This design comes from an exercise in tuning for small area on the open sky130 flow, not from production work. Where RTL was checked, it was by simulation tests only, not by an equivalence proof against the original. Not every run is shown, and edits may drop behaviour that the tests do not exercise. No functional check of the RTL was part of run 2.

### flow/constraint.sdc
create_clock -name core_clock -period 10.0 [get_ports {clk}]
set_input_delay 2.0000 -clock core_clock [delete_from_list [all_inputs] [get_ports {clk}]]
set_output_delay 2.0000 -clock core_clock [all_outputs]
set_load 0.01 [all_outputs]
### flow/config.mk
export PLATFORM = sky130hd
export DESIGN_NAME = bossBattleTop
export DESIGN_NICKNAME = bossBattleTop
export VERILOG_FILES = /design/flow/design.v
export SDC_FILE = /design/flow/constraint.sdc
export NUM_CORES = 4
export LEC_CHECK = 0
export CAP_MARGIN = 20
export CORE_MARGIN = 2
export CORE_UTILIZATION = 40
export SLEW_MARGIN = 20
### flow/run.sh
#!/bin/bash
# synth_recipe.tcl (not shown) runs the flow's synth.tcl, then flattens the netlist and writes it again
# the make line also repeats each setting of config.mk as NAME=value (left out here)
make -C /OpenROAD-flow-scripts/flow DESIGN_CONFIG=/design/flow/config.mk WORK_HOME=/design/flow/orfs CLKGATE_MAP_FILE= SYNTH_SCRIPT=/design/flow/synth_recipe.tcl finish
### flow/design.v
`timescale 1ns / 1ps
module vga640x480(
	input wire clk,
	input wire dclk_en,		 
	input wire rst,			 
	input wire display_player,
	input wire indicate1,
	input wire indicate2,
	input wire [4:0] bossHPk,	 
	input wire [2:0] bossState,	 
	input wire [5:1] bossAlive,	 
	input wire [8:0] bossProjY,	 
	input wire [9:0] playerX,
	input wire [5:0] pq1, pq2, pq3,	 
	input wire [8:0] py1, py2, py3,	 
	input wire [1:0] gameState,
	output wire hsync,
	output wire vsync,
	output reg [2:0] red,
	output reg [2:0] green,
	output reg [1:0] blue
	);
parameter hpixels = 800;
parameter vlines = 521;
parameter hpulse = 96;
parameter vpulse = 2;
parameter vbp = 31;
parameter vfp = 511;
parameter bossHP_Y = 56;
parameter bossHP_H = 40;
parameter bossHP_X = 144 + 50;
parameter PX_PER_BLOCK = 15;
parameter EYE_PX_PER_BLOCK = 10;
parameter VICTORY_Y = 233;
parameter VICTORY_X = 179;
parameter GAMEOVER_X = 314;
parameter GAMEOVER_Y = 189;
parameter LEFT_EYE_X = 334;
parameter LEFT_EYE_Y = 151;
parameter RIGHT_EYE_X = 264+230;
parameter RIGHT_EYE_Y = 151;
parameter INDIC_W = 10;
parameter INDIC_H = 15;
parameter INDIC_Y = 231;
parameter INDIC1_1X = 254;
parameter INDIC1_2X = 664;
parameter INDIC2_1X = 144 + 30;
parameter INDIC2_2X = 464;
parameter INDIC2_3X = 783 - 30;
parameter bossX = 264;
parameter bossY = 121;
parameter bossW = 400;
parameter bossH = 110;
reg [9:0] hc;
reg [9:0] vc;
always @(posedge clk)
begin
	if (rst == 1)
	begin
		hc <= 0;
		vc <= 0;
	end
	else if (dclk_en)
	begin
		if (hc < hpixels - 1)
			hc <= hc + 1;
		else
		begin
			hc <= 0;
			if (vc < vlines - 1)
				vc <= vc + 1;
			else
				vc <= 0;
		end
	end
end
assign hsync = (hc < hpulse) ? 0:1;
assign vsync = (vc < vpulse) ? 0:1;
reg [9:0] bx1, bx2, bx3, bx4, bx5, bw;
reg [8:0] bh;
always @(*) begin
	bx1 = 0; bx2 = 0; bx3 = 0; bx4 = 0; bx5 = 0;
	bw = 20; bh = 25;
	case (bossState)
		3'd2, 3'd4: begin bx1 = 254; bx2 = 354; bx3 = 454; bx4 = 554; bx5 = 654; end
		3'd3, 3'd5: begin bx1 = 304; bx2 = 404; bx3 = 504; bx4 = 604; end
		3'd6: begin bx1 = 214; bx2 = 614; bw = 100; bh = 280; end
		3'd7: begin bx1 = 144; bx2 = 414; bx3 = 683; bw = 100; bh = 280; end
		3'd1: begin
			bx1 = bossProjY + 10'd13;
			bx2 = 10'd915 - bossProjY;
			bx3 = bossProjY + 10'd223;
			bx4 = 10'd685 - bossProjY;
			bh = 20;
		end
		default: ;
	endcase
end
wire [9:0] bossHP = {bossHPk, 4'b0} + {bossHPk, 2'b0};
wire [9:0] ppx1 = 10'd141 + {pq1, 4'b0} - pq1;
wire [9:0] ppx2 = 10'd141 + {pq2, 4'b0} - pq2;
wire [9:0] ppx3 = 10'd141 + {pq3, 4'b0} - pq3;
wire bvy = vc >= bossProjY && vc <= bossProjY + bh;
wire bd1 = bossAlive[1] && bvy && hc >= bx1 && hc <= bx1 + bw;
wire bd2 = bossAlive[2] && bvy && hc >= bx2 && hc <= bx2 + bw;
wire bd3 = bossAlive[3] && bvy && hc >= bx3 && hc <= bx3 + bw;
wire bd4 = bossAlive[4] && bvy && hc >= bx4 && hc <= bx4 + bw;
wire bd5 = bossAlive[5] && bvy && hc >= bx5 && hc <= bx5 + bw;
wire pd1 = pq1 != 0 && py1 >= 31 && vc >= py1 && vc <= py1 + 10 && hc >= ppx1 && hc <= ppx1 + 10;
wire pd2 = pq2 != 0 && py2 >= 31 && vc >= py2 && vc <= py2 + 10 && hc >= ppx2 && hc <= ppx2 + 10;
wire pd3 = pq3 != 0 && py3 >= 31 && vc >= py3 && vc <= py3 + 10 && hc >= ppx3 && hc <= ppx3 + 10;
always @(*)
begin
	red = 3'b000;
	green = 3'b000;
	blue = 2'b00;
	if (vc >= vbp && vc < vfp)
	begin
		if (gameState == 2'b00) begin
			if (vc >= LEFT_EYE_Y + (2*EYE_PX_PER_BLOCK) && vc <= LEFT_EYE_Y + (4*EYE_PX_PER_BLOCK) &&
				hc >= LEFT_EYE_X + (5*EYE_PX_PER_BLOCK) && hc <= LEFT_EYE_X + (7*EYE_PX_PER_BLOCK))
			begin
				red = 3'b000;
				green = 3'b000;
				blue = 2'b00;
			end
			else if (vc >= LEFT_EYE_Y + EYE_PX_PER_BLOCK && vc <= LEFT_EYE_Y + (2*EYE_PX_PER_BLOCK) &&
				hc >= LEFT_EYE_X + (5*EYE_PX_PER_BLOCK) && hc <= LEFT_EYE_X + (6*EYE_PX_PER_BLOCK))
			begin
				red = 3'b000;
				green = 3'b000;
				blue = 2'b00;
			end
			else if (vc >= LEFT_EYE_Y && vc <= LEFT_EYE_Y + EYE_PX_PER_BLOCK &&
				hc >= LEFT_EYE_X && hc <= LEFT_EYE_X + (3*EYE_PX_PER_BLOCK))
			begin
				red = 3'b111;
				green = 3'b111;
				blue = 2'b11;
			end
			else if (vc >= LEFT_EYE_Y + EYE_PX_PER_BLOCK && vc <= LEFT_EYE_Y + (2*EYE_PX_PER_BLOCK) &&
				hc >= LEFT_EYE_X + EYE_PX_PER_BLOCK && hc <= LEFT_EYE_X + (6*EYE_PX_PER_BLOCK))
			begin
				red = 3'b111;
				green = 3'b111;
				blue = 2'b11;
			end
			else if (vc >= LEFT_EYE_Y + (2*EYE_PX_PER_BLOCK) && vc <= LEFT_EYE_Y + (3*EYE_PX_PER_BLOCK) &&
				hc >= LEFT_EYE_X + EYE_PX_PER_BLOCK && hc <= LEFT_EYE_X + (9*EYE_PX_PER_BLOCK))
			begin
				red = 3'b111;
				green = 3'b111;
				blue = 2'b11;
			end
			else if (vc >= LEFT_EYE_Y + (3*EYE_PX_PER_BLOCK) && vc <= LEFT_EYE_Y + (4*EYE_PX_PER_BLOCK) &&
				hc >= LEFT_EYE_X + (2*EYE_PX_PER_BLOCK) && hc <= LEFT_EYE_X + (9*EYE_PX_PER_BLOCK))
			begin
				red = 3'b111;
				green = 3'b111;
				blue = 2'b11;
			end
			else if (vc >= LEFT_EYE_Y + (4*EYE_PX_PER_BLOCK) && vc <= LEFT_EYE_Y + (5*EYE_PX_PER_BLOCK) &&
				hc >= LEFT_EYE_X + (3*EYE_PX_PER_BLOCK) && hc <= LEFT_EYE_X + (9*EYE_PX_PER_BLOCK))
			begin
				red = 3'b111;
				green = 3'b111;
				blue = 2'b11;
			end
			else if (vc >= LEFT_EYE_Y + (5*EYE_PX_PER_BLOCK) && vc <= LEFT_EYE_Y + (6*EYE_PX_PER_BLOCK) &&
				hc >= LEFT_EYE_X + (4*EYE_PX_PER_BLOCK) && hc <= LEFT_EYE_X + (8*EYE_PX_PER_BLOCK))
			begin
				red = 3'b111;
				green = 3'b111;
				blue = 2'b11;
			end
			else if (vc >= LEFT_EYE_Y - (2*EYE_PX_PER_BLOCK) && vc <= LEFT_EYE_Y - EYE_PX_PER_BLOCK &&
				hc >= LEFT_EYE_X + (3*EYE_PX_PER_BLOCK) && hc <= LEFT_EYE_X + (6*EYE_PX_PER_BLOCK))
			begin
				red = 3'b000;
				green = 3'b000;
				blue = 2'b00;
			end
			else if (vc >= LEFT_EYE_Y - EYE_PX_PER_BLOCK && vc <= LEFT_EYE_Y &&
				hc >= LEFT_EYE_X + (5*EYE_PX_PER_BLOCK) && hc <= LEFT_EYE_X + (8*EYE_PX_PER_BLOCK))
			begin
				red = 3'b000;
				green = 3'b000;
				blue = 2'b00;
			end
			else if (vc >= LEFT_EYE_Y && vc <= LEFT_EYE_Y + EYE_PX_PER_BLOCK &&
				hc >= LEFT_EYE_X + (7*EYE_PX_PER_BLOCK) && hc <= LEFT_EYE_X + (10*EYE_PX_PER_BLOCK))
			begin
				red = 3'b000;
				green = 3'b000;
				blue = 2'b00;
			end
			else if (vc >= RIGHT_EYE_Y + (2*EYE_PX_PER_BLOCK) && vc <= RIGHT_EYE_Y + (4*EYE_PX_PER_BLOCK) &&
				hc >= RIGHT_EYE_X + (2*EYE_PX_PER_BLOCK) && hc <= RIGHT_EYE_X + (4*EYE_PX_PER_BLOCK))
			begin
				red = 3'b000;
				green = 3'b000;
				blue = 2'b00;
			end
			else if (vc >= RIGHT_EYE_Y + EYE_PX_PER_BLOCK && vc <= RIGHT_EYE_Y + (2*EYE_PX_PER_BLOCK) &&
				hc >= RIGHT_EYE_X + (3*EYE_PX_PER_BLOCK) && hc <= RIGHT_EYE_X + (4*EYE_PX_PER_BLOCK))
			begin
				red = 3'b000;
				green = 3'b000;
				blue = 2'b00;
			end
			else if (vc >= RIGHT_EYE_Y && vc <= RIGHT_EYE_Y + EYE_PX_PER_BLOCK &&
				hc >= RIGHT_EYE_X + (6*EYE_PX_PER_BLOCK) && hc <= RIGHT_EYE_X + (9*EYE_PX_PER_BLOCK))
			begin
				red = 3'b111;
				green = 3'b111;
				blue = 2'b11;
			end
			else if (vc >= RIGHT_EYE_Y + EYE_PX_PER_BLOCK && vc <= RIGHT_EYE_Y + (2*EYE_PX_PER_BLOCK) &&
				hc >= RIGHT_EYE_X + (3*EYE_PX_PER_BLOCK) && hc <= RIGHT_EYE_X + (8*EYE_PX_PER_BLOCK))
			begin
				red = 3'b111;
				green = 3'b111;
				blue = 2'b11;
			end
			else if (vc >= RIGHT_EYE_Y + (2*EYE_PX_PER_BLOCK) && vc <= RIGHT_EYE_Y + (3*EYE_PX_PER_BLOCK) &&
				hc >= RIGHT_EYE_X && hc <= RIGHT_EYE_X + (8*EYE_PX_PER_BLOCK))
			begin
				red = 3'b111;
				green = 3'b111;
				blue = 2'b11;
			end
			else if (vc >= RIGHT_EYE_Y + (3*EYE_PX_PER_BLOCK) && vc <= RIGHT_EYE_Y + (4*EYE_PX_PER_BLOCK) &&
				hc >= RIGHT_EYE_X && hc <= RIGHT_EYE_X + (7*EYE_PX_PER_BLOCK))
			begin
				red = 3'b111;
				green = 3'b111;
				blue = 2'b11;
			end
			else if (vc >= RIGHT_EYE_Y + (4*EYE_PX_PER_BLOCK) && vc <= RIGHT_EYE_Y + (5*EYE_PX_PER_BLOCK) &&
				hc >= RIGHT_EYE_X && hc <= RIGHT_EYE_X + (6*EYE_PX_PER_BLOCK))
			begin
				red = 3'b111;
				green = 3'b111;
				blue = 2'b11;
			end
			else if (vc >= RIGHT_EYE_Y + (5*EYE_PX_PER_BLOCK) && vc <= RIGHT_EYE_Y + (6*EYE_PX_PER_BLOCK) &&
				hc >= RIGHT_EYE_X + EYE_PX_PER_BLOCK && hc <= RIGHT_EYE_X + (5*EYE_PX_PER_BLOCK))
			begin
				red = 3'b111;
				green = 3'b111;
				blue = 2'b11;
			end
			else if (vc >= RIGHT_EYE_Y - (2*EYE_PX_PER_BLOCK) && vc <= RIGHT_EYE_Y - EYE_PX_PER_BLOCK &&
				hc >= RIGHT_EYE_X + (3*EYE_PX_PER_BLOCK) && hc <= RIGHT_EYE_X + (6*EYE_PX_PER_BLOCK))
			begin
				red = 3'b000;
				green = 3'b000;
				blue = 2'b00;
			end
			else if (vc >= RIGHT_EYE_Y - EYE_PX_PER_BLOCK && vc <= RIGHT_EYE_Y &&
				hc >= RIGHT_EYE_X + EYE_PX_PER_BLOCK && hc <= RIGHT_EYE_X + (4*EYE_PX_PER_BLOCK))
			begin
				red = 3'b000;
				green = 3'b000;
				blue = 2'b00;
			end
			else if (vc >= RIGHT_EYE_Y && vc <= RIGHT_EYE_Y + EYE_PX_PER_BLOCK &&
				hc >= RIGHT_EYE_X - EYE_PX_PER_BLOCK && hc <= RIGHT_EYE_X + (2*EYE_PX_PER_BLOCK))
			begin
				red = 3'b000;
				green = 3'b000;
				blue = 2'b00;
			end
			else if (vc >= bossY && vc <= bossY + bossH &&
				hc >= bossX && hc <= bossX + bossW)
			begin
				red = 3'b111;
				green = 3'b000;
				blue = 2'b00;
			end
			else if (vc >= bossHP_Y && vc <= (bossHP_Y + bossHP_H) &&
				hc >= bossHP_X && hc <= (bossHP_X + bossHP))
			begin
				if (bossHPk > 18) begin
					red = 3'b000;
					green = 3'b111;
					blue = 2'b00;
				end
				else if (bossHPk > 9) begin
					red = 3'b111;
					green = 3'b111;
					blue = 2'b00;
				end
				else begin
					red = 3'b111;
					green = 3'b000;
					blue = 2'b00;
				end
			end
			else if (indicate1 && vc >= INDIC_Y && vc <= INDIC_Y + INDIC_H &&
					((hc >= INDIC1_1X && hc <= INDIC1_1X + INDIC_W) ||
					(hc >= INDIC1_2X && hc <= INDIC1_2X + INDIC_W)))
			begin
				red = 3'b111;
				green = 3'b111;
				blue = 2'b00;
			end
			else if (indicate2 && vc >= INDIC_Y && vc <= INDIC_Y + INDIC_H &&
					((hc >= INDIC2_1X && hc <= INDIC2_1X + INDIC_W) ||
					(hc >= INDIC2_2X && hc <= INDIC2_2X + INDIC_W) ||
					(hc >= INDIC2_3X && hc <= INDIC2_3X + INDIC_W)))
			begin
				red = 3'b111;
				green = 3'b111;
				blue = 2'b00;
			end
			else if (bd1 || bd2 || bd3 || bd4 || bd5)
			begin
				red = 3'b111;
				green = 3'b000;
				blue = 2'b11;
			end
			else if (display_player && vc >= 450 && vc <= 480 &&
				hc >= playerX && hc <= playerX + 30)
			begin
				red = 3'b000;
				green = 3'b000;
				blue = 2'b11;
			end
			else if (pd1 || pd2 || pd3)
			begin
				red = 3'b000;
				green = 3'b111;
				blue = 2'b11;
			end
			else
			begin
				red = 0;
				green = 0;
				blue = 0;
			end
		end
		else if (gameState == 2'b01) begin
			if (vc >= VICTORY_Y && vc <= VICTORY_Y + (3*PX_PER_BLOCK) &&
				hc >= VICTORY_X && hc <= VICTORY_X + PX_PER_BLOCK)
			begin
				red = 3'b000;
				green = 3'b111;
				blue = 2'b00;
			end
			else if (vc >= VICTORY_Y && vc <= VICTORY_Y + (3*PX_PER_BLOCK) &&
				hc >= VICTORY_X + (4*PX_PER_BLOCK) && hc <= VICTORY_X + (5*PX_PER_BLOCK))
			begin
				red = 3'b000;
				green = 3'b111;
				blue = 2'b00;
			end
			else if (vc >= VICTORY_Y + (3*PX_PER_BLOCK) && vc <= VICTORY_Y + (4*PX_PER_BLOCK) &&
				((hc >= VICTORY_X + PX_PER_BLOCK && hc <= VICTORY_X + (2*PX_PER_BLOCK)) ||
				(hc >= VICTORY_X + (3*PX_PER_BLOCK) && hc <= VICTORY_X + (4*PX_PER_BLOCK))))
			begin
				red = 3'b000;
				green = 3'b111;
				blue = 2'b00;
			end
			else if (vc >= VICTORY_Y + (4*PX_PER_BLOCK) && vc <= VICTORY_Y + (5*PX_PER_BLOCK) &&
				hc >= VICTORY_X + (2*PX_PER_BLOCK) && hc <= VICTORY_X + (3*PX_PER_BLOCK))
			begin
				red = 3'b000;
				green = 3'b111;
				blue = 2'b00;
			end
			else if (vc >= VICTORY_Y && vc <= VICTORY_Y + (5*PX_PER_BLOCK) &&
				hc >= VICTORY_X + (6*PX_PER_BLOCK) && hc <= VICTORY_X + (7*PX_PER_BLOCK))
			begin
				red = 3'b000;
				green = 3'b111;
				blue = 2'b00;
			end
			else if (vc >= VICTORY_Y && vc <= VICTORY_Y + PX_PER_BLOCK &&
				hc >= VICTORY_X + (8*PX_PER_BLOCK) && hc <= VICTORY_X + (12*PX_PER_BLOCK))
			begin
				red = 3'b000;
				green = 3'b111;
				blue = 2'b00;
			end
			else if (vc >= VICTORY_Y && vc <= VICTORY_Y + (5*PX_PER_BLOCK) &&
				hc >= VICTORY_X + (8*PX_PER_BLOCK) && hc <= VICTORY_X + (9*PX_PER_BLOCK))
			begin
				red = 3'b000;
				green = 3'b111;
				blue = 2'b00;
			end
			else if (vc >= VICTORY_Y + (4*PX_PER_BLOCK) && vc <= VICTORY_Y + (5*PX_PER_BLOCK) &&
				hc >= VICTORY_X + (8*PX_PER_BLOCK) && hc <= VICTORY_X + (12*PX_PER_BLOCK))
			begin
				red = 3'b000;
				green = 3'b111;
				blue = 2'b00;
			end
			else if (vc >= VICTORY_Y && vc <= VICTORY_Y + PX_PER_BLOCK &&
				hc >= VICTORY_X + (13*PX_PER_BLOCK) && hc <= VICTORY_X + (18*PX_PER_BLOCK))
			begin
				red = 3'b000;
				green = 3'b111;
				blue = 2'b00;
			end
			else if (vc >= VICTORY_Y && vc <= VICTORY_Y + (5*PX_PER_BLOCK) &&
				hc >= VICTORY_X + (15*PX_PER_BLOCK) && hc <= VICTORY_X + (16*PX_PER_BLOCK))
			begin
				red = 3'b000;
				green = 3'b111;
				blue = 2'b00;
			end
			else if (vc >= VICTORY_Y && vc <= VICTORY_Y + PX_PER_BLOCK &&
				hc >= VICTORY_X + (20*PX_PER_BLOCK) && hc <= VICTORY_X + (22*PX_PER_BLOCK))
			begin
				red = 3'b000;
				green = 3'b111;
				blue = 2'b00;
			end
			else if (vc >= VICTORY_Y + PX_PER_BLOCK && vc <= VICTORY_Y + (4*PX_PER_BLOCK) &&
				hc >= VICTORY_X + (19*PX_PER_BLOCK) && hc <= VICTORY_X + (20*PX_PER_BLOCK))
			begin
				red = 3'b000;
				green = 3'b111;
				blue = 2'b00;
			end
			else if (vc >= VICTORY_Y + PX_PER_BLOCK && vc <= VICTORY_Y + (4*PX_PER_BLOCK) &&
				hc >= VICTORY_X + (22*PX_PER_BLOCK) && hc <= VICTORY_X + (23*PX_PER_BLOCK))
			begin
				red = 3'b000;
				green = 3'b111;
				blue = 2'b00;
			end
			else if (vc >= VICTORY_Y + (4*PX_PER_BLOCK) && vc <= VICTORY_Y + (5*PX_PER_BLOCK) &&
				hc >= VICTORY_X + (20*PX_PER_BLOCK) && hc <= VICTORY_X + (22*PX_PER_BLOCK))
			begin
				red = 3'b000;
				green = 3'b111;
				blue = 2'b00;
			end
			else if (vc >= VICTORY_Y && vc <= VICTORY_Y + PX_PER_BLOCK &&
				hc >= VICTORY_X + (24*PX_PER_BLOCK) && hc <= VICTORY_X + (27*PX_PER_BLOCK))
			begin
				red = 3'b000;
				green = 3'b111;
				blue = 2'b00;
			end
			else if (vc >= VICTORY_Y && vc <= VICTORY_Y + (5*PX_PER_BLOCK) &&
				hc >= VICTORY_X + (24*PX_PER_BLOCK) && hc <= VICTORY_X + (25*PX_PER_BLOCK))
			begin
				red = 3'b000;
				green = 3'b111;
				blue = 2'b00;
			end
			else if (vc >= VICTORY_Y + (2*PX_PER_BLOCK) && vc <= VICTORY_Y + (3*PX_PER_BLOCK) &&
				hc >= VICTORY_X + (24*PX_PER_BLOCK) && hc <= VICTORY_X + (28*PX_PER_BLOCK))
			begin
				red = 3'b000;
				green = 3'b111;
				blue = 2'b00;
			end
			else if (vc >= VICTORY_Y + PX_PER_BLOCK && vc <= VICTORY_Y + (2*PX_PER_BLOCK) &&
				hc >= VICTORY_X + (27*PX_PER_BLOCK) && hc <= VICTORY_X + (28*PX_PER_BLOCK))
			begin
				red = 3'b000;
				green = 3'b111;
				blue = 2'b00;
			end
			else if (vc >= VICTORY_Y + (3*PX_PER_BLOCK) && vc <= VICTORY_Y + (4*PX_PER_BLOCK) &&
				hc >= VICTORY_X + (26*PX_PER_BLOCK) && hc <= VICTORY_X + (27*PX_PER_BLOCK))
			begin
				red = 3'b000;
				green = 3'b111;
				blue = 2'b00;
			end
			else if (vc >= VICTORY_Y + (4*PX_PER_BLOCK) && vc <= VICTORY_Y + (5*PX_PER_BLOCK) &&
				hc >= VICTORY_X + (27*PX_PER_BLOCK) && hc <= VICTORY_X + (28*PX_PER_BLOCK))
			begin
				red = 3'b000;
				green = 3'b111;
				blue = 2'b00;
			end
			else if (vc >= VICTORY_Y && vc <= VICTORY_Y + PX_PER_BLOCK &&
				((hc >= VICTORY_X + (29*PX_PER_BLOCK) && hc <= VICTORY_X + (30*PX_PER_BLOCK)) ||
				(hc >= VICTORY_X + (33*PX_PER_BLOCK) && hc <= VICTORY_X + (34*PX_PER_BLOCK))))
			begin
				red = 3'b000;
				green = 3'b111;
				blue = 2'b00;
			end
			else if (vc >= VICTORY_Y + PX_PER_BLOCK && vc <= VICTORY_Y + (2*PX_PER_BLOCK) &&
				((hc >= VICTORY_X + (30*PX_PER_BLOCK) && hc <= VICTORY_X + (31*PX_PER_BLOCK)) ||
				(hc >= VICTORY_X + (32*PX_PER_BLOCK) && hc <= VICTORY_X + (33*PX_PER_BLOCK))))
			begin
				red = 3'b000;
				green = 3'b111;
				blue = 2'b00;
			end
			else if (vc >= VICTORY_Y + (2*PX_PER_BLOCK) && vc <= VICTORY_Y + (5*PX_PER_BLOCK) &&
				hc >= VICTORY_X + (31*PX_PER_BLOCK) && hc <= VICTORY_X + (32*PX_PER_BLOCK))
			begin
				red = 3'b000;
				green = 3'b111;
				blue = 2'b00;
			end
			else if (vc >= VICTORY_Y && vc <= VICTORY_Y + (3*PX_PER_BLOCK) &&
				hc >= VICTORY_X + (35*PX_PER_BLOCK) && hc <= VICTORY_X + (36*PX_PER_BLOCK))
			begin
				red = 3'b000;
				green = 3'b111;
				blue = 2'b00;
			end
            else if (vc >= VICTORY_Y + (4*PX_PER_BLOCK) && vc <= VICTORY_Y + (5*PX_PER_BLOCK) &&
                hc >= VICTORY_X + (35*PX_PER_BLOCK) && hc <= VICTORY_X + (36*PX_PER_BLOCK))
            begin
                red = 3'b000;
                green = 3'b111;
                blue = 2'b00;
            end
			else
			begin
				red = 0;
				green = 0;
				blue = 0;
			end
		end
		else if (gameState == 2'b10)
		begin
			if (vc >= GAMEOVER_Y && vc <= GAMEOVER_Y + PX_PER_BLOCK &&
				hc >= GAMEOVER_X + PX_PER_BLOCK && hc <= GAMEOVER_X + (4*PX_PER_BLOCK))
			begin
				red = 3'b111;
				green = 3'b111;
				blue = 2'b11;
			end
			else if (vc >= GAMEOVER_Y + PX_PER_BLOCK && vc <= GAMEOVER_Y + (4*PX_PER_BLOCK) &&
				hc >= GAMEOVER_X && hc <= GAMEOVER_X + PX_PER_BLOCK)
			begin
				red = 3'b111;
				green = 3'b111;
				blue = 2'b11;
			end
			else if (vc >= GAMEOVER_Y + (4*PX_PER_BLOCK) && vc <= GAMEOVER_Y + (5*PX_PER_BLOCK) &&
				hc >= GAMEOVER_X + PX_PER_BLOCK && hc <= GAMEOVER_X + (4*PX_PER_BLOCK))
			begin
				red = 3'b111;
				green = 3'b111;
				blue = 2'b11;
			end
			else if (vc >= GAMEOVER_Y + (2*PX_PER_BLOCK) && vc <= GAMEOVER_Y + (5*PX_PER_BLOCK) &&
				hc >= GAMEOVER_X + (3*PX_PER_BLOCK) && hc <= GAMEOVER_X + (4*PX_PER_BLOCK))
			begin
				red = 3'b111;
				green = 3'b111;
				blue = 2'b11;
			end
			else if (vc >= GAMEOVER_Y + (2*PX_PER_BLOCK) && vc <= GAMEOVER_Y + (3*PX_PER_BLOCK) &&
				hc >= GAMEOVER_X + (2*PX_PER_BLOCK) && hc <= GAMEOVER_X + (3*PX_PER_BLOCK))
			begin
				red = 3'b111;
				green = 3'b111;
				blue = 2'b11;
			end
			else if (vc >= GAMEOVER_Y && vc <= GAMEOVER_Y + PX_PER_BLOCK &&
				hc >= GAMEOVER_X + (6*PX_PER_BLOCK) && hc <= GAMEOVER_X + (8*PX_PER_BLOCK))
			begin
				red = 3'b111;
				green = 3'b111;
				blue = 2'b11;
			end
			else if (vc >= GAMEOVER_Y + PX_PER_BLOCK && vc <= GAMEOVER_Y + (5*PX_PER_BLOCK) &&
				hc >= GAMEOVER_X + (5*PX_PER_BLOCK) && hc <= GAMEOVER_X + (6*PX_PER_BLOCK))
			begin
				red = 3'b111;
				green = 3'b111;
				blue = 2'b11;
			end
			else if (vc >= GAMEOVER_Y + PX_PER_BLOCK && vc <= GAMEOVER_Y + (5*PX_PER_BLOCK) &&
				hc >= GAMEOVER_X + (8*PX_PER_BLOCK) && hc <= GAMEOVER_X + (9*PX_PER_BLOCK))
			begin
				red = 3'b111;
				green = 3'b111;
				blue = 2'b11;
			end
			else if (vc >= GAMEOVER_Y + (2*PX_PER_BLOCK) && vc <= GAMEOVER_Y + (3*PX_PER_BLOCK) &&
				hc >= GAMEOVER_X + (6*PX_PER_BLOCK) && hc <= GAMEOVER_X + (8*PX_PER_BLOCK))
			begin
				red = 3'b111;
				green = 3'b111;
				blue = 2'b11;
			end
			else if (vc >= GAMEOVER_Y && vc <= GAMEOVER_Y + (5*PX_PER_BLOCK) &&
				hc >= GAMEOVER_X + (10*PX_PER_BLOCK) && hc <= GAMEOVER_X + (11*PX_PER_BLOCK))
			begin
				red = 3'b111;
				green = 3'b111;
				blue = 2'b11;
			end
			else if (vc >= GAMEOVER_Y + PX_PER_BLOCK && vc <= GAMEOVER_Y + (2*PX_PER_BLOCK) &&
				hc >= GAMEOVER_X + (11*PX_PER_BLOCK) && hc <= GAMEOVER_X + (12*PX_PER_BLOCK))
			begin
				red = 3'b111;
				green = 3'b111;
				blue = 2'b11;
			end
			else if (vc >= GAMEOVER_Y + (2*PX_PER_BLOCK) && vc <= GAMEOVER_Y + (3*PX_PER_BLOCK) &&
				hc >= GAMEOVER_X + (12*PX_PER_BLOCK) && hc <= GAMEOVER_X + (13*PX_PER_BLOCK))
			begin
				red = 3'b111;
				green = 3'b111;
				blue = 2'b11;
			end
			else if (vc >= GAMEOVER_Y + PX_PER_BLOCK && vc <= GAMEOVER_Y + (2*PX_PER_BLOCK) &&
				hc >= GAMEOVER_X + (13*PX_PER_BLOCK) && hc <= GAMEOVER_X + (14*PX_PER_BLOCK))
			begin
				red = 3'b111;
				green = 3'b111;
				blue = 2'b11;
			end
			else if (vc >= GAMEOVER_Y && vc <= GAMEOVER_Y + (5*PX_PER_BLOCK) &&
				hc >= GAMEOVER_X + (14*PX_PER_BLOCK) && hc <= GAMEOVER_X + (15*PX_PER_BLOCK))
			begin
				red = 3'b111;
				green = 3'b111;
				blue = 2'b11;
			end
			else if (vc >= GAMEOVER_Y && vc <= GAMEOVER_Y + PX_PER_BLOCK &&
				hc >= GAMEOVER_X + (17*PX_PER_BLOCK) && hc <= GAMEOVER_X + (20*PX_PER_BLOCK))
			begin
				red = 3'b111;
				green = 3'b111;
				blue = 2'b11;
			end
			else if (vc >= GAMEOVER_Y + (2*PX_PER_BLOCK) && vc <= GAMEOVER_Y + (3*PX_PER_BLOCK) &&
				hc >= GAMEOVER_X + (17*PX_PER_BLOCK) && hc <= GAMEOVER_X + (19*PX_PER_BLOCK))
			begin
				red = 3'b111;
				green = 3'b111;
				blue = 2'b11;
			end
			else if (vc >= GAMEOVER_Y + (4*PX_PER_BLOCK) && vc <= GAMEOVER_Y + (5*PX_PER_BLOCK) &&
				hc >= GAMEOVER_X + (17*PX_PER_BLOCK) && hc <= GAMEOVER_X + (20*PX_PER_BLOCK))
			begin
				red = 3'b111;
				green = 3'b111;
				blue = 2'b11;
			end
			else if (vc >= GAMEOVER_Y && vc <= GAMEOVER_Y + (5*PX_PER_BLOCK) &&
				hc >= GAMEOVER_X + (16*PX_PER_BLOCK) && hc <= GAMEOVER_X + (17*PX_PER_BLOCK))
			begin
				red = 3'b111;
				green = 3'b111;
				blue = 2'b11;
			end
			else if (vc >= GAMEOVER_Y + (6*PX_PER_BLOCK) && vc <= GAMEOVER_Y + (7*PX_PER_BLOCK) &&
				hc >= GAMEOVER_X + PX_PER_BLOCK && hc <= GAMEOVER_X + (3*PX_PER_BLOCK))
			begin
				red = 3'b111;
				green = 3'b111;
				blue = 2'b11;
			end
			else if (vc >= GAMEOVER_Y + (7*PX_PER_BLOCK) && vc <= GAMEOVER_Y + (10*PX_PER_BLOCK) &&
				hc >= GAMEOVER_X && hc <= GAMEOVER_X + PX_PER_BLOCK)
			begin
				red = 3'b111;
				green = 3'b111;
				blue = 2'b11;
			end
			else if (vc >= GAMEOVER_Y + (7*PX_PER_BLOCK) && vc <= GAMEOVER_Y + (10*PX_PER_BLOCK) &&
				hc >= GAMEOVER_X + (3*PX_PER_BLOCK) && hc <= GAMEOVER_X + (4*PX_PER_BLOCK))
			begin
				red = 3'b111;
				green = 3'b111;
				blue = 2'b11;
			end
			else if (vc >= GAMEOVER_Y + (10*PX_PER_BLOCK) && vc <= GAMEOVER_Y + (11*PX_PER_BLOCK) &&
				hc >= GAMEOVER_X + PX_PER_BLOCK && hc <= GAMEOVER_X + (3*PX_PER_BLOCK))
			begin
				red = 3'b111;
				green = 3'b111;
				blue = 2'b11;
			end
			else if (vc >= GAMEOVER_Y + (6*PX_PER_BLOCK) && vc <= GAMEOVER_Y + (9*PX_PER_BLOCK) &&
				hc >= GAMEOVER_X + (5*PX_PER_BLOCK) && hc <= GAMEOVER_X + (6*PX_PER_BLOCK))
			begin
				red = 3'b111;
				green = 3'b111;
				blue = 2'b11;
			end
			else if (vc >= GAMEOVER_Y + (6*PX_PER_BLOCK) && vc <= GAMEOVER_Y + (9*PX_PER_BLOCK) &&
				hc >= GAMEOVER_X + (9*PX_PER_BLOCK) && hc <= GAMEOVER_X + (10*PX_PER_BLOCK))
			begin
				red = 3'b111;
				green = 3'b111;
				blue = 2'b11;
			end
			else if (vc >= GAMEOVER_Y + (9*PX_PER_BLOCK) && vc <= GAMEOVER_Y + (10*PX_PER_BLOCK) &&
				hc >= GAMEOVER_X + (6*PX_PER_BLOCK) && hc <= GAMEOVER_X + (7*PX_PER_BLOCK))
			begin
				red = 3'b111;
				green = 3'b111;
				blue = 2'b11;
			end
			else if (vc >= GAMEOVER_Y + (10*PX_PER_BLOCK) && vc <= GAMEOVER_Y + (11*PX_PER_BLOCK) &&
				hc >= GAMEOVER_X + (7*PX_PER_BLOCK) && hc <= GAMEOVER_X + (8*PX_PER_BLOCK))
			begin
				red = 3'b111;
				green = 3'b111;
				blue = 2'b11;
			end
			else if (vc >= GAMEOVER_Y + (9*PX_PER_BLOCK) && vc <= GAMEOVER_Y + (10*PX_PER_BLOCK) &&
				hc >= GAMEOVER_X + (8*PX_PER_BLOCK) && hc <= GAMEOVER_X + (9*PX_PER_BLOCK))
			begin
				red = 3'b111;
				green = 3'b111;
				blue = 2'b11;
			end
			else if (vc >= GAMEOVER_Y + (6*PX_PER_BLOCK) && vc <= GAMEOVER_Y + (11*PX_PER_BLOCK) &&
				hc >= GAMEOVER_X + (11*PX_PER_BLOCK) && hc <= GAMEOVER_X + (12*PX_PER_BLOCK))
			begin
				red = 3'b111;
				green = 3'b111;
				blue = 2'b11;
			end
			else if (vc >= GAMEOVER_Y + (6*PX_PER_BLOCK) && vc <= GAMEOVER_Y + (7*PX_PER_BLOCK) &&
				hc >= GAMEOVER_X + (12*PX_PER_BLOCK) && hc <= GAMEOVER_X + (15*PX_PER_BLOCK))
			begin
				red = 3'b111;
				green = 3'b111;
				blue = 2'b11;
			end
			else if (vc >= GAMEOVER_Y + (8*PX_PER_BLOCK) && vc <= GAMEOVER_Y + (9*PX_PER_BLOCK) &&
				hc >= GAMEOVER_X + (12*PX_PER_BLOCK) && hc <= GAMEOVER_X + (14*PX_PER_BLOCK))
			begin
				red = 3'b111;
				green = 3'b111;
				blue = 2'b11;
			end
			else if (vc >= GAMEOVER_Y + (10*PX_PER_BLOCK) && vc <= GAMEOVER_Y + (11*PX_PER_BLOCK) &&
				hc >= GAMEOVER_X + (12*PX_PER_BLOCK) && hc <= GAMEOVER_X + (15*PX_PER_BLOCK))
			begin
				red = 3'b111;
				green = 3'b111;
				blue = 2'b11;
			end
			else if (vc >= GAMEOVER_Y + (6*PX_PER_BLOCK) && vc <= GAMEOVER_Y + (11*PX_PER_BLOCK) &&
				hc >= GAMEOVER_X + (16*PX_PER_BLOCK) && hc <= GAMEOVER_X + (17*PX_PER_BLOCK))
			begin
				red = 3'b111;
				green = 3'b111;
				blue = 2'b11;
			end
			else if (vc >= GAMEOVER_Y + (6*PX_PER_BLOCK) && vc <= GAMEOVER_Y + (7*PX_PER_BLOCK) &&
				hc >= GAMEOVER_X + (17*PX_PER_BLOCK) && hc <= GAMEOVER_X + (19*PX_PER_BLOCK))
			begin
				red = 3'b111;
				green = 3'b111;
				blue = 2'b11;
			end
			else if (vc >= GAMEOVER_Y + (8*PX_PER_BLOCK) && vc <= GAMEOVER_Y + (9*PX_PER_BLOCK) &&
				hc >= GAMEOVER_X + (17*PX_PER_BLOCK) && hc <= GAMEOVER_X + (20*PX_PER_BLOCK))
			begin
				red = 3'b111;
				green = 3'b111;
				blue = 2'b11;
			end
			else if (vc >= GAMEOVER_Y + (7*PX_PER_BLOCK) && vc <= GAMEOVER_Y + (8*PX_PER_BLOCK) &&
				hc >= GAMEOVER_X + (19*PX_PER_BLOCK) && hc <= GAMEOVER_X + (20*PX_PER_BLOCK))
			begin
				red = 3'b111;
				green = 3'b111;
				blue = 2'b11;
			end
			else if (vc >= GAMEOVER_Y + (9*PX_PER_BLOCK) && vc <= GAMEOVER_Y + (10*PX_PER_BLOCK) &&
				hc >= GAMEOVER_X + (18*PX_PER_BLOCK) && hc <= GAMEOVER_X + (19*PX_PER_BLOCK))
			begin
				red = 3'b111;
				green = 3'b111;
				blue = 2'b11;
			end
			else if (vc >= GAMEOVER_Y + (10*PX_PER_BLOCK) && vc <= GAMEOVER_Y + (11*PX_PER_BLOCK) &&
				hc >= GAMEOVER_X + (19*PX_PER_BLOCK) && hc <= GAMEOVER_X + (20*PX_PER_BLOCK))
			begin
				red = 3'b111;
				green = 3'b111;
				blue = 2'b11;
			end
			else
			begin
				red = 0;
				green = 0;
				blue = 0;
			end
		end
	end
	else
	begin
		red = 0;
		green = 0;
		blue = 0;
	end
end
endmodule
`timescale 1ns / 1ps
module bossBattleTop(clk, btnRst, btnLeft, btnRight, btnShoot,
	seg, an, vgaRed, vgaGreen, vgaBlue, Hsync, Vsync
    );
	input clk, btnRst, btnLeft, btnRight, btnShoot;
	output reg [7:0] seg;
	output [3:0] an;
	output [2:0] vgaRed, vgaGreen;
	output [1:0] vgaBlue;
	output Hsync, Vsync;
	reg [1:0] arst_ff;
	wire rst = arst_ff[0];
	always @ (posedge clk or posedge btnRst)
		if (btnRst)
			arst_ff <= 2'b11;
		else
			arst_ff <= {1'b0, arst_ff[1]};
	reg first;
	always @(posedge clk)
		first <= rst;
	reg [1:0] c4;
	reg [6:0] a;
	reg [1:0] b4;
	reg [4:0] b30;
	reg [4:0] d;
	reg [5:0] e;
	wire c4end = c4 == 2'd3;
	wire aend = c4end && a == 7'd124;
	wire b30end = aend && b30 == 5'd29;
	always @(posedge clk) begin
		if (rst) begin
			c4 <= 0; a <= 0; b4 <= 0; b30 <= 0; d <= 0; e <= 0;
		end
		else begin
			c4 <= c4 + 1'b1;
			if (c4end) begin
				a <= (a == 7'd124) ? 7'd0 : a + 1'b1;
				e <= e + 1'b1;
			end
			if (aend) begin
				b4 <= b4 + 1'b1;
				b30 <= (b30 == 5'd29) ? 5'd0 : b30 + 1'b1;
			end
			if (b30end)
				d <= (d == 5'd19) ? 5'd0 : d + 1'b1;
		end
	end
	wire c0 = c4 == 2'd0;
	wire t500 = c0 && a == 7'd0;				 
	wire pulse_playerProj = t500 && !first;			 
	wire pulse_bossProj = c0 && (					 
		(b4 == 2'd0 && (a == 7'd0 || a == 7'd100)) ||
		(b4 == 2'd1 && a == 7'd75) ||
		(b4 == 2'd2 && a == 7'd50) ||
		(b4 == 2'd3 && a == 7'd25));
	wire pulse_immune = t500 && b30 == 5'd0;		 
	wire phi0 = pulse_immune && d == 5'd0;
	wire pulse_cycleStep = phi0 && !first;			 
	wire phi150000 = pulse_immune && d == 5'd10;		 
	wire phi250002 = c4 == 2'd2 && a == 7'd0 && b30 == 5'd20 && d == 5'd16;
	wire en_vga = c4 == 2'd1;				 
	wire en_display = aend && b4 == 2'd1;			 
	wire deb_en = c0 && e == 6'd0 && !first;		 
	wire deb_out = c4 == 2'd2 && e == 6'd0;			 
	reg [2:0] stepL, stepR, stepS;
	always @(posedge clk)
		if (rst) begin
			stepL <= 0; stepR <= 0; stepS <= 0;
		end
		else if (deb_en) begin
			stepL <= {btnLeft, stepL[2:1]};
			stepR <= {btnRight, stepR[2:1]};
			stepS <= {btnShoot, stepS[2:1]};
		end
	wire mvLeft = deb_out && !stepL[0] && stepL[1];
	wire mvRight = deb_out && !stepR[0] && stepR[1];
	wire shoot = deb_out && !stepS[0] && stepS[1];
	reg [5:0] pj;
	reg [1:0] playerHP;
	reg immune;
	reg [17:0] itimer;
	reg playerHit;
	always @(posedge clk)
		if (rst) begin
			pj <= 6'd20;
			playerHP <= 2'd3;
			immune <= 0;
		end
		else begin
			if (immune) begin
				itimer <= itimer + 1'b1;
				if (itimer == 18'd150000)
					immune <= 0;
			end
			else if (playerHit && playerHP != 0) begin
				playerHP <= playerHP - 1'b1;
				itimer <= 1;
				immune <= 1;
			end
			if (mvLeft && pj != 0)
				pj <= pj - 1'b1;
			else if (mvRight && pj < 6'd40)
				pj <= pj + 1'b1;
		end
	wire [9:0] playerX = 10'd149 + {pj, 4'b0} - pj;
	reg display_player;
	always @(posedge clk)
		if (immune) begin
			if (pulse_immune)
				display_player <= ~display_player;
		end
		else
			display_player <= 1;
	reg [5:0] pq1, pq2, pq3;
	reg [8:0] py1, py2, py3;
	reg bossHit;
	reg [1:0] bossCollided;
	always @(posedge clk) begin
		if (rst) begin
			pq1 <= 0; pq2 <= 0; pq3 <= 0;
		end
		else if (shoot) begin
			if (pq1 == 0) begin
				pq1 <= pj + 1'b1; py1 <= 9'd420;
			end
			else if (pq2 == 0) begin
				pq2 <= pj + 1'b1; py2 <= 9'd420;
			end
			else if (pq3 == 0) begin
				pq3 <= pj + 1'b1; py3 <= 9'd420;
			end
		end
		if (pulse_playerProj) begin
			pq1 <= (pq1 == 0 || py1 <= 9'd30) ? 6'd0 : pq1;
			pq2 <= (pq2 == 0 || py2 <= 9'd30) ? 6'd0 : pq2;
			pq3 <= (pq3 == 0 || py3 <= 9'd30) ? 6'd0 : pq3;
			py1 <= py1 - 1'b1;
			py2 <= py2 - 1'b1;
			py3 <= py3 - 1'b1;
		end
		if (bossHit) begin
			case (bossCollided)
				2'd1: pq1 <= 0;
				2'd2: pq2 <= 0;
				2'd3: pq3 <= 0;
				default: ;
			endcase
		end
	end
	wire bh1 = py1 < 9'd231 && pq1 >= 6'd8 && pq1 <= 6'd34;
	wire bh2 = py2 < 9'd231 && pq2 >= 6'd8 && pq2 <= 6'd34;
	wire bh3 = py3 < 9'd231 && pq3 >= 6'd8 && pq3 <= 6'd34;
	always @(posedge clk) begin
		bossHit <= bh1 || bh2 || bh3;
		bossCollided <= bh1 ? 2'd1 : bh2 ? 2'd2 : 2'd3;
	end
	reg [4:0] bossHPk;
	reg [2:0] bst;
	reg bwait;
	reg bossShoot;
	always @(posedge clk)
		if (rst) begin
			bossHPk <= 5'd27;
			bst <= 0;
			bwait <= 0;
			bossShoot <= 0;
		end
		else begin
			if (bossHit)
				bossHPk <= (bossHPk > 5'd1) ? bossHPk - 1'b1 : 5'd0;
			bossShoot <= (pulse_cycleStep && (bst == 3'd1 || bst == 3'd2 || bst == 3'd3 || bst == 3'd4 || bst == 3'd7)) ||
				(bwait && phi150000);
			if (bwait && phi150000)
				bwait <= 0;
			else if (pulse_cycleStep && (bst == 3'd5 || bst == 3'd6))
				bwait <= 1;
			if (pulse_cycleStep)
				bst <= (bst == 3'd7) ? 3'd1 : bst + 1'b1;
		end
	wire indicate1 = bwait && bst == 3'd6;
	wire indicate2 = bwait && bst == 3'd7;
	wire beamState = bst == 3'd6 || bst == 3'd7;
	reg [5:1] bossAlive;
	reg [8:0] bossProjY;
	reg projHit;
	reg [2:0] projCollided;
	always @(posedge clk)
		if (rst || (beamState && phi250002))
			bossAlive <= 0;
		else if (bossShoot) begin
			bossProjY <= 9'd231;
			case (bst)
				3'd2, 3'd4: bossAlive <= 5'b11111;
				3'd6: bossAlive <= 5'b00011;
				3'd7: bossAlive <= 5'b00111;
				default: bossAlive <= 5'b01111;
			endcase
		end
		else if (pulse_bossProj && !beamState) begin
			bossProjY <= bossProjY + 1'b1;
			if (bossProjY == 9'd511)
				bossAlive <= 0;
		end
		else if (projHit && !beamState) begin
			case (projCollided)
				3'd1: bossAlive[1] <= 0;
				3'd2: bossAlive[2] <= 0;
				3'd3: bossAlive[3] <= 0;
				3'd4: bossAlive[4] <= 0;
				3'd5: bossAlive[5] <= 0;
				default: ;
			endcase
		end
	reg [9:0] bx1, bx2, bx3, bx4, bx5, bw;
	reg [8:0] bh;
	always @(*) begin
		bx1 = 0; bx2 = 0; bx3 = 0; bx4 = 0; bx5 = 0;
		bw = 20; bh = 25;
		case (bst)
			3'd2, 3'd4: begin bx1 = 254; bx2 = 354; bx3 = 454; bx4 = 554; bx5 = 654; end
			3'd3, 3'd5: begin bx1 = 304; bx2 = 404; bx3 = 504; bx4 = 604; end
			3'd6: begin bx1 = 214; bx2 = 614; bw = 100; bh = 280; end
			3'd7: begin bx1 = 144; bx2 = 414; bx3 = 683; bw = 100; bh = 280; end
			3'd1: begin
				bx1 = bossProjY + 10'd13;
				bx2 = 10'd915 - bossProjY;
				bx3 = bossProjY + 10'd223;
				bx4 = 10'd685 - bossProjY;
				bh = 20;
			end
			default: ;
		endcase
	end
	wire [8:0] ybot = bossProjY + bh;
	wire yhit = ybot > 9'd450;
	wire ph1 = bossAlive[1] && yhit && ((playerX >= bx1 && playerX < bx1 + bw) || (bx1 > playerX && bx1 < playerX + 10'd30));
	wire ph2 = bossAlive[2] && yhit && ((playerX >= bx2 && playerX < bx2 + bw) || (bx2 > playerX && bx2 < playerX + 10'd30));
	wire ph3 = bossAlive[3] && yhit && ((playerX >= bx3 && playerX < bx3 + bw) || (bx3 > playerX && bx3 < playerX + 10'd30));
	wire ph4 = bossAlive[4] && yhit && ((playerX >= bx4 && playerX < bx4 + bw) || (bx4 > playerX && bx4 < playerX + 10'd30));
	wire ph5 = bossAlive[5] && yhit && ((playerX >= bx5 && playerX < bx5 + bw) || (bx5 > playerX && bx5 < playerX + 10'd30));
	always @(posedge clk) begin
		playerHit <= ph1 || ph2 || ph3 || ph4 || ph5;
		projHit <= ph1 || ph2 || ph3 || ph4 || ph5;
		projCollided <= ph1 ? 3'd1 : ph2 ? 3'd2 : ph3 ? 3'd3 : ph4 ? 3'd4 : 3'd5;
	end
	reg [1:0] gameState;
	always @(posedge clk)
		if (rst)
			gameState <= 2'b00;
		else if (bossHPk == 0)
			gameState <= 2'b01;
		else if (playerHP == 0)
			gameState <= 2'b10;
		else
			gameState <= 2'b00;
	reg [1:0] digit;
	always @(posedge clk)
		if (rst)
			digit <= 0;
		else if (en_display)
			digit <= digit + 1'b1;
	assign an = ~(4'b1000 >> digit);
	always @(*)
		if (digit != 2'd3)
			seg = 8'b11111111;
		else
			case (playerHP)
				2'd0: seg = 8'b11000000;
				2'd1: seg = 8'b11111001;
				2'd2: seg = 8'b10100100;
				default: seg = 8'b10110000;
			endcase
	vga640x480 vgaController(
		.clk(clk), .dclk_en(en_vga), .rst(rst), .display_player(display_player),
		.indicate1(indicate1), .indicate2(indicate2), .bossHPk(bossHPk),
		.bossState(bst), .bossAlive(bossAlive), .bossProjY(bossProjY),
		.playerX(playerX), .pq1(pq1), .pq2(pq2), .pq3(pq3),
		.py1(py1), .py2(py2), .py3(py3), .gameState(gameState),
		.hsync(Hsync), .vsync(Vsync), .red(vgaRed), .green(vgaGreen), .blue(vgaBlue));
endmodule
Run 1, cell area per tile:
25 x 25 tiles, from white (low) to dark blue (high), 0 to 100% covered.
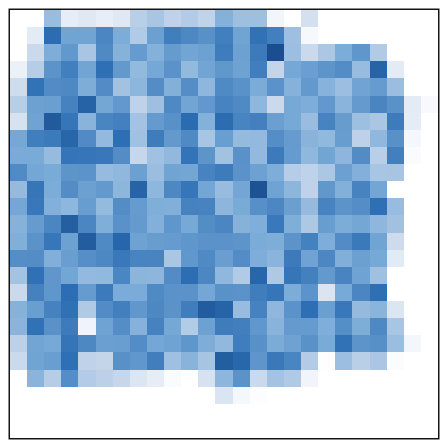
The mean over all tiles is 40%. The emptiest ninth of the die: south-east. The fullest tile reaches 88%.

Run 1, selected gate families:
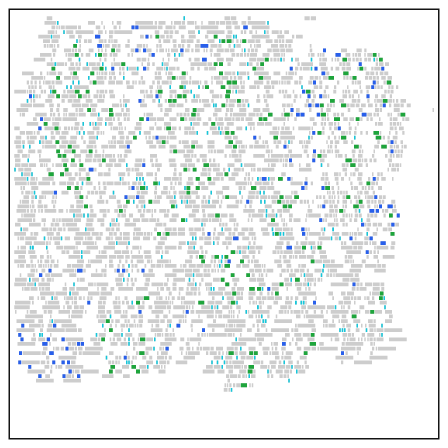
Key: cyan = inv cells [cells 234, most used inv_1, where all over the die]; blue = and/or cells [cells 125, most used and3_1, where all over the die]; green = non-inverting ao/oa cells [cells 196, most used a21o_1]

Run 1, CTS result over the die:
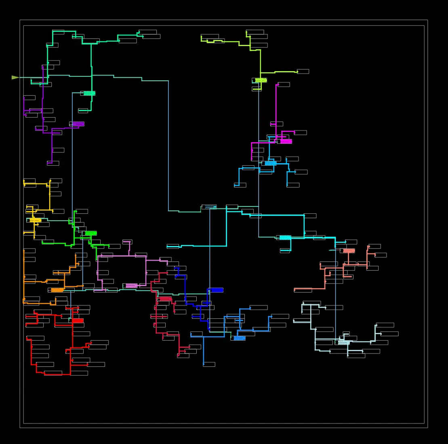
TritonCTS Sinks: 167
clock root cell: clkbuf_16

Run 1, wiring by layer:
Only two layers are drawn.
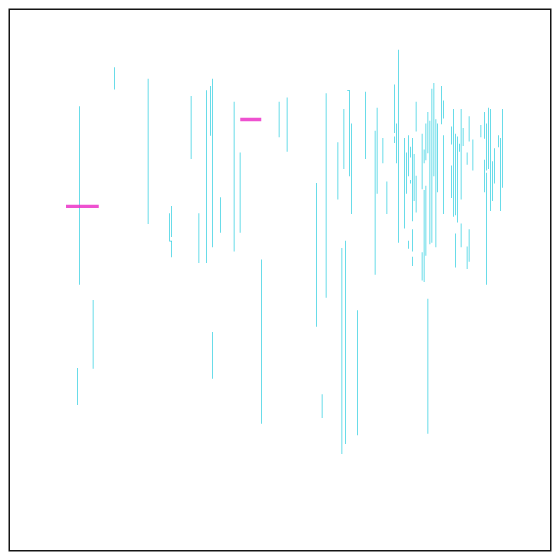
Key: cyan = metal 4 [wire length 2930 um]; magenta = metal 5 [wire length 22.1 um]

==> impl_metrics.ini, run 1 <==
[synth]
synth-edff-count = 54
ys_seq_area_frac = 0.1561
netlist_instances = 3183
netlist_area_um2 = 24960
yosysWarnings = 2
synth_fp_nets = 3727

[worst_setup_path]
crit_buf_inv = 5
reg2reg_from = pj[1]$_SDFFE_PP0P_
reg2reg_slack_ns = 4.13
cp.required_ns = 8.00

[grt]
grt_use_total = 0.2597
grt_pass1_vias = 22590
antenna_found_initial = 2
grt_pass1_wl_um = 131000

[timing]
period_minus_slack_ns = 8.826
hold_viol = 0
final-setup-viol-count = 0
rsz0062_at_grt = false
fin_tns_setup_ns = 0

[flow_run]
drv_cap = 0

[route]
firstDrtPassIters = 9
drt_wl_total_um = 84110
drc_errors = 0
vias = 24040

[layout]
drive_gt1_frac = 0.04323
layout.nets = 3700
final_util = 0.4342

[floorplanning]
core_um2 = 61710
die_w_um = 253.8
io_pins = 27
dieArea_um2 = 64400

[cts]
post_cts_buffers = 0
cts.htree.levels = 4
cts_tree = built
cts_buffers = 17

[outcome]
status = timing/DRC/antenna clean

[min_path]
hold-path-endpoint = arst_ff[0]$_DFF_PP1_
run 1: worst register-to-register path: stages (launching register included):
cell	delay, ns
dfxtp_1	0.32
buf_4	0.24
inv_1	0.35
ha_1	0.40
fa_1	0.43
a31oi_1	0.28
o21bai_1	0.10
a21o_1	0.19
xnor2_1	0.58
inv_1	0.42
ha_1	0.42
nand4_1	0.14
nor3_1	0.27
o21ai_0	0.13
nand2_1	0.08
nor3_1	0.05
a31oi_1	0.30
a211oi_1	0.09
a311oi_1	0.63
a31oi_1	0.25
nand3b_1	0.15
run 1: worst max path at each step:
stage | start | endpoint | depth (start not counted)
finish | bst[1]$_SDFFE_PP0P_ | vgaGreen[1] | 26
global placement | bst[1]$_SDFFE_PP0P_ | vgaGreen[1] | 26
CTS | bst[1]$_SDFFE_PP0P_ | vgaGreen[1] | 26
floorplan | bst[1]$_SDFFE_PP0P_ | vgaRed[1] | 25
global route | bst[1]$_SDFFE_PP0P_ | vgaGreen[1] | 26
detailed placement | bst[1]$_SDFFE_PP0P_ | vgaGreen[1] | 26
run 1: per-stage QoR:
step	cells	cell area (um^2)
after floorplan	3183	24960
after detailed placement	3974	26140
after CTS	4006	26800
final	4006	26800
after global routing	4006	26800
after global placement	3974	26140
run 1: layout by cell type, fill, tap and decap left out, drive strengths merged, types with 49 or more instances in the layout:
cell type / synthesis / layout
dfxtp: 111 / 111
a21oi: 214 / 214
nor3: 82 / 82
inv: 231 / 238
nor2b: 58 / 58
nand2: 226 / 226
nand4: 60 / 60
nand2b: 53 / 53
o21ai: 192 / 192
nor2: 252 / 252
nand3: 105 / 105
o21a: 49 / 49
edfxtp: 54 / 54
a21o: 81 / 81
xnor2: 141 / 141
buf: 26 / 49
ha: 534 / 534
run 1: area by class of cell:
class / instances / area, um^2
fill: 6319 / 34920
multi-input combinational: 2662 / 19690
sequential: 167 / 3906
tap: 837 / 1047
inverter: 234 / 878.3
timing repair buffer: 74 / 618.1
clock buffer: 17 / 425.4
clock inverter: 15 / 227.7
run 1: layer usage:
metal	vias up	share of wire	track usage
met3	207	0.069	0.03841
met2	1003	0.44	0.4113
met1	11240	0.46	0.3548
met4	4	0.035	0.09899
li1	11590	-	-
met5	-	0.00026	0
run 1: kinds of logic after synthesis:
logic type	share of synthesized area
and+or+nand+nor	0.2121
xor gates and xnor gates	0.06583
adders and majority gates	0.2733
DFF	0.1561
buffers and inverters	0.05505
AOI/OAI and AO/OA	0.2271
other	0.0003009
muxes	0.01023
run 1: sequential cells by signal, indices dropped and copies added, names as in the netlist, 5 cells and up:
register          cells
a                     7
bossProjY             9
pq3                   6
pq1                   6
e                     6
pq2                   6
vgaController.vc     10
d                     5
bossHPk               5
py1                   9
bossAlive             5
vgaController.hc     10
pj                    6
py2                   9
itimer               18
py3                   9
b30                   5
run 1: cells in the mapped netlist (all sizes together) (9+ instances only):
library cell / count
nand2b: 53
or2: 18
o211ai: 29
o21ai: 192
nor2b: 58
or3: 18
nand4b: 11
nor3b: 16
nor4: 24
buf: 26
inv: 231
a211oi: 33
xnor2: 141
a21o: 81
a32oi: 13
o31a: 10
o21a: 49
clkbuf: 94
nand3: 105
and3: 34
a31o: 9
nand4: 60
a211o: 17
and2: 32
dfxtp: 111
a21oi: 214
a22oi: 20
a2111oi: 16
o22ai: 10
o2111ai: 15
edfxtp: 54
nor4b: 10
o31ai: 15
a31oi: 38
nand3b: 11
o21bai: 13
o311ai: 11
nor2: 252
nand2: 226
nor3: 82
mux2i: 21
xor2: 44
ha: 534
a21boi: 12
==> run 2: a larger rewrite; changed files in full <==
==> flow/design.v <==
`timescale 1ns / 1ps
module clockDivider(clk, rst, maxValue, clk_out, rise);
	input clk, rst;
	input [25:0] maxValue;
	output reg clk_out;
	output wire rise;
	reg [25:0] counter;
	assign rise = ~rst & ~clk_out & (counter == maxValue);
	always @(posedge clk) begin
		if (rst) begin
			counter <= 1;
			clk_out <= 1'b0;
		end
		else begin
			counter <= counter + 1'b1;
			if (counter == maxValue) begin
				clk_out <= ~clk_out;
				counter <= 1;
			end
		end
	end
endmodule
`timescale 1ns / 1ps
module clockPulser(clk, rst, maxValue, clk_out);
	input clk, rst;
	input [31:0] maxValue;
	output reg clk_out;
	reg [31:0] counter;
	always @(posedge clk) begin
		if (rst) begin
			counter <= 1;
			clk_out <= 1'b0;
		end
		else begin
			counter <= counter + 1'b1;
			if (counter == maxValue) begin
				clk_out <= 1;
				counter <= 1;
			end
			else
				clk_out <= 0;
		end
	end
endmodule
`timescale 1ns / 1ps
module debouncer(clk, rst, btnInput, btn_signal
    );
	parameter DIV_BITS = 17;
	input clk, rst, btnInput;
	output reg btn_signal;
	wire [DIV_BITS:0] clk_dv_inc;
	reg [DIV_BITS-1:0] clk_dv;
	reg clk_en;
	reg clk_en_d;
	reg [2:0] step_btn;
    assign clk_dv_inc = clk_dv + 1;
    always @ (posedge clk)
      if (rst)
        begin
           clk_dv   <= 0;
           clk_en   <= 1'b0;
           clk_en_d <= 1'b0;
        end
      else
        begin
           clk_dv   <= clk_dv_inc[DIV_BITS-1:0];
           clk_en   <= clk_dv_inc[DIV_BITS];
           clk_en_d <= clk_en;
        end
   always @ (posedge clk)
     if (rst)
       begin
		  step_btn[2:0]  <= 0;
       end
     else if (clk_en)  
       begin
		  step_btn[2:0] <= {btnInput, step_btn[2:1]};
       end
	wire is_btn_posedge;
    assign is_btn_posedge = ~ step_btn[0] & step_btn[1];
	always @ (posedge clk)
		if (rst)
			begin
				btn_signal <= 1'b0;
			end
		else if (clk_en_d) 
			begin
				btn_signal <= is_btn_posedge;
			end
		else
			begin
				btn_signal <= 1'b0;
			end
endmodule
`timescale 1ns / 1ps
module immuneController(
	clk, pulse_immune, immune, display_player
    );
	input clk,pulse_immune, immune;
	output reg display_player;
	always@(posedge clk)
	begin
		if(immune)
		begin
			if(pulse_immune)
				display_player <= ~display_player;
		end
		else
			display_player <= 1;
	end
endmodule
`timescale 1ns / 1ps
module gameStateHandler(clk, rst, bossHP, playerHP, gameState
    );
	input clk, rst;
	input [9:0] bossHP;
	input [1:0] playerHP;
	output reg [1:0] gameState;
	always @ (posedge clk) begin
		if (rst)
			gameState <= 2'b00;
		else if (bossHP <= 0)
			gameState <= 2'b01;
		else if (playerHP <= 0)
			gameState <= 2'b10;
		else
			gameState <= 2'b00;
	end
endmodule
`timescale 1ns / 1ps
module sevenSegmentDisplayController(
	playerHealth, clk, rst, en_display,
	seg, an
    );
	input [1:0] playerHealth;
	input clk, rst, en_display;
	output reg [7:0] seg;
	output reg [3:0] an;
	parameter stFirst = 2'b00;
	parameter stSecond = 2'b01;
	parameter stThird = 2'b10;
	parameter stFourth = 2'b11;
	parameter fstSeg = 4'b0111;
	parameter sndSeg = 4'b1011;
	parameter thrdSeg = 4'b1101;
	parameter frthSeg = 4'b1110;
	reg [1:0] state;
	function [7:0] getSegment;
		input [3:0] digit;
		begin
			case (digit)
				4'b0000: getSegment = 8'b11000000;
				4'b0001: getSegment = 8'b11111001;
				4'b0010: getSegment = 8'b10100100;
				4'b0011: getSegment = 8'b10110000;
				4'b0100: getSegment = 8'b10011001;
				4'b0101: getSegment = 8'b10010010;
				4'b0110: getSegment = 8'b10000010;
				4'b0111: getSegment = 8'b11111000;
				4'b1000: getSegment = 8'b10000000;
				4'b1001: getSegment = 8'b10010000;
				default: getSegment = 8'b11111111;
			endcase
		end
	endfunction
	always @ (posedge clk) begin
		if (rst)
			state <= stFirst;
		else if (en_display)
		case (state)
			stFirst:
				state <= state + 1;
			stSecond:
				state <= state + 1;
			stThird:
				state <= state + 1;
			stFourth:
				state <= stFirst;
		endcase
	end
	always @ (*) begin
		case (state)
			stFirst: begin
				an = fstSeg;
				seg = getSegment(4'b1111);
				end
			stSecond: begin
				an = sndSeg;
				seg = getSegment(4'b1111);
				end
			stThird: begin
				an = thrdSeg;
				seg = getSegment(4'b1111);
				end
			stFourth: begin
				an = frthSeg;
				seg = getSegment(playerHealth);
				end
		endcase
	end
endmodule
`timescale 1ns / 1ps
module bossController(clk_master, pulse_cycleStep, rst, bossHit, delay,
	bossLocX, bossLocY, bossWidth, bossHeight,
	proj1X, proj1Y,
	proj2X, proj2Y,
	proj3X, proj3Y,
	proj4X, proj4Y,
	proj5X, proj5Y,
	projW, projH,
	bossHP, bossShoot, attackType,
	indicate1, indicate2
    );
	parameter BOSS_HP = 540;
	parameter HIT_DMG = 20;
	input clk_master, pulse_cycleStep, rst, bossHit;
	input [31:0] delay;
	output wire [9:0] bossLocX, bossWidth;
	output wire [8:0] bossLocY, bossHeight;
	output reg [9:0] proj1X, proj2X, proj3X, proj4X, proj5X,
		projW;
	output reg [8:0] proj1Y, proj2Y, proj3Y, proj4Y, proj5Y,
		projH;
	output reg bossShoot;
	output reg [1:0] attackType;
	output reg [9:0] bossHP;
	output reg indicate1, indicate2;
	parameter projAtk = 2'b00;
	parameter beamAtk = 2'b01;
	parameter diagAtk = 2'b10;
	parameter BOSS_X = 264;
	parameter BOSS_Y = 121;
	parameter BOSS_W = 400;
	parameter BOSS_H = 110;
	assign bossLocX = BOSS_X;
	assign bossLocY = BOSS_Y;
	assign bossWidth = BOSS_W;
	assign bossHeight = BOSS_H;
	parameter PROJ_OFFSET = BOSS_W / 4;
	parameter PROJ_Y = BOSS_Y + BOSS_H;
	parameter PROJ_W = 20;
	parameter PROJ_H = 25;
	parameter ATK1_PROJ1_X = BOSS_X - (PROJ_W / 2);
	parameter ATK1_PROJ2_X = ATK1_PROJ1_X + PROJ_OFFSET;
	parameter ATK1_PROJ3_X = ATK1_PROJ2_X + PROJ_OFFSET;
	parameter ATK1_PROJ4_X = ATK1_PROJ3_X + PROJ_OFFSET;
	parameter ATK1_PROJ5_X = ATK1_PROJ4_X + PROJ_OFFSET;
	parameter ATK2_PROJ1_X = BOSS_X + (PROJ_OFFSET / 2) - (PROJ_W / 2);
	parameter ATK2_PROJ2_X = ATK2_PROJ1_X + PROJ_OFFSET;
	parameter ATK2_PROJ3_X = ATK2_PROJ2_X + PROJ_OFFSET;
	parameter ATK2_PROJ4_X = ATK2_PROJ3_X + PROJ_OFFSET;
	parameter BEAM_W = 100;
	parameter BEAM_H = 280;
	parameter ATK3_PROJ1_X = BOSS_X - (BEAM_W / 2);
	parameter ATK3_PROJ2_X = BOSS_X + BOSS_W - (BEAM_W / 2);
	parameter ATK4_PROJ1_X = 144;
	parameter ATK4_PROJ2_X = 464 - (BEAM_W / 2);
	parameter ATK4_PROJ3_X = 783 - BEAM_W;
	parameter ATK5_PROJ_W = 20;
	parameter ATK5_PROJ_H = 20;
	parameter ATK5_PROJ1_X = BOSS_X - ATK5_PROJ_W;
	parameter ATK5_PROJ2_X = BOSS_X + BOSS_W + ATK5_PROJ_W;
	parameter ATK5_PROJ3_X = BOSS_X + BOSS_W/2 - PROJ_W/2;
	reg [2:0] state;
	reg [31:0] timer;
	reg waitSignal;
	always @ (posedge clk_master) begin
		if (rst) begin
			state <= 0;
			bossShoot <= 0;
			waitSignal <= 0;
			indicate1 <= 0;
			indicate2 <= 0;
			bossHP <= BOSS_HP;
			proj1X <= 0;
			proj1Y <= 0;
			proj2X <= 0;
			proj2Y <= 0;
			proj3X <= 0;
			proj3Y <= 0;
			proj4X <= 0;
			proj4Y <= 0;
			proj5X <= 0;
			proj5Y <= 0;
			projW <= 0;
			projH <= 0;
			attackType <= 0;
		end
		else begin
			if (bossHit) begin
				if (bossHP > HIT_DMG)
					bossHP <= bossHP - HIT_DMG;
				else
					bossHP <= 0;
			end
            if (waitSignal) begin
                timer <= timer + 1;
                if (timer == delay) begin
                    indicate1 <= 0;
                    indicate2 <= 0;
                    bossShoot <= 1;
                    waitSignal <= 0;
                end
                else
                    bossShoot <= 0;
            end
			else if (pulse_cycleStep) begin
				case (state)
					0: begin
						waitSignal <= 0;
						state <= state + 1;
					end
					1, 3: begin
						proj1X <= ATK1_PROJ1_X;
						proj1Y <= PROJ_Y;
						proj2X <= ATK1_PROJ2_X;
						proj2Y <= PROJ_Y;
						proj3X <= ATK1_PROJ3_X;
						proj3Y <= PROJ_Y;
						proj4X <= ATK1_PROJ4_X;
						proj4Y <= PROJ_Y;
						proj5X <= ATK1_PROJ5_X;
						proj5Y <= PROJ_Y;
						projW <= PROJ_W;
						projH <= PROJ_H;
						attackType <= projAtk;
						bossShoot <= 1;
						state <= state + 1;
					end
					2, 4: begin
						proj1X <= ATK2_PROJ1_X;
						proj1Y <= PROJ_Y;
						proj2X <= ATK2_PROJ2_X;
						proj2Y <= PROJ_Y;
						proj3X <= ATK2_PROJ3_X;
						proj3Y <= PROJ_Y;
						proj4X <= ATK2_PROJ4_X;
						proj4Y <= PROJ_Y;
						proj5X <= 0;
						proj5Y <= 0;
						projW <= PROJ_W;
						projH <= PROJ_H;
						attackType <= projAtk;
						bossShoot <= 1;
						state <= state + 1;
					end
					5: begin
						proj1X <= ATK3_PROJ1_X;
						proj1Y <= PROJ_Y;
						proj2X <= ATK3_PROJ2_X;
						proj2Y <= PROJ_Y;
						proj3X <= 0;
						proj3Y <= 0;
						proj4X <= 0;
						proj4Y <= 0;
						proj5X <= 0;
						proj5Y <= 0;
						projW <= BEAM_W;
						projH <= BEAM_H;
						attackType <= beamAtk;
						indicate1 <= 1;
						timer <= 1;
						waitSignal <= 1;
						state <= state + 1;
					end
					6: begin
						proj1X <= ATK4_PROJ1_X;
						proj1Y <= PROJ_Y;
						proj2X <= ATK4_PROJ2_X;
						proj2Y <= PROJ_Y;
						proj3X <= ATK4_PROJ3_X;
						proj3Y <= PROJ_Y;
						proj4X <= 0;
						proj4Y <= 0;
						proj5X <= 0;
						proj5Y <= 0;
						projW <= BEAM_W;
						projH <= BEAM_H;
						attackType <= beamAtk;
						indicate2 <= 1;
						timer <= 1;
						waitSignal <= 1;
						state <= state + 1;
					end
					7: begin
						proj1X <= ATK5_PROJ1_X;
						proj1Y <= PROJ_Y;
						proj2X <= ATK5_PROJ2_X;
						proj2Y <= PROJ_Y;
						proj3X <= ATK5_PROJ3_X;
						proj3Y <= PROJ_Y;
						proj4X <= ATK5_PROJ3_X;
						proj4Y <= PROJ_Y;
						proj5X <= 0;
						proj5Y <= 0;
						projW <= ATK5_PROJ_W;
						projH <= ATK5_PROJ_H;
						attackType <= diagAtk;
						bossShoot <= 1;
						state <= 1;
					end
				endcase
			end
			else
				bossShoot <= 0;
		end
	end
endmodule
`timescale 1ns / 1ps
module bossProjHandler(clk, rst, pulse_projSpeed, bossShoot, projHit, collidedProj, attackType, delay,
	proj1X_start, proj1Y_start, proj2X_start, proj2Y_start, proj3X_start, proj3Y_start,
	proj4X_start, proj4Y_start, proj5X_start, proj5Y_start,
	proj1X_out, proj1Y_out, proj2X_out, proj2Y_out, proj3X_out, proj3Y_out,
	proj4X_out, proj4Y_out, proj5X_out, proj5Y_out
    );
	input clk, rst, pulse_projSpeed, bossShoot, projHit;
	input [1:0] attackType;
	input [31:0] delay;
	input [2:0] collidedProj;
	input [9:0] proj1X_start, proj2X_start, proj3X_start, proj4X_start, proj5X_start;
	input [8:0] proj1Y_start, proj2Y_start, proj3Y_start, proj4Y_start, proj5Y_start;
	output reg [9:0] proj1X_out, proj2X_out, proj3X_out, proj4X_out, proj5X_out;
	output reg [8:0] proj1Y_out, proj2Y_out, proj3Y_out, proj4Y_out, proj5Y_out;
	parameter STEP = 1'b1;
	reg [31:0] timer;
    reg waitSignal;
    reg turnOffBeam;
	always @ (posedge clk) begin
		if (rst || turnOffBeam) begin
            if (turnOffBeam == 1)
                turnOffBeam <= 0;
            if (rst)
                timer <= 1;
			proj1X_out <= 0;
			proj1Y_out <= 0;
			proj2X_out <= 0;
			proj2Y_out <= 0;
			proj3X_out <= 0;
			proj3Y_out <= 0;
			proj4X_out <= 0;
			proj4Y_out <= 0;
			proj5X_out <= 0;
			proj5Y_out <= 0;
			waitSignal <= 0;
		end
        else if (waitSignal) begin
			timer <= timer + 1;
			if (timer == delay) begin
				turnOffBeam <= 1;
				waitSignal <= 0;
                timer <= 1;
			end
			else
				turnOffBeam <= 0;
		end
		else if (bossShoot) begin
			if (attackType == 2'b01) begin
				waitSignal <= 1;
			end
			proj1X_out <= proj1X_start;
			proj1Y_out <= proj1Y_start;
			proj2X_out <= proj2X_start;
			proj2Y_out <= proj2Y_start;
			proj3X_out <= proj3X_start;
			proj3Y_out <= proj3Y_start;
			proj4X_out <= proj4X_start;
			proj4Y_out <= proj4Y_start;
			proj5X_out <= proj5X_start;
			proj5Y_out <= proj5Y_start;		
		end
		else if (pulse_projSpeed && attackType == 2'b00) begin
			if (proj1Y_out > 0) proj1Y_out <= proj1Y_out + STEP;
			if (proj2Y_out > 0) proj2Y_out <= proj2Y_out + STEP;
			if (proj3Y_out > 0) proj3Y_out <= proj3Y_out + STEP;
			if (proj4Y_out > 0) proj4Y_out <= proj4Y_out + STEP;
			if (proj5Y_out > 0) proj5Y_out <= proj5Y_out + STEP;
		end
		else if (pulse_projSpeed && attackType == 2'b10) begin
			if (proj1X_out > 0) proj1X_out <= proj1X_out + STEP;
			if (proj1Y_out > 0) proj1Y_out <= proj1Y_out + STEP;
			if (proj2X_out > 0) proj2X_out <= proj2X_out - STEP;
			if (proj2Y_out > 0) proj2Y_out <= proj2Y_out + STEP;
			if (proj3X_out > 0) proj3X_out <= proj3X_out + STEP;
			if (proj3Y_out > 0) proj3Y_out <= proj3Y_out + STEP;
			if (proj4X_out > 0) proj4X_out <= proj4X_out - STEP;
			if (proj4Y_out > 0) proj4Y_out <= proj4Y_out + STEP;
		end
		else if (projHit && (attackType == 2'b00 || attackType == 2'b10)) begin
			if (collidedProj == 1) begin
				proj1X_out <= 0;
				proj1Y_out <= 0;
			end
			if (collidedProj == 2) begin
				proj2X_out <= 0;
				proj2Y_out <= 0;
			end
			if (collidedProj == 3) begin
				proj3X_out <= 0;
				proj3Y_out <= 0;
			end
			if (collidedProj == 4) begin
				proj4X_out <= 0;
				proj4Y_out <= 0;
			end
			if (collidedProj == 5) begin
				proj5X_out <= 0;
				proj5Y_out <= 0;
			end
		end
	end
endmodule
`timescale 1ns / 1ps
module playerController(clk_master, pulse_stepCycle, rst, mvLeft, mvRight, playerHit, delay,
	playerX, playerY, playerW, playerH,
	projW, projH,
	playerHP, immune
    );
	input clk_master, pulse_stepCycle, rst, mvLeft, mvRight, playerHit;
	input [31:0] delay;
	parameter PLAYER_START_X = 449;
	parameter PLAYER_Y = 450;
	parameter PLAYER_W = 30;
	parameter PLAYER_H = 30;
	parameter PROJ_W = 10;
	parameter PROJ_H = 10;
	parameter STEP = 15;
	parameter LEFT_BOUNDARY = 144;
	parameter RIGHT_BOUNDARY = 784;
	parameter MAX_HEALTH = 2'b11;
	parameter MIN_HEALTH = 0;
	parameter HEALTH_LOSS = 1'b1;
	output reg [9:0] playerX;
	output wire [8:0] playerY;
	output wire [9:0] playerW, projW;
	output wire [8:0] playerH, projH;
	output reg [1:0] playerHP;
	output reg immune;
	assign playerW = PLAYER_W;
	assign playerH = PLAYER_H;
	assign playerY = PLAYER_Y;
	assign projW = PROJ_W;
	assign projH = PROJ_H;
	reg [31:0] timer;
	always @(posedge clk_master)
	begin
		if (rst)
		begin
			playerX <= PLAYER_START_X;
			playerHP <= MAX_HEALTH;  
			immune <= 0;
		end
		else
		begin
			if (immune) begin
                timer <= timer + 1;
                if (timer == delay) begin
                    immune <= 0;
                end
            end
			else if(playerHit)
			begin
				if(playerHP > MIN_HEALTH)
				begin
					playerHP <= playerHP-HEALTH_LOSS;
					timer <= 1;
					immune <= 1;
				end
				else
				begin
					playerHP <= MIN_HEALTH;  
				end
			end
			if(mvLeft || mvRight)  
			begin
				if(mvLeft && playerX > (STEP+LEFT_BOUNDARY))
				begin
					playerX <= playerX - STEP;
				end
				else if(mvRight && playerX < (RIGHT_BOUNDARY-STEP-PLAYER_W))
				begin
					playerX <= playerX + STEP;
				end
			end
			else
			begin
				playerX <= playerX;
			end
		end
	end
endmodule
`timescale 1ns / 1ps
module playerProjHandler(clk, rst, pulse_projSpeed, shoot, projHit, collidedProj,
	playerX, playerY, playerW,
	o_proj1X, o_proj1Y, o_proj2X, o_proj2Y, o_proj3X, o_proj3Y
    );
	input clk, rst, pulse_projSpeed, shoot, projHit;
	input [1:0] collidedProj;
	input [9:0] playerX, playerW;
	input [8:0] playerY;
	output reg [9:0] o_proj1X, o_proj2X, o_proj3X;
	output reg [8:0] o_proj1Y, o_proj2Y, o_proj3Y;
	parameter TOP_BOUNDARY = 31;
	parameter STEP = 1;
	always @(posedge clk)
	begin
		if(rst)
		begin
			o_proj1X <= 0;
			o_proj1Y <= 0;
			o_proj2X <= 0;
			o_proj2Y <= 0;
			o_proj3X <= 0;
			o_proj3Y <= 0;
		end
		else if(shoot)  
		begin
			if(o_proj1X==0 && o_proj1Y ==0)
			begin
				o_proj1X <= playerX + playerW/4;
				o_proj1Y <= playerY - playerW;
			end
			else if(o_proj2X==0 && o_proj2Y ==0)
			begin
				o_proj2X <= playerX + playerW/4;
				o_proj2Y <= playerY - playerW;
			end
			else if(o_proj3X==0 && o_proj3Y ==0)
			begin
				o_proj3X <= playerX + playerW/4;
				o_proj3Y <= playerY - playerW;
			end
		end
		if(pulse_projSpeed)  
		begin
			if(((o_proj1Y+STEP)<=TOP_BOUNDARY || (o_proj1X==0 && o_proj1Y==0))) 
			begin
				o_proj1X <= 0;
				o_proj1Y <= 0;
			end
			else
			begin
				o_proj1X <= o_proj1X;
				o_proj1Y <= o_proj1Y-STEP;
			end 
			if(((o_proj2Y+STEP)<=TOP_BOUNDARY || (o_proj2X==0 && o_proj2Y==0))) 
			begin
				o_proj2X <= 0;
				o_proj2Y <= 0;
			end
			else
			begin
				o_proj2X <= o_proj2X;
				o_proj2Y <= o_proj2Y-STEP;
			end
			if(((o_proj3Y+STEP)<=TOP_BOUNDARY || (o_proj3X==0 && o_proj3Y==0))) 
			begin
				o_proj3X <= 0;
				o_proj3Y <= 0;
			end
			else
			begin
				o_proj3X <= o_proj3X;
				o_proj3Y <= o_proj3Y-STEP;
			end
		end
		if (projHit) begin
			case (collidedProj)
				2'b01:
					begin
						o_proj1X <= 0;
						o_proj1Y <= 0;
					end
				2'b10:
					begin
						o_proj2X <= 0;
						o_proj2Y <= 0;
					end
				2'b11:
					begin
						o_proj3X <= 0;
						o_proj3Y <= 0;
					end
			endcase
		end
	end
endmodule
`timescale 1ns / 1ps
module playerCollisionDetector(clk, playerX, playerY, playerW, playerH,
	bossProj1X, bossProj1Y, bossProj2X, bossProj2Y, bossProj3X, bossProj3Y,bossProj4X, bossProj4Y,bossProj5X, bossProj5Y,
	projW, projH,
	playerHit, projHit, collidedProj
    );
	input clk;
	input [9:0] playerX, playerW, bossProj1X, bossProj2X, bossProj3X, bossProj4X, bossProj5X, projW;
	input [8:0] playerY, playerH, bossProj1Y, bossProj2Y, bossProj3Y, bossProj4Y, bossProj5Y, projH;
	output reg playerHit, projHit;
	output reg [2:0] collidedProj;
	always @ (posedge clk) begin
		if ((bossProj1Y + projH > playerY) &&
			(((playerX >= bossProj1X) && (playerX < (bossProj1X + projW))) ||
			((bossProj1X > playerX) && (bossProj1X < (playerX + playerW))))) begin
			playerHit <= 1;
			projHit <= 1;
			collidedProj <= 1;
		end
		else if ((bossProj2Y + projH > playerY) &&
			(((playerX >= bossProj2X) && (playerX < (bossProj2X + projW))) ||
			((bossProj2X > playerX) && (bossProj2X < (playerX + playerW))))) begin
			playerHit <= 1;
			projHit <= 1;
			collidedProj <= 2;
		end
		else if ((bossProj3Y + projH > playerY) &&
			(((playerX >= bossProj3X) && (playerX < (bossProj3X + projW))) ||
			((bossProj3X > playerX) && (bossProj3X < (playerX + playerW))))) begin
			playerHit <= 1;
			projHit <= 1;
			collidedProj <= 3;
		end
		else if ((bossProj4Y + projH > playerY) &&
			(((playerX >= bossProj4X) && (playerX < (bossProj4X + projW))) ||
			((bossProj4X > playerX) && (bossProj4X < (playerX + playerW))))) begin
			playerHit <= 1;
			projHit <= 1;
			collidedProj <= 4;
		end
		else if ((bossProj5Y + projH > playerY) &&
			(((playerX >= bossProj5X) && (playerX < (bossProj5X + projW))) ||
			((bossProj5X > playerX) && (bossProj5X < (playerX + playerW))))) begin
			playerHit <= 1;
			projHit <= 1;
			collidedProj <= 5;
		end
		else begin
			playerHit <= 0;
			projHit <= 0;
		end
	end
endmodule
`timescale 1ns / 1ps
module bossCollisionDetector(clk, rst, bossX, bossY, bossW, bossH,
	playerProj1X, playerProj1Y, playerProj2X, playerProj2Y, playerProj3X, playerProj3Y,
	projW, 
	bossHit, projHit, collidedProj
    );
	input clk,rst;
	input [9:0] bossX, bossW, playerProj1X, playerProj2X, playerProj3X, projW;
	input [8:0] bossY, bossH, playerProj1Y, playerProj2Y, playerProj3Y;
	output reg bossHit, projHit;
	output reg [1:0] collidedProj;
	parameter BORDER = 31;
	always @ (posedge clk) begin
		if (rst)
		begin
			bossHit <= 0;
			projHit <= 0;
			collidedProj <= 0;
		end
		if ((playerProj1Y < (bossY + bossH)) &&
			(((bossX >= playerProj1X) && (bossX < (playerProj1X + projW))) ||
			((playerProj1X >= bossX) && (playerProj1X < (bossX + bossW))))) begin
			bossHit <= 1;
			projHit <= 1;
			collidedProj <= 1;
		end
		else if ((playerProj2Y < (bossY + bossH)) &&
				(((bossX >= playerProj2X) && (bossX < (playerProj2X + projW))) ||
				((playerProj2X >= bossX) && (playerProj2X < (bossX + bossW))))) begin
			bossHit <= 1;
			projHit <= 1;
			collidedProj <= 2;
		end
		else if ((playerProj3Y < (bossY + bossH)) &&
				(((bossX >= playerProj3X) && (bossX < (playerProj3X + projW))) ||
				((playerProj3X >= bossX) && (playerProj3X < (bossX + bossW))))) begin
			bossHit <= 1;
			projHit <= 1;
			collidedProj <= 3;
		end
		else begin
			bossHit <= 0;
			projHit <= 0;
			collidedProj <= 0;
		end
	end
endmodule
`timescale 1ns / 1ps
module vga640x480(
	input wire clk,			 
	input wire dclk_en,		 
	input wire display_player,
	input wire rst,			 
	input wire [9:0] bossX,
	input wire [8:0] bossY,
	input wire [9:0] bossW,
	input wire [8:0] bossH,
	input wire playerImmune,
	input wire indicate1,
	input wire indicate2,
	input wire [9:0] bossProj1X,
	input wire [8:0] bossProj1Y,
	input wire [9:0] bossProj2X,
	input wire [8:0] bossProj2Y,
	input wire [9:0] bossProj3X,
	input wire [8:0] bossProj3Y,
	input wire [9:0] bossProj4X,
	input wire [8:0] bossProj4Y,
	input wire [9:0] bossProj5X,
	input wire [8:0] bossProj5Y,
	input wire [9:0] bossProjW,
	input wire [8:0] bossProjH,
	input wire [9:0] bossHP,
	input wire [9:0] playerX,
	input wire [8:0] playerY,
	input wire [9:0] playerW,
	input wire [8:0] playerH,
	input wire [9:0] playerProj1X,
	input wire [8:0] playerProj1Y,
	input wire [9:0] playerProj2X,
	input wire [8:0] playerProj2Y,
	input wire [9:0] playerProj3X,
	input wire [8:0] playerProj3Y,
	input wire [9:0] playerProjW,
	input wire [8:0] playerProjH,
	input wire [1:0] gameState,
	output wire hsync,		 
	output wire vsync,		 
	output reg [2:0] red,	 
	output reg [2:0] green,  
	output reg [1:0] blue	 
	);
parameter hpixels = 800; 
parameter vlines = 521;  
parameter hpulse = 96; 	 
parameter vpulse = 2; 	 
parameter hbp = 144; 	 
parameter hfp = 784; 	 
parameter vbp = 31; 		 
parameter vfp = 511; 	 
parameter bossHP_Y = 56;
parameter bossHP_H = 40;
parameter bossHP_X = 144 + 50;
parameter PX_PER_BLOCK = 15;
parameter EYE_PX_PER_BLOCK = 10;
parameter VICTORY_Y = 233;
parameter VICTORY_X = 179;
parameter GAMEOVER_X = 314;
parameter GAMEOVER_Y = 189;
parameter LEFT_EYE_X = 334;
parameter LEFT_EYE_Y = 151;
parameter RIGHT_EYE_X = 264+230;
parameter RIGHT_EYE_Y = 151;
parameter INDIC_W = 10;
parameter INDIC_H = 15;
parameter INDIC_Y = 231;
parameter INDIC1_1X = 254;
parameter INDIC1_2X = 664;
parameter INDIC2_1X = 144 + 30;
parameter INDIC2_2X = 464;
parameter INDIC2_3X = 783 - 30;
reg [9:0] hc;
reg [9:0] vc;
always @(posedge clk)
begin
	if (rst == 1)
	begin
		hc <= 0;
		vc <= 0;
	end
	else if (dclk_en)
	begin
		if (hc < hpixels - 1)
			hc <= hc + 1;
		else
		begin
			hc <= 0;
			if (vc < vlines - 1)
				vc <= vc + 1;
			else
				vc <= 0;
		end
	end
end
assign hsync = (hc < hpulse) ? 0:1;
assign vsync = (vc < vpulse) ? 0:1;
always @(*)
begin
	red = 3'b000;
	green = 3'b000;
	blue = 2'b00;
	if (vc >= vbp && vc < vfp)
	begin
		if (gameState == 2'b00) begin
			if (vc >= LEFT_EYE_Y + (2*EYE_PX_PER_BLOCK) && vc <= LEFT_EYE_Y + (4*EYE_PX_PER_BLOCK) &&
				hc >= LEFT_EYE_X + (5*EYE_PX_PER_BLOCK) && hc <= LEFT_EYE_X + (7*EYE_PX_PER_BLOCK))
			begin
				red = 3'b000;
				green = 3'b000;
				blue = 2'b00;
			end
			else if (vc >= LEFT_EYE_Y + EYE_PX_PER_BLOCK && vc <= LEFT_EYE_Y + (2*EYE_PX_PER_BLOCK) &&
				hc >= LEFT_EYE_X + (5*EYE_PX_PER_BLOCK) && hc <= LEFT_EYE_X + (6*EYE_PX_PER_BLOCK))
			begin
				red = 3'b000;
				green = 3'b000;
				blue = 2'b00;
			end
			else if (vc >= LEFT_EYE_Y && vc <= LEFT_EYE_Y + EYE_PX_PER_BLOCK &&
				hc >= LEFT_EYE_X && hc <= LEFT_EYE_X + (3*EYE_PX_PER_BLOCK))
			begin
				red = 3'b111;
				green = 3'b111;
				blue = 2'b11;
			end
			else if (vc >= LEFT_EYE_Y + EYE_PX_PER_BLOCK && vc <= LEFT_EYE_Y + (2*EYE_PX_PER_BLOCK) &&
				hc >= LEFT_EYE_X + EYE_PX_PER_BLOCK && hc <= LEFT_EYE_X + (6*EYE_PX_PER_BLOCK))
			begin
				red = 3'b111;
				green = 3'b111;
				blue = 2'b11;
			end
			else if (vc >= LEFT_EYE_Y + (2*EYE_PX_PER_BLOCK) && vc <= LEFT_EYE_Y + (3*EYE_PX_PER_BLOCK) &&
				hc >= LEFT_EYE_X + EYE_PX_PER_BLOCK && hc <= LEFT_EYE_X + (9*EYE_PX_PER_BLOCK))
			begin
				red = 3'b111;
				green = 3'b111;
				blue = 2'b11;
			end
			else if (vc >= LEFT_EYE_Y + (3*EYE_PX_PER_BLOCK) && vc <= LEFT_EYE_Y + (4*EYE_PX_PER_BLOCK) &&
				hc >= LEFT_EYE_X + (2*EYE_PX_PER_BLOCK) && hc <= LEFT_EYE_X + (9*EYE_PX_PER_BLOCK))
			begin
				red = 3'b111;
				green = 3'b111;
				blue = 2'b11;
			end
			else if (vc >= LEFT_EYE_Y + (4*EYE_PX_PER_BLOCK) && vc <= LEFT_EYE_Y + (5*EYE_PX_PER_BLOCK) &&
				hc >= LEFT_EYE_X + (3*EYE_PX_PER_BLOCK) && hc <= LEFT_EYE_X + (9*EYE_PX_PER_BLOCK))
			begin
				red = 3'b111;
				green = 3'b111;
				blue = 2'b11;
			end
			else if (vc >= LEFT_EYE_Y + (5*EYE_PX_PER_BLOCK) && vc <= LEFT_EYE_Y + (6*EYE_PX_PER_BLOCK) &&
				hc >= LEFT_EYE_X + (4*EYE_PX_PER_BLOCK) && hc <= LEFT_EYE_X + (8*EYE_PX_PER_BLOCK))
			begin
				red = 3'b111;
				green = 3'b111;
				blue = 2'b11;
			end
			else if (vc >= LEFT_EYE_Y - (2*EYE_PX_PER_BLOCK) && vc <= LEFT_EYE_Y - EYE_PX_PER_BLOCK &&
				hc >= LEFT_EYE_X + (3*EYE_PX_PER_BLOCK) && hc <= LEFT_EYE_X + (6*EYE_PX_PER_BLOCK))
			begin
				red = 3'b000;
				green = 3'b000;
				blue = 2'b00;
			end
			else if (vc >= LEFT_EYE_Y - EYE_PX_PER_BLOCK && vc <= LEFT_EYE_Y &&
				hc >= LEFT_EYE_X + (5*EYE_PX_PER_BLOCK) && hc <= LEFT_EYE_X + (8*EYE_PX_PER_BLOCK))
			begin
				red = 3'b000;
				green = 3'b000;
				blue = 2'b00;
			end
			else if (vc >= LEFT_EYE_Y && vc <= LEFT_EYE_Y + EYE_PX_PER_BLOCK &&
				hc >= LEFT_EYE_X + (7*EYE_PX_PER_BLOCK) && hc <= LEFT_EYE_X + (10*EYE_PX_PER_BLOCK))
			begin
				red = 3'b000;
				green = 3'b000;
				blue = 2'b00;
			end
			else if (vc >= RIGHT_EYE_Y + (2*EYE_PX_PER_BLOCK) && vc <= RIGHT_EYE_Y + (4*EYE_PX_PER_BLOCK) &&
				hc >= RIGHT_EYE_X + (2*EYE_PX_PER_BLOCK) && hc <= RIGHT_EYE_X + (4*EYE_PX_PER_BLOCK))
			begin
				red = 3'b000;
				green = 3'b000;
				blue = 2'b00;
			end
			else if (vc >= RIGHT_EYE_Y + EYE_PX_PER_BLOCK && vc <= RIGHT_EYE_Y + (2*EYE_PX_PER_BLOCK) &&
				hc >= RIGHT_EYE_X + (3*EYE_PX_PER_BLOCK) && hc <= RIGHT_EYE_X + (4*EYE_PX_PER_BLOCK))
			begin
				red = 3'b000;
				green = 3'b000;
				blue = 2'b00;
			end
			else if (vc >= RIGHT_EYE_Y && vc <= RIGHT_EYE_Y + EYE_PX_PER_BLOCK &&
				hc >= RIGHT_EYE_X + (6*EYE_PX_PER_BLOCK) && hc <= RIGHT_EYE_X + (9*EYE_PX_PER_BLOCK))
			begin
				red = 3'b111;
				green = 3'b111;
				blue = 2'b11;
			end
			else if (vc >= RIGHT_EYE_Y + EYE_PX_PER_BLOCK && vc <= RIGHT_EYE_Y + (2*EYE_PX_PER_BLOCK) &&
				hc >= RIGHT_EYE_X + (3*EYE_PX_PER_BLOCK) && hc <= RIGHT_EYE_X + (8*EYE_PX_PER_BLOCK))
			begin
				red = 3'b111;
				green = 3'b111;
				blue = 2'b11;
			end
			else if (vc >= RIGHT_EYE_Y + (2*EYE_PX_PER_BLOCK) && vc <= RIGHT_EYE_Y + (3*EYE_PX_PER_BLOCK) &&
				hc >= RIGHT_EYE_X && hc <= RIGHT_EYE_X + (8*EYE_PX_PER_BLOCK))
			begin
				red = 3'b111;
				green = 3'b111;
				blue = 2'b11;
			end
			else if (vc >= RIGHT_EYE_Y + (3*EYE_PX_PER_BLOCK) && vc <= RIGHT_EYE_Y + (4*EYE_PX_PER_BLOCK) &&
				hc >= RIGHT_EYE_X && hc <= RIGHT_EYE_X + (7*EYE_PX_PER_BLOCK))
			begin
				red = 3'b111;
				green = 3'b111;
				blue = 2'b11;
			end
			else if (vc >= RIGHT_EYE_Y + (4*EYE_PX_PER_BLOCK) && vc <= RIGHT_EYE_Y + (5*EYE_PX_PER_BLOCK) &&
				hc >= RIGHT_EYE_X && hc <= RIGHT_EYE_X + (6*EYE_PX_PER_BLOCK))
			begin
				red = 3'b111;
				green = 3'b111;
				blue = 2'b11;
			end
			else if (vc >= RIGHT_EYE_Y + (5*EYE_PX_PER_BLOCK) && vc <= RIGHT_EYE_Y + (6*EYE_PX_PER_BLOCK) &&
				hc >= RIGHT_EYE_X + EYE_PX_PER_BLOCK && hc <= RIGHT_EYE_X + (5*EYE_PX_PER_BLOCK))
			begin
				red = 3'b111;
				green = 3'b111;
				blue = 2'b11;
			end
			else if (vc >= RIGHT_EYE_Y - (2*EYE_PX_PER_BLOCK) && vc <= RIGHT_EYE_Y - EYE_PX_PER_BLOCK &&
				hc >= RIGHT_EYE_X + (3*EYE_PX_PER_BLOCK) && hc <= RIGHT_EYE_X + (6*EYE_PX_PER_BLOCK))
			begin
				red = 3'b000;
				green = 3'b000;
				blue = 2'b00;
			end
			else if (vc >= RIGHT_EYE_Y - EYE_PX_PER_BLOCK && vc <= RIGHT_EYE_Y &&
				hc >= RIGHT_EYE_X + EYE_PX_PER_BLOCK && hc <= RIGHT_EYE_X + (4*EYE_PX_PER_BLOCK))
			begin
				red = 3'b000;
				green = 3'b000;
				blue = 2'b00;
			end
			else if (vc >= RIGHT_EYE_Y && vc <= RIGHT_EYE_Y + EYE_PX_PER_BLOCK &&
				hc >= RIGHT_EYE_X - EYE_PX_PER_BLOCK && hc <= RIGHT_EYE_X + (2*EYE_PX_PER_BLOCK))
			begin
				red = 3'b000;
				green = 3'b000;
				blue = 2'b00;
			end
			else if (vc >= bossY && vc <= bossY + bossH &&
				hc >= bossX && hc <= bossX + bossW)
			begin
				red = 3'b111;
				green = 3'b000;
				blue = 2'b00;
			end
			else if (vc >= bossHP_Y && vc <= (bossHP_Y + bossHP_H) &&
				hc >= bossHP_X && hc <= (bossHP_X + bossHP))
			begin
				if (bossHP > 360) begin
					red = 3'b000;
					green = 3'b111;
					blue = 2'b00;
				end
				else if (bossHP > 180) begin
					red = 3'b111;
					green = 3'b111;
					blue = 2'b00;
				end
				else begin
					red = 3'b111;
					green = 3'b000;
					blue = 2'b00;
				end
			end
			else if (indicate1 && vc >= INDIC_Y && vc <= INDIC_Y + INDIC_H &&
					((hc >= INDIC1_1X && hc <= INDIC1_1X + INDIC_W) ||
					(hc >= INDIC1_2X && hc <= INDIC1_2X + INDIC_W)))
			begin
				red = 3'b111;
				green = 3'b111;
				blue = 2'b00;
			end
			else if (indicate2 && vc >= INDIC_Y && vc <= INDIC_Y + INDIC_H &&
					((hc >= INDIC2_1X && hc <= INDIC2_1X + INDIC_W) ||
					(hc >= INDIC2_2X && hc <= INDIC2_2X + INDIC_W) ||
					(hc >= INDIC2_3X && hc <= INDIC2_3X + INDIC_W)))
			begin
				red = 3'b111;
				green = 3'b111;
				blue = 2'b00;
			end
			else if (bossProj1X >= 144 && bossProj1Y >= 31 &&
				vc >= bossProj1Y && vc <= bossProj1Y + bossProjH &&
				hc >= bossProj1X && hc <= bossProj1X + bossProjW)
			begin
				red = 3'b111;
				green = 3'b000;
				blue = 2'b11;
			end
			else if (bossProj2X >= 144 && bossProj2Y >= 31 &&
				vc >= bossProj2Y && vc <= bossProj2Y + bossProjH &&
				hc >= bossProj2X && hc <= bossProj2X + bossProjW)
			begin
				red = 3'b111;
				green = 3'b000;
				blue = 2'b11;
			end
			else if (bossProj3X >= 144 && bossProj3Y >= 31 &&
				vc >= bossProj3Y && vc <= bossProj3Y + bossProjH &&
				hc >= bossProj3X && hc <= bossProj3X + bossProjW)
			begin
				red = 3'b111;
				green = 3'b000;
				blue = 2'b11;
			end
			else if (bossProj4X >= 144 && bossProj4Y >= 31 &&
				vc >= bossProj4Y && vc <= bossProj4Y + bossProjH &&
				hc >= bossProj4X && hc <= bossProj4X + bossProjW)
			begin
				red = 3'b111;
				green = 3'b000;
				blue = 2'b11;
			end
			else if (bossProj5X >= 144 && bossProj5Y >= 31 &&
				vc >= bossProj5Y && vc <= bossProj5Y + bossProjH &&
				hc >= bossProj5X && hc <= bossProj5X + bossProjW)
			begin
				red = 3'b111;
				green = 3'b000;
				blue = 2'b11;
			end
			else if (  display_player && vc >= playerY && vc <= playerY + playerH &&
				hc >= playerX && hc <= playerX + playerW)
			begin
				red = 3'b000;
				green = 3'b000;
				blue = 2'b11;
			end
			else if (playerProj1X >= 144 && playerProj1Y >= 31 &&
				vc >= playerProj1Y && vc <= playerProj1Y + playerProjH &&
				hc >= playerProj1X && hc <= playerProj1X + playerProjW)
			begin
				red = 3'b000;
				green = 3'b111;
				blue = 2'b11;
			end
			else if (playerProj2X >= 144 && playerProj2Y >= 31 &&
				vc >= playerProj2Y && vc <= playerProj2Y + playerProjH &&
				hc >= playerProj2X && hc <= playerProj2X + playerProjW)
			begin
				red = 3'b000;
				green = 3'b111;
				blue = 2'b11;
			end
			else if (playerProj3X >= 144 && playerProj3Y >= 31 &&
				vc >= playerProj3Y && vc <= playerProj3Y + playerProjH &&
				hc >= playerProj3X && hc <= playerProj3X + playerProjW)
			begin
				red = 3'b000;
				green = 3'b111;
				blue = 2'b11;
			end
			else
			begin
				red = 0;
				green = 0;
				blue = 0;
			end
		end
		else if (gameState == 2'b01) begin
			if (vc >= VICTORY_Y && vc <= VICTORY_Y + (3*PX_PER_BLOCK) &&
				hc >= VICTORY_X && hc <= VICTORY_X + PX_PER_BLOCK)
			begin
				red = 3'b000;
				green = 3'b111;
				blue = 2'b00;
			end
			else if (vc >= VICTORY_Y && vc <= VICTORY_Y + (3*PX_PER_BLOCK) &&
				hc >= VICTORY_X + (4*PX_PER_BLOCK) && hc <= VICTORY_X + (5*PX_PER_BLOCK))
			begin
				red = 3'b000;
				green = 3'b111;
				blue = 2'b00;
			end
			else if (vc >= VICTORY_Y + (3*PX_PER_BLOCK) && vc <= VICTORY_Y + (4*PX_PER_BLOCK) &&
				((hc >= VICTORY_X + PX_PER_BLOCK && hc <= VICTORY_X + (2*PX_PER_BLOCK)) ||
				(hc >= VICTORY_X + (3*PX_PER_BLOCK) && hc <= VICTORY_X + (4*PX_PER_BLOCK))))
			begin
				red = 3'b000;
				green = 3'b111;
				blue = 2'b00;
			end
			else if (vc >= VICTORY_Y + (4*PX_PER_BLOCK) && vc <= VICTORY_Y + (5*PX_PER_BLOCK) &&
				hc >= VICTORY_X + (2*PX_PER_BLOCK) && hc <= VICTORY_X + (3*PX_PER_BLOCK))
			begin
				red = 3'b000;
				green = 3'b111;
				blue = 2'b00;
			end
			else if (vc >= VICTORY_Y && vc <= VICTORY_Y + (5*PX_PER_BLOCK) &&
				hc >= VICTORY_X + (6*PX_PER_BLOCK) && hc <= VICTORY_X + (7*PX_PER_BLOCK))
			begin
				red = 3'b000;
				green = 3'b111;
				blue = 2'b00;
			end
			else if (vc >= VICTORY_Y && vc <= VICTORY_Y + PX_PER_BLOCK &&
				hc >= VICTORY_X + (8*PX_PER_BLOCK) && hc <= VICTORY_X + (12*PX_PER_BLOCK))
			begin
				red = 3'b000;
				green = 3'b111;
				blue = 2'b00;
			end
			else if (vc >= VICTORY_Y && vc <= VICTORY_Y + (5*PX_PER_BLOCK) &&
				hc >= VICTORY_X + (8*PX_PER_BLOCK) && hc <= VICTORY_X + (9*PX_PER_BLOCK))
			begin
				red = 3'b000;
				green = 3'b111;
				blue = 2'b00;
			end
			else if (vc >= VICTORY_Y + (4*PX_PER_BLOCK) && vc <= VICTORY_Y + (5*PX_PER_BLOCK) &&
				hc >= VICTORY_X + (8*PX_PER_BLOCK) && hc <= VICTORY_X + (12*PX_PER_BLOCK))
			begin
				red = 3'b000;
				green = 3'b111;
				blue = 2'b00;
			end
			else if (vc >= VICTORY_Y && vc <= VICTORY_Y + PX_PER_BLOCK &&
				hc >= VICTORY_X + (13*PX_PER_BLOCK) && hc <= VICTORY_X + (18*PX_PER_BLOCK))
			begin
				red = 3'b000;
				green = 3'b111;
				blue = 2'b00;
			end
			else if (vc >= VICTORY_Y && vc <= VICTORY_Y + (5*PX_PER_BLOCK) &&
				hc >= VICTORY_X + (15*PX_PER_BLOCK) && hc <= VICTORY_X + (16*PX_PER_BLOCK))
			begin
				red = 3'b000;
				green = 3'b111;
				blue = 2'b00;
			end
			else if (vc >= VICTORY_Y && vc <= VICTORY_Y + PX_PER_BLOCK &&
				hc >= VICTORY_X + (20*PX_PER_BLOCK) && hc <= VICTORY_X + (22*PX_PER_BLOCK))
			begin
				red = 3'b000;
				green = 3'b111;
				blue = 2'b00;
			end
			else if (vc >= VICTORY_Y + PX_PER_BLOCK && vc <= VICTORY_Y + (4*PX_PER_BLOCK) &&
				hc >= VICTORY_X + (19*PX_PER_BLOCK) && hc <= VICTORY_X + (20*PX_PER_BLOCK))
			begin
				red = 3'b000;
				green = 3'b111;
				blue = 2'b00;
			end
			else if (vc >= VICTORY_Y + PX_PER_BLOCK && vc <= VICTORY_Y + (4*PX_PER_BLOCK) &&
				hc >= VICTORY_X + (22*PX_PER_BLOCK) && hc <= VICTORY_X + (23*PX_PER_BLOCK))
			begin
				red = 3'b000;
				green = 3'b111;
				blue = 2'b00;
			end
			else if (vc >= VICTORY_Y + (4*PX_PER_BLOCK) && vc <= VICTORY_Y + (5*PX_PER_BLOCK) &&
				hc >= VICTORY_X + (20*PX_PER_BLOCK) && hc <= VICTORY_X + (22*PX_PER_BLOCK))
			begin
				red = 3'b000;
				green = 3'b111;
				blue = 2'b00;
			end
			else if (vc >= VICTORY_Y && vc <= VICTORY_Y + PX_PER_BLOCK &&
				hc >= VICTORY_X + (24*PX_PER_BLOCK) && hc <= VICTORY_X + (27*PX_PER_BLOCK))
			begin
				red = 3'b000;
				green = 3'b111;
				blue = 2'b00;
			end
			else if (vc >= VICTORY_Y && vc <= VICTORY_Y + (5*PX_PER_BLOCK) &&
				hc >= VICTORY_X + (24*PX_PER_BLOCK) && hc <= VICTORY_X + (25*PX_PER_BLOCK))
			begin
				red = 3'b000;
				green = 3'b111;
				blue = 2'b00;
			end
			else if (vc >= VICTORY_Y + (2*PX_PER_BLOCK) && vc <= VICTORY_Y + (3*PX_PER_BLOCK) &&
				hc >= VICTORY_X + (24*PX_PER_BLOCK) && hc <= VICTORY_X + (28*PX_PER_BLOCK))
			begin
				red = 3'b000;
				green = 3'b111;
				blue = 2'b00;
			end
			else if (vc >= VICTORY_Y + PX_PER_BLOCK && vc <= VICTORY_Y + (2*PX_PER_BLOCK) &&
				hc >= VICTORY_X + (27*PX_PER_BLOCK) && hc <= VICTORY_X + (28*PX_PER_BLOCK))
			begin
				red = 3'b000;
				green = 3'b111;
				blue = 2'b00;
			end
			else if (vc >= VICTORY_Y + (3*PX_PER_BLOCK) && vc <= VICTORY_Y + (4*PX_PER_BLOCK) &&
				hc >= VICTORY_X + (26*PX_PER_BLOCK) && hc <= VICTORY_X + (27*PX_PER_BLOCK))
			begin
				red = 3'b000;
				green = 3'b111;
				blue = 2'b00;
			end
			else if (vc >= VICTORY_Y + (4*PX_PER_BLOCK) && vc <= VICTORY_Y + (5*PX_PER_BLOCK) &&
				hc >= VICTORY_X + (27*PX_PER_BLOCK) && hc <= VICTORY_X + (28*PX_PER_BLOCK))
			begin
				red = 3'b000;
				green = 3'b111;
				blue = 2'b00;
			end
			else if (vc >= VICTORY_Y && vc <= VICTORY_Y + PX_PER_BLOCK &&
				((hc >= VICTORY_X + (29*PX_PER_BLOCK) && hc <= VICTORY_X + (30*PX_PER_BLOCK)) ||
				(hc >= VICTORY_X + (33*PX_PER_BLOCK) && hc <= VICTORY_X + (34*PX_PER_BLOCK))))
			begin
				red = 3'b000;
				green = 3'b111;
				blue = 2'b00;
			end
			else if (vc >= VICTORY_Y + PX_PER_BLOCK && vc <= VICTORY_Y + (2*PX_PER_BLOCK) &&
				((hc >= VICTORY_X + (30*PX_PER_BLOCK) && hc <= VICTORY_X + (31*PX_PER_BLOCK)) ||
				(hc >= VICTORY_X + (32*PX_PER_BLOCK) && hc <= VICTORY_X + (33*PX_PER_BLOCK))))
			begin
				red = 3'b000;
				green = 3'b111;
				blue = 2'b00;
			end
			else if (vc >= VICTORY_Y + (2*PX_PER_BLOCK) && vc <= VICTORY_Y + (5*PX_PER_BLOCK) &&
				hc >= VICTORY_X + (31*PX_PER_BLOCK) && hc <= VICTORY_X + (32*PX_PER_BLOCK))
			begin
				red = 3'b000;
				green = 3'b111;
				blue = 2'b00;
			end
			else if (vc >= VICTORY_Y && vc <= VICTORY_Y + (3*PX_PER_BLOCK) &&
				hc >= VICTORY_X + (35*PX_PER_BLOCK) && hc <= VICTORY_X + (36*PX_PER_BLOCK))
			begin
				red = 3'b000;
				green = 3'b111;
				blue = 2'b00;
			end
            else if (vc >= VICTORY_Y + (4*PX_PER_BLOCK) && vc <= VICTORY_Y + (5*PX_PER_BLOCK) &&
                hc >= VICTORY_X + (35*PX_PER_BLOCK) && hc <= VICTORY_X + (36*PX_PER_BLOCK))
            begin
                red = 3'b000;
                green = 3'b111;
                blue = 2'b00;
            end
			else
			begin
				red = 0;
				green = 0;
				blue = 0;
			end
		end
		else if (gameState == 2'b10)
		begin
			if (vc >= GAMEOVER_Y && vc <= GAMEOVER_Y + PX_PER_BLOCK &&
				hc >= GAMEOVER_X + PX_PER_BLOCK && hc <= GAMEOVER_X + (4*PX_PER_BLOCK))
			begin
				red = 3'b111;
				green = 3'b111;
				blue = 2'b11;
			end
			else if (vc >= GAMEOVER_Y + PX_PER_BLOCK && vc <= GAMEOVER_Y + (4*PX_PER_BLOCK) &&
				hc >= GAMEOVER_X && hc <= GAMEOVER_X + PX_PER_BLOCK)
			begin
				red = 3'b111;
				green = 3'b111;
				blue = 2'b11;
			end
			else if (vc >= GAMEOVER_Y + (4*PX_PER_BLOCK) && vc <= GAMEOVER_Y + (5*PX_PER_BLOCK) &&
				hc >= GAMEOVER_X + PX_PER_BLOCK && hc <= GAMEOVER_X + (4*PX_PER_BLOCK))
			begin
				red = 3'b111;
				green = 3'b111;
				blue = 2'b11;
			end
			else if (vc >= GAMEOVER_Y + (2*PX_PER_BLOCK) && vc <= GAMEOVER_Y + (5*PX_PER_BLOCK) &&
				hc >= GAMEOVER_X + (3*PX_PER_BLOCK) && hc <= GAMEOVER_X + (4*PX_PER_BLOCK))
			begin
				red = 3'b111;
				green = 3'b111;
				blue = 2'b11;
			end
			else if (vc >= GAMEOVER_Y + (2*PX_PER_BLOCK) && vc <= GAMEOVER_Y + (3*PX_PER_BLOCK) &&
				hc >= GAMEOVER_X + (2*PX_PER_BLOCK) && hc <= GAMEOVER_X + (3*PX_PER_BLOCK))
			begin
				red = 3'b111;
				green = 3'b111;
				blue = 2'b11;
			end
			else if (vc >= GAMEOVER_Y && vc <= GAMEOVER_Y + PX_PER_BLOCK &&
				hc >= GAMEOVER_X + (6*PX_PER_BLOCK) && hc <= GAMEOVER_X + (8*PX_PER_BLOCK))
			begin
				red = 3'b111;
				green = 3'b111;
				blue = 2'b11;
			end
			else if (vc >= GAMEOVER_Y + PX_PER_BLOCK && vc <= GAMEOVER_Y + (5*PX_PER_BLOCK) &&
				hc >= GAMEOVER_X + (5*PX_PER_BLOCK) && hc <= GAMEOVER_X + (6*PX_PER_BLOCK))
			begin
				red = 3'b111;
				green = 3'b111;
				blue = 2'b11;
			end
			else if (vc >= GAMEOVER_Y + PX_PER_BLOCK && vc <= GAMEOVER_Y + (5*PX_PER_BLOCK) &&
				hc >= GAMEOVER_X + (8*PX_PER_BLOCK) && hc <= GAMEOVER_X + (9*PX_PER_BLOCK))
			begin
				red = 3'b111;
				green = 3'b111;
				blue = 2'b11;
			end
			else if (vc >= GAMEOVER_Y + (2*PX_PER_BLOCK) && vc <= GAMEOVER_Y + (3*PX_PER_BLOCK) &&
				hc >= GAMEOVER_X + (6*PX_PER_BLOCK) && hc <= GAMEOVER_X + (8*PX_PER_BLOCK))
			begin
				red = 3'b111;
				green = 3'b111;
				blue = 2'b11;
			end
			else if (vc >= GAMEOVER_Y && vc <= GAMEOVER_Y + (5*PX_PER_BLOCK) &&
				hc >= GAMEOVER_X + (10*PX_PER_BLOCK) && hc <= GAMEOVER_X + (11*PX_PER_BLOCK))
			begin
				red = 3'b111;
				green = 3'b111;
				blue = 2'b11;
			end
			else if (vc >= GAMEOVER_Y + PX_PER_BLOCK && vc <= GAMEOVER_Y + (2*PX_PER_BLOCK) &&
				hc >= GAMEOVER_X + (11*PX_PER_BLOCK) && hc <= GAMEOVER_X + (12*PX_PER_BLOCK))
			begin
				red = 3'b111;
				green = 3'b111;
				blue = 2'b11;
			end
			else if (vc >= GAMEOVER_Y + (2*PX_PER_BLOCK) && vc <= GAMEOVER_Y + (3*PX_PER_BLOCK) &&
				hc >= GAMEOVER_X + (12*PX_PER_BLOCK) && hc <= GAMEOVER_X + (13*PX_PER_BLOCK))
			begin
				red = 3'b111;
				green = 3'b111;
				blue = 2'b11;
			end
			else if (vc >= GAMEOVER_Y + PX_PER_BLOCK && vc <= GAMEOVER_Y + (2*PX_PER_BLOCK) &&
				hc >= GAMEOVER_X + (13*PX_PER_BLOCK) && hc <= GAMEOVER_X + (14*PX_PER_BLOCK))
			begin
				red = 3'b111;
				green = 3'b111;
				blue = 2'b11;
			end
			else if (vc >= GAMEOVER_Y && vc <= GAMEOVER_Y + (5*PX_PER_BLOCK) &&
				hc >= GAMEOVER_X + (14*PX_PER_BLOCK) && hc <= GAMEOVER_X + (15*PX_PER_BLOCK))
			begin
				red = 3'b111;
				green = 3'b111;
				blue = 2'b11;
			end
			else if (vc >= GAMEOVER_Y && vc <= GAMEOVER_Y + PX_PER_BLOCK &&
				hc >= GAMEOVER_X + (17*PX_PER_BLOCK) && hc <= GAMEOVER_X + (20*PX_PER_BLOCK))
			begin
				red = 3'b111;
				green = 3'b111;
				blue = 2'b11;
			end
			else if (vc >= GAMEOVER_Y + (2*PX_PER_BLOCK) && vc <= GAMEOVER_Y + (3*PX_PER_BLOCK) &&
				hc >= GAMEOVER_X + (17*PX_PER_BLOCK) && hc <= GAMEOVER_X + (19*PX_PER_BLOCK))
			begin
				red = 3'b111;
				green = 3'b111;
				blue = 2'b11;
			end
			else if (vc >= GAMEOVER_Y + (4*PX_PER_BLOCK) && vc <= GAMEOVER_Y + (5*PX_PER_BLOCK) &&
				hc >= GAMEOVER_X + (17*PX_PER_BLOCK) && hc <= GAMEOVER_X + (20*PX_PER_BLOCK))
			begin
				red = 3'b111;
				green = 3'b111;
				blue = 2'b11;
			end
			else if (vc >= GAMEOVER_Y && vc <= GAMEOVER_Y + (5*PX_PER_BLOCK) &&
				hc >= GAMEOVER_X + (16*PX_PER_BLOCK) && hc <= GAMEOVER_X + (17*PX_PER_BLOCK))
			begin
				red = 3'b111;
				green = 3'b111;
				blue = 2'b11;
			end
			else if (vc >= GAMEOVER_Y + (6*PX_PER_BLOCK) && vc <= GAMEOVER_Y + (7*PX_PER_BLOCK) &&
				hc >= GAMEOVER_X + PX_PER_BLOCK && hc <= GAMEOVER_X + (3*PX_PER_BLOCK))
			begin
				red = 3'b111;
				green = 3'b111;
				blue = 2'b11;
			end
			else if (vc >= GAMEOVER_Y + (7*PX_PER_BLOCK) && vc <= GAMEOVER_Y + (10*PX_PER_BLOCK) &&
				hc >= GAMEOVER_X && hc <= GAMEOVER_X + PX_PER_BLOCK)
			begin
				red = 3'b111;
				green = 3'b111;
				blue = 2'b11;
			end
			else if (vc >= GAMEOVER_Y + (7*PX_PER_BLOCK) && vc <= GAMEOVER_Y + (10*PX_PER_BLOCK) &&
				hc >= GAMEOVER_X + (3*PX_PER_BLOCK) && hc <= GAMEOVER_X + (4*PX_PER_BLOCK))
			begin
				red = 3'b111;
				green = 3'b111;
				blue = 2'b11;
			end
			else if (vc >= GAMEOVER_Y + (10*PX_PER_BLOCK) && vc <= GAMEOVER_Y + (11*PX_PER_BLOCK) &&
				hc >= GAMEOVER_X + PX_PER_BLOCK && hc <= GAMEOVER_X + (3*PX_PER_BLOCK))
			begin
				red = 3'b111;
				green = 3'b111;
				blue = 2'b11;
			end
			else if (vc >= GAMEOVER_Y + (6*PX_PER_BLOCK) && vc <= GAMEOVER_Y + (9*PX_PER_BLOCK) &&
				hc >= GAMEOVER_X + (5*PX_PER_BLOCK) && hc <= GAMEOVER_X + (6*PX_PER_BLOCK))
			begin
				red = 3'b111;
				green = 3'b111;
				blue = 2'b11;
			end
			else if (vc >= GAMEOVER_Y + (6*PX_PER_BLOCK) && vc <= GAMEOVER_Y + (9*PX_PER_BLOCK) &&
				hc >= GAMEOVER_X + (9*PX_PER_BLOCK) && hc <= GAMEOVER_X + (10*PX_PER_BLOCK))
			begin
				red = 3'b111;
				green = 3'b111;
				blue = 2'b11;
			end
			else if (vc >= GAMEOVER_Y + (9*PX_PER_BLOCK) && vc <= GAMEOVER_Y + (10*PX_PER_BLOCK) &&
				hc >= GAMEOVER_X + (6*PX_PER_BLOCK) && hc <= GAMEOVER_X + (7*PX_PER_BLOCK))
			begin
				red = 3'b111;
				green = 3'b111;
				blue = 2'b11;
			end
			else if (vc >= GAMEOVER_Y + (10*PX_PER_BLOCK) && vc <= GAMEOVER_Y + (11*PX_PER_BLOCK) &&
				hc >= GAMEOVER_X + (7*PX_PER_BLOCK) && hc <= GAMEOVER_X + (8*PX_PER_BLOCK))
			begin
				red = 3'b111;
				green = 3'b111;
				blue = 2'b11;
			end
			else if (vc >= GAMEOVER_Y + (9*PX_PER_BLOCK) && vc <= GAMEOVER_Y + (10*PX_PER_BLOCK) &&
				hc >= GAMEOVER_X + (8*PX_PER_BLOCK) && hc <= GAMEOVER_X + (9*PX_PER_BLOCK))
			begin
				red = 3'b111;
				green = 3'b111;
				blue = 2'b11;
			end
			else if (vc >= GAMEOVER_Y + (6*PX_PER_BLOCK) && vc <= GAMEOVER_Y + (11*PX_PER_BLOCK) &&
				hc >= GAMEOVER_X + (11*PX_PER_BLOCK) && hc <= GAMEOVER_X + (12*PX_PER_BLOCK))
			begin
				red = 3'b111;
				green = 3'b111;
				blue = 2'b11;
			end
			else if (vc >= GAMEOVER_Y + (6*PX_PER_BLOCK) && vc <= GAMEOVER_Y + (7*PX_PER_BLOCK) &&
				hc >= GAMEOVER_X + (12*PX_PER_BLOCK) && hc <= GAMEOVER_X + (15*PX_PER_BLOCK))
			begin
				red = 3'b111;
				green = 3'b111;
				blue = 2'b11;
			end
			else if (vc >= GAMEOVER_Y + (8*PX_PER_BLOCK) && vc <= GAMEOVER_Y + (9*PX_PER_BLOCK) &&
				hc >= GAMEOVER_X + (12*PX_PER_BLOCK) && hc <= GAMEOVER_X + (14*PX_PER_BLOCK))
			begin
				red = 3'b111;
				green = 3'b111;
				blue = 2'b11;
			end
			else if (vc >= GAMEOVER_Y + (10*PX_PER_BLOCK) && vc <= GAMEOVER_Y + (11*PX_PER_BLOCK) &&
				hc >= GAMEOVER_X + (12*PX_PER_BLOCK) && hc <= GAMEOVER_X + (15*PX_PER_BLOCK))
			begin
				red = 3'b111;
				green = 3'b111;
				blue = 2'b11;
			end
			else if (vc >= GAMEOVER_Y + (6*PX_PER_BLOCK) && vc <= GAMEOVER_Y + (11*PX_PER_BLOCK) &&
				hc >= GAMEOVER_X + (16*PX_PER_BLOCK) && hc <= GAMEOVER_X + (17*PX_PER_BLOCK))
			begin
				red = 3'b111;
				green = 3'b111;
				blue = 2'b11;
			end
			else if (vc >= GAMEOVER_Y + (6*PX_PER_BLOCK) && vc <= GAMEOVER_Y + (7*PX_PER_BLOCK) &&
				hc >= GAMEOVER_X + (17*PX_PER_BLOCK) && hc <= GAMEOVER_X + (19*PX_PER_BLOCK))
			begin
				red = 3'b111;
				green = 3'b111;
				blue = 2'b11;
			end
			else if (vc >= GAMEOVER_Y + (8*PX_PER_BLOCK) && vc <= GAMEOVER_Y + (9*PX_PER_BLOCK) &&
				hc >= GAMEOVER_X + (17*PX_PER_BLOCK) && hc <= GAMEOVER_X + (20*PX_PER_BLOCK))
			begin
				red = 3'b111;
				green = 3'b111;
				blue = 2'b11;
			end
			else if (vc >= GAMEOVER_Y + (7*PX_PER_BLOCK) && vc <= GAMEOVER_Y + (8*PX_PER_BLOCK) &&
				hc >= GAMEOVER_X + (19*PX_PER_BLOCK) && hc <= GAMEOVER_X + (20*PX_PER_BLOCK))
			begin
				red = 3'b111;
				green = 3'b111;
				blue = 2'b11;
			end
			else if (vc >= GAMEOVER_Y + (9*PX_PER_BLOCK) && vc <= GAMEOVER_Y + (10*PX_PER_BLOCK) &&
				hc >= GAMEOVER_X + (18*PX_PER_BLOCK) && hc <= GAMEOVER_X + (19*PX_PER_BLOCK))
			begin
				red = 3'b111;
				green = 3'b111;
				blue = 2'b11;
			end
			else if (vc >= GAMEOVER_Y + (10*PX_PER_BLOCK) && vc <= GAMEOVER_Y + (11*PX_PER_BLOCK) &&
				hc >= GAMEOVER_X + (19*PX_PER_BLOCK) && hc <= GAMEOVER_X + (20*PX_PER_BLOCK))
			begin
				red = 3'b111;
				green = 3'b111;
				blue = 2'b11;
			end
			else
			begin
				red = 0;
				green = 0;
				blue = 0;
			end
		end
	end
	else
	begin
		red = 0;
		green = 0;
		blue = 0;
	end
end
endmodule
`timescale 1ns / 1ps
module bossBattleTop(clk, btnRst, btnLeft, btnRight, btnShoot,
	seg, an, vgaRed, vgaGreen, vgaBlue, Hsync, Vsync
    );
	input clk, btnRst, btnLeft, btnRight, btnShoot;
	output [7:0] seg;
	output [3:0] an;
	output [2:0] vgaRed, vgaGreen;
	output [1:0] vgaBlue;
	output Hsync, Vsync;
	wire rst;
	reg [1:0] arst_ff;
	wire arst_i;
	assign arst_i = btnRst;
	assign rst = arst_ff[0];
    always @ (posedge clk or posedge arst_i)
      if (arst_i)
        arst_ff <= 2'b11;
      else
        arst_ff <= {1'b0, arst_ff[1]};
	parameter CYCLES_PER_BOSS_ATTACK = 300000;
	parameter IMMUNE_CYCLES = 150000;
	parameter IMMUNE_BLINK_CYCLES = IMMUNE_CYCLES/10;
	parameter BOSS_PROJ_CYCLES = 400;
	parameter PLAYER_PROJ_CYCLES = 500;
	parameter DISPLAY_HALF_CYCLES = 1000;
	parameter DEBOUNCE_BITS = 8;
	wire clk_vga, en_vga;
	clockDivider gen_clkVga(clk, rst, 26'b0000000000000000000000010, clk_vga, en_vga);
	wire pulse_bossProjSpeed;
	clockPulser gen_pulseBossProjSpeed(clk, rst, BOSS_PROJ_CYCLES, pulse_bossProjSpeed);
	wire pulse_playerProjSpeed;
	clockPulser gen_pulsePlayerProjSpeed(clk, rst, PLAYER_PROJ_CYCLES, pulse_playerProjSpeed);
	wire pulse_cycleStep;
	clockPulser gen_pulseCycleStep(clk, rst, CYCLES_PER_BOSS_ATTACK, pulse_cycleStep);
	wire pulse_immune;
	clockPulser gen_pulseImmune(clk,rst,IMMUNE_BLINK_CYCLES,pulse_immune);
	wire mvLeft;
	wire mvRight;
	wire shoot;
	debouncer #(.DIV_BITS(DEBOUNCE_BITS)) db_btnL(clk, rst, btnLeft, mvLeft);
	debouncer #(.DIV_BITS(DEBOUNCE_BITS)) db_btnR(clk, rst, btnRight, mvRight);
	debouncer #(.DIV_BITS(DEBOUNCE_BITS)) db_btnS(clk, rst, btnShoot, shoot);
	wire [9:0] bossX, bossW, bossProj1X, bossProj2X, bossProj3X, bossProj4X, bossProj5X, bossProjW;
	wire [8:0] bossY, bossH, bossProj1Y, bossProj2Y, bossProj3Y, bossProj4Y, bossProj5Y, bossProjH;
	wire bossHit, bossShoot;
    wire [1:0] atkType;
	wire [9:0] bossHP;
	wire indicate1, indicate2;
	bossController bossCtrl(clk, pulse_cycleStep, rst, bossHit, (CYCLES_PER_BOSS_ATTACK / 2),
		bossX, bossY, bossW, bossH,
		bossProj1X, bossProj1Y, bossProj2X, bossProj2Y, bossProj3X, bossProj3Y, bossProj4X, bossProj4Y,
		bossProj5X, bossProj5Y, bossProjW, bossProjH, bossHP, bossShoot, atkType, indicate1, indicate2);
    wire bossProjHit;
    wire [2:0] bossCollidedProj;
    wire [9:0] bossProj1X_out, bossProj2X_out, bossProj3X_out, bossProj4X_out, bossProj5X_out;
    wire [8:0] bossProj1Y_out, bossProj2Y_out, bossProj3Y_out, bossProj4Y_out, bossProj5Y_out;
    bossProjHandler bossProj(clk, rst, pulse_bossProjSpeed, bossShoot, bossProjHit, bossCollidedProj, atkType,
        (CYCLES_PER_BOSS_ATTACK / 3), bossProj1X, bossProj1Y, bossProj2X, bossProj2Y, bossProj3X, bossProj3Y,
        bossProj4X, bossProj4Y,	bossProj5X, bossProj5Y, bossProj1X_out, bossProj1Y_out, bossProj2X_out,
        bossProj2Y_out, bossProj3X_out, bossProj3Y_out, bossProj4X_out, bossProj4Y_out, bossProj5X_out,
        bossProj5Y_out);
	wire [9:0] playerX, playerW, playerProjW;
	wire [8:0] playerY, playerH, playerProjH;
	wire playerHit;
	wire playerImmune;
	wire [1:0] playerHP;
	playerController playerCtrl(clk, pulse_cycleStep, rst, mvLeft, mvRight, playerHit, IMMUNE_CYCLES,
								playerX, playerY, playerW, playerH, playerProjW, playerProjH,
								playerHP, playerImmune);
	wire playerProjHit;
    wire [1:0] playerCollidedProj;
    wire [9:0] playerProj1X_out, playerProj2X_out, playerProj3X_out;
    wire [8:0] playerProj1Y_out, playerProj2Y_out, playerProj3Y_out;
	playerProjHandler playerProj(clk,rst, pulse_playerProjSpeed, shoot, playerProjHit, playerCollidedProj,
								playerX, playerY, playerW,
								playerProj1X_out, playerProj1Y_out, playerProj2X_out, playerProj2Y_out, playerProj3X_out, playerProj3Y_out
								);
	playerCollisionDetector playerCollisions(clk, playerX, playerY, playerW, playerH,
								bossProj1X_out, bossProj1Y_out, bossProj2X_out, bossProj2Y_out, 
								bossProj3X_out, bossProj3Y_out, bossProj4X_out, bossProj4Y_out, bossProj5X_out, bossProj5Y_out,
								bossProjW, bossProjH, playerHit, bossProjHit, bossCollidedProj);
	bossCollisionDetector bossCollisions(clk, rst, bossX, bossY, bossW, bossH,
	playerProj1X_out, playerProj1Y_out, playerProj2X_out, playerProj2Y_out, playerProj3X_out, playerProj3Y_out,
	playerProjW, bossHit, playerProjHit, playerCollidedProj);
	wire clk_display, en_display;
	clockDivider clkDisplay(clk, rst, DISPLAY_HALF_CYCLES, clk_display, en_display);
	sevenSegmentDisplayController playerHealthDisplay(playerHP,clk,rst,en_display,seg,an);
	wire display_player;
	immuneController immuneHandler(clk,pulse_immune,playerImmune,display_player);
	wire [1:0] gameState;
	gameStateHandler state(clk, rst, bossHP, playerHP, gameState);
    vga640x480 vgaController(clk, en_vga, display_player, rst, bossX, bossY, bossW, bossH,playerImmune, indicate1, indicate2, bossProj1X_out,
        bossProj1Y_out, bossProj2X_out, bossProj2Y_out, bossProj3X_out, bossProj3Y_out, bossProj4X_out,
        bossProj4Y_out,	bossProj5X_out, bossProj5Y_out, bossProjW, bossProjH, bossHP,
        playerX, playerY, playerW, playerH, playerProj1X_out, playerProj1Y_out, playerProj2X_out, playerProj2Y_out, playerProj3X_out, playerProj3Y_out,
		  playerProjW, playerProjH, gameState,
        Hsync, Vsync, vgaRed, vgaGreen, vgaBlue);
endmodule
==> run 2 against run 1 <==
  * Routed wire length rose by 63%
  * Cell count rose by 71%
  * Clock skew increased by 0.024 ns
  * Critical endpoint is now vgaGreen[2]
==> impl_metrics.ini, run 2 <==
[outcome]
status = timing/DRC/antenna clean

[timing]
fin_tns_setup_ns = 0
rsz0062_at_grt = false
hold_viol = 0
final-setup-viol-count = 0
period_minus_slack_ns = 8.050

[route]
drc_errors = 0
vias = 40520
firstDrtPassIters = 6
drt_wl_total_um = 137100

[floorplanning]
dieArea_um2 = 112700
io_pins = 27
die_h_um = 335.8
die_w_um = 335.8

[grt]
grt_pass1_wl_um = 216300
grtUsageMet1 = 0.3132
grt_pass1_vias = 38350
grt_use_total = 0.2386
antenna_found_initial = 1
grt_busiest_layer = met2

[synth]
synth-seq-cells = 568
yosysWarnings = 15
synthXorXnorAreaFrac = 0.07718
yosysMostFrequentCell = nor2_1
syn_area_per_cell_um2 = 8.122
netlist_instances = 5421
synth_fp_nets = 6017
synth_simple_gate_area_frac = 0.2373
netlist_area_um2 = 44030
synthMuxAreaShare = 0.003950
synthAdderAreaFrac = 0.1681
synth-edff-count = 96
synth-compound-area-share = 0.1885
synth_common_cells = 641 x nor2_1, 590 x ha_1, 470 x dfxtp_1
ys_seq_area_frac = 0.2804
synth_top_family_by_area = simple AND/OR/NAND/NOR gates

[layout]
layout_commonest_cell = nor2_1
final_cell_mix = 640 x nor2_1, 590 x ha_1, 453 x dfxtp_1
design_area_um2 = 47920
nFillCells = 10920
layout.nets = 5979
drive_gt1_frac = 0.05040

[flow_run]
drv_cap = 0

[cts]
cts_sinks = 568
cts_root_buf = clkbuf_16
cts_tree = built

[placement]
place_area_um2 = 45680

[worst_setup_path]
cp.required_ns = 8.00
-- run 2: changes by cell type after synthesis, sizes merged, moves of 49 or more --
cell / delta
nor4: +54
or3: +55
nand3: +112
ha: +56
a21oi: +159
o21ai: +127
dfxtp: +359
nand4: +84
nor3: +49
xor2: +138
nand2: +172
xnor2: +65
nor2: +391
-- run 2: stage by stage --
stage	setup slack (ns)	util	instances	hold slack, ns
2_1_floorplan	4.218	-	5421	0.3452
3_3_place_gp	2.907	0.4190	6724	0.3475
3_5_place_dp	2.862	0.4191	6724	0.3491
4_1_cts	2.119	0.4393	6848	0.3580
5_1_grt	1.827	0.4396	6850	0.3693
6_report	1.950	0.4396	6850	0.3574
-- run 2: critical path, cell delays in order (launching register included) --
cell	delay, ns
dfxtp_1	0.36
buf_4	0.21
ha_1	0.34
a31oi_1	0.13
o21ai_0	0.39
nand3_1	0.15
xnor2_1	0.17
ha_1	0.30
a21oi_1	0.06
o21ai_0	0.21
nand2b_1	0.14
or3b_2	0.44
nand4_1	0.12
o2111ai_1	0.38
nor3_1	0.44
a21bo_2	0.27
a211oi_1	0.61
clkdlybuf4s50_1	0.67
-- run 2: cell families after synthesis --
family          after synthesis
compound gates             1291
flops                       568
xor+xnor                    388
simple gates               2091
buf+inv                     473
fa+ha+maj                   591
other cells                   2
mux                          17
-- run 2: path summary, 6_finish.rpt --
| kind | from | endpoint | slack [ns] | cells after the start |
|---|---|---|---|---|
| max in group asynchronous | btnRst | arst_ff[1]$_DFF_PP1_ | 8.30 | 2 |
| min in group asynchronous | btnRst | arst_ff[1]$_DFF_PP1_ | 1.68 | 2 |
| setup reg to reg | bossProj.proj1X_out[4]$_SDFFE_PP0P_ | playerCollisions.collidedProj[1]$_SDFFE_PP0P_ | 5.84 | 12 |
| hold reg to reg | arst_ff[1]$_DFF_PP1_ | arst_ff[0]$_DFF_PP1_ | 0.36 | 0 |
| hold / removal | arst_ff[1]$_DFF_PP1_ | arst_ff[0]$_DFF_PP1_ | 0.36 | 0 |
| setup / recovery | bossCtrl.projH[2]$_SDFFE_PP0P_ | vgaGreen[2] | 1.95 | 17 |
-- run 2: routing by layer --
layer  up-vias  part of all wire
met1     19200              0.45
met3       306             0.063
met5         -                 0
met2      1315              0.45
met4         0             0.041
li1      19700                 -
-- run 2: cell type report --
class	instances	area, um^2	share of cell area
multi-input combinational	4380	29800	0.6219
clock inverter	34	347.8	0.007258
sequential	568	12370	0.2581
timing repair buffer	91	753.2	0.01572
inverter	273	1025	0.02138
clock buffer	90	1856	0.03872
tap	1414	1769	0.03692
Run 2, CTS result over the die:
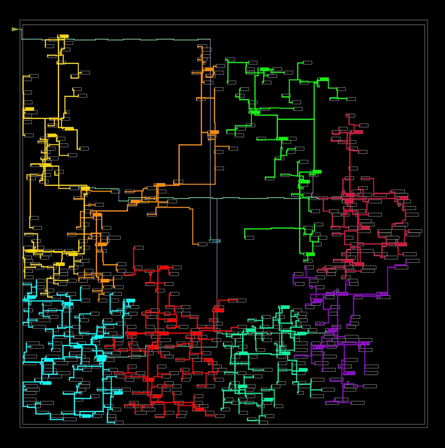
CTS buffer count: 69
htree depth: 3

Run 2, M2 wires:
Scale bar: 100 um.
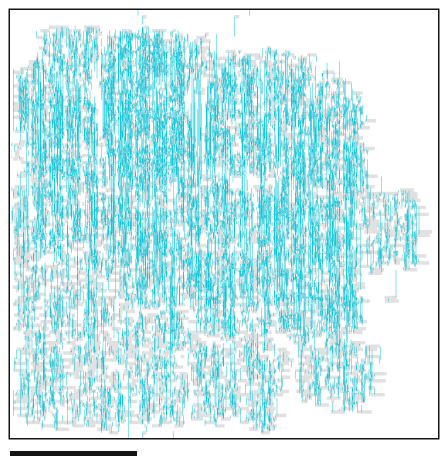
The wires run mostly vertical. The longest straight run is 93.8 um.

Run 2, cell area per tile:
34 x 34 tiles, from white (low) to dark blue (high), 0 to 100% covered.
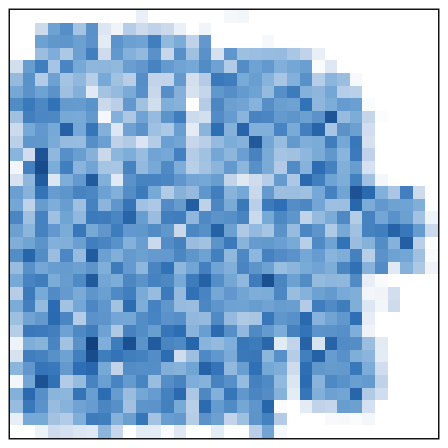
core area: 109000 um^2
fin util: 0.4396
initial core utilization: 0.4039

Run 2, wiring by layer:
Only two layers are drawn.
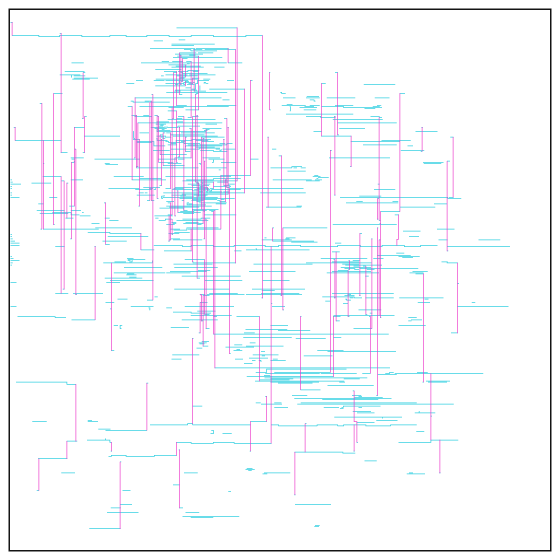
Key: magenta = metal 4 [wire length 5590 um]; cyan = metal 3 [wire length 8630 um]

## Run 3: files that changed since run 2, shown whole
==> flow/design.v <==
`timescale 1ns / 1ps
module vga640x480(
	input wire clk,
	input wire dclk_en,		 
	input wire rst,			 
	input wire display_player,
	input wire indicate1,
	input wire indicate2,
	input wire [4:0] bossHPk,	 
	input wire [2:0] bossState,	 
	input wire [5:1] bossAlive,	 
	input wire [8:0] bossProjY,	 
	input wire [5:0] playerJ,	 
	input wire [9:0] playerX,
	input wire [5:0] pq1, pq2, pq3,	 
	input wire [8:0] py1, py2, py3,	 
	input wire [1:0] gameState,
	output wire hsync,
	output wire vsync,
	output reg [2:0] red,
	output reg [2:0] green,
	output reg [1:0] blue
	);
parameter hpixels = 800;
parameter vlines = 521;
parameter hpulse = 96;
parameter vpulse = 2;
parameter vbp = 31;
parameter vfp = 511;
parameter bossHP_Y = 56;
parameter bossHP_H = 40;
parameter bossHP_X = 144 + 50;
parameter PX_PER_BLOCK = 15;
parameter EYE_PX_PER_BLOCK = 10;
parameter VICTORY_Y = 233;
parameter VICTORY_X = 179;
parameter GAMEOVER_X = 314;
parameter GAMEOVER_Y = 189;
parameter LEFT_EYE_X = 334;
parameter LEFT_EYE_Y = 151;
parameter RIGHT_EYE_X = 264+230;
parameter RIGHT_EYE_Y = 151;
parameter INDIC_W = 10;
parameter INDIC_H = 15;
parameter INDIC_Y = 231;
parameter INDIC1_1X = 254;
parameter INDIC1_2X = 664;
parameter INDIC2_1X = 144 + 30;
parameter INDIC2_2X = 464;
parameter INDIC2_3X = 783 - 30;
parameter bossX = 264;
parameter bossY = 121;
parameter bossW = 400;
parameter bossH = 110;
reg [9:0] hc;
reg [9:0] vc;
reg [5:0] gq;
reg [3:0] gr;
wire hend = hc == hpixels - 1;
always @(posedge clk)
begin
	if (rst == 1)
	begin
		hc <= 0;
		vc <= 0;
		gq <= 1;
		gr <= 9;
	end
	else if (dclk_en)
	begin
		if (!hend)
		begin
			hc <= hc + 1;
			if (gr == 14) begin
				gr <= 0;
				gq <= gq + 1;
			end
			else
				gr <= gr + 1;
		end
		else
		begin
			hc <= 0;
			gq <= 1;
			gr <= 9;
			if (vc < vlines - 1)
				vc <= vc + 1;
			else
				vc <= 0;
		end
	end
end
assign hsync = (hc < hpulse) ? 0:1;
assign vsync = (vc < vpulse) ? 0:1;
function GEc(input [10:0] x, input [10:0] c);
	integer i;
	reg r;
	begin
		r = 1'b1;
		for (i = 0; i < 11; i = i + 1)
			r = c[i] ? (x[i] & r) : (x[i] | r);
		GEc = r;
	end
endfunction
function LEc(input [10:0] x, input [10:0] c);
	integer i;
	reg r;
	begin
		r = 1'b1;
		for (i = 0; i < 11; i = i + 1)
			r = c[i] ? (~x[i] | r) : (~x[i] & r);
		LEc = r;
	end
endfunction
wire [10:0] dv = {1'b0, vc} - {2'b0, bossProjY};		 
wire [10:0] ds = {1'b0, hc} - {2'b0, bossProjY};		 
wire [10:0] dt = {1'b0, hc} + {2'b0, bossProjY};		 
reg bvy;
reg [5:1] bcol;
always @(*) begin
	bvy = LEc(dv, 25);
	bcol = 0;
	case (bossState)
		3'd2, 3'd4: bcol = {GEc(hc, 654) && LEc(hc, 674), GEc(hc, 554) && LEc(hc, 574), GEc(hc, 454) && LEc(hc, 474),
			GEc(hc, 354) && LEc(hc, 374), GEc(hc, 254) && LEc(hc, 274)};
		3'd3, 3'd5: bcol = {1'b0, GEc(hc, 604) && LEc(hc, 624), GEc(hc, 504) && LEc(hc, 524),
			GEc(hc, 404) && LEc(hc, 424), GEc(hc, 304) && LEc(hc, 324)};
		3'd6: begin
			bcol = {3'b0, GEc(hc, 614) && LEc(hc, 714), GEc(hc, 214) && LEc(hc, 314)};
			bvy = LEc(dv, 280);
		end
		3'd7: begin
			bcol = {2'b0, GEc(hc, 683) && LEc(hc, 783), GEc(hc, 414) && LEc(hc, 514), GEc(hc, 144) && LEc(hc, 244)};
			bvy = LEc(dv, 280);
		end
		3'd1: begin
			bcol = {1'b0, GEc(dt, 685) && LEc(dt, 705), GEc(ds, 223) && LEc(ds, 243), GEc(dt, 915) && LEc(dt, 935), GEc(ds, 13) && LEc(ds, 33)};
			bvy = LEc(dv, 20);
		end
		default: ;
	endcase
end
wire bossProjDraw = bvy && |(bcol & bossAlive);
wire [5:0] dq = gq - playerJ;
wire playerDraw = display_player && GEc(vc, 450) && LEc(vc, 480) &&
	((dq == 0 && gr >= 8) || dq == 1 || (dq == 2 && gr <= 8));
wire [9:0] dv1 = vc - py1;
wire [9:0] dv2 = vc - py2;
wire [9:0] dv3 = vc - py3;
wire pcol = gr <= 10;
wire pd1 = pcol && gq == pq1 && GEc(py1, 31) && LEc(dv1, 10);
wire pd2 = pcol && gq == pq2 && GEc(py2, 31) && LEc(dv2, 10);
wire pd3 = pcol && gq == pq3 && GEc(py3, 31) && LEc(dv3, 10);
wire [9:0] bossHP = {bossHPk, 4'b0} + {bossHPk, 2'b0};
always @(*)
begin
	red = 3'b000;
	green = 3'b000;
	blue = 2'b00;
	if (GEc(vc, vbp) && LEc(vc, (vfp) - 1))
	begin
		if (gameState == 2'b00) begin
			if (GEc(vc, LEFT_EYE_Y + (2*EYE_PX_PER_BLOCK)) && LEc(vc, LEFT_EYE_Y + (4*EYE_PX_PER_BLOCK)) &&
				GEc(hc, LEFT_EYE_X + (5*EYE_PX_PER_BLOCK)) && LEc(hc, LEFT_EYE_X + (7*EYE_PX_PER_BLOCK)))
			begin
				red = 3'b000;
				green = 3'b000;
				blue = 2'b00;
			end
			else if (GEc(vc, LEFT_EYE_Y + EYE_PX_PER_BLOCK) && LEc(vc, LEFT_EYE_Y + (2*EYE_PX_PER_BLOCK)) &&
				GEc(hc, LEFT_EYE_X + (5*EYE_PX_PER_BLOCK)) && LEc(hc, LEFT_EYE_X + (6*EYE_PX_PER_BLOCK)))
			begin
				red = 3'b000;
				green = 3'b000;
				blue = 2'b00;
			end
			else if (GEc(vc, LEFT_EYE_Y) && LEc(vc, LEFT_EYE_Y + EYE_PX_PER_BLOCK) &&
				GEc(hc, LEFT_EYE_X) && LEc(hc, LEFT_EYE_X + (3*EYE_PX_PER_BLOCK)))
			begin
				red = 3'b111;
				green = 3'b111;
				blue = 2'b11;
			end
			else if (GEc(vc, LEFT_EYE_Y + EYE_PX_PER_BLOCK) && LEc(vc, LEFT_EYE_Y + (2*EYE_PX_PER_BLOCK)) &&
				GEc(hc, LEFT_EYE_X + EYE_PX_PER_BLOCK) && LEc(hc, LEFT_EYE_X + (6*EYE_PX_PER_BLOCK)))
			begin
				red = 3'b111;
				green = 3'b111;
				blue = 2'b11;
			end
			else if (GEc(vc, LEFT_EYE_Y + (2*EYE_PX_PER_BLOCK)) && LEc(vc, LEFT_EYE_Y + (3*EYE_PX_PER_BLOCK)) &&
				GEc(hc, LEFT_EYE_X + EYE_PX_PER_BLOCK) && LEc(hc, LEFT_EYE_X + (9*EYE_PX_PER_BLOCK)))
			begin
				red = 3'b111;
				green = 3'b111;
				blue = 2'b11;
			end
			else if (GEc(vc, LEFT_EYE_Y + (3*EYE_PX_PER_BLOCK)) && LEc(vc, LEFT_EYE_Y + (4*EYE_PX_PER_BLOCK)) &&
				GEc(hc, LEFT_EYE_X + (2*EYE_PX_PER_BLOCK)) && LEc(hc, LEFT_EYE_X + (9*EYE_PX_PER_BLOCK)))
			begin
				red = 3'b111;
				green = 3'b111;
				blue = 2'b11;
			end
			else if (GEc(vc, LEFT_EYE_Y + (4*EYE_PX_PER_BLOCK)) && LEc(vc, LEFT_EYE_Y + (5*EYE_PX_PER_BLOCK)) &&
				GEc(hc, LEFT_EYE_X + (3*EYE_PX_PER_BLOCK)) && LEc(hc, LEFT_EYE_X + (9*EYE_PX_PER_BLOCK)))
			begin
				red = 3'b111;
				green = 3'b111;
				blue = 2'b11;
			end
			else if (GEc(vc, LEFT_EYE_Y + (5*EYE_PX_PER_BLOCK)) && LEc(vc, LEFT_EYE_Y + (6*EYE_PX_PER_BLOCK)) &&
				GEc(hc, LEFT_EYE_X + (4*EYE_PX_PER_BLOCK)) && LEc(hc, LEFT_EYE_X + (8*EYE_PX_PER_BLOCK)))
			begin
				red = 3'b111;
				green = 3'b111;
				blue = 2'b11;
			end
			else if (GEc(vc, LEFT_EYE_Y - (2*EYE_PX_PER_BLOCK)) && LEc(vc, LEFT_EYE_Y - EYE_PX_PER_BLOCK) &&
				GEc(hc, LEFT_EYE_X + (3*EYE_PX_PER_BLOCK)) && LEc(hc, LEFT_EYE_X + (6*EYE_PX_PER_BLOCK)))
			begin
				red = 3'b000;
				green = 3'b000;
				blue = 2'b00;
			end
			else if (GEc(vc, LEFT_EYE_Y - EYE_PX_PER_BLOCK) && LEc(vc, LEFT_EYE_Y) &&
				GEc(hc, LEFT_EYE_X + (5*EYE_PX_PER_BLOCK)) && LEc(hc, LEFT_EYE_X + (8*EYE_PX_PER_BLOCK)))
			begin
				red = 3'b000;
				green = 3'b000;
				blue = 2'b00;
			end
			else if (GEc(vc, LEFT_EYE_Y) && LEc(vc, LEFT_EYE_Y + EYE_PX_PER_BLOCK) &&
				GEc(hc, LEFT_EYE_X + (7*EYE_PX_PER_BLOCK)) && LEc(hc, LEFT_EYE_X + (10*EYE_PX_PER_BLOCK)))
			begin
				red = 3'b000;
				green = 3'b000;
				blue = 2'b00;
			end
			else if (GEc(vc, RIGHT_EYE_Y + (2*EYE_PX_PER_BLOCK)) && LEc(vc, RIGHT_EYE_Y + (4*EYE_PX_PER_BLOCK)) &&
				GEc(hc, RIGHT_EYE_X + (2*EYE_PX_PER_BLOCK)) && LEc(hc, RIGHT_EYE_X + (4*EYE_PX_PER_BLOCK)))
			begin
				red = 3'b000;
				green = 3'b000;
				blue = 2'b00;
			end
			else if (GEc(vc, RIGHT_EYE_Y + EYE_PX_PER_BLOCK) && LEc(vc, RIGHT_EYE_Y + (2*EYE_PX_PER_BLOCK)) &&
				GEc(hc, RIGHT_EYE_X + (3*EYE_PX_PER_BLOCK)) && LEc(hc, RIGHT_EYE_X + (4*EYE_PX_PER_BLOCK)))
			begin
				red = 3'b000;
				green = 3'b000;
				blue = 2'b00;
			end
			else if (GEc(vc, RIGHT_EYE_Y) && LEc(vc, RIGHT_EYE_Y + EYE_PX_PER_BLOCK) &&
				GEc(hc, RIGHT_EYE_X + (6*EYE_PX_PER_BLOCK)) && LEc(hc, RIGHT_EYE_X + (9*EYE_PX_PER_BLOCK)))
			begin
				red = 3'b111;
				green = 3'b111;
				blue = 2'b11;
			end
			else if (GEc(vc, RIGHT_EYE_Y + EYE_PX_PER_BLOCK) && LEc(vc, RIGHT_EYE_Y + (2*EYE_PX_PER_BLOCK)) &&
				GEc(hc, RIGHT_EYE_X + (3*EYE_PX_PER_BLOCK)) && LEc(hc, RIGHT_EYE_X + (8*EYE_PX_PER_BLOCK)))
			begin
				red = 3'b111;
				green = 3'b111;
				blue = 2'b11;
			end
			else if (GEc(vc, RIGHT_EYE_Y + (2*EYE_PX_PER_BLOCK)) && LEc(vc, RIGHT_EYE_Y + (3*EYE_PX_PER_BLOCK)) &&
				GEc(hc, RIGHT_EYE_X) && LEc(hc, RIGHT_EYE_X + (8*EYE_PX_PER_BLOCK)))
			begin
				red = 3'b111;
				green = 3'b111;
				blue = 2'b11;
			end
			else if (GEc(vc, RIGHT_EYE_Y + (3*EYE_PX_PER_BLOCK)) && LEc(vc, RIGHT_EYE_Y + (4*EYE_PX_PER_BLOCK)) &&
				GEc(hc, RIGHT_EYE_X) && LEc(hc, RIGHT_EYE_X + (7*EYE_PX_PER_BLOCK)))
			begin
				red = 3'b111;
				green = 3'b111;
				blue = 2'b11;
			end
			else if (GEc(vc, RIGHT_EYE_Y + (4*EYE_PX_PER_BLOCK)) && LEc(vc, RIGHT_EYE_Y + (5*EYE_PX_PER_BLOCK)) &&
				GEc(hc, RIGHT_EYE_X) && LEc(hc, RIGHT_EYE_X + (6*EYE_PX_PER_BLOCK)))
			begin
				red = 3'b111;
				green = 3'b111;
				blue = 2'b11;
			end
			else if (GEc(vc, RIGHT_EYE_Y + (5*EYE_PX_PER_BLOCK)) && LEc(vc, RIGHT_EYE_Y + (6*EYE_PX_PER_BLOCK)) &&
				GEc(hc, RIGHT_EYE_X + EYE_PX_PER_BLOCK) && LEc(hc, RIGHT_EYE_X + (5*EYE_PX_PER_BLOCK)))
			begin
				red = 3'b111;
				green = 3'b111;
				blue = 2'b11;
			end
			else if (GEc(vc, RIGHT_EYE_Y - (2*EYE_PX_PER_BLOCK)) && LEc(vc, RIGHT_EYE_Y - EYE_PX_PER_BLOCK) &&
				GEc(hc, RIGHT_EYE_X + (3*EYE_PX_PER_BLOCK)) && LEc(hc, RIGHT_EYE_X + (6*EYE_PX_PER_BLOCK)))
			begin
				red = 3'b000;
				green = 3'b000;
				blue = 2'b00;
			end
			else if (GEc(vc, RIGHT_EYE_Y - EYE_PX_PER_BLOCK) && LEc(vc, RIGHT_EYE_Y) &&
				GEc(hc, RIGHT_EYE_X + EYE_PX_PER_BLOCK) && LEc(hc, RIGHT_EYE_X + (4*EYE_PX_PER_BLOCK)))
			begin
				red = 3'b000;
				green = 3'b000;
				blue = 2'b00;
			end
			else if (GEc(vc, RIGHT_EYE_Y) && LEc(vc, RIGHT_EYE_Y + EYE_PX_PER_BLOCK) &&
				GEc(hc, RIGHT_EYE_X - EYE_PX_PER_BLOCK) && LEc(hc, RIGHT_EYE_X + (2*EYE_PX_PER_BLOCK)))
			begin
				red = 3'b000;
				green = 3'b000;
				blue = 2'b00;
			end
			else if (GEc(vc, bossY) && LEc(vc, bossY + bossH) &&
				GEc(hc, bossX) && LEc(hc, bossX + bossW))
			begin
				red = 3'b111;
				green = 3'b000;
				blue = 2'b00;
			end
			else if (GEc(vc, bossHP_Y) && LEc(vc, (bossHP_Y + bossHP_H)) &&
				GEc(hc, bossHP_X) && LEc(hc, (bossHP_X + bossHP)))
			begin
				if (GEc(bossHPk, (18) + 1)) begin
					red = 3'b000;
					green = 3'b111;
					blue = 2'b00;
				end
				else if (GEc(bossHPk, (9) + 1)) begin
					red = 3'b111;
					green = 3'b111;
					blue = 2'b00;
				end
				else begin
					red = 3'b111;
					green = 3'b000;
					blue = 2'b00;
				end
			end
			else if (indicate1 && GEc(vc, INDIC_Y) && LEc(vc, INDIC_Y + INDIC_H) &&
					((GEc(hc, INDIC1_1X) && LEc(hc, INDIC1_1X + INDIC_W)) ||
					(GEc(hc, INDIC1_2X) && LEc(hc, INDIC1_2X + INDIC_W))))
			begin
				red = 3'b111;
				green = 3'b111;
				blue = 2'b00;
			end
			else if (indicate2 && GEc(vc, INDIC_Y) && LEc(vc, INDIC_Y + INDIC_H) &&
					((GEc(hc, INDIC2_1X) && LEc(hc, INDIC2_1X + INDIC_W)) ||
					(GEc(hc, INDIC2_2X) && LEc(hc, INDIC2_2X + INDIC_W)) ||
					(GEc(hc, INDIC2_3X) && LEc(hc, INDIC2_3X + INDIC_W))))
			begin
				red = 3'b111;
				green = 3'b111;
				blue = 2'b00;
			end
			else if (bossProjDraw)
			begin
				red = 3'b111;
				green = 3'b000;
				blue = 2'b11;
			end
			else if (playerDraw)
			begin
				red = 3'b000;
				green = 3'b000;
				blue = 2'b11;
			end
			else if (pd1 || pd2 || pd3)
			begin
				red = 3'b000;
				green = 3'b111;
				blue = 2'b11;
			end
			else
			begin
				red = 0;
				green = 0;
				blue = 0;
			end
		end
		else if (gameState == 2'b01) begin
			if (GEc(vc, VICTORY_Y) && LEc(vc, VICTORY_Y + (3*PX_PER_BLOCK)) &&
				(GEc(gq, 14) || (gq == 13 && GEc(gr, 8))) && (LEc(gq, 13) || (gq == 14 && LEc(gr, 8))))
			begin
				red = 3'b000;
				green = 3'b111;
				blue = 2'b00;
			end
			else if (GEc(vc, VICTORY_Y) && LEc(vc, VICTORY_Y + (3*PX_PER_BLOCK)) &&
				(GEc(gq, 18) || (gq == 17 && GEc(gr, 8))) && (LEc(gq, 17) || (gq == 18 && LEc(gr, 8))))
			begin
				red = 3'b000;
				green = 3'b111;
				blue = 2'b00;
			end
			else if (GEc(vc, VICTORY_Y + (3*PX_PER_BLOCK)) && LEc(vc, VICTORY_Y + (4*PX_PER_BLOCK)) &&
				(((GEc(gq, 15) || (gq == 14 && GEc(gr, 8))) && (LEc(gq, 14) || (gq == 15 && LEc(gr, 8)))) ||
				((GEc(gq, 17) || (gq == 16 && GEc(gr, 8))) && (LEc(gq, 16) || (gq == 17 && LEc(gr, 8))))))
			begin
				red = 3'b000;
				green = 3'b111;
				blue = 2'b00;
			end
			else if (GEc(vc, VICTORY_Y + (4*PX_PER_BLOCK)) && LEc(vc, VICTORY_Y + (5*PX_PER_BLOCK)) &&
				(GEc(gq, 16) || (gq == 15 && GEc(gr, 8))) && (LEc(gq, 15) || (gq == 16 && LEc(gr, 8))))
			begin
				red = 3'b000;
				green = 3'b111;
				blue = 2'b00;
			end
			else if (GEc(vc, VICTORY_Y) && LEc(vc, VICTORY_Y + (5*PX_PER_BLOCK)) &&
				(GEc(gq, 20) || (gq == 19 && GEc(gr, 8))) && (LEc(gq, 19) || (gq == 20 && LEc(gr, 8))))
			begin
				red = 3'b000;
				green = 3'b111;
				blue = 2'b00;
			end
			else if (GEc(vc, VICTORY_Y) && LEc(vc, VICTORY_Y + PX_PER_BLOCK) &&
				(GEc(gq, 22) || (gq == 21 && GEc(gr, 8))) && (LEc(gq, 24) || (gq == 25 && LEc(gr, 8))))
			begin
				red = 3'b000;
				green = 3'b111;
				blue = 2'b00;
			end
			else if (GEc(vc, VICTORY_Y) && LEc(vc, VICTORY_Y + (5*PX_PER_BLOCK)) &&
				(GEc(gq, 22) || (gq == 21 && GEc(gr, 8))) && (LEc(gq, 21) || (gq == 22 && LEc(gr, 8))))
			begin
				red = 3'b000;
				green = 3'b111;
				blue = 2'b00;
			end
			else if (GEc(vc, VICTORY_Y + (4*PX_PER_BLOCK)) && LEc(vc, VICTORY_Y + (5*PX_PER_BLOCK)) &&
				(GEc(gq, 22) || (gq == 21 && GEc(gr, 8))) && (LEc(gq, 24) || (gq == 25 && LEc(gr, 8))))
			begin
				red = 3'b000;
				green = 3'b111;
				blue = 2'b00;
			end
			else if (GEc(vc, VICTORY_Y) && LEc(vc, VICTORY_Y + PX_PER_BLOCK) &&
				(GEc(gq, 27) || (gq == 26 && GEc(gr, 8))) && (LEc(gq, 30) || (gq == 31 && LEc(gr, 8))))
			begin
				red = 3'b000;
				green = 3'b111;
				blue = 2'b00;
			end
			else if (GEc(vc, VICTORY_Y) && LEc(vc, VICTORY_Y + (5*PX_PER_BLOCK)) &&
				(GEc(gq, 29) || (gq == 28 && GEc(gr, 8))) && (LEc(gq, 28) || (gq == 29 && LEc(gr, 8))))
			begin
				red = 3'b000;
				green = 3'b111;
				blue = 2'b00;
			end
			else if (GEc(vc, VICTORY_Y) && LEc(vc, VICTORY_Y + PX_PER_BLOCK) &&
				(GEc(gq, 34) || (gq == 33 && GEc(gr, 8))) && (LEc(gq, 34) || (gq == 35 && LEc(gr, 8))))
			begin
				red = 3'b000;
				green = 3'b111;
				blue = 2'b00;
			end
			else if (GEc(vc, VICTORY_Y + PX_PER_BLOCK) && LEc(vc, VICTORY_Y + (4*PX_PER_BLOCK)) &&
				(GEc(gq, 33) || (gq == 32 && GEc(gr, 8))) && (LEc(gq, 32) || (gq == 33 && LEc(gr, 8))))
			begin
				red = 3'b000;
				green = 3'b111;
				blue = 2'b00;
			end
			else if (GEc(vc, VICTORY_Y + PX_PER_BLOCK) && LEc(vc, VICTORY_Y + (4*PX_PER_BLOCK)) &&
				(GEc(gq, 36) || (gq == 35 && GEc(gr, 8))) && (LEc(gq, 35) || (gq == 36 && LEc(gr, 8))))
			begin
				red = 3'b000;
				green = 3'b111;
				blue = 2'b00;
			end
			else if (GEc(vc, VICTORY_Y + (4*PX_PER_BLOCK)) && LEc(vc, VICTORY_Y + (5*PX_PER_BLOCK)) &&
				(GEc(gq, 34) || (gq == 33 && GEc(gr, 8))) && (LEc(gq, 34) || (gq == 35 && LEc(gr, 8))))
			begin
				red = 3'b000;
				green = 3'b111;
				blue = 2'b00;
			end
			else if (GEc(vc, VICTORY_Y) && LEc(vc, VICTORY_Y + PX_PER_BLOCK) &&
				(GEc(gq, 38) || (gq == 37 && GEc(gr, 8))) && (LEc(gq, 39) || (gq == 40 && LEc(gr, 8))))
			begin
				red = 3'b000;
				green = 3'b111;
				blue = 2'b00;
			end
			else if (GEc(vc, VICTORY_Y) && LEc(vc, VICTORY_Y + (5*PX_PER_BLOCK)) &&
				(GEc(gq, 38) || (gq == 37 && GEc(gr, 8))) && (LEc(gq, 37) || (gq == 38 && LEc(gr, 8))))
			begin
				red = 3'b000;
				green = 3'b111;
				blue = 2'b00;
			end
			else if (GEc(vc, VICTORY_Y + (2*PX_PER_BLOCK)) && LEc(vc, VICTORY_Y + (3*PX_PER_BLOCK)) &&
				(GEc(gq, 38) || (gq == 37 && GEc(gr, 8))) && (LEc(gq, 40) || (gq == 41 && LEc(gr, 8))))
			begin
				red = 3'b000;
				green = 3'b111;
				blue = 2'b00;
			end
			else if (GEc(vc, VICTORY_Y + PX_PER_BLOCK) && LEc(vc, VICTORY_Y + (2*PX_PER_BLOCK)) &&
				(GEc(gq, 41) || (gq == 40 && GEc(gr, 8))) && (LEc(gq, 40) || (gq == 41 && LEc(gr, 8))))
			begin
				red = 3'b000;
				green = 3'b111;
				blue = 2'b00;
			end
			else if (GEc(vc, VICTORY_Y + (3*PX_PER_BLOCK)) && LEc(vc, VICTORY_Y + (4*PX_PER_BLOCK)) &&
				(GEc(gq, 40) || (gq == 39 && GEc(gr, 8))) && (LEc(gq, 39) || (gq == 40 && LEc(gr, 8))))
			begin
				red = 3'b000;
				green = 3'b111;
				blue = 2'b00;
			end
			else if (GEc(vc, VICTORY_Y + (4*PX_PER_BLOCK)) && LEc(vc, VICTORY_Y + (5*PX_PER_BLOCK)) &&
				(GEc(gq, 41) || (gq == 40 && GEc(gr, 8))) && (LEc(gq, 40) || (gq == 41 && LEc(gr, 8))))
			begin
				red = 3'b000;
				green = 3'b111;
				blue = 2'b00;
			end
			else if (GEc(vc, VICTORY_Y) && LEc(vc, VICTORY_Y + PX_PER_BLOCK) &&
				(((GEc(gq, 43) || (gq == 42 && GEc(gr, 8))) && (LEc(gq, 42) || (gq == 43 && LEc(gr, 8)))) ||
				((GEc(gq, 47) || (gq == 46 && GEc(gr, 8))) && (LEc(gq, 46) || (gq == 47 && LEc(gr, 8))))))
			begin
				red = 3'b000;
				green = 3'b111;
				blue = 2'b00;
			end
			else if (GEc(vc, VICTORY_Y + PX_PER_BLOCK) && LEc(vc, VICTORY_Y + (2*PX_PER_BLOCK)) &&
				(((GEc(gq, 44) || (gq == 43 && GEc(gr, 8))) && (LEc(gq, 43) || (gq == 44 && LEc(gr, 8)))) ||
				((GEc(gq, 46) || (gq == 45 && GEc(gr, 8))) && (LEc(gq, 45) || (gq == 46 && LEc(gr, 8))))))
			begin
				red = 3'b000;
				green = 3'b111;
				blue = 2'b00;
			end
			else if (GEc(vc, VICTORY_Y + (2*PX_PER_BLOCK)) && LEc(vc, VICTORY_Y + (5*PX_PER_BLOCK)) &&
				(GEc(gq, 45) || (gq == 44 && GEc(gr, 8))) && (LEc(gq, 44) || (gq == 45 && LEc(gr, 8))))
			begin
				red = 3'b000;
				green = 3'b111;
				blue = 2'b00;
			end
			else if (GEc(vc, VICTORY_Y) && LEc(vc, VICTORY_Y + (3*PX_PER_BLOCK)) &&
				(GEc(gq, 49) || (gq == 48 && GEc(gr, 8))) && (LEc(gq, 48) || (gq == 49 && LEc(gr, 8))))
			begin
				red = 3'b000;
				green = 3'b111;
				blue = 2'b00;
			end
            else if (GEc(vc, VICTORY_Y + (4*PX_PER_BLOCK)) && LEc(vc, VICTORY_Y + (5*PX_PER_BLOCK)) &&
                (GEc(gq, 49) || (gq == 48 && GEc(gr, 8))) && (LEc(gq, 48) || (gq == 49 && LEc(gr, 8))))
            begin
                red = 3'b000;
                green = 3'b111;
                blue = 2'b00;
            end
			else
			begin
				red = 0;
				green = 0;
				blue = 0;
			end
		end
		else if (gameState == 2'b10)
		begin
			if (GEc(vc, GAMEOVER_Y) && LEc(vc, GAMEOVER_Y + PX_PER_BLOCK) &&
				(GEc(gq, 24) || (gq == 23 && GEc(gr, 8))) && (LEc(gq, 25) || (gq == 26 && LEc(gr, 8))))
			begin
				red = 3'b111;
				green = 3'b111;
				blue = 2'b11;
			end
			else if (GEc(vc, GAMEOVER_Y + PX_PER_BLOCK) && LEc(vc, GAMEOVER_Y + (4*PX_PER_BLOCK)) &&
				(GEc(gq, 23) || (gq == 22 && GEc(gr, 8))) && (LEc(gq, 22) || (gq == 23 && LEc(gr, 8))))
			begin
				red = 3'b111;
				green = 3'b111;
				blue = 2'b11;
			end
			else if (GEc(vc, GAMEOVER_Y + (4*PX_PER_BLOCK)) && LEc(vc, GAMEOVER_Y + (5*PX_PER_BLOCK)) &&
				(GEc(gq, 24) || (gq == 23 && GEc(gr, 8))) && (LEc(gq, 25) || (gq == 26 && LEc(gr, 8))))
			begin
				red = 3'b111;
				green = 3'b111;
				blue = 2'b11;
			end
			else if (GEc(vc, GAMEOVER_Y + (2*PX_PER_BLOCK)) && LEc(vc, GAMEOVER_Y + (5*PX_PER_BLOCK)) &&
				(GEc(gq, 26) || (gq == 25 && GEc(gr, 8))) && (LEc(gq, 25) || (gq == 26 && LEc(gr, 8))))
			begin
				red = 3'b111;
				green = 3'b111;
				blue = 2'b11;
			end
			else if (GEc(vc, GAMEOVER_Y + (2*PX_PER_BLOCK)) && LEc(vc, GAMEOVER_Y + (3*PX_PER_BLOCK)) &&
				(GEc(gq, 25) || (gq == 24 && GEc(gr, 8))) && (LEc(gq, 24) || (gq == 25 && LEc(gr, 8))))
			begin
				red = 3'b111;
				green = 3'b111;
				blue = 2'b11;
			end
			else if (GEc(vc, GAMEOVER_Y) && LEc(vc, GAMEOVER_Y + PX_PER_BLOCK) &&
				(GEc(gq, 29) || (gq == 28 && GEc(gr, 8))) && (LEc(gq, 29) || (gq == 30 && LEc(gr, 8))))
			begin
				red = 3'b111;
				green = 3'b111;
				blue = 2'b11;
			end
			else if (GEc(vc, GAMEOVER_Y + PX_PER_BLOCK) && LEc(vc, GAMEOVER_Y + (5*PX_PER_BLOCK)) &&
				(GEc(gq, 28) || (gq == 27 && GEc(gr, 8))) && (LEc(gq, 27) || (gq == 28 && LEc(gr, 8))))
			begin
				red = 3'b111;
				green = 3'b111;
				blue = 2'b11;
			end
			else if (GEc(vc, GAMEOVER_Y + PX_PER_BLOCK) && LEc(vc, GAMEOVER_Y + (5*PX_PER_BLOCK)) &&
				(GEc(gq, 31) || (gq == 30 && GEc(gr, 8))) && (LEc(gq, 30) || (gq == 31 && LEc(gr, 8))))
			begin
				red = 3'b111;
				green = 3'b111;
				blue = 2'b11;
			end
			else if (GEc(vc, GAMEOVER_Y + (2*PX_PER_BLOCK)) && LEc(vc, GAMEOVER_Y + (3*PX_PER_BLOCK)) &&
				(GEc(gq, 29) || (gq == 28 && GEc(gr, 8))) && (LEc(gq, 29) || (gq == 30 && LEc(gr, 8))))
			begin
				red = 3'b111;
				green = 3'b111;
				blue = 2'b11;
			end
			else if (GEc(vc, GAMEOVER_Y) && LEc(vc, GAMEOVER_Y + (5*PX_PER_BLOCK)) &&
				(GEc(gq, 33) || (gq == 32 && GEc(gr, 8))) && (LEc(gq, 32) || (gq == 33 && LEc(gr, 8))))
			begin
				red = 3'b111;
				green = 3'b111;
				blue = 2'b11;
			end
			else if (GEc(vc, GAMEOVER_Y + PX_PER_BLOCK) && LEc(vc, GAMEOVER_Y + (2*PX_PER_BLOCK)) &&
				(GEc(gq, 34) || (gq == 33 && GEc(gr, 8))) && (LEc(gq, 33) || (gq == 34 && LEc(gr, 8))))
			begin
				red = 3'b111;
				green = 3'b111;
				blue = 2'b11;
			end
			else if (GEc(vc, GAMEOVER_Y + (2*PX_PER_BLOCK)) && LEc(vc, GAMEOVER_Y + (3*PX_PER_BLOCK)) &&
				(GEc(gq, 35) || (gq == 34 && GEc(gr, 8))) && (LEc(gq, 34) || (gq == 35 && LEc(gr, 8))))
			begin
				red = 3'b111;
				green = 3'b111;
				blue = 2'b11;
			end
			else if (GEc(vc, GAMEOVER_Y + PX_PER_BLOCK) && LEc(vc, GAMEOVER_Y + (2*PX_PER_BLOCK)) &&
				(GEc(gq, 36) || (gq == 35 && GEc(gr, 8))) && (LEc(gq, 35) || (gq == 36 && LEc(gr, 8))))
			begin
				red = 3'b111;
				green = 3'b111;
				blue = 2'b11;
			end
			else if (GEc(vc, GAMEOVER_Y) && LEc(vc, GAMEOVER_Y + (5*PX_PER_BLOCK)) &&
				(GEc(gq, 37) || (gq == 36 && GEc(gr, 8))) && (LEc(gq, 36) || (gq == 37 && LEc(gr, 8))))
			begin
				red = 3'b111;
				green = 3'b111;
				blue = 2'b11;
			end
			else if (GEc(vc, GAMEOVER_Y) && LEc(vc, GAMEOVER_Y + PX_PER_BLOCK) &&
				(GEc(gq, 40) || (gq == 39 && GEc(gr, 8))) && (LEc(gq, 41) || (gq == 42 && LEc(gr, 8))))
			begin
				red = 3'b111;
				green = 3'b111;
				blue = 2'b11;
			end
			else if (GEc(vc, GAMEOVER_Y + (2*PX_PER_BLOCK)) && LEc(vc, GAMEOVER_Y + (3*PX_PER_BLOCK)) &&
				(GEc(gq, 40) || (gq == 39 && GEc(gr, 8))) && (LEc(gq, 40) || (gq == 41 && LEc(gr, 8))))
			begin
				red = 3'b111;
				green = 3'b111;
				blue = 2'b11;
			end
			else if (GEc(vc, GAMEOVER_Y + (4*PX_PER_BLOCK)) && LEc(vc, GAMEOVER_Y + (5*PX_PER_BLOCK)) &&
				(GEc(gq, 40) || (gq == 39 && GEc(gr, 8))) && (LEc(gq, 41) || (gq == 42 && LEc(gr, 8))))
			begin
				red = 3'b111;
				green = 3'b111;
				blue = 2'b11;
			end
			else if (GEc(vc, GAMEOVER_Y) && LEc(vc, GAMEOVER_Y + (5*PX_PER_BLOCK)) &&
				(GEc(gq, 39) || (gq == 38 && GEc(gr, 8))) && (LEc(gq, 38) || (gq == 39 && LEc(gr, 8))))
			begin
				red = 3'b111;
				green = 3'b111;
				blue = 2'b11;
			end
			else if (GEc(vc, GAMEOVER_Y + (6*PX_PER_BLOCK)) && LEc(vc, GAMEOVER_Y + (7*PX_PER_BLOCK)) &&
				(GEc(gq, 24) || (gq == 23 && GEc(gr, 8))) && (LEc(gq, 24) || (gq == 25 && LEc(gr, 8))))
			begin
				red = 3'b111;
				green = 3'b111;
				blue = 2'b11;
			end
			else if (GEc(vc, GAMEOVER_Y + (7*PX_PER_BLOCK)) && LEc(vc, GAMEOVER_Y + (10*PX_PER_BLOCK)) &&
				(GEc(gq, 23) || (gq == 22 && GEc(gr, 8))) && (LEc(gq, 22) || (gq == 23 && LEc(gr, 8))))
			begin
				red = 3'b111;
				green = 3'b111;
				blue = 2'b11;
			end
			else if (GEc(vc, GAMEOVER_Y + (7*PX_PER_BLOCK)) && LEc(vc, GAMEOVER_Y + (10*PX_PER_BLOCK)) &&
				(GEc(gq, 26) || (gq == 25 && GEc(gr, 8))) && (LEc(gq, 25) || (gq == 26 && LEc(gr, 8))))
			begin
				red = 3'b111;
				green = 3'b111;
				blue = 2'b11;
			end
			else if (GEc(vc, GAMEOVER_Y + (10*PX_PER_BLOCK)) && LEc(vc, GAMEOVER_Y + (11*PX_PER_BLOCK)) &&
				(GEc(gq, 24) || (gq == 23 && GEc(gr, 8))) && (LEc(gq, 24) || (gq == 25 && LEc(gr, 8))))
			begin
				red = 3'b111;
				green = 3'b111;
				blue = 2'b11;
			end
			else if (GEc(vc, GAMEOVER_Y + (6*PX_PER_BLOCK)) && LEc(vc, GAMEOVER_Y + (9*PX_PER_BLOCK)) &&
				(GEc(gq, 28) || (gq == 27 && GEc(gr, 8))) && (LEc(gq, 27) || (gq == 28 && LEc(gr, 8))))
			begin
				red = 3'b111;
				green = 3'b111;
				blue = 2'b11;
			end
			else if (GEc(vc, GAMEOVER_Y + (6*PX_PER_BLOCK)) && LEc(vc, GAMEOVER_Y + (9*PX_PER_BLOCK)) &&
				(GEc(gq, 32) || (gq == 31 && GEc(gr, 8))) && (LEc(gq, 31) || (gq == 32 && LEc(gr, 8))))
			begin
				red = 3'b111;
				green = 3'b111;
				blue = 2'b11;
			end
			else if (GEc(vc, GAMEOVER_Y + (9*PX_PER_BLOCK)) && LEc(vc, GAMEOVER_Y + (10*PX_PER_BLOCK)) &&
				(GEc(gq, 29) || (gq == 28 && GEc(gr, 8))) && (LEc(gq, 28) || (gq == 29 && LEc(gr, 8))))
			begin
				red = 3'b111;
				green = 3'b111;
				blue = 2'b11;
			end
			else if (GEc(vc, GAMEOVER_Y + (10*PX_PER_BLOCK)) && LEc(vc, GAMEOVER_Y + (11*PX_PER_BLOCK)) &&
				(GEc(gq, 30) || (gq == 29 && GEc(gr, 8))) && (LEc(gq, 29) || (gq == 30 && LEc(gr, 8))))
			begin
				red = 3'b111;
				green = 3'b111;
				blue = 2'b11;
			end
			else if (GEc(vc, GAMEOVER_Y + (9*PX_PER_BLOCK)) && LEc(vc, GAMEOVER_Y + (10*PX_PER_BLOCK)) &&
				(GEc(gq, 31) || (gq == 30 && GEc(gr, 8))) && (LEc(gq, 30) || (gq == 31 && LEc(gr, 8))))
			begin
				red = 3'b111;
				green = 3'b111;
				blue = 2'b11;
			end
			else if (GEc(vc, GAMEOVER_Y + (6*PX_PER_BLOCK)) && LEc(vc, GAMEOVER_Y + (11*PX_PER_BLOCK)) &&
				(GEc(gq, 34) || (gq == 33 && GEc(gr, 8))) && (LEc(gq, 33) || (gq == 34 && LEc(gr, 8))))
			begin
				red = 3'b111;
				green = 3'b111;
				blue = 2'b11;
			end
			else if (GEc(vc, GAMEOVER_Y + (6*PX_PER_BLOCK)) && LEc(vc, GAMEOVER_Y + (7*PX_PER_BLOCK)) &&
				(GEc(gq, 35) || (gq == 34 && GEc(gr, 8))) && (LEc(gq, 36) || (gq == 37 && LEc(gr, 8))))
			begin
				red = 3'b111;
				green = 3'b111;
				blue = 2'b11;
			end
			else if (GEc(vc, GAMEOVER_Y + (8*PX_PER_BLOCK)) && LEc(vc, GAMEOVER_Y + (9*PX_PER_BLOCK)) &&
				(GEc(gq, 35) || (gq == 34 && GEc(gr, 8))) && (LEc(gq, 35) || (gq == 36 && LEc(gr, 8))))
			begin
				red = 3'b111;
				green = 3'b111;
				blue = 2'b11;
			end
			else if (GEc(vc, GAMEOVER_Y + (10*PX_PER_BLOCK)) && LEc(vc, GAMEOVER_Y + (11*PX_PER_BLOCK)) &&
				(GEc(gq, 35) || (gq == 34 && GEc(gr, 8))) && (LEc(gq, 36) || (gq == 37 && LEc(gr, 8))))
			begin
				red = 3'b111;
				green = 3'b111;
				blue = 2'b11;
			end
			else if (GEc(vc, GAMEOVER_Y + (6*PX_PER_BLOCK)) && LEc(vc, GAMEOVER_Y + (11*PX_PER_BLOCK)) &&
				(GEc(gq, 39) || (gq == 38 && GEc(gr, 8))) && (LEc(gq, 38) || (gq == 39 && LEc(gr, 8))))
			begin
				red = 3'b111;
				green = 3'b111;
				blue = 2'b11;
			end
			else if (GEc(vc, GAMEOVER_Y + (6*PX_PER_BLOCK)) && LEc(vc, GAMEOVER_Y + (7*PX_PER_BLOCK)) &&
				(GEc(gq, 40) || (gq == 39 && GEc(gr, 8))) && (LEc(gq, 40) || (gq == 41 && LEc(gr, 8))))
			begin
				red = 3'b111;
				green = 3'b111;
				blue = 2'b11;
			end
			else if (GEc(vc, GAMEOVER_Y + (8*PX_PER_BLOCK)) && LEc(vc, GAMEOVER_Y + (9*PX_PER_BLOCK)) &&
				(GEc(gq, 40) || (gq == 39 && GEc(gr, 8))) && (LEc(gq, 41) || (gq == 42 && LEc(gr, 8))))
			begin
				red = 3'b111;
				green = 3'b111;
				blue = 2'b11;
			end
			else if (GEc(vc, GAMEOVER_Y + (7*PX_PER_BLOCK)) && LEc(vc, GAMEOVER_Y + (8*PX_PER_BLOCK)) &&
				(GEc(gq, 42) || (gq == 41 && GEc(gr, 8))) && (LEc(gq, 41) || (gq == 42 && LEc(gr, 8))))
			begin
				red = 3'b111;
				green = 3'b111;
				blue = 2'b11;
			end
			else if (GEc(vc, GAMEOVER_Y + (9*PX_PER_BLOCK)) && LEc(vc, GAMEOVER_Y + (10*PX_PER_BLOCK)) &&
				(GEc(gq, 41) || (gq == 40 && GEc(gr, 8))) && (LEc(gq, 40) || (gq == 41 && LEc(gr, 8))))
			begin
				red = 3'b111;
				green = 3'b111;
				blue = 2'b11;
			end
			else if (GEc(vc, GAMEOVER_Y + (10*PX_PER_BLOCK)) && LEc(vc, GAMEOVER_Y + (11*PX_PER_BLOCK)) &&
				(GEc(gq, 42) || (gq == 41 && GEc(gr, 8))) && (LEc(gq, 41) || (gq == 42 && LEc(gr, 8))))
			begin
				red = 3'b111;
				green = 3'b111;
				blue = 2'b11;
			end
			else
			begin
				red = 0;
				green = 0;
				blue = 0;
			end
		end
	end
	else
	begin
		red = 0;
		green = 0;
		blue = 0;
	end
end
endmodule
`timescale 1ns / 1ps
module bossBattleTop(clk, btnRst, btnLeft, btnRight, btnShoot,
	seg, an, vgaRed, vgaGreen, vgaBlue, Hsync, Vsync
    );
	input clk, btnRst, btnLeft, btnRight, btnShoot;
	output reg [7:0] seg;
	output [3:0] an;
	output [2:0] vgaRed, vgaGreen;
	output [1:0] vgaBlue;
	output Hsync, Vsync;
	reg [1:0] arst_ff;
	wire rst = arst_ff[0];
	always @ (posedge clk or posedge btnRst)
		if (btnRst)
			arst_ff <= 2'b11;
		else
			arst_ff <= {1'b0, arst_ff[1]};
	reg first;
	always @(posedge clk)
		first <= rst;
	reg [1:0] c4;
	reg [6:0] a;
	reg [1:0] b4;
	reg [4:0] b30;
	reg [4:0] d;
	reg [5:0] e;
	wire c4end = c4 == 2'd3;
	wire aend = c4end && a == 7'd124;
	wire b30end = aend && b30 == 5'd29;
	always @(posedge clk) begin
		if (rst) begin
			c4 <= 0; a <= 0; b4 <= 0; b30 <= 0; d <= 0; e <= 0;
		end
		else begin
			c4 <= c4 + 1'b1;
			if (c4end) begin
				a <= (a == 7'd124) ? 7'd0 : a + 1'b1;
				e <= e + 1'b1;
			end
			if (aend) begin
				b4 <= b4 + 1'b1;
				b30 <= (b30 == 5'd29) ? 5'd0 : b30 + 1'b1;
			end
			if (b30end)
				d <= (d == 5'd19) ? 5'd0 : d + 1'b1;
		end
	end
	wire c0 = c4 == 2'd0;
	wire t500 = c0 && a == 7'd0;				 
	wire pulse_playerProj = t500 && !first;			 
	wire pulse_bossProj = c0 && (					 
		(b4 == 2'd0 && (a == 7'd0 || a == 7'd100)) ||
		(b4 == 2'd1 && a == 7'd75) ||
		(b4 == 2'd2 && a == 7'd50) ||
		(b4 == 2'd3 && a == 7'd25));
	wire pulse_immune = t500 && b30 == 5'd0;		 
	wire phi0 = pulse_immune && d == 5'd0;
	wire pulse_cycleStep = phi0 && !first;			 
	wire phi150000 = pulse_immune && d == 5'd10;		 
	wire phi250002 = c4 == 2'd2 && a == 7'd0 && b30 == 5'd20 && d == 5'd16;
	wire en_vga = c4 == 2'd1;				 
	wire en_display = aend && b4 == 2'd1;			 
	wire deb_en = c0 && e == 6'd0 && !first;		 
	wire deb_out = c4 == 2'd2 && e == 6'd0;			 
	reg [2:0] stepL, stepR, stepS;
	always @(posedge clk)
		if (rst) begin
			stepL <= 0; stepR <= 0; stepS <= 0;
		end
		else if (deb_en) begin
			stepL <= {btnLeft, stepL[2:1]};
			stepR <= {btnRight, stepR[2:1]};
			stepS <= {btnShoot, stepS[2:1]};
		end
	wire mvLeft = deb_out && !stepL[0] && stepL[1];
	wire mvRight = deb_out && !stepR[0] && stepR[1];
	wire shoot = deb_out && !stepS[0] && stepS[1];
	reg [5:0] pJ;
	reg [1:0] playerHP;
	reg immune;
	reg [17:0] itimer;	 
	reg playerHit;
	always @(posedge clk)
		if (rst) begin
			pJ <= 6'd31;
			playerHP <= 2'd3;
			immune <= 0;
		end
		else begin
			if (immune) begin
				itimer <= {itimer[16:0], itimer[17] ^ itimer[10]};
				if (itimer == 18'h08d32)
					immune <= 0;
			end
			else if (playerHit && playerHP != 0) begin
				playerHP <= playerHP - 1'b1;
				itimer <= 18'd1;
				immune <= 1;
			end
			if (mvLeft && pJ != 6'd11)
				pJ <= pJ - 1'b1;
			else if (mvRight && pJ != 6'd51)
				pJ <= pJ + 1'b1;
		end
	wire [9:0] playerX = {pJ, 4'b0} - pJ - 10'd16;
	reg display_player;
	always @(posedge clk)
		if (immune) begin
			if (pulse_immune)
				display_player <= ~display_player;
		end
		else
			display_player <= 1;
	reg [5:0] pq1, pq2, pq3;
	reg [8:0] py1, py2, py3;
	reg bossHit;
	reg [1:0] bossCollided;
	always @(posedge clk) begin
		if (rst) begin
			pq1 <= 0; pq2 <= 0; pq3 <= 0;
		end
		else if (shoot) begin
			if (pq1 == 0) begin
				pq1 <= pJ + 1'b1; py1 <= 9'd420;
			end
			else if (pq2 == 0) begin
				pq2 <= pJ + 1'b1; py2 <= 9'd420;
			end
			else if (pq3 == 0) begin
				pq3 <= pJ + 1'b1; py3 <= 9'd420;
			end
		end
		if (pulse_playerProj) begin
			pq1 <= (pq1 == 0 || py1 <= 9'd30) ? 6'd0 : pq1;
			pq2 <= (pq2 == 0 || py2 <= 9'd30) ? 6'd0 : pq2;
			pq3 <= (pq3 == 0 || py3 <= 9'd30) ? 6'd0 : pq3;
			py1 <= py1 - 1'b1;
			py2 <= py2 - 1'b1;
			py3 <= py3 - 1'b1;
		end
		if (bossHit) begin
			case (bossCollided)
				2'd1: pq1 <= 0;
				2'd2: pq2 <= 0;
				2'd3: pq3 <= 0;
				default: ;
			endcase
		end
	end
	wire bh1 = py1 < 9'd231 && pq1 >= 6'd19 && pq1 <= 6'd45;
	wire bh2 = py2 < 9'd231 && pq2 >= 6'd19 && pq2 <= 6'd45;
	wire bh3 = py3 < 9'd231 && pq3 >= 6'd19 && pq3 <= 6'd45;
	always @(posedge clk) begin
		bossHit <= bh1 || bh2 || bh3;
		bossCollided <= bh1 ? 2'd1 : bh2 ? 2'd2 : 2'd3;
	end
	reg [4:0] bossHPk;
	reg [2:0] bst;
	reg bwait;
	reg bossShoot;
	always @(posedge clk)
		if (rst) begin
			bossHPk <= 5'd27;
			bst <= 0;
			bwait <= 0;
			bossShoot <= 0;
		end
		else begin
			if (bossHit)
				bossHPk <= (bossHPk > 5'd1) ? bossHPk - 1'b1 : 5'd0;
			bossShoot <= (pulse_cycleStep && (bst == 3'd1 || bst == 3'd2 || bst == 3'd3 || bst == 3'd4 || bst == 3'd7)) ||
				(bwait && phi150000);
			if (bwait && phi150000)
				bwait <= 0;
			else if (pulse_cycleStep && (bst == 3'd5 || bst == 3'd6))
				bwait <= 1;
			if (pulse_cycleStep)
				bst <= (bst == 3'd7) ? 3'd1 : bst + 1'b1;
		end
	wire indicate1 = bwait && bst == 3'd6;
	wire indicate2 = bwait && bst == 3'd7;
	wire beamState = bst == 3'd6 || bst == 3'd7;
	reg [5:1] bossAlive;
	reg [8:0] bossProjY;
	reg projHit;
	reg [2:0] projCollided;
	always @(posedge clk)
		if (rst || (beamState && phi250002))
			bossAlive <= 0;
		else if (bossShoot) begin
			bossProjY <= 9'd231;
			case (bst)
				3'd2, 3'd4: bossAlive <= 5'b11111;
				3'd6: bossAlive <= 5'b00011;
				3'd7: bossAlive <= 5'b00111;
				default: bossAlive <= 5'b01111;
			endcase
		end
		else if (pulse_bossProj && !beamState) begin
			bossProjY <= bossProjY + 1'b1;
			if (bossProjY == 9'd511)
				bossAlive <= 0;
		end
		else if (projHit && !beamState) begin
			case (projCollided)
				3'd1: bossAlive[1] <= 0;
				3'd2: bossAlive[2] <= 0;
				3'd3: bossAlive[3] <= 0;
				3'd4: bossAlive[4] <= 0;
				3'd5: bossAlive[5] <= 0;
				default: ;
			endcase
		end
	wire [10:0] cm = {1'b0, playerX} - {2'b0, bossProjY};	 
	wire [10:0] cp = {1'b0, playerX} + {2'b0, bossProjY};	 
	reg [5:1] ccol;
	reg yhit;
	always @(*) begin
		ccol = 0;
		yhit = bossProjY >= 9'd426 && bossProjY <= 9'd486;
		case (bst)
			3'd2, 3'd4: ccol = {pJ >= 43 && pJ <= 45, pJ >= 37 && pJ <= 39, pJ >= 30 && pJ <= 32,
				pJ >= 23 && pJ <= 25, pJ >= 17 && pJ <= 19};
			3'd3, 3'd5: ccol = {1'b0, pJ >= 40 && pJ <= 42, pJ >= 33 && pJ <= 35,
				pJ >= 27 && pJ <= 29, pJ >= 20 && pJ <= 22};
			3'd6: begin
				ccol = {3'b0, pJ >= 41 && pJ <= 48, pJ >= 14 && pJ <= 21};
				yhit = bossProjY >= 9'd171 && bossProjY <= 9'd231;
			end
			3'd7: begin
				ccol = {2'b0, pJ >= 45 && pJ <= 51, pJ >= 27 && pJ <= 35, pJ >= 11 && pJ <= 17};
				yhit = bossProjY >= 9'd171 && bossProjY <= 9'd231;
			end
			3'd1: begin
				ccol = {1'b0, cp >= 656 && cp <= 704, cm >= 194 && cm <= 242,
					cp >= 886 && cp <= 934, cm <= 32 || cm >= 11'h7f0};
				yhit = bossProjY >= 9'd431 && bossProjY <= 9'd491;
			end
			default: ;
		endcase
	end
	wire [5:1] ph = (yhit ? ccol : 5'b0) & bossAlive;
	always @(posedge clk) begin
		playerHit <= |ph;
		projHit <= |ph;
		projCollided <= ph[1] ? 3'd1 : ph[2] ? 3'd2 : ph[3] ? 3'd3 : ph[4] ? 3'd4 : 3'd5;
	end
	reg [1:0] gameState;
	always @(posedge clk)
		if (rst)
			gameState <= 2'b00;
		else if (bossHPk == 0)
			gameState <= 2'b01;
		else if (playerHP == 0)
			gameState <= 2'b10;
		else
			gameState <= 2'b00;
	reg [1:0] digit;
	always @(posedge clk)
		if (rst)
			digit <= 0;
		else if (en_display)
			digit <= digit + 1'b1;
	assign an = ~(4'b1000 >> digit);
	always @(*)
		if (digit != 2'd3)
			seg = 8'b11111111;
		else
			case (playerHP)
				2'd0: seg = 8'b11000000;
				2'd1: seg = 8'b11111001;
				2'd2: seg = 8'b10100100;
				default: seg = 8'b10110000;
			endcase
	vga640x480 vgaController(
		.clk(clk), .dclk_en(en_vga), .rst(rst), .display_player(display_player),
		.indicate1(indicate1), .indicate2(indicate2), .bossHPk(bossHPk),
		.bossState(bst), .bossAlive(bossAlive), .bossProjY(bossProjY),
		.playerJ(pJ), .playerX(playerX), .pq1(pq1), .pq2(pq2), .pq3(pq3),
		.py1(py1), .py2(py2), .py3(py3), .gameState(gameState),
		.hsync(Hsync), .vsync(Vsync), .red(vgaRed), .green(vgaGreen), .blue(vgaBlue));
endmodule
==> run 3 against run 2 <==
  * Clock-buffer cell count decreased by 72
  * Sequential share of layout area decreased by 4.3 points
  * Critical path type unchanged
  * Critical endpoint is now vgaGreen[1]
  * Still clean on timing, DRC and antenna
  * Final area decreased by 60%
==> impl_metrics.ini, run 3 <==
[layout]
layout.nets = 2447
final_cell_mix = 235 x nor2_1, 186 x nand2_1, 165 x ha_1
drive_gt1_frac = 0.05088

[cts]
cts_root_buf = clkbuf_16
cts_buffers = 17
cts_sinks = 177

[worst_setup_path]
reg2reg_depth = 18
cp.required_ns = 8.00
reg2reg_from = pJ[1]$_SDFFE_PP1P_
reg2reg_slack_ns = 4.96

[synth]
synth_fp_nets = 2496
ys_seq_area_frac = 0.2291
synth_common_cells = 235 x nor2_1, 186 x nand2_1, 165 x ha_1
yosysMostFrequentCell = nor2_1
netlist_instances = 2316
synth-edff-count = 54
syn_area_per_cell_um2 = 7.719

[grt]
antenna_found_initial = 0
grt_pass1_wl_um = 90530

[timing]
final.setup.worst_slack_ns = 2.885
rsz0062_at_grt = false
hold_viol = 0
fin_tns_setup_ns = 0
period_minus_slack_ns = 7.115

[floorplanning]
die_w_um = 215.4
dieArea_um2 = 46400
start_util = 0.4051
io_pins = 27
die_h_um = 215.4

[min_path]
hold-path-endpoint = arst_ff[0]$_DFF_PP1_
hold_depth = 0

[outcome]
status = timing/DRC/antenna clean

[placement]
dp_cells = 2840
pre_cts_slack_ns = 3.389

[flow_run]
drv_cap = 0

[route]
drc_errors = 0
[run 3: cell count changes after synthesis, sizes merged, moves of 185 or more]
cell | previous run | this run
o21ai | 319 | 134
a21oi | 373 | 134
dfxtp | 470 | 121
ha | 590 | 165
nand2 | 398 | 186
nor2 | 643 | 235
[run 3: kinds of logic after synthesis]
kind of cell	count (synthesis)	share of synthesized area
xor+xnor	140	0.06901
simple gates	920	0.2618
fa+ha+maj	176	0.1272
mux	33	0.01876
flops	177	0.2291
compound gates	606	0.2294
other cells	2	0.0004201
buf+inv	262	0.06432
[run 3: worst max path at each step]
stage,end,slack (ns),cells after the start
3_3_place_gp,vgaBlue[0],3.46,13
2_1_floorplan,vgaBlue[1],4.30,15
5_1_grt,vgaRed[0],2.55,13
4_1_cts,vgaRed[1],2.86,13
3_5_place_dp,vgaRed[1],3.39,13
6_report,vgaGreen[1],2.89,13
[run 3: routing by layer]
metal  track usage  vias to the layer above  wire length (um)
li1              -                     8322                 -
met1        0.3363                     8256             25940
met2        0.3808                      754             24970
met3       0.02988                      124              3919
met4       0.08667                        0              1606
met5             0                        -                 0
[run 3: worst max-delay path, delay by kind of cell (launching register included)]
family                     cells  cell delay, ns
and+or+nand+nor                4            0.69
adders and majority gates      1            0.46
DFF                            1            0.60
buffers and inverters          2            0.91
AOI/OAI and AO/OA              6            1.98
[run 3: area by class of cell]
| type | instances | area (um^2) | share of cell area |
|---|---|---|---|
| Multi-Input combinational cell | 1877 | 12640 | 0.6621 |
| Sequential cell | 177 | 4096 | 0.2146 |
| Tap cell | 592 | 740.7 | 0.03881 |
| Inverter | 140 | 525.5 | 0.02754 |
| Timing Repair Buffer | 54 | 467.9 | 0.02452 |
| Clock buffer | 18 | 450.4 | 0.02360 |
| Clock inverter | 14 | 167.7 | 0.008785 |
[run 3: stage by stage]
| step | instance area, um^2 | hold WS [ns] |
|---|---|---|
| after floorplan | 17880 | 0.3452 |
| after global placement | 18470 | 0.3472 |
| after detailed placement | 18470 | 0.3488 |
| after CTS | 19080 | 0.3611 |
| after global routing | 19080 | 0.3669 |
| final | 19080 | 0.3596 |
Run 3, M2 wires:
Scale bar: 50 um.
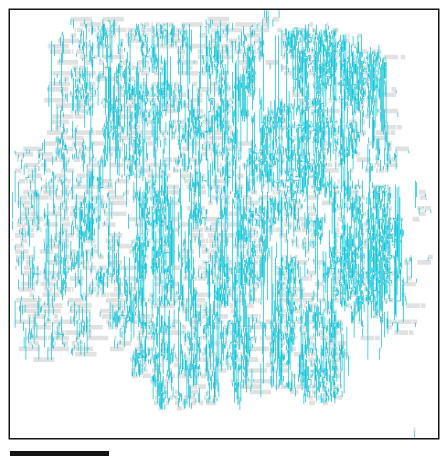
The longest straight run is 71.4 um. The layer carries 25.0 mm of wire. The wires run mostly vertical. The layer holds 44% of the routed length. 1980 nets have wire on it.

Run 3, wiring by layer:
Only two layers are drawn.
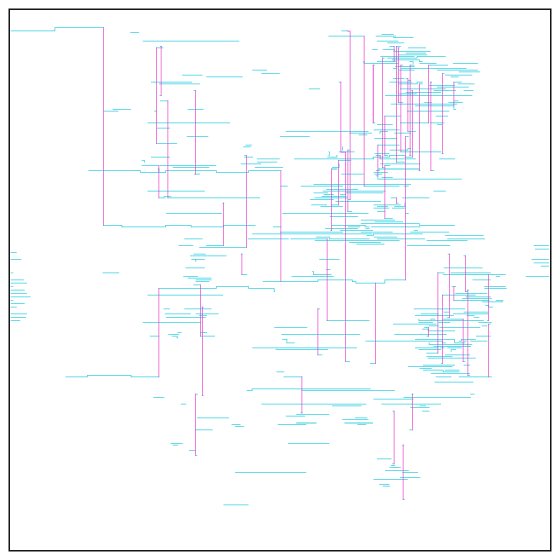
All-Layer GR Usage: 0.2406
DR WL/cell: 19.65 um
via count: 17460
drt total wl: 56440 um

Run 3, selected gate families:
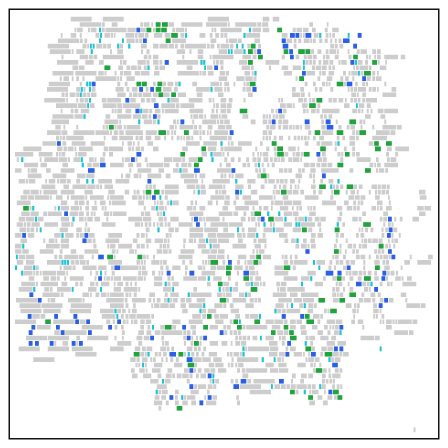
commonest non-fill, non-tap cell in the layout: nor2_1
Post-Layout Cell Count: 2872
multi-input combinational area share: 0.6621

Run 3, cell outlines without signal wires:
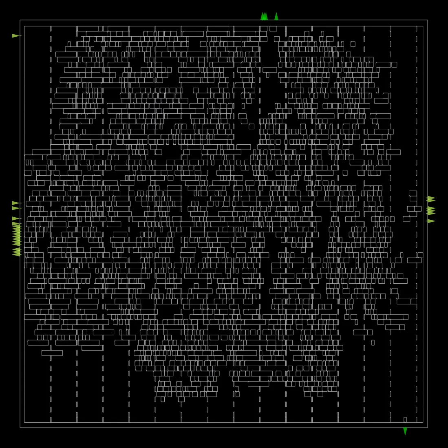
Tapcells: 592
core area: 44120 um^2
FF+latch count: 177
Filler Cell Count: 4513

==> inputs of run 4 (changes only) <==
--- a/flow/design.v
+++ b/flow/design.v
@@ -57,5 +57,5 @@
 reg [5:0] gq;
 reg [3:0] gr;
-wire hend = hc == hpixels - 1;
+wire hend = GEc(hc, hpixels - 1);
 always @(posedge clk)
 begin
@@ -71,11 +71,11 @@
 		if (!hend)
 		begin
-			hc <= hc + 1;
+			hc <= INCr(hc);
 			if (gr == 14) begin
 				gr <= 0;
-				gq <= gq + 1;
+				gq <= INCr(gq);
 			end
 			else
-				gr <= gr + 1;
+				gr <= INCr(gr);
 		end
 		else
@@ -84,6 +84,6 @@
 			gq <= 1;
 			gr <= 9;
-			if (vc < vlines - 1)
-				vc <= vc + 1;
+			if (LEc(vc, vlines - 2))
+				vc <= INCr(vc);
 			else
 				vc <= 0;
@@ -91,6 +91,50 @@
 	end
 end
-assign hsync = (hc < hpulse) ? 0:1;
-assign vsync = (vc < vpulse) ? 0:1;
+assign hsync = GEc(hc, hpulse);
+assign vsync = GEc(vc, vpulse);
+function [10:0] ADDr(input [10:0] a, input [10:0] b);
+	integer i;
+	reg c;
+	begin
+		c = 1'b0;
+		for (i = 0; i < 11; i = i + 1) begin
+			ADDr[i] = a[i] ^ b[i] ^ c;
+			c = (a[i] & b[i]) | (c & (a[i] ^ b[i]));
+		end
+	end
+endfunction
+function [10:0] SUBr(input [10:0] a, input [10:0] b);
+	integer i;
+	reg c;
+	begin
+		c = 1'b1;
+		for (i = 0; i < 11; i = i + 1) begin
+			SUBr[i] = a[i] ^ ~b[i] ^ c;
+			c = (a[i] & ~b[i]) | (c & (a[i] ^ ~b[i]));
+		end
+	end
+endfunction
+function [10:0] INCr(input [10:0] a);
+	integer i;
+	reg c;
+	begin
+		c = 1'b1;
+		for (i = 0; i < 11; i = i + 1) begin
+			INCr[i] = a[i] ^ c;
+			c = c & a[i];
+		end
+	end
+endfunction
+function [10:0] DECr(input [10:0] a);
+	integer i;
+	reg c;
+	begin
+		c = 1'b1;
+		for (i = 0; i < 11; i = i + 1) begin
+			DECr[i] = a[i] ^ c;
+			c = c & ~a[i];
+		end
+	end
+endfunction
 function GEc(input [10:0] x, input [10:0] c);
 	integer i;
@@ -113,7 +157,7 @@
 	end
 endfunction
-wire [10:0] dv = {1'b0, vc} - {2'b0, bossProjY};		 
-wire [10:0] ds = {1'b0, hc} - {2'b0, bossProjY};		 
-wire [10:0] dt = {1'b0, hc} + {2'b0, bossProjY};		 
+wire [10:0] dv = SUBr(vc, bossProjY);		 
+wire [10:0] ds = SUBr(hc, bossProjY);		 
+wire [10:0] dt = ADDr(hc, bossProjY);		 
 reg bvy;
 reg [5:1] bcol;
@@ -142,15 +186,15 @@
 end
 wire bossProjDraw = bvy && |(bcol & bossAlive);
-wire [5:0] dq = gq - playerJ;
+wire [5:0] dq = SUBr(gq, playerJ);
 wire playerDraw = display_player && GEc(vc, 450) && LEc(vc, 480) &&
-	((dq == 0 && gr >= 8) || dq == 1 || (dq == 2 && gr <= 8));
-wire [9:0] dv1 = vc - py1;
-wire [9:0] dv2 = vc - py2;
-wire [9:0] dv3 = vc - py3;
-wire pcol = gr <= 10;
+	((dq == 0 && GEc(gr, 8)) || dq == 1 || (dq == 2 && LEc(gr, 8)));
+wire [9:0] dv1 = SUBr(vc, py1);
+wire [9:0] dv2 = SUBr(vc, py2);
+wire [9:0] dv3 = SUBr(vc, py3);
+wire pcol = LEc(gr, 10);
 wire pd1 = pcol && gq == pq1 && GEc(py1, 31) && LEc(dv1, 10);
 wire pd2 = pcol && gq == pq2 && GEc(py2, 31) && LEc(dv2, 10);
 wire pd3 = pcol && gq == pq3 && GEc(py3, 31) && LEc(dv3, 10);
-wire [9:0] bossHP = {bossHPk, 4'b0} + {bossHPk, 2'b0};
+wire [9:0] bossHPend = ADDr(ADDr({bossHPk, 4'b0}, {bossHPk, 2'b0}), bossHP_X);
 always @(*)
 begin
@@ -323,5 +367,5 @@
 			end
 			else if (GEc(vc, bossHP_Y) && LEc(vc, (bossHP_Y + bossHP_H)) &&
-				GEc(hc, bossHP_X) && LEc(hc, (bossHP_X + bossHP)))
+				GEc(hc, bossHP_X) && LEc(hc, bossHPend))
 			begin
 				if (GEc(bossHPk, (18) + 1)) begin
@@ -856,4 +900,68 @@
 	output [1:0] vgaBlue;
 	output Hsync, Vsync;
+	function [10:0] ADDr(input [10:0] a, input [10:0] b);
+		integer i;
+		reg c;
+		begin
+			c = 1'b0;
+			for (i = 0; i < 11; i = i + 1) begin
+				ADDr[i] = a[i] ^ b[i] ^ c;
+				c = (a[i] & b[i]) | (c & (a[i] ^ b[i]));
+			end
+		end
+	endfunction
+	function [10:0] SUBr(input [10:0] a, input [10:0] b);
+		integer i;
+		reg c;
+		begin
+			c = 1'b1;
+			for (i = 0; i < 11; i = i + 1) begin
+				SUBr[i] = a[i] ^ ~b[i] ^ c;
+				c = (a[i] & ~b[i]) | (c & (a[i] ^ ~b[i]));
+			end
+		end
+	endfunction
+	function [10:0] INCr(input [10:0] a);
+		integer i;
+		reg c;
+		begin
+			c = 1'b1;
+			for (i = 0; i < 11; i = i + 1) begin
+				INCr[i] = a[i] ^ c;
+				c = c & a[i];
+			end
+		end
+	endfunction
+	function [10:0] DECr(input [10:0] a);
+		integer i;
+		reg c;
+		begin
+			c = 1'b1;
+			for (i = 0; i < 11; i = i + 1) begin
+				DECr[i] = a[i] ^ c;
+				c = c & ~a[i];
+			end
+		end
+	endfunction
+	function GEc(input [10:0] x, input [10:0] c);
+		integer i;
+		reg r;
+		begin
+			r = 1'b1;
+			for (i = 0; i < 11; i = i + 1)
+				r = c[i] ? (x[i] & r) : (x[i] | r);
+			GEc = r;
+		end
+	endfunction
+	function LEc(input [10:0] x, input [10:0] c);
+		integer i;
+		reg r;
+		begin
+			r = 1'b1;
+			for (i = 0; i < 11; i = i + 1)
+				r = c[i] ? (~x[i] | r) : (~x[i] & r);
+			LEc = r;
+		end
+	endfunction
 	reg [1:0] arst_ff;
 	wire rst = arst_ff[0];
@@ -880,15 +988,15 @@
 		end
 		else begin
-			c4 <= c4 + 1'b1;
+			c4 <= INCr(c4);
 			if (c4end) begin
-				a <= (a == 7'd124) ? 7'd0 : a + 1'b1;
-				e <= e + 1'b1;
+				a <= (a == 7'd124) ? 7'd0 : INCr(a);
+				e <= INCr(e);
 			end
 			if (aend) begin
-				b4 <= b4 + 1'b1;
-				b30 <= (b30 == 5'd29) ? 5'd0 : b30 + 1'b1;
+				b4 <= INCr(b4);
+				b30 <= (b30 == 5'd29) ? 5'd0 : INCr(b30);
 			end
 			if (b30end)
-				d <= (d == 5'd19) ? 5'd0 : d + 1'b1;
+				d <= (d == 5'd19) ? 5'd0 : INCr(d);
 		end
 	end
@@ -941,14 +1049,14 @@
 			end
 			else if (playerHit && playerHP != 0) begin
-				playerHP <= playerHP - 1'b1;
+				playerHP <= DECr(playerHP);
 				itimer <= 18'd1;
 				immune <= 1;
 			end
 			if (mvLeft && pJ != 6'd11)
-				pJ <= pJ - 1'b1;
+				pJ <= DECr(pJ);
 			else if (mvRight && pJ != 6'd51)
-				pJ <= pJ + 1'b1;
+				pJ <= INCr(pJ);
 		end
-	wire [9:0] playerX = {pJ, 4'b0} - pJ - 10'd16;
+	wire [9:0] playerX = SUBr(SUBr({pJ, 4'b0}, pJ), 16);
 	reg display_player;
 	always @(posedge clk)
@@ -969,20 +1077,20 @@
 		else if (shoot) begin
 			if (pq1 == 0) begin
-				pq1 <= pJ + 1'b1; py1 <= 9'd420;
+				pq1 <= INCr(pJ); py1 <= 9'd420;
 			end
 			else if (pq2 == 0) begin
-				pq2 <= pJ + 1'b1; py2 <= 9'd420;
+				pq2 <= INCr(pJ); py2 <= 9'd420;
 			end
 			else if (pq3 == 0) begin
-				pq3 <= pJ + 1'b1; py3 <= 9'd420;
+				pq3 <= INCr(pJ); py3 <= 9'd420;
 			end
 		end
 		if (pulse_playerProj) begin
-			pq1 <= (pq1 == 0 || py1 <= 9'd30) ? 6'd0 : pq1;
-			pq2 <= (pq2 == 0 || py2 <= 9'd30) ? 6'd0 : pq2;
-			pq3 <= (pq3 == 0 || py3 <= 9'd30) ? 6'd0 : pq3;
-			py1 <= py1 - 1'b1;
-			py2 <= py2 - 1'b1;
-			py3 <= py3 - 1'b1;
+			pq1 <= (pq1 == 0 || LEc(py1, 9'd30)) ? 6'd0 : pq1;
+			pq2 <= (pq2 == 0 || LEc(py2, 9'd30)) ? 6'd0 : pq2;
+			pq3 <= (pq3 == 0 || LEc(py3, 9'd30)) ? 6'd0 : pq3;
+			py1 <= DECr(py1);
+			py2 <= DECr(py2);
+			py3 <= DECr(py3);
 		end
 		if (bossHit) begin
@@ -995,7 +1103,7 @@
 		end
 	end
-	wire bh1 = py1 < 9'd231 && pq1 >= 6'd19 && pq1 <= 6'd45;
-	wire bh2 = py2 < 9'd231 && pq2 >= 6'd19 && pq2 <= 6'd45;
-	wire bh3 = py3 < 9'd231 && pq3 >= 6'd19 && pq3 <= 6'd45;
+	wire bh1 = LEc(py1, (9'd231) - 1) && GEc(pq1, 6'd19) && LEc(pq1, 6'd45);
+	wire bh2 = LEc(py2, (9'd231) - 1) && GEc(pq2, 6'd19) && LEc(pq2, 6'd45);
+	wire bh3 = LEc(py3, (9'd231) - 1) && GEc(pq3, 6'd19) && LEc(pq3, 6'd45);
 	always @(posedge clk) begin
 		bossHit <= bh1 || bh2 || bh3;
@@ -1015,5 +1123,5 @@
 		else begin
 			if (bossHit)
-				bossHPk <= (bossHPk > 5'd1) ? bossHPk - 1'b1 : 5'd0;
+				bossHPk <= GEc(bossHPk, 2) ? DECr(bossHPk) : 5'd0;
 			bossShoot <= (pulse_cycleStep && (bst == 3'd1 || bst == 3'd2 || bst == 3'd3 || bst == 3'd4 || bst == 3'd7)) ||
 				(bwait && phi150000);
@@ -1023,5 +1131,5 @@
 				bwait <= 1;
 			if (pulse_cycleStep)
-				bst <= (bst == 3'd7) ? 3'd1 : bst + 1'b1;
+				bst <= (bst == 3'd7) ? 3'd1 : INCr(bst);
 		end
 	wire indicate1 = bwait && bst == 3'd6;
@@ -1045,5 +1153,5 @@
 		end
 		else if (pulse_bossProj && !beamState) begin
-			bossProjY <= bossProjY + 1'b1;
+			bossProjY <= INCr(bossProjY);
 			if (bossProjY == 9'd511)
 				bossAlive <= 0;
@@ -1059,28 +1167,28 @@
 			endcase
 		end
-	wire [10:0] cm = {1'b0, playerX} - {2'b0, bossProjY};	 
-	wire [10:0] cp = {1'b0, playerX} + {2'b0, bossProjY};	 
+	wire [10:0] cm = SUBr(playerX, bossProjY);	 
+	wire [10:0] cp = ADDr(playerX, bossProjY);	 
 	reg [5:1] ccol;
 	reg yhit;
 	always @(*) begin
 		ccol = 0;
-		yhit = bossProjY >= 9'd426 && bossProjY <= 9'd486;
+		yhit = GEc(bossProjY, 9'd426) && LEc(bossProjY, 9'd486);
 		case (bst)
-			3'd2, 3'd4: ccol = {pJ >= 43 && pJ <= 45, pJ >= 37 && pJ <= 39, pJ >= 30 && pJ <= 32,
-				pJ >= 23 && pJ <= 25, pJ >= 17 && pJ <= 19};
-			3'd3, 3'd5: ccol = {1'b0, pJ >= 40 && pJ <= 42, pJ >= 33 && pJ <= 35,
-				pJ >= 27 && pJ <= 29, pJ >= 20 && pJ <= 22};
+			3'd2, 3'd4: ccol = {GEc(pJ, 43) && LEc(pJ, 45), GEc(pJ, 37) && LEc(pJ, 39), GEc(pJ, 30) && LEc(pJ, 32),
+				GEc(pJ, 23) && LEc(pJ, 25), GEc(pJ, 17) && LEc(pJ, 19)};
+			3'd3, 3'd5: ccol = {1'b0, GEc(pJ, 40) && LEc(pJ, 42), GEc(pJ, 33) && LEc(pJ, 35),
+				GEc(pJ, 27) && LEc(pJ, 29), GEc(pJ, 20) && LEc(pJ, 22)};
 			3'd6: begin
-				ccol = {3'b0, pJ >= 41 && pJ <= 48, pJ >= 14 && pJ <= 21};
-				yhit = bossProjY >= 9'd171 && bossProjY <= 9'd231;
+				ccol = {3'b0, GEc(pJ, 41) && LEc(pJ, 48), GEc(pJ, 14) && LEc(pJ, 21)};
+				yhit = GEc(bossProjY, 9'd171) && LEc(bossProjY, 9'd231);
 			end
 			3'd7: begin
-				ccol = {2'b0, pJ >= 45 && pJ <= 51, pJ >= 27 && pJ <= 35, pJ >= 11 && pJ <= 17};
-				yhit = bossProjY >= 9'd171 && bossProjY <= 9'd231;
+				ccol = {2'b0, GEc(pJ, 45) && LEc(pJ, 51), GEc(pJ, 27) && LEc(pJ, 35), GEc(pJ, 11) && LEc(pJ, 17)};
+				yhit = GEc(bossProjY, 9'd171) && LEc(bossProjY, 9'd231);
 			end
 			3'd1: begin
-				ccol = {1'b0, cp >= 656 && cp <= 704, cm >= 194 && cm <= 242,
-					cp >= 886 && cp <= 934, cm <= 32 || cm >= 11'h7f0};
-				yhit = bossProjY >= 9'd431 && bossProjY <= 9'd491;
+				ccol = {1'b0, GEc(cp, 656) && LEc(cp, 704), GEc(cm, 194) && LEc(cm, 242),
+					GEc(cp, 886) && LEc(cp, 934), LEc(cm, 32) || GEc(cm, 11'h7f0)};
+				yhit = GEc(bossProjY, 9'd431) && LEc(bossProjY, 9'd491);
 			end
 			default: ;
@@ -1108,5 +1216,5 @@
 			digit <= 0;
 		else if (en_display)
-			digit <= digit + 1'b1;
+			digit <= INCr(digit);
 	assign an = ~(4'b1000 >> digit);
 	always @(*)
==> run 4 against run 3 <==
  * Still clean
  * Worst hold slack worse by 0.00083 ns
  * Synthesized area is 9.2% lower
  * Sequential cell count stayed put
  * Clock-buffer cell count is 2 higher
  * First-iteration DRC count is 25% lower
  * Die area is 9.0% lower
  * Synthesized cell count is 17% lower
  * Register-to-register slack worse by 0.94 ns
  * Critical endpoint is now vgaGreen[0]
==> impl_metrics.ini, run 4 <==
[cts]
cts_root_buf = clkbuf_16

[timing]
maxSlewViolCount = 0
period_minus_slack_ns = 9.365
rsz0062_at_grt = false
hold_viol = 0
hold_slack_ns = 0.3587
fin_tns_setup_ns = 0

[synth]
yosysMostFrequentCell = inv_1
synth-edff-count = 54
synth_common_cells = 179 x inv_1, 177 x nor2_1, 164 x ha_1
ys_seq_area_frac = 0.2524
netlist_instances = 1929
synth_top_area_share = 0.1492
synth_fp_nets = 2171
syn_area_per_cell_um2 = 8.415

[worst_setup_path]
crit_arrival_ns = 7.37
cp.required_ns = 8.00
critPathLaunch = vgaController.hc[1]$_SDFFE_PP0P_
reg2reg_from = pJ[0]$_SDFFE_PP1P_
critPathCaptureType = output port

[route]
drc_errors = 0
vias = 14480
wl_per_cell_um = 19.89

[layout]
layout.nets = 2135
syn_to_final_growth_pct = 7.723
top_regs = itimer (18), vgaController.hc (10), vgaController.vc (10)
drive_gt1_frac = 0.05247
layout_commonest_cell = inv_1
final_cell_mix = 179 x inv_1, 177 x nor2_1, 164 x ha_1

[floorplanning]
io_pins = 27
die_w_um = 205.5
dieArea_um2 = 42210

[grt]
grt_use_total = 0.2355
grt_pass1_wl_um = 77940
antenna_found_initial = 1

[flow_run]
drv_cap = 0

[placement]
portBuffers = 25
gp_congestion = 0.9240

[outcome]
status = timing/DRC/antenna clean
[run 4: cell types whose count changed in the layout (fill, tap and decap cells not counted), sizes merged, moves of 22 or more]
cell,delta
o21ai,-50
nor3,-41
xnor2,-68
xor2,-25
nand2,-55
a21oi,-22
nor2,-58
fa,+63
inv,+39
[run 4: worst max-delay path, stage by stage (launching register included)]
cell,delay (ns)
dfxtp_1,0.61
inv_1,0.16
fa_1,0.44
fa_1,0.39
fa_1,0.39
fa_1,0.38
inv_1,0.08
fa_1,0.16
inv_1,0.05
fa_1,0.39
fa_1,0.38
inv_1,0.08
fa_1,0.19
ha_1,0.25
nor2b_1,0.19
a31oi_1,0.20
a2111oi_0,0.17
nor4_1,0.34
a21boi_1,0.13
o41ai_2,0.63
a41oi_1,0.24
a211oi_2,0.42
clkdlybuf4s50_1,0.66
[run 4: cell type report]
type,instances,area (um^2)
Timing Repair Buffer,51,445.4
Multi-Input combinational cell,1461,10990
Clock buffer,20,461.7
Clock inverter,12,137.6
Fill cell,3951,22430
Tap cell,525,656.9
Inverter,185,694.4
Sequential cell,177,4096
[run 4: through the flow]
stage               cells  cell area [um^2]  worst slack (ns)
finish               2431             17490            0.6347
detailed placement   2399             16890             1.117
CTS                  2431             17490            0.5708
floorplan            1929             16230             2.532
global route         2431             17490            0.2049
global placement     2399             16880             1.313
[run 4: worst paths after layout]
check,endpoint,slack (ns),cells after the start
setup / recovery,vgaGreen[0],0.63,22
hold / removal,arst_ff[0]$_DFF_PP1_,0.36,0
setup reg to reg,playerHit$_DFF_P_,4.02,22
hold reg to reg,arst_ff[0]$_DFF_PP1_,0.36,0
max in group asynchronous,arst_ff[0]$_DFF_PP1_,8.13,2
min in group asynchronous,arst_ff[1]$_DFF_PP1_,1.85,2
[run 4: logic make-up after synthesis]
| group | after synthesis | share of synthesized area |
|---|---|---|
| AOI/OAI and AO/OA | 455 | 0.1926 |
| xor gates and xnor gates | 47 | 0.02536 |
| adders and majority gates | 237 | 0.2164 |
| buffers and inverters | 291 | 0.07091 |
| DFF | 177 | 0.2524 |
| muxes | 28 | 0.01765 |
| other | 2 | 0.0004626 |
| and+or+nand+nor | 692 | 0.2242 |
[run 4: routing by layer]
layer | vias to the layer above | global-route usage | share of wire
met5 | - | 0 | 0.00019
met4 | 2 | 0.07580 | 0.021
met3 | 78 | 0.04102 | 0.054
met2 | 470 | 0.3825 | 0.46
met1 | 7071 | 0.3177 | 0.46
li1 | 6860 | - | -
Run 4, M2 wires:
Scale bar: 50 um.
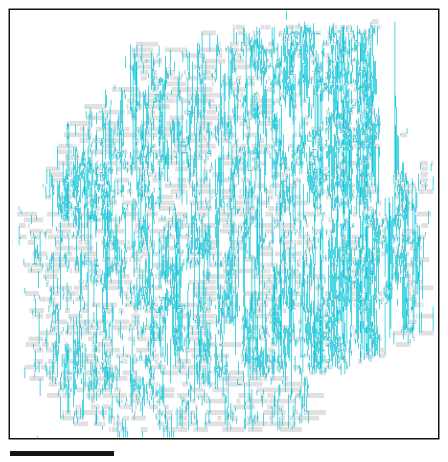
The longest straight run is 72.8 um. 1724 nets have wire on it. The layer holds 46% of the routed length. The wires run mostly vertical. The layer carries 22.5 mm of wire.

Run 4, cell area per tile:
21 x 21 tiles, from white (low) to dark blue (high), 0 to 100% covered.
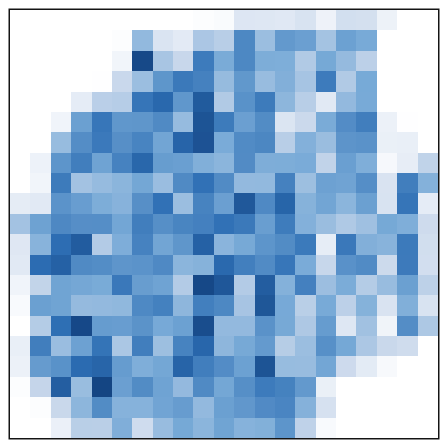
initial core utilization: 0.4067
core area: 39910 um^2
fin util: 0.4381

Run 4, CTS result over the die:
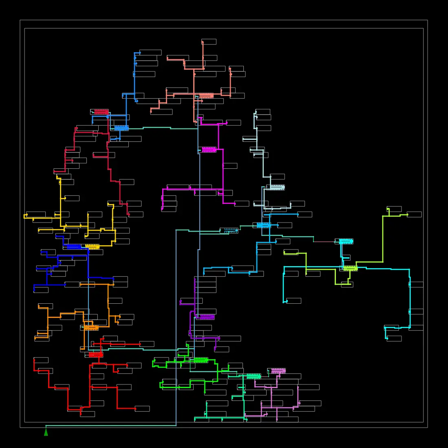
TritonCTS Sinks: 177
htree depth: 4
CTS buffer count: 17

Run 4, selected gate families:
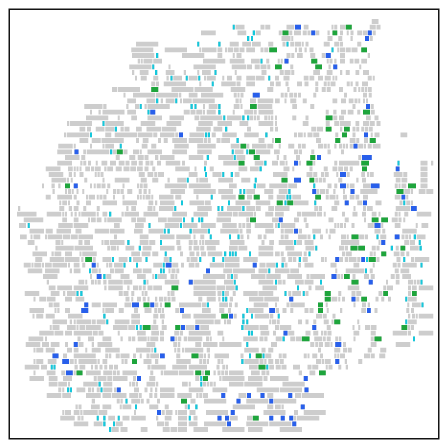
Key: cyan = inv cells [cells 185, most used inv_1]; blue = and/or cells [cells 86, most used and2_1, where all over the die]; green = non-inverting ao/oa cells [cells 77, most used a22o_1]

==> run 5: too many edits to list; what changed since run 4 <==
flow/design.v: 1237 -> 1249 lines; modules unchanged: 0
  vga640x480: edited, 890 -> 887 lines
  bossBattleTop: edited, 345 -> 360 lines
==> module bossBattleTop as of run 5 <==
module bossBattleTop(clk, btnRst, btnLeft, btnRight, btnShoot,
	seg, an, vgaRed, vgaGreen, vgaBlue, Hsync, Vsync
    );
	input clk, btnRst, btnLeft, btnRight, btnShoot;
	output reg [7:0] seg;
	output [3:0] an;
	output [2:0] vgaRed, vgaGreen;
	output [1:0] vgaBlue;
	output Hsync, Vsync;
	function [10:0] ADDr(input [10:0] a, input [10:0] b);
		integer i;
		reg c;
		begin
			c = 1'b0;
			for (i = 0; i < 11; i = i + 1) begin
				ADDr[i] = a[i] ^ b[i] ^ c;
				c = (a[i] & b[i]) | (c & (a[i] ^ b[i]));
			end
		end
	endfunction
	function [10:0] SUBr(input [10:0] a, input [10:0] b);
		integer i;
		reg c;
		begin
			c = 1'b1;
			for (i = 0; i < 11; i = i + 1) begin
				SUBr[i] = a[i] ^ ~b[i] ^ c;
				c = (a[i] & ~b[i]) | (c & (a[i] ^ ~b[i]));
			end
		end
	endfunction
	function [10:0] INCr(input [10:0] a);
		integer i;
		reg c;
		begin
			c = 1'b1;
			for (i = 0; i < 11; i = i + 1) begin
				INCr[i] = a[i] ^ c;
				c = c & a[i];
			end
		end
	endfunction
	function [10:0] DECr(input [10:0] a);
		integer i;
		reg c;
		begin
			c = 1'b1;
			for (i = 0; i < 11; i = i + 1) begin
				DECr[i] = a[i] ^ c;
				c = c & ~a[i];
			end
		end
	endfunction
	function GEc(input [10:0] x, input [10:0] c);
		integer i;
		reg r;
		begin
			r = 1'b1;
			for (i = 0; i < 11; i = i + 1)
				r = c[i] ? (x[i] & r) : (x[i] | r);
			GEc = r;
		end
	endfunction
	function LEc(input [10:0] x, input [10:0] c);
		integer i;
		reg r;
		begin
			r = 1'b1;
			for (i = 0; i < 11; i = i + 1)
				r = c[i] ? (~x[i] | r) : (~x[i] & r);
			LEc = r;
		end
	endfunction
	reg [1:0] arst_ff;
	wire rst = arst_ff[0];
	always @ (posedge clk or posedge btnRst)
		if (btnRst)
			arst_ff <= 2'b11;
		else
			arst_ff <= {1'b0, arst_ff[1]};
	reg first;
	always @(posedge clk)
		first <= rst;
	reg [1:0] c4;
	reg [6:0] a;
	reg [1:0] b4;
	reg [4:0] b30;
	reg [4:0] d;
	reg [5:0] e;
	wire c0 = c4 == 2'b00;
	wire c1 = c4 == 2'b01;
	wire c2 = c4 == 2'b11;
	wire c3 = c4 == 2'b10;
	wire a0 = a == 7'b0000000;
	wire a25 = a == 7'b0101110;
	wire a50 = a == 7'b1010110;
	wire a75 = a == 7'b1011001;
	wire a100 = a == 7'b0010110;
	wire a124 = a == 7'b1010000;
	wire b30_0 = b30 == 5'b00000;
	wire b30_20 = b30 == 5'b11011;
	wire b30_29 = b30 == 5'b11000;
	wire d0 = d == 5'b00000;
	wire d10 = d == 5'b10001;
	wire d16 = d == 5'b10111;
	wire d19 = d == 5'b11101;
	wire e0 = e == 6'b000000;
	wire aend = c3 && a124;
	wire b30end = aend && b30_29;
	always @(posedge clk) begin
		if (rst) begin
			c4 <= 0; a <= 0; b4 <= 0; b30 <= 0; d <= 0; e <= 0;
		end
		else begin
			c4 <= {c4[0], ~c4[1]};
			if (c3) begin
				a <= a124 ? 7'd0 : {a[5:0], ~(a[6] ^ a[5])};
				e <= {e[4:0], e[5] ^ e[4] ^ (e[4:0] == 5'b00000)};
			end
			if (aend) begin
				b4 <= {b4[0], ~b4[1]};
				b30 <= b30_29 ? 5'd0 : {b30[3:0], ~(b30[4] ^ b30[2])};
			end
			if (b30end)
				d <= d19 ? 5'd0 : {d[3:0], ~(d[4] ^ d[2])};
		end
	end
	wire t500 = c0 && a0;					 
	wire pulse_playerProj = t500 && !first;			 
	wire pulse_bossProj = c0 && (					 
		(b4 == 2'b00 && (a0 || a100)) ||
		(b4 == 2'b01 && a75) ||
		(b4 == 2'b11 && a50) ||
		(b4 == 2'b10 && a25));
	wire pulse_immune = t500 && b30_0;			 
	wire phi0 = pulse_immune && d0;
	wire pulse_cycleStep = phi0 && !first;			 
	wire phi150000 = pulse_immune && d10;			 
	wire phi250002 = c2 && a0 && b30_20 && d16;		 
	wire en_vga = c1;					 
	wire en_display = aend && b4 == 2'b01;			 
	wire deb_en = c0 && e0 && !first;			 
	wire deb_out = c2 && e0;				 
	reg [2:0] stepL, stepR, stepS;
	always @(posedge clk)
		if (rst) begin
			stepL <= 0; stepR <= 0; stepS <= 0;
		end
		else if (deb_en) begin
			stepL <= {btnLeft, stepL[2:1]};
			stepR <= {btnRight, stepR[2:1]};
			stepS <= {btnShoot, stepS[2:1]};
		end
	wire mvLeft = deb_out && !stepL[0] && stepL[1];
	wire mvRight = deb_out && !stepR[0] && stepR[1];
	wire shoot = deb_out && !stepS[0] && stepS[1];
	reg [5:0] pJ;
	reg [1:0] playerHP;
	reg immune;
	reg [17:0] itimer;	 
	reg playerHit;
	always @(posedge clk)
		if (rst) begin
			pJ <= 6'd31;
			playerHP <= 2'd3;
			immune <= 0;
		end
		else begin
			if (immune) begin
				itimer <= {itimer[16:0], itimer[17] ^ itimer[10]};
				if (itimer == 18'h08d32)
					immune <= 0;
			end
			else if (playerHit && playerHP != 0) begin
				playerHP <= DECr(playerHP);
				itimer <= 18'd1;
				immune <= 1;
			end
			if (mvLeft && pJ != 6'd11)
				pJ <= DECr(pJ);
			else if (mvRight && pJ != 6'd51)
				pJ <= INCr(pJ);
		end
	wire [9:0] playerX = SUBr(SUBr({pJ, 4'b0}, pJ), 16);
	reg display_player;
	always @(posedge clk)
		if (immune) begin
			if (pulse_immune)
				display_player <= ~display_player;
		end
		else
			display_player <= 1;
	reg [5:0] pq1, pq2, pq3;
	reg [8:0] py1, py2, py3;
	reg bossHit;
	reg [1:0] bossCollided;
	always @(posedge clk) begin
		if (rst) begin
			pq1 <= 0; pq2 <= 0; pq3 <= 0;
		end
		else if (shoot) begin
			if (pq1 == 0) begin
				pq1 <= INCr(pJ); py1 <= 9'd420;
			end
			else if (pq2 == 0) begin
				pq2 <= INCr(pJ); py2 <= 9'd420;
			end
			else if (pq3 == 0) begin
				pq3 <= INCr(pJ); py3 <= 9'd420;
			end
		end
		if (pulse_playerProj) begin
			pq1 <= (pq1 == 0 || LEc(py1, 9'd30)) ? 6'd0 : pq1;
			pq2 <= (pq2 == 0 || LEc(py2, 9'd30)) ? 6'd0 : pq2;
			pq3 <= (pq3 == 0 || LEc(py3, 9'd30)) ? 6'd0 : pq3;
			py1 <= DECr(py1);
			py2 <= DECr(py2);
			py3 <= DECr(py3);
		end
		if (bossHit) begin
			case (bossCollided)
				2'd1: pq1 <= 0;
				2'd2: pq2 <= 0;
				2'd3: pq3 <= 0;
				default: ;
			endcase
		end
	end
	wire bh1 = LEc(py1, (9'd231) - 1) && GEc(pq1, 6'd19) && LEc(pq1, 6'd45);
	wire bh2 = LEc(py2, (9'd231) - 1) && GEc(pq2, 6'd19) && LEc(pq2, 6'd45);
	wire bh3 = LEc(py3, (9'd231) - 1) && GEc(pq3, 6'd19) && LEc(pq3, 6'd45);
	always @(posedge clk) begin
		bossHit <= bh1 || bh2 || bh3;
		bossCollided <= bh1 ? 2'd1 : bh2 ? 2'd2 : 2'd3;
	end
	reg [4:0] bossHPk;
	reg [2:0] bst;
	reg bwait;
	reg bossShoot;
	always @(posedge clk)
		if (rst) begin
			bossHPk <= 5'd27;
			bst <= 0;
			bwait <= 0;
			bossShoot <= 0;
		end
		else begin
			if (bossHit)
				bossHPk <= GEc(bossHPk, 2) ? DECr(bossHPk) : 5'd0;
			bossShoot <= (pulse_cycleStep && (bst == 3'd1 || bst == 3'd2 || bst == 3'd3 || bst == 3'd4 || bst == 3'd7)) ||
				(bwait && phi150000);
			if (bwait && phi150000)
				bwait <= 0;
			else if (pulse_cycleStep && (bst == 3'd5 || bst == 3'd6))
				bwait <= 1;
			if (pulse_cycleStep)
				bst <= (bst == 3'd7) ? 3'd1 : INCr(bst);
		end
	wire indicate1 = bwait && bst == 3'd6;
	wire indicate2 = bwait && bst == 3'd7;
	wire beamState = bst == 3'd6 || bst == 3'd7;
	reg [5:1] bossAlive;
	reg [8:0] bossProjY;
	wire projHit = playerHit;
	reg [2:0] projCollided;
	always @(posedge clk)
		if (rst || (beamState && phi250002))
			bossAlive <= 0;
		else if (bossShoot) begin
			bossProjY <= 9'd231;
			case (bst)
				3'd2, 3'd4: bossAlive <= 5'b11111;
				3'd6: bossAlive <= 5'b00011;
				3'd7: bossAlive <= 5'b00111;
				default: bossAlive <= 5'b01111;
			endcase
		end
		else if (pulse_bossProj && !beamState) begin
			bossProjY <= INCr(bossProjY);
			if (bossProjY == 9'd511)
				bossAlive <= 0;
		end
		else if (projHit && !beamState) begin
			case (projCollided)
				3'd1: bossAlive[1] <= 0;
				3'd2: bossAlive[2] <= 0;
				3'd3: bossAlive[3] <= 0;
				3'd4: bossAlive[4] <= 0;
				3'd5: bossAlive[5] <= 0;
				default: ;
			endcase
		end
	wire [10:0] cm = SUBr(playerX, bossProjY);	 
	wire [10:0] cp = ADDr(playerX, bossProjY);	 
	reg [5:1] ccol;
	reg yhit;
	always @(*) begin
		ccol = 0;
		yhit = GEc(bossProjY, 9'd426) && LEc(bossProjY, 9'd486);
		case (bst)
			3'd2, 3'd4: ccol = {GEc(pJ, 43) && LEc(pJ, 45), GEc(pJ, 37) && LEc(pJ, 39), GEc(pJ, 30) && LEc(pJ, 32),
				GEc(pJ, 23) && LEc(pJ, 25), GEc(pJ, 17) && LEc(pJ, 19)};
			3'd3, 3'd5: ccol = {1'b0, GEc(pJ, 40) && LEc(pJ, 42), GEc(pJ, 33) && LEc(pJ, 35),
				GEc(pJ, 27) && LEc(pJ, 29), GEc(pJ, 20) && LEc(pJ, 22)};
			3'd6: begin
				ccol = {3'b0, GEc(pJ, 41) && LEc(pJ, 48), GEc(pJ, 14) && LEc(pJ, 21)};
				yhit = GEc(bossProjY, 9'd171) && LEc(bossProjY, 9'd231);
			end
			3'd7: begin
				ccol = {2'b0, GEc(pJ, 45) && LEc(pJ, 51), GEc(pJ, 27) && LEc(pJ, 35), GEc(pJ, 11) && LEc(pJ, 17)};
				yhit = GEc(bossProjY, 9'd171) && LEc(bossProjY, 9'd231);
			end
			3'd1: begin
				ccol = {1'b0, GEc(cp, 656) && LEc(cp, 704), GEc(cm, 194) && LEc(cm, 242),
					GEc(cp, 886) && LEc(cp, 934), LEc(cm, 32) || GEc(cm, 11'h7f0)};
				yhit = GEc(bossProjY, 9'd431) && LEc(bossProjY, 9'd491);
			end
			default: ;
		endcase
	end
	wire [5:1] ph = (yhit ? ccol : 5'b0) & bossAlive;
	always @(posedge clk) begin
		playerHit <= |ph;
		projCollided <= ph[1] ? 3'd1 : ph[2] ? 3'd2 : ph[3] ? 3'd3 : ph[4] ? 3'd4 : 3'd5;
	end
	reg [1:0] gameState;
	always @(posedge clk)
		if (rst)
			gameState <= 2'b00;
		else if (bossHPk == 0)
			gameState <= 2'b01;
		else if (playerHP == 0)
			gameState <= 2'b10;
		else
			gameState <= 2'b00;
	reg [1:0] digit;
	always @(posedge clk)
		if (rst)
			digit <= 0;
		else if (en_display)
			digit <= {digit[0], ~digit[1]};
	assign an = {digit != 2'b00, digit != 2'b01, digit != 2'b11, digit != 2'b10};
	always @(*)
		if (digit != 2'b10)
			seg = 8'b11111111;
		else
			case (playerHP)
				2'd0: seg = 8'b11000000;
				2'd1: seg = 8'b11111001;
				2'd2: seg = 8'b10100100;
				default: seg = 8'b10110000;
			endcase
	vga640x480 vgaController(
		.clk(clk), .dclk_en(en_vga), .rst(rst), .display_player(display_player),
		.indicate1(indicate1), .indicate2(indicate2), .bossHPk(bossHPk),
		.bossState(bst), .bossAlive(bossAlive), .bossProjY(bossProjY),
		.playerJ(pJ), .playerX(playerX), .pq1(pq1), .pq2(pq2), .pq3(pq3),
		.py1(py1), .py2(py2), .py3(py3), .gameState(gameState),
		.hsync(Hsync), .vsync(Vsync), .red(vgaRed), .green(vgaGreen), .blue(vgaBlue));
endmodule
==> run 5 against run 4 <==
  * Still clean on timing, DRC and antenna
  * Routed wire length shrank 1.5%
  * Sequential cell count stayed put
  * Critical path type unchanged
  * Largest cell class unchanged
==> impl_metrics.ini, run 5 <==
[outcome]
status = timing/DRC/antenna clean

[layout]
finalNonFillerCells = 2413
drive_gt1_frac = 0.04960
layout_commonest_cell = nand2_1
layout.nets = 2093
design_area_um2 = 16830
final_cell_mix = 201 x nand2_1, 171 x inv_1, 168 x nor2_1
syn_to_final_growth_pct = 7.754

[timing]
hold_viol = 0
maxSlewViolCount = 0
rsz0062_at_grt = false
fin_tns_setup_ns = 0
final-setup-viol-count = 0

[worst_setup_path]
crit_arrival_ns = 6.74
cpPeakStageDelay_ns = 0.61
critPathCaptureType = output port
worst_path_max_delay_cell = clkdlybuf4s50_1
cp.required_ns = 8.00

[floorplanning]
dieArea_um2 = 40650
io_pins = 27
die_w_um = 201.6

[synth]
yosysMostFrequentCell = nand2_1
syn_area_per_cell_um2 = 8.135
netlist_instances = 1920
ys_seq_area_frac = 0.2623
synth_common_cells = 201 x nand2_1, 171 x inv_1, 168 x nor2_1
synth_top_area_share = 0.1551
synth_fp_nets = 2131
synth-edff-count = 54

[route]
drc_errors = 0

[flow_run]
drv_cap = 0

[cts]
cts_root_buf = clkbuf_16
cts_buffers = 17
cts_hold_buf = 0
cts_sinks = 177

[placement]
portBuffers = 25
dp_cells = 2381
place_area_um2 = 16220

[grt]
grt_pass1_wl_um = 76250
antenna_found_initial = 0
## run 5: worst paths after layout
check,to,slack [ns],from,depth (start not counted)
setup / recovery,vgaGreen[1],1.26,bossProjY[0]$_SDFFCE_PP1P_,24
hold / removal,arst_ff[0]$_DFF_PP1_,0.36,arst_ff[1]$_DFF_PP1_,0
setup reg to reg,projCollided[1]$_SDFF_PP0_,3.94,pJ[0]$_SDFFE_PP1P_,22
hold reg to reg,arst_ff[0]$_DFF_PP1_,0.36,arst_ff[1]$_DFF_PP1_,0
max in group asynchronous,arst_ff[0]$_DFF_PP1_,8.12,btnRst,2
min in group asynchronous,arst_ff[1]$_DFF_PP1_,1.86,btnRst,2
## run 5: worst max-delay path: cells and delay by family (launching register included)
kind | cells | cell delay, ns
buf+inv | 5 | 0.86
simple gates | 4 | 0.69
fa+ha+maj | 10 | 3.12
compound gates | 5 | 1.08
flops | 1 | 0.52
## run 5: logic make-up (layout without fill, tap and decap cells)
family,after synthesis,in the layout,share of synthesized area
and+or+nand+nor,719,719,0.2298
muxes,27,27,0.01762
AOI/OAI and AO/OA,468,468,0.1958
buffers and inverters,281,256,0.07153
adders and majority gates,206,206,0.2001
other,2,2,0.0004808
DFF,177,177,0.2623
xor gates and xnor gates,40,40,0.02243
## run 5: layer usage
layer / track usage / part of all wire / routed length, um
met1: 0.3179 / 0.44 / 20930
met2: 0.3814 / 0.46 / 22060
met3: 0.03207 / 0.067 / 3208
met4: 0.08718 / 0.030 / 1429
met5: 0 / 0 / 0
## run 5: cell type report
cell class / count / area (um^2) / share of cell area
Multi-Input combinational cell: 1462 / 10410 / 0.6186
Sequential cell: 177 / 4096 / 0.2434
Inverter: 180 / 675.6 / 0.04014
Tap cell: 518 / 648.1 / 0.03851
Clock buffer: 18 / 450.4 / 0.02676
Timing Repair Buffer: 44 / 392.9 / 0.02334
Clock inverter: 14 / 156.4 / 0.009292
## run 5: stage by stage
step	hold WS [ns]	setup slack, ns
CTS	0.3635	1.265
global placement	0.3482	1.842
global route	0.3671	0.9454
finish	0.3610	1.257
floorplan	0.3452	2.548
detailed placement	0.3500	1.788
Run 5, cell area per tile:
20 x 20 tiles, from white (low) to dark blue (high), 0 to 100% covered.
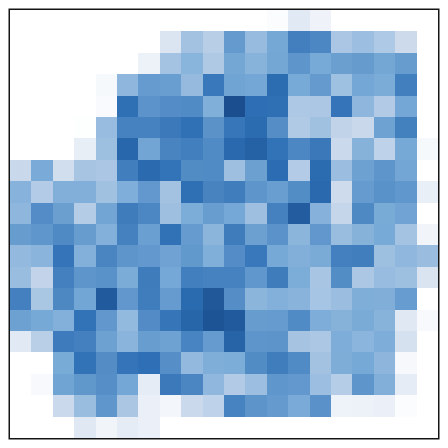
core area: 38560 um^2
initial core utilization: 0.4051
fin util: 0.4365

Run 5, cell outlines without signal wires:
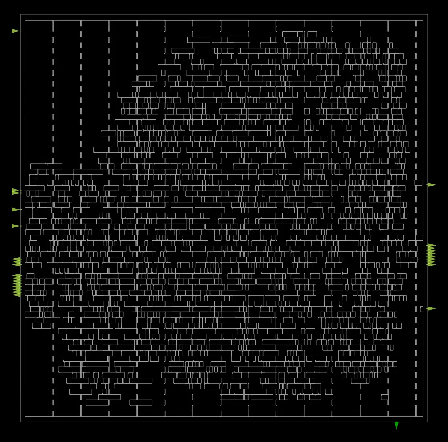
Filler Cell Count: 3925
Tapcells: 518

Run 5, CTS result over the die:
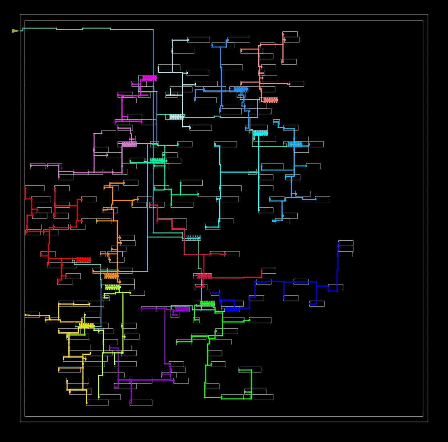

Run 5, wiring by layer:
Only two layers are drawn.
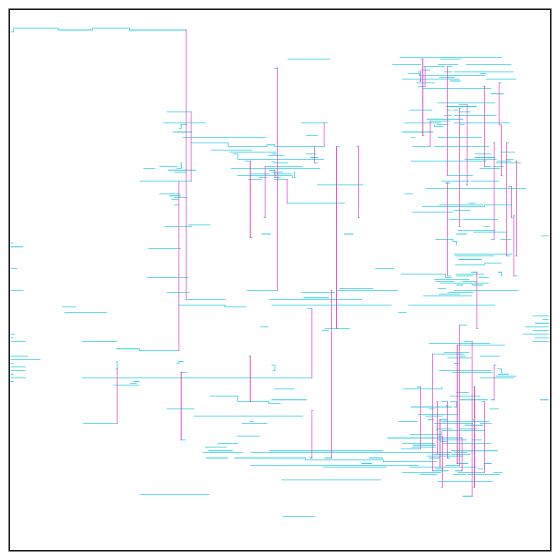
All-Layer GR Usage: 0.2347
drt total wl: 47630 um
via count: 14310
DR WL/cell: 19.74 um

==> inputs of run 6 (changes only) <==
--- a/flow/design.v
+++ b/flow/design.v
@@ -3,4 +3,6 @@
 	input wire clk,
 	input wire dclk_en,		 
+	input wire [9:0] hc,		 
+	input wire hend,		 
 	input wire rst,			 
 	input wire display_player,
@@ -53,50 +55,42 @@
 parameter bossW = 400;
 parameter bossH = 110;
-reg [9:0] hc;
 reg [9:0] vc;
 reg [5:0] gq;
 reg [3:0] gr;
-wire hend = GEc(hc, hpixels - 1);
 always @(posedge clk)
 begin
 	if (rst == 1)
 	begin
-		hc <= 0;
 		vc <= 0;
 		gq <= 1;
 		gr <= 9;
 	end
+	else if (hend)
+	begin
+		gq <= 1;
+		gr <= 9;
+		if (LEc(vc, vlines - 2))
+			vc <= INCr(vc);
+		else
+			vc <= 0;
+	end
 	else if (dclk_en)
 	begin
-		if (!hend)
-		begin
-			hc <= INCr(hc);
-			if (gr == 14) begin
-				gr <= 0;
-				gq <= INCr(gq);
-			end
-			else
-				gr <= INCr(gr);
+		if (gr == 14) begin
+			gr <= 0;
+			gq <= INCr(gq);
 		end
 		else
-		begin
-			hc <= 0;
-			gq <= 1;
-			gr <= 9;
-			if (LEc(vc, vlines - 2))
-				vc <= INCr(vc);
-			else
-				vc <= 0;
-		end
+			gr <= INCr(gr);
 	end
 end
 assign hsync = GEc(hc, hpulse);
 assign vsync = GEc(vc, vpulse);
-function [10:0] ADDr(input [10:0] a, input [10:0] b);
+function [11:0] ADDr(input [11:0] a, input [11:0] b);
 	integer i;
 	reg c;
 	begin
 		c = 1'b0;
-		for (i = 0; i < 11; i = i + 1) begin
+		for (i = 0; i < 12; i = i + 1) begin
 			ADDr[i] = a[i] ^ b[i] ^ c;
 			c = (a[i] & b[i]) | (c & (a[i] ^ b[i]));
@@ -104,10 +98,10 @@
 	end
 endfunction
-function [10:0] SUBr(input [10:0] a, input [10:0] b);
+function [11:0] SUBr(input [11:0] a, input [11:0] b);
 	integer i;
 	reg c;
 	begin
 		c = 1'b1;
-		for (i = 0; i < 11; i = i + 1) begin
+		for (i = 0; i < 12; i = i + 1) begin
 			SUBr[i] = a[i] ^ ~b[i] ^ c;
 			c = (a[i] & ~b[i]) | (c & (a[i] ^ ~b[i]));
@@ -115,10 +109,10 @@
 	end
 endfunction
-function [10:0] INCr(input [10:0] a);
+function [11:0] INCr(input [11:0] a);
 	integer i;
 	reg c;
 	begin
 		c = 1'b1;
-		for (i = 0; i < 11; i = i + 1) begin
+		for (i = 0; i < 12; i = i + 1) begin
 			INCr[i] = a[i] ^ c;
 			c = c & a[i];
@@ -126,10 +120,10 @@
 	end
 endfunction
-function [10:0] DECr(input [10:0] a);
+function [11:0] DECr(input [11:0] a);
 	integer i;
 	reg c;
 	begin
 		c = 1'b1;
-		for (i = 0; i < 11; i = i + 1) begin
+		for (i = 0; i < 12; i = i + 1) begin
 			DECr[i] = a[i] ^ c;
 			c = c & ~a[i];
@@ -137,20 +131,20 @@
 	end
 endfunction
-function GEc(input [10:0] x, input [10:0] c);
+function GEc(input [11:0] x, input [11:0] c);
 	integer i;
 	reg r;
 	begin
 		r = 1'b1;
-		for (i = 0; i < 11; i = i + 1)
+		for (i = 0; i < 12; i = i + 1)
 			r = c[i] ? (x[i] & r) : (x[i] | r);
 		GEc = r;
 	end
 endfunction
-function LEc(input [10:0] x, input [10:0] c);
+function LEc(input [11:0] x, input [11:0] c);
 	integer i;
 	reg r;
 	begin
 		r = 1'b1;
-		for (i = 0; i < 11; i = i + 1)
+		for (i = 0; i < 12; i = i + 1)
 			r = c[i] ? (~x[i] | r) : (~x[i] & r);
 		LEc = r;
@@ -897,10 +891,10 @@
 	output [1:0] vgaBlue;
 	output Hsync, Vsync;
-	function [10:0] ADDr(input [10:0] a, input [10:0] b);
+	function [11:0] ADDr(input [11:0] a, input [11:0] b);
 		integer i;
 		reg c;
 		begin
 			c = 1'b0;
-			for (i = 0; i < 11; i = i + 1) begin
+			for (i = 0; i < 12; i = i + 1) begin
 				ADDr[i] = a[i] ^ b[i] ^ c;
 				c = (a[i] & b[i]) | (c & (a[i] ^ b[i]));
@@ -908,10 +902,10 @@
 		end
 	endfunction
-	function [10:0] SUBr(input [10:0] a, input [10:0] b);
+	function [11:0] SUBr(input [11:0] a, input [11:0] b);
 		integer i;
 		reg c;
 		begin
 			c = 1'b1;
-			for (i = 0; i < 11; i = i + 1) begin
+			for (i = 0; i < 12; i = i + 1) begin
 				SUBr[i] = a[i] ^ ~b[i] ^ c;
 				c = (a[i] & ~b[i]) | (c & (a[i] ^ ~b[i]));
@@ -919,10 +913,10 @@
 		end
 	endfunction
-	function [10:0] INCr(input [10:0] a);
+	function [11:0] INCr(input [11:0] a);
 		integer i;
 		reg c;
 		begin
 			c = 1'b1;
-			for (i = 0; i < 11; i = i + 1) begin
+			for (i = 0; i < 12; i = i + 1) begin
 				INCr[i] = a[i] ^ c;
 				c = c & a[i];
@@ -930,10 +924,10 @@
 		end
 	endfunction
-	function [10:0] DECr(input [10:0] a);
+	function [11:0] DECr(input [11:0] a);
 		integer i;
 		reg c;
 		begin
 			c = 1'b1;
-			for (i = 0; i < 11; i = i + 1) begin
+			for (i = 0; i < 12; i = i + 1) begin
 				DECr[i] = a[i] ^ c;
 				c = c & ~a[i];
@@ -941,20 +935,20 @@
 		end
 	endfunction
-	function GEc(input [10:0] x, input [10:0] c);
+	function GEc(input [11:0] x, input [11:0] c);
 		integer i;
 		reg r;
 		begin
 			r = 1'b1;
-			for (i = 0; i < 11; i = i + 1)
+			for (i = 0; i < 12; i = i + 1)
 				r = c[i] ? (x[i] & r) : (x[i] | r);
 			GEc = r;
 		end
 	endfunction
-	function LEc(input [10:0] x, input [10:0] c);
+	function LEc(input [11:0] x, input [11:0] c);
 		integer i;
 		reg r;
 		begin
 			r = 1'b1;
-			for (i = 0; i < 11; i = i + 1)
+			for (i = 0; i < 12; i = i + 1)
 				r = c[i] ? (~x[i] | r) : (~x[i] & r);
 			LEc = r;
@@ -971,20 +965,22 @@
 	always @(posedge clk)
 		first <= rst;
-	reg [1:0] c4;
-	reg [6:0] a;
+	reg [11:0] u;
+	reg [8:0] a;
 	reg [1:0] b4;
 	reg [4:0] b30;
 	reg [4:0] d;
 	reg [5:0] e;
-	wire c0 = c4 == 2'b00;
-	wire c1 = c4 == 2'b01;
-	wire c2 = c4 == 2'b11;
-	wire c3 = c4 == 2'b10;
-	wire a0 = a == 7'b0000000;
-	wire a25 = a == 7'b0101110;
-	wire a50 = a == 7'b1010110;
-	wire a75 = a == 7'b1011001;
-	wire a100 = a == 7'b0010110;
-	wire a124 = a == 7'b1010000;
+	wire c0 = u[1:0] == 2'd2;				 
+	wire c1 = u[1:0] == 2'd3;
+	wire c2 = u[1:0] == 2'd0;
+	wire c3 = u[1:0] == 2'd1;
+	wire uend = u == 12'd3199;
+	wire a0 = a == 9'b000000000;
+	wire a2 = a == 9'b000000011;
+	wire a100 = a == 9'b100100101;
+	wire a200 = a == 9'b111010100;
+	wire a300 = a == 9'b110100111;
+	wire a400 = a == 9'b101010000;
+	wire aend = a == 9'b000100001;				 
 	wire b30_0 = b30 == 5'b00000;
 	wire b30_20 = b30 == 5'b11011;
@@ -995,16 +991,14 @@
 	wire d19 = d == 5'b11101;
 	wire e0 = e == 6'b000000;
-	wire aend = c3 && a124;
 	wire b30end = aend && b30_29;
 	always @(posedge clk) begin
 		if (rst) begin
-			c4 <= 0; a <= 0; b4 <= 0; b30 <= 0; d <= 0; e <= 0;
+			u <= 12'd2; a <= 0; b4 <= 0; b30 <= 0; d <= 0; e <= 0;
 		end
 		else begin
-			c4 <= {c4[0], ~c4[1]};
-			if (c3) begin
-				a <= a124 ? 7'd0 : {a[5:0], ~(a[6] ^ a[5])};
+			u <= uend ? 12'd0 : INCr(u);
+			a <= aend ? 9'd0 : {a[7:0], ~(a[8] ^ a[4])};
+			if (c3)
 				e <= {e[4:0], e[5] ^ e[4] ^ (e[4:0] == 5'b00000)};
-			end
 			if (aend) begin
 				b4 <= {b4[0], ~b4[1]};
@@ -1015,16 +1009,16 @@
 		end
 	end
-	wire t500 = c0 && a0;					 
+	wire t500 = a0;						 
 	wire pulse_playerProj = t500 && !first;			 
-	wire pulse_bossProj = c0 && (					 
-		(b4 == 2'b00 && (a0 || a100)) ||
-		(b4 == 2'b01 && a75) ||
-		(b4 == 2'b11 && a50) ||
-		(b4 == 2'b10 && a25));
+	wire pulse_bossProj =					 
+		(b4 == 2'b00 && (a0 || a400)) ||
+		(b4 == 2'b01 && a300) ||
+		(b4 == 2'b11 && a200) ||
+		(b4 == 2'b10 && a100);
 	wire pulse_immune = t500 && b30_0;			 
 	wire phi0 = pulse_immune && d0;
 	wire pulse_cycleStep = phi0 && !first;			 
 	wire phi150000 = pulse_immune && d10;			 
-	wire phi250002 = c2 && a0 && b30_20 && d16;		 
+	wire phi250002 = a2 && b30_20 && d16;			 
 	wire en_vga = c1;					 
 	wire en_display = aend && b4 == 2'b01;			 
@@ -1057,5 +1051,4 @@
 		else begin
 			if (immune) begin
-				itimer <= {itimer[16:0], itimer[17] ^ itimer[10]};
 				if (itimer == 18'h08d32)
 					immune <= 0;
@@ -1063,5 +1056,4 @@
 			else if (playerHit && playerHP != 0) begin
 				playerHP <= DECr(playerHP);
-				itimer <= 18'd1;
 				immune <= 1;
 			end
@@ -1071,4 +1063,9 @@
 				pJ <= INCr(pJ);
 		end
+	always @(posedge clk)
+		if (!immune && playerHit && playerHP != 0)
+			itimer <= 18'd1;
+		else
+			itimer <= {itimer[16:0], itimer[17] ^ itimer[10]};
 	wire [9:0] playerX = SUBr(SUBr({pJ, 4'b0}, pJ), 16);
 	reg display_player;
@@ -1241,5 +1238,5 @@
 			endcase
 	vga640x480 vgaController(
-		.clk(clk), .dclk_en(en_vga), .rst(rst), .display_player(display_player),
+		.clk(clk), .dclk_en(en_vga), .hc(u[11:2]), .hend(uend), .rst(rst), .display_player(display_player),
 		.indicate1(indicate1), .indicate2(indicate2), .bossHPk(bossHPk),
 		.bossState(bst), .bossAlive(bossAlive), .bossProjY(bossProjY),
==> run 6 against run 5 <==
  * Still clean
  * Core utilization rose by 0.27 points
  * Highest routed layer unchanged
==> impl_metrics.ini, run 6 <==
[synth]
yosysMostFrequentCell = inv_1
ys_seq_area_frac = 0.2585
synth_fp_nets = 2031

[route]
drc_errors = 0
wl_per_cell_um = 20.11
wl_met1_um = 21410
top_layer = met4
dr_wl_met3_um = 2808

[worst_setup_path]
critPathCaptureType = output port
reg2reg_from = pJ[0]$_SDFFE_PP1P_
worst_path_max_delay_cell = dfxtp_1
cp_top_family = adder cells
crit_buf_inv = 5

[timing]
hold_slack_ns = 0.3586
hold_viol = 0
rsz0062_at_grt = false
final-setup-viol-count = 0

[layout]
design_area_um2 = 16540
final_cell_mix = 172 x inv_1, 157 x nor2_1, 141 x dfxtp_1
nFillCells = 3804
syn_to_final_growth_pct = 8.084
layout_commonest_cell = inv_1

[placement]
place_area_um2 = 15950
dp_cells = 2291
portBuffers = 25

[cts]
cts_root_buf = clkbuf_16
cts_buffers = 17
cts_hold_buf = 0

[floorplanning]
io_pins = 27

[outcome]
status = timing/DRC/antenna clean

[grt]
antenna_found_initial = 0
-- run 6: changes by cell type after synthesis, sizes merged, moves of 16 or more --
cell / before / now
nand2: 201 / 140
a21oi: 120 / 78
nor2b: 24 / 47
clkbuf: 65 / 44
dfxtp: 121 / 141
edfxtp: 54 / 36
o21ai: 105 / 89
-- run 6: stage by stage --
step           setup slack (ns)    util
2_1_floorplan             2.589       -
4_1_cts                   1.241  0.4392
3_3_place_gp              2.005  0.4235
3_5_place_dp              1.752  0.4235
5_1_grt                  0.7758  0.4392
6_report                  1.266  0.4392
-- run 6: cell type report --
type / instances / share of cell area
clock inverter: 14 / 0.009907
tap: 511 / 0.03864
multi-input combinational: 1378 / 0.6223
sequential: 179 / 0.2391
timing repair buffer: 43 / 0.02329
inverter: 180 / 0.04084
clock buffer: 18 / 0.02594
-- run 6: cell families (layout without fill, tap and decap cells) --
| group | after synthesis | after routing | share of synthesized area |
|---|---|---|---|
| DFF | 179 | 179 | 0.2585 |
| buffers and inverters | 266 | 255 | 0.06964 |
| other | 2 | 2 | 0.0004906 |
| adders and majority gates | 203 | 203 | 0.2017 |
| muxes | 35 | 35 | 0.02321 |
| AOI/OAI and AO/OA | 413 | 413 | 0.1864 |
| xor gates and xnor gates | 43 | 43 | 0.02460 |
| and+or+nand+nor | 682 | 682 | 0.2355 |
-- run 6: final timing paths --
check,end,depth (start not counted),slack [ns]
max,vgaGreen[1],21,1.27
min,arst_ff[0]$_DFF_PP1_,0,0.36
max reg2reg,playerHit$_DFF_P_,22,3.86
min reg2reg,arst_ff[0]$_DFF_PP1_,0,0.36
max in group asynchronous,arst_ff[0]$_DFF_PP1_,2,8.12
min in group asynchronous,arst_ff[1]$_DFF_PP1_,2,1.86
-- run 6: per-layer routing --
metal  vias to the layer above  track usage
met1                      6516       0.3354
met2                       563       0.3773
met3                        98      0.02886
met4                         0      0.09136
met5                         -            0
li1                       6466            -
Run 6, CTS result over the die:
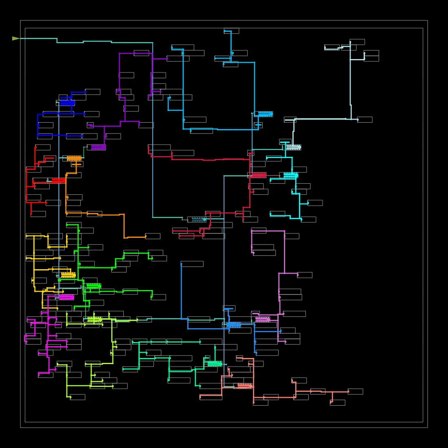
TritonCTS Sinks: 179
FF+latch count: 179

Run 6, cell outlines without signal wires:
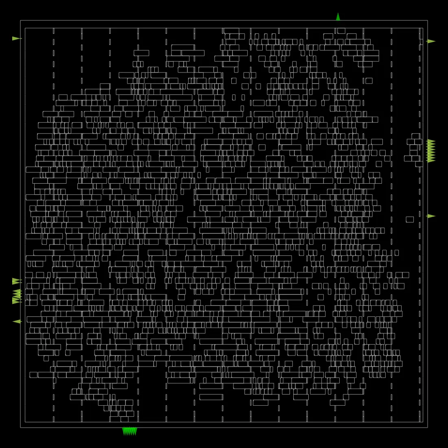
fin util: 0.4392
Post-Layout Cell Count: 2323
Tapcells: 511
core area: 37670 um^2
sequential cell area share: 0.2391

Run 6, wiring by layer:
Only two layers are drawn.
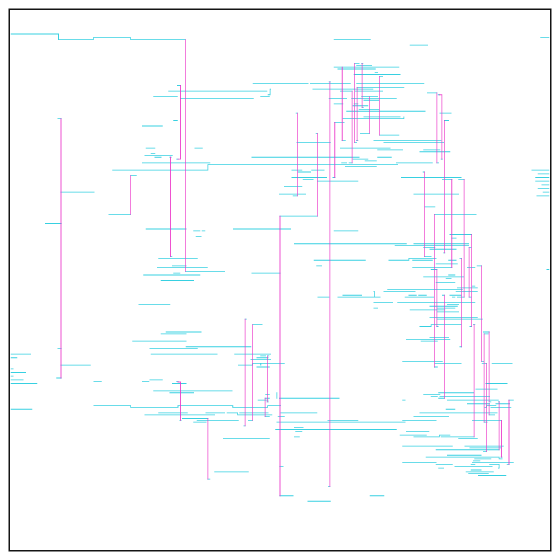
Key: cyan = metal 3 [wire length 2810 um]; magenta = metal 4 [wire length 1520 um]

Run 6, cell area per tile:
20 x 20 tiles, from white (low) to dark blue (high), 0 to 100% covered.
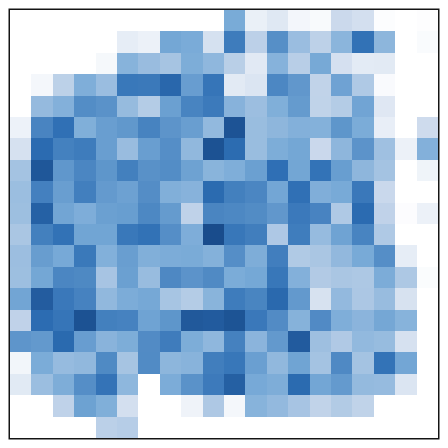
18% of the tiles are nearly empty. The fullest tile reaches 89%. 5.2% of the tiles are over 75% full.

==> inputs of run 7 (changes only) <==
==> flow/flow/run.sh (new file) <==
#!/bin/bash
# Layout flow: the standard flow (standard.sh, unchanged synthesis and steps), with one
# change: clock tree synthesis adds no dummy loads to balance the tree.
set -euo pipefail
export CTS_ARGS="-sink_clustering_enable -repair_clock_nets -dont_use_dummy_load"
bash standard.sh 2>&1 | tee standard.log
==> flow/standard.sh (new file) <==
#!/bin/bash
# synth_recipe.tcl (not shown) runs the flow's synth.tcl, then flattens the netlist and writes it again
# the make line also repeats each setting of config.mk as NAME=value (left out here)
make -C /OpenROAD-flow-scripts/flow DESIGN_CONFIG=/design/flow/config.mk WORK_HOME=/design/flow/orfs CLKGATE_MAP_FILE= SYNTH_SCRIPT=/design/flow/synth_recipe.tcl "${@:-finish}"
removed: flow/run.sh
==> run 7 against run 6 <==
  * Still clean on timing, DRC and antenna
  * Setup slack improved by 0.013 ns
  * Register-to-register slack got worse by 0.05 ns
  * Critical endpoint unchanged
  * Largest cell class unchanged
==> impl_metrics.ini, run 7 <==
[placement]
gp_congestion = 0.9491
pre_cts_slack_ns = 1.752
portBuffers = 25

[timing]
hold_viol = 0
rsz0062_at_grt = false
relSlewSlack = 0.3205
final-setup-viol-count = 0
final.setup.worst_slack_ns = 1.279

[layout]
layout_commonest_cell = inv_1
final_cell_mix = 172 x inv_1, 157 x nor2_1, 141 x dfxtp_1
multiInputGateArea_um2 = 10290
antenna_cells = 0
syn_to_final_growth_pct = 6.989

[synth]
syn_area_per_cell_um2 = 8.397
ys_seq_area_frac = 0.2585
yosysMostFrequentCell = inv_1
synth-seq-cells = 179
synth-edff-count = 36
synth_fp_nets = 2031
synthArstFlopShare = 0.01117
synth.area.top_cells = dfxtp_1 18%, ha_1 11%, fa_1 9.5%, edfxtp_1 7.1%, inv_1 4.2%

[route]
wl_per_cell_um = 20.24
firstDrtPassIters = 5
drt_iter0_drc = 1336
drt_wl_total_um = 46700
vias = 13650
drc_errors = 0
ant_nets = 0
viasPerCell = 5.914

[outcome]
status = timing/DRC/antenna clean

[grt]
grt_max_degree = 50
antenna_found_initial = 0

[floorplanning]
die_h_um = 199.6
start_util = 0.4064
io_pins = 27
core_um2 = 37670

[cts]
cts_buffers = 17
cts_root_buf = clkbuf_16
cts_hold_buf = 0
cts_sinks = 179
cts_tree = built

[worst_setup_path]
cp_max_fo = 18
crit_arrival_ns = 6.72
critPathCaptureType = output port
run 7: final timing paths:
kind                                      start                    to  slack [ns]  depth (start not counted)
setup / recovery                u[3]$_SDFF_PP0_           vgaGreen[1]        1.28                         21
hold reg to reg            arst_ff[1]$_DFF_PP1_  arst_ff[0]$_DFF_PP1_        0.36                          0
setup reg to reg             pJ[0]$_SDFFE_PP1P_     playerHit$_DFF_P_        3.81                         22
hold / removal             arst_ff[1]$_DFF_PP1_  arst_ff[0]$_DFF_PP1_        0.36                          0
min in group asynchronous                btnRst  arst_ff[0]$_DFF_PP1_        1.87                          2
max in group asynchronous                btnRst  arst_ff[1]$_DFF_PP1_        8.11                          2
run 7: area by class of cell:
| class | count | share of cell area |
|---|---|---|
| repair buffers | 43 | 0.02353 |
| clock buffers | 17 | 0.02598 |
| inverters | 180 | 0.04126 |
| flip-flops and latches | 179 | 0.2416 |
| multi-input cells | 1378 | 0.6286 |
| well taps | 511 | 0.03904 |
run 7: metal layers:
layer / wire [um] / global-route usage / up-vias
met5: 0 / 0 / -
met4: 1380 / 0.08779 / 0
met2: 21130 / 0.3778 / 546
li1: - / - / 6450
met1: 21350 / 0.3335 / 6560
met3: 2844 / 0.03426 / 93
run 7: cell families (layout without fill, tap and decap cells):
group,count (synthesis),after routing,share of synthesized area
simple gates,682,682,0.2355
compound gates,413,413,0.1864
buf+inv,266,240,0.06964
fa+ha+maj,203,203,0.2017
flops,179,179,0.2585
xor+xnor,43,43,0.02460
mux,35,35,0.02321
other cells,2,2,0.0004906
run 7: metrics by stage:
step / std cells / hold WS (ns) / instance area [um^2]
after floorplan: 1823 / 0.3452 / 15310
after global placement: 2291 / 0.3472 / 15950
after detailed placement: 2291 / 0.3491 / 15950
after CTS: 2308 / 0.3587 / 16380
after global routing: 2308 / 0.3644 / 16380
final: 2308 / 0.3571 / 16380
run 7: critical path, stage by stage (launching register included):
cell and delay [ns]:
dfxtp_1 0.75, inv_1 0.18, fa_1 0.47, fa_1 0.39
fa_1 0.38, fa_1 0.36, inv_1 0.07, fa_1 0.15
inv_1 0.05, fa_1 0.37, fa_1 0.36, inv_1 0.07
fa_1 0.21, ha_1 0.15, nand2b_1 0.10, o31a_1 0.30
a32oi_1 0.16, a41oi_1 0.13, o31a_1 0.39, nand4b_1 0.20
a211oi_1 0.37, clkdlybuf4s50_1 0.61
Run 7, sequential cells coloured by netlist name:
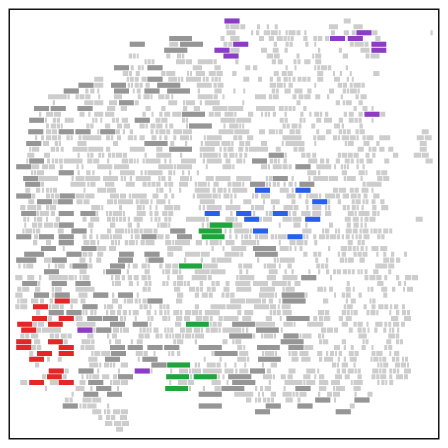
Key: purple = u [placed flops 12]; red = itimer [placed flops 18, where south-west]; blue = vgaController.vc [placed flops 10, where centre]; green = py1 [placed flops 9]
Another 130 sequential cells are not coloured.

Run 7, cell area per tile:
20 x 20 tiles, from white (low) to dark blue (high), 0 to 100% covered.
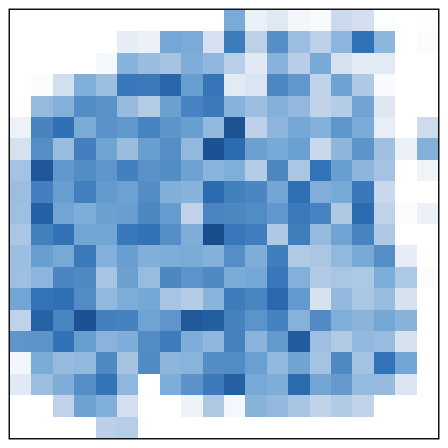
18% of the tiles are nearly empty. The mean over all tiles is 40%. The fullest tile reaches 89%. 4.3% of the tiles are over 75% full.

Run 7, cell outlines without signal wires:
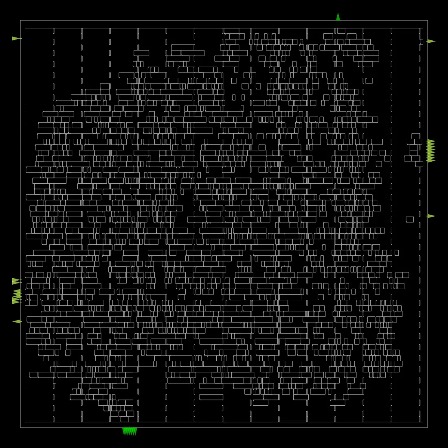
fin util: 0.4348
Post-Layout Cell Count: 2308
sequential cell area share: 0.2416
Cell Rows: 71
Filler Cell Count: 3820

Run 7, wiring by layer:
Only two layers are drawn.
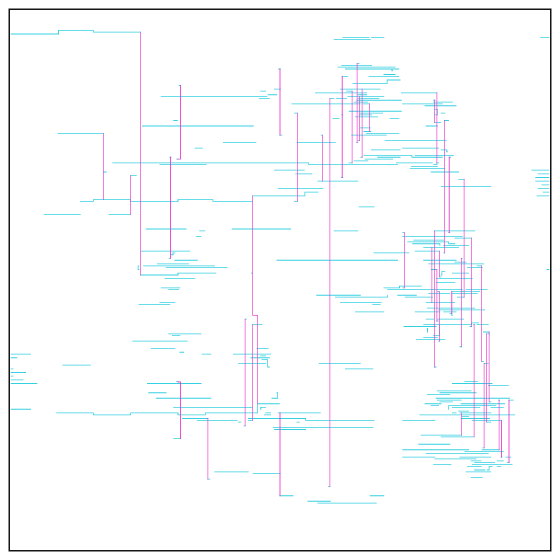
Key: magenta = metal 4 [wire length 1380 um]; cyan = metal 3 [wire length 2840 um]

==> inputs of run 8 (changes only) <==
--- a/flow/design.v
+++ b/flow/design.v
@@ -166,9 +166,9 @@
 		3'd6: begin
 			bcol = {3'b0, GEc(hc, 614) && LEc(hc, 714), GEc(hc, 214) && LEc(hc, 314)};
-			bvy = LEc(dv, 280);
+			bvy = GEc(vc, 231) && LEc(vc, 511);	 
 		end
 		3'd7: begin
 			bcol = {2'b0, GEc(hc, 683) && LEc(hc, 783), GEc(hc, 414) && LEc(hc, 514), GEc(hc, 144) && LEc(hc, 244)};
-			bvy = LEc(dv, 280);
+			bvy = GEc(vc, 231) && LEc(vc, 511);	 
 		end
 		3'd1: begin
@@ -1191,9 +1191,9 @@
 			3'd6: begin
 				ccol = {3'b0, GEc(pJ, 41) && LEc(pJ, 48), GEc(pJ, 14) && LEc(pJ, 21)};
-				yhit = GEc(bossProjY, 9'd171) && LEc(bossProjY, 9'd231);
+				yhit = 1'b1;	 
 			end
 			3'd7: begin
 				ccol = {2'b0, GEc(pJ, 45) && LEc(pJ, 51), GEc(pJ, 27) && LEc(pJ, 35), GEc(pJ, 11) && LEc(pJ, 17)};
-				yhit = GEc(bossProjY, 9'd171) && LEc(bossProjY, 9'd231);
+				yhit = 1'b1;	 
 			end
 			3'd1: begin
==> run 8 against run 7 <==
  * Clock-buffer cell count unchanged
  * Die area up 1.0%
  * Synthesized area grew 1.0%
  * Global-route usage fell by 2.0 points
  * Core utilization is 0.53 points lower
  * Worst hold slack gained 0.0024 ns
  * Maximum frequency decreased by 3.2%
  * Routed wire length is 4.6% lower
  * Non-clock buffer count up 7
  * Highest routed layer unchanged
==> impl_metrics.ini, run 8 <==
[timing]
final.setup.worst_slack_ns = 0.9947
hold_viol = 0
final-setup-viol-count = 0
relSlewSlack = 0.2479

[placement]
gp_congestion = 0.9972
dp_cells = 2315

[cts]
cts_tree = built
cts_hold_buf = 0

[worst_setup_path]
reg2reg_from = pJ[0]$_SDFFE_PP1P_
critPathCaptureType = output port
crit_arrival_ns = 7.01
critPathLaunch = u[3]$_SDFF_PP0_
cp_max_fo = 18

[grt]
antenna_found_initial = 1

[synth]
synth-compound-area-share = 0.1751
syn_area_per_cell_um2 = 8.373
synthAdderAreaFrac = 0.2008
yosysMostFrequentCell = nor2_1
synth-edff-count = 36
synth.area.top_cells = dfxtp_1 18%, ha_1 10%, fa_1 9.4%, edfxtp_1 7.0%, nor2_1 4.0%
synthArstFlopShare = 0.01117

[route]
drc_errors = 0
wl_per_cell_um = 19.10
firstDrtPassIters = 5

[floorplanning]
io_pins = 27

[outcome]
status = timing/DRC/antenna clean

[min_path]
hold_depth = 0

[layout]
layout_commonest_cell = nor2_1
==> run 8: cell count changes after synthesis, moves of 11 or more <==
| cell | previous run | this run |
|---|---|---|
| nand4_1 | 28 | 42 |
| buf_2 | 20 | 31 |
| o21ai_0 | 88 | 75 |
| inv_1 | 172 | 160 |
==> run 8: logic make-up after synthesis <==
logic type / Yosys count
simple gates: 713
compound gates: 397
buf+inv: 267
fa+ha+maj: 205
flops: 179
xor+xnor: 44
mux: 40
other cells: 2
==> run 8: through the flow <==
stage | cell area, um^2 | hold WS (ns)
2_1_floorplan | 15460 | 0.3452
3_3_place_gp | 16060 | 0.3473
3_5_place_dp | 16060 | 0.3498
4_1_cts | 16480 | 0.3602
5_1_grt | 16480 | 0.3611
6_report | 16480 | 0.3595
==> run 8: worst max-delay path: stages, from the launching register on <==
cell and delay (ns):
dfxtp_1 0.79, inv_2 0.12, fa_1 0.46, fa_1 0.39, fa_1 0.40, fa_1 0.37, inv_1 0.07, fa_1 0.15
inv_1 0.05, fa_1 0.37, fa_1 0.37, inv_1 0.08, fa_1 0.20, ha_1 0.15, nand2b_1 0.10, o31a_1 0.29
nor4_1 0.30, o41a_1 0.26, o31ai_4 0.10, a221o_1 0.37, a2111oi_1 0.55, clkdlybuf4s50_1 0.64
==> run 8: cell type report <==
cell class	instances	area, um^2
well taps	518	648.1
repair buffers	50	437.9
multi-input cells	1401	10390
inverters	167	626.9
clock buffers	17	425.4
fillers	3837	21890
flip-flops and latches	179	3956
==> run 8: how the worst max path moves through the flow <==
| stage | to | slack, ns | cells past startpoint |
|---|---|---|---|
| 5_1_grt | vgaRed[0] | 0.47 | 21 |
| 3_5_place_dp | vgaRed[0] | 1.43 | 21 |
| 2_1_floorplan | vgaRed[1] | 2.15 | 22 |
| 4_1_cts | vgaRed[0] | 0.97 | 21 |
| 3_3_place_gp | vgaRed[1] | 1.63 | 21 |
| 6_report | vgaRed[0] | 0.99 | 21 |
==> run 8: layer usage <==
layer  up-vias  routed length (um)  track usage
li1       6519                   -            -
met5         -                   0            0
met2       619               19910       0.3501
met3       101                3180      0.02354
met1      6487               20170       0.3110
met4         0                1272      0.07751
Run 8, cell area per tile:
20 x 20 tiles, from white (low) to dark blue (high), 0 to 100% covered.
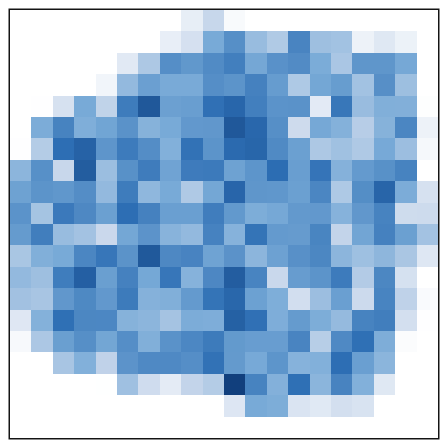
initial core utilization: 0.4030
fin util: 0.4295
core area: 38380 um^2

Run 8, sequential cells coloured by netlist name:
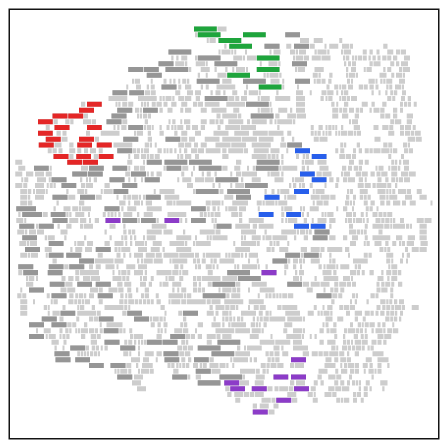
Key: blue = vgaController.vc [placed flops 10]; green = py1 [placed flops 9, where north]; red = itimer [placed flops 18]; purple = u [placed flops 12, where south]
Another 130 sequential cells are not coloured.

Run 8, CTS result over the die:
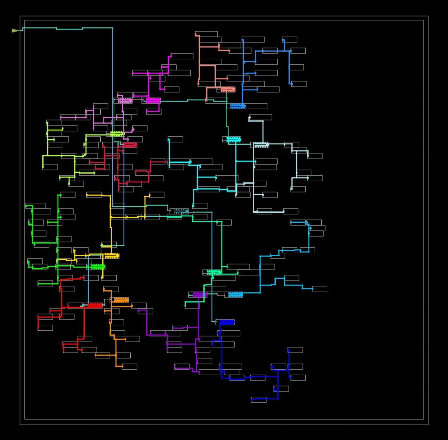

Run 8, selected gate families:
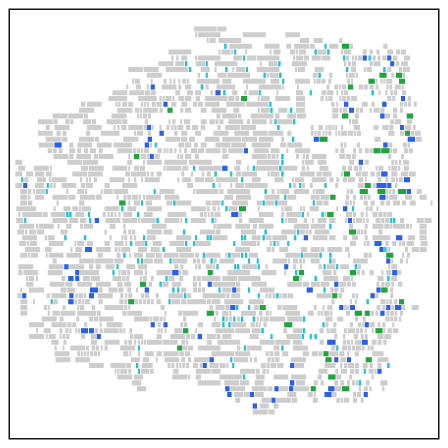
Key: cyan = inv cells [cells 167, most used inv_1]; green = non-inverting ao/oa cells [cells 49, most used a21o_1]; blue = and/or cells [cells 92, most used and3_1, where all over the die]


==> layout pictures side by side <==
Cell outlines without signal wires.
picture 1
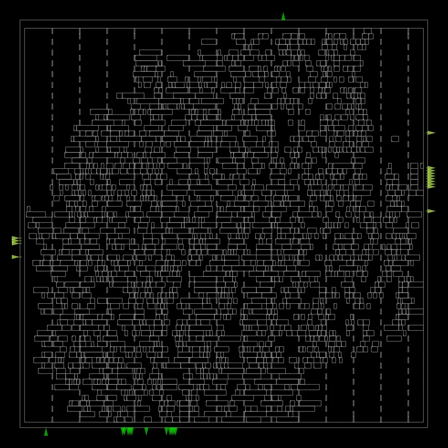
picture 2
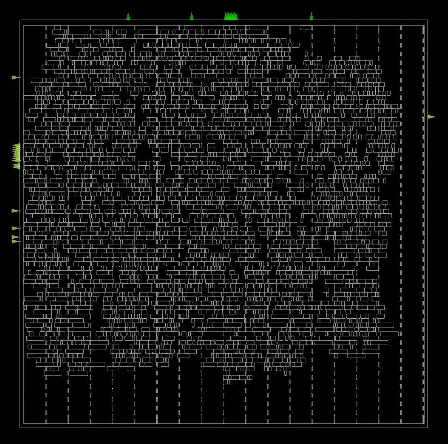
picture 3
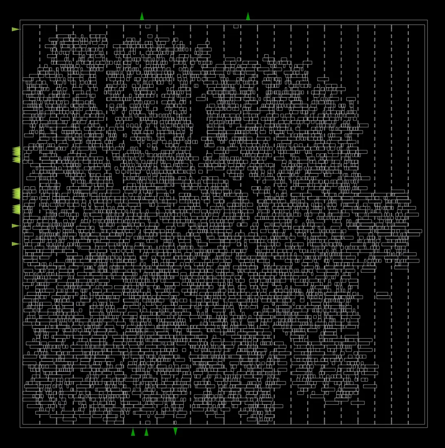
picture 4
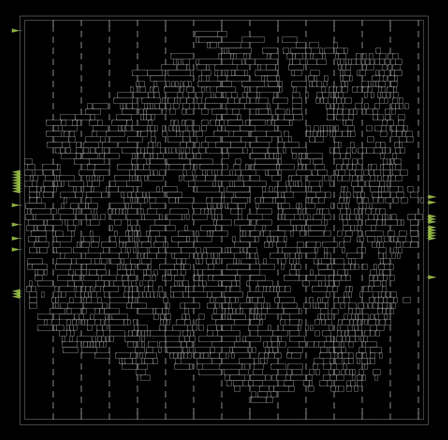
picture 2 -> run 1
picture 1 -> run 4
picture 4 -> run 8
picture 3 -> run 2

afterwards: timing with drivers on the ports:
Ports are ideal in the flow. The routed layouts listed here were re-timed in OpenROAD.
Step 1: set_driving_cell puts a clkbuf_16 on clk and a buf_2 on each other input, an assumption about the parent block.
Step 2, shift: input delay + t, output delay - t, t = (earliest + latest rising clock arrival at the registers) / 2. This alone moves slack from input paths to output paths.
Three values: ideal, step 1, step 2; two values: the first two.
| run | t, ns | setup WS [ns] | worst hold slack (ns) | pins driven straight from the clock port |
|---|---|---|---|---|
| run 1 | 0.551 | 1.174 / 1.115 / 1.666 | 0.362 / 0.362 / 0.362 | 1 |
| run 2 | 0.715 | 1.950 / 1.871 / 2.586 | 0.357 / 0.357 / 0.357 | 1 |
| run 3 | 0.515 | 2.885 / 2.831 / 3.346 | 0.360 / 0.360 / 0.360 | 1 |
| run 4 | 0.505 | 0.635 / 0.583 / 1.088 | 0.359 / 0.359 / 0.359 | 1 |
| run 5 | 0.498 | 1.257 / 1.206 / 1.704 | 0.361 / 0.361 / 0.361 | 1 |
| run 6 | 0.506 | 1.266 / 1.215 / 1.722 | 0.359 / 0.359 / 0.359 | 1 |
| run 7 | 0.497 | 1.279 / 1.226 / 1.723 | 0.357 / 0.357 / 0.357 | 1 |
| run 8 | 0.472 | 0.995 / 0.946 / 1.418 | 0.359 / 0.359 / 0.359 | 1 |
After both steps every run listed still meets setup and hold.
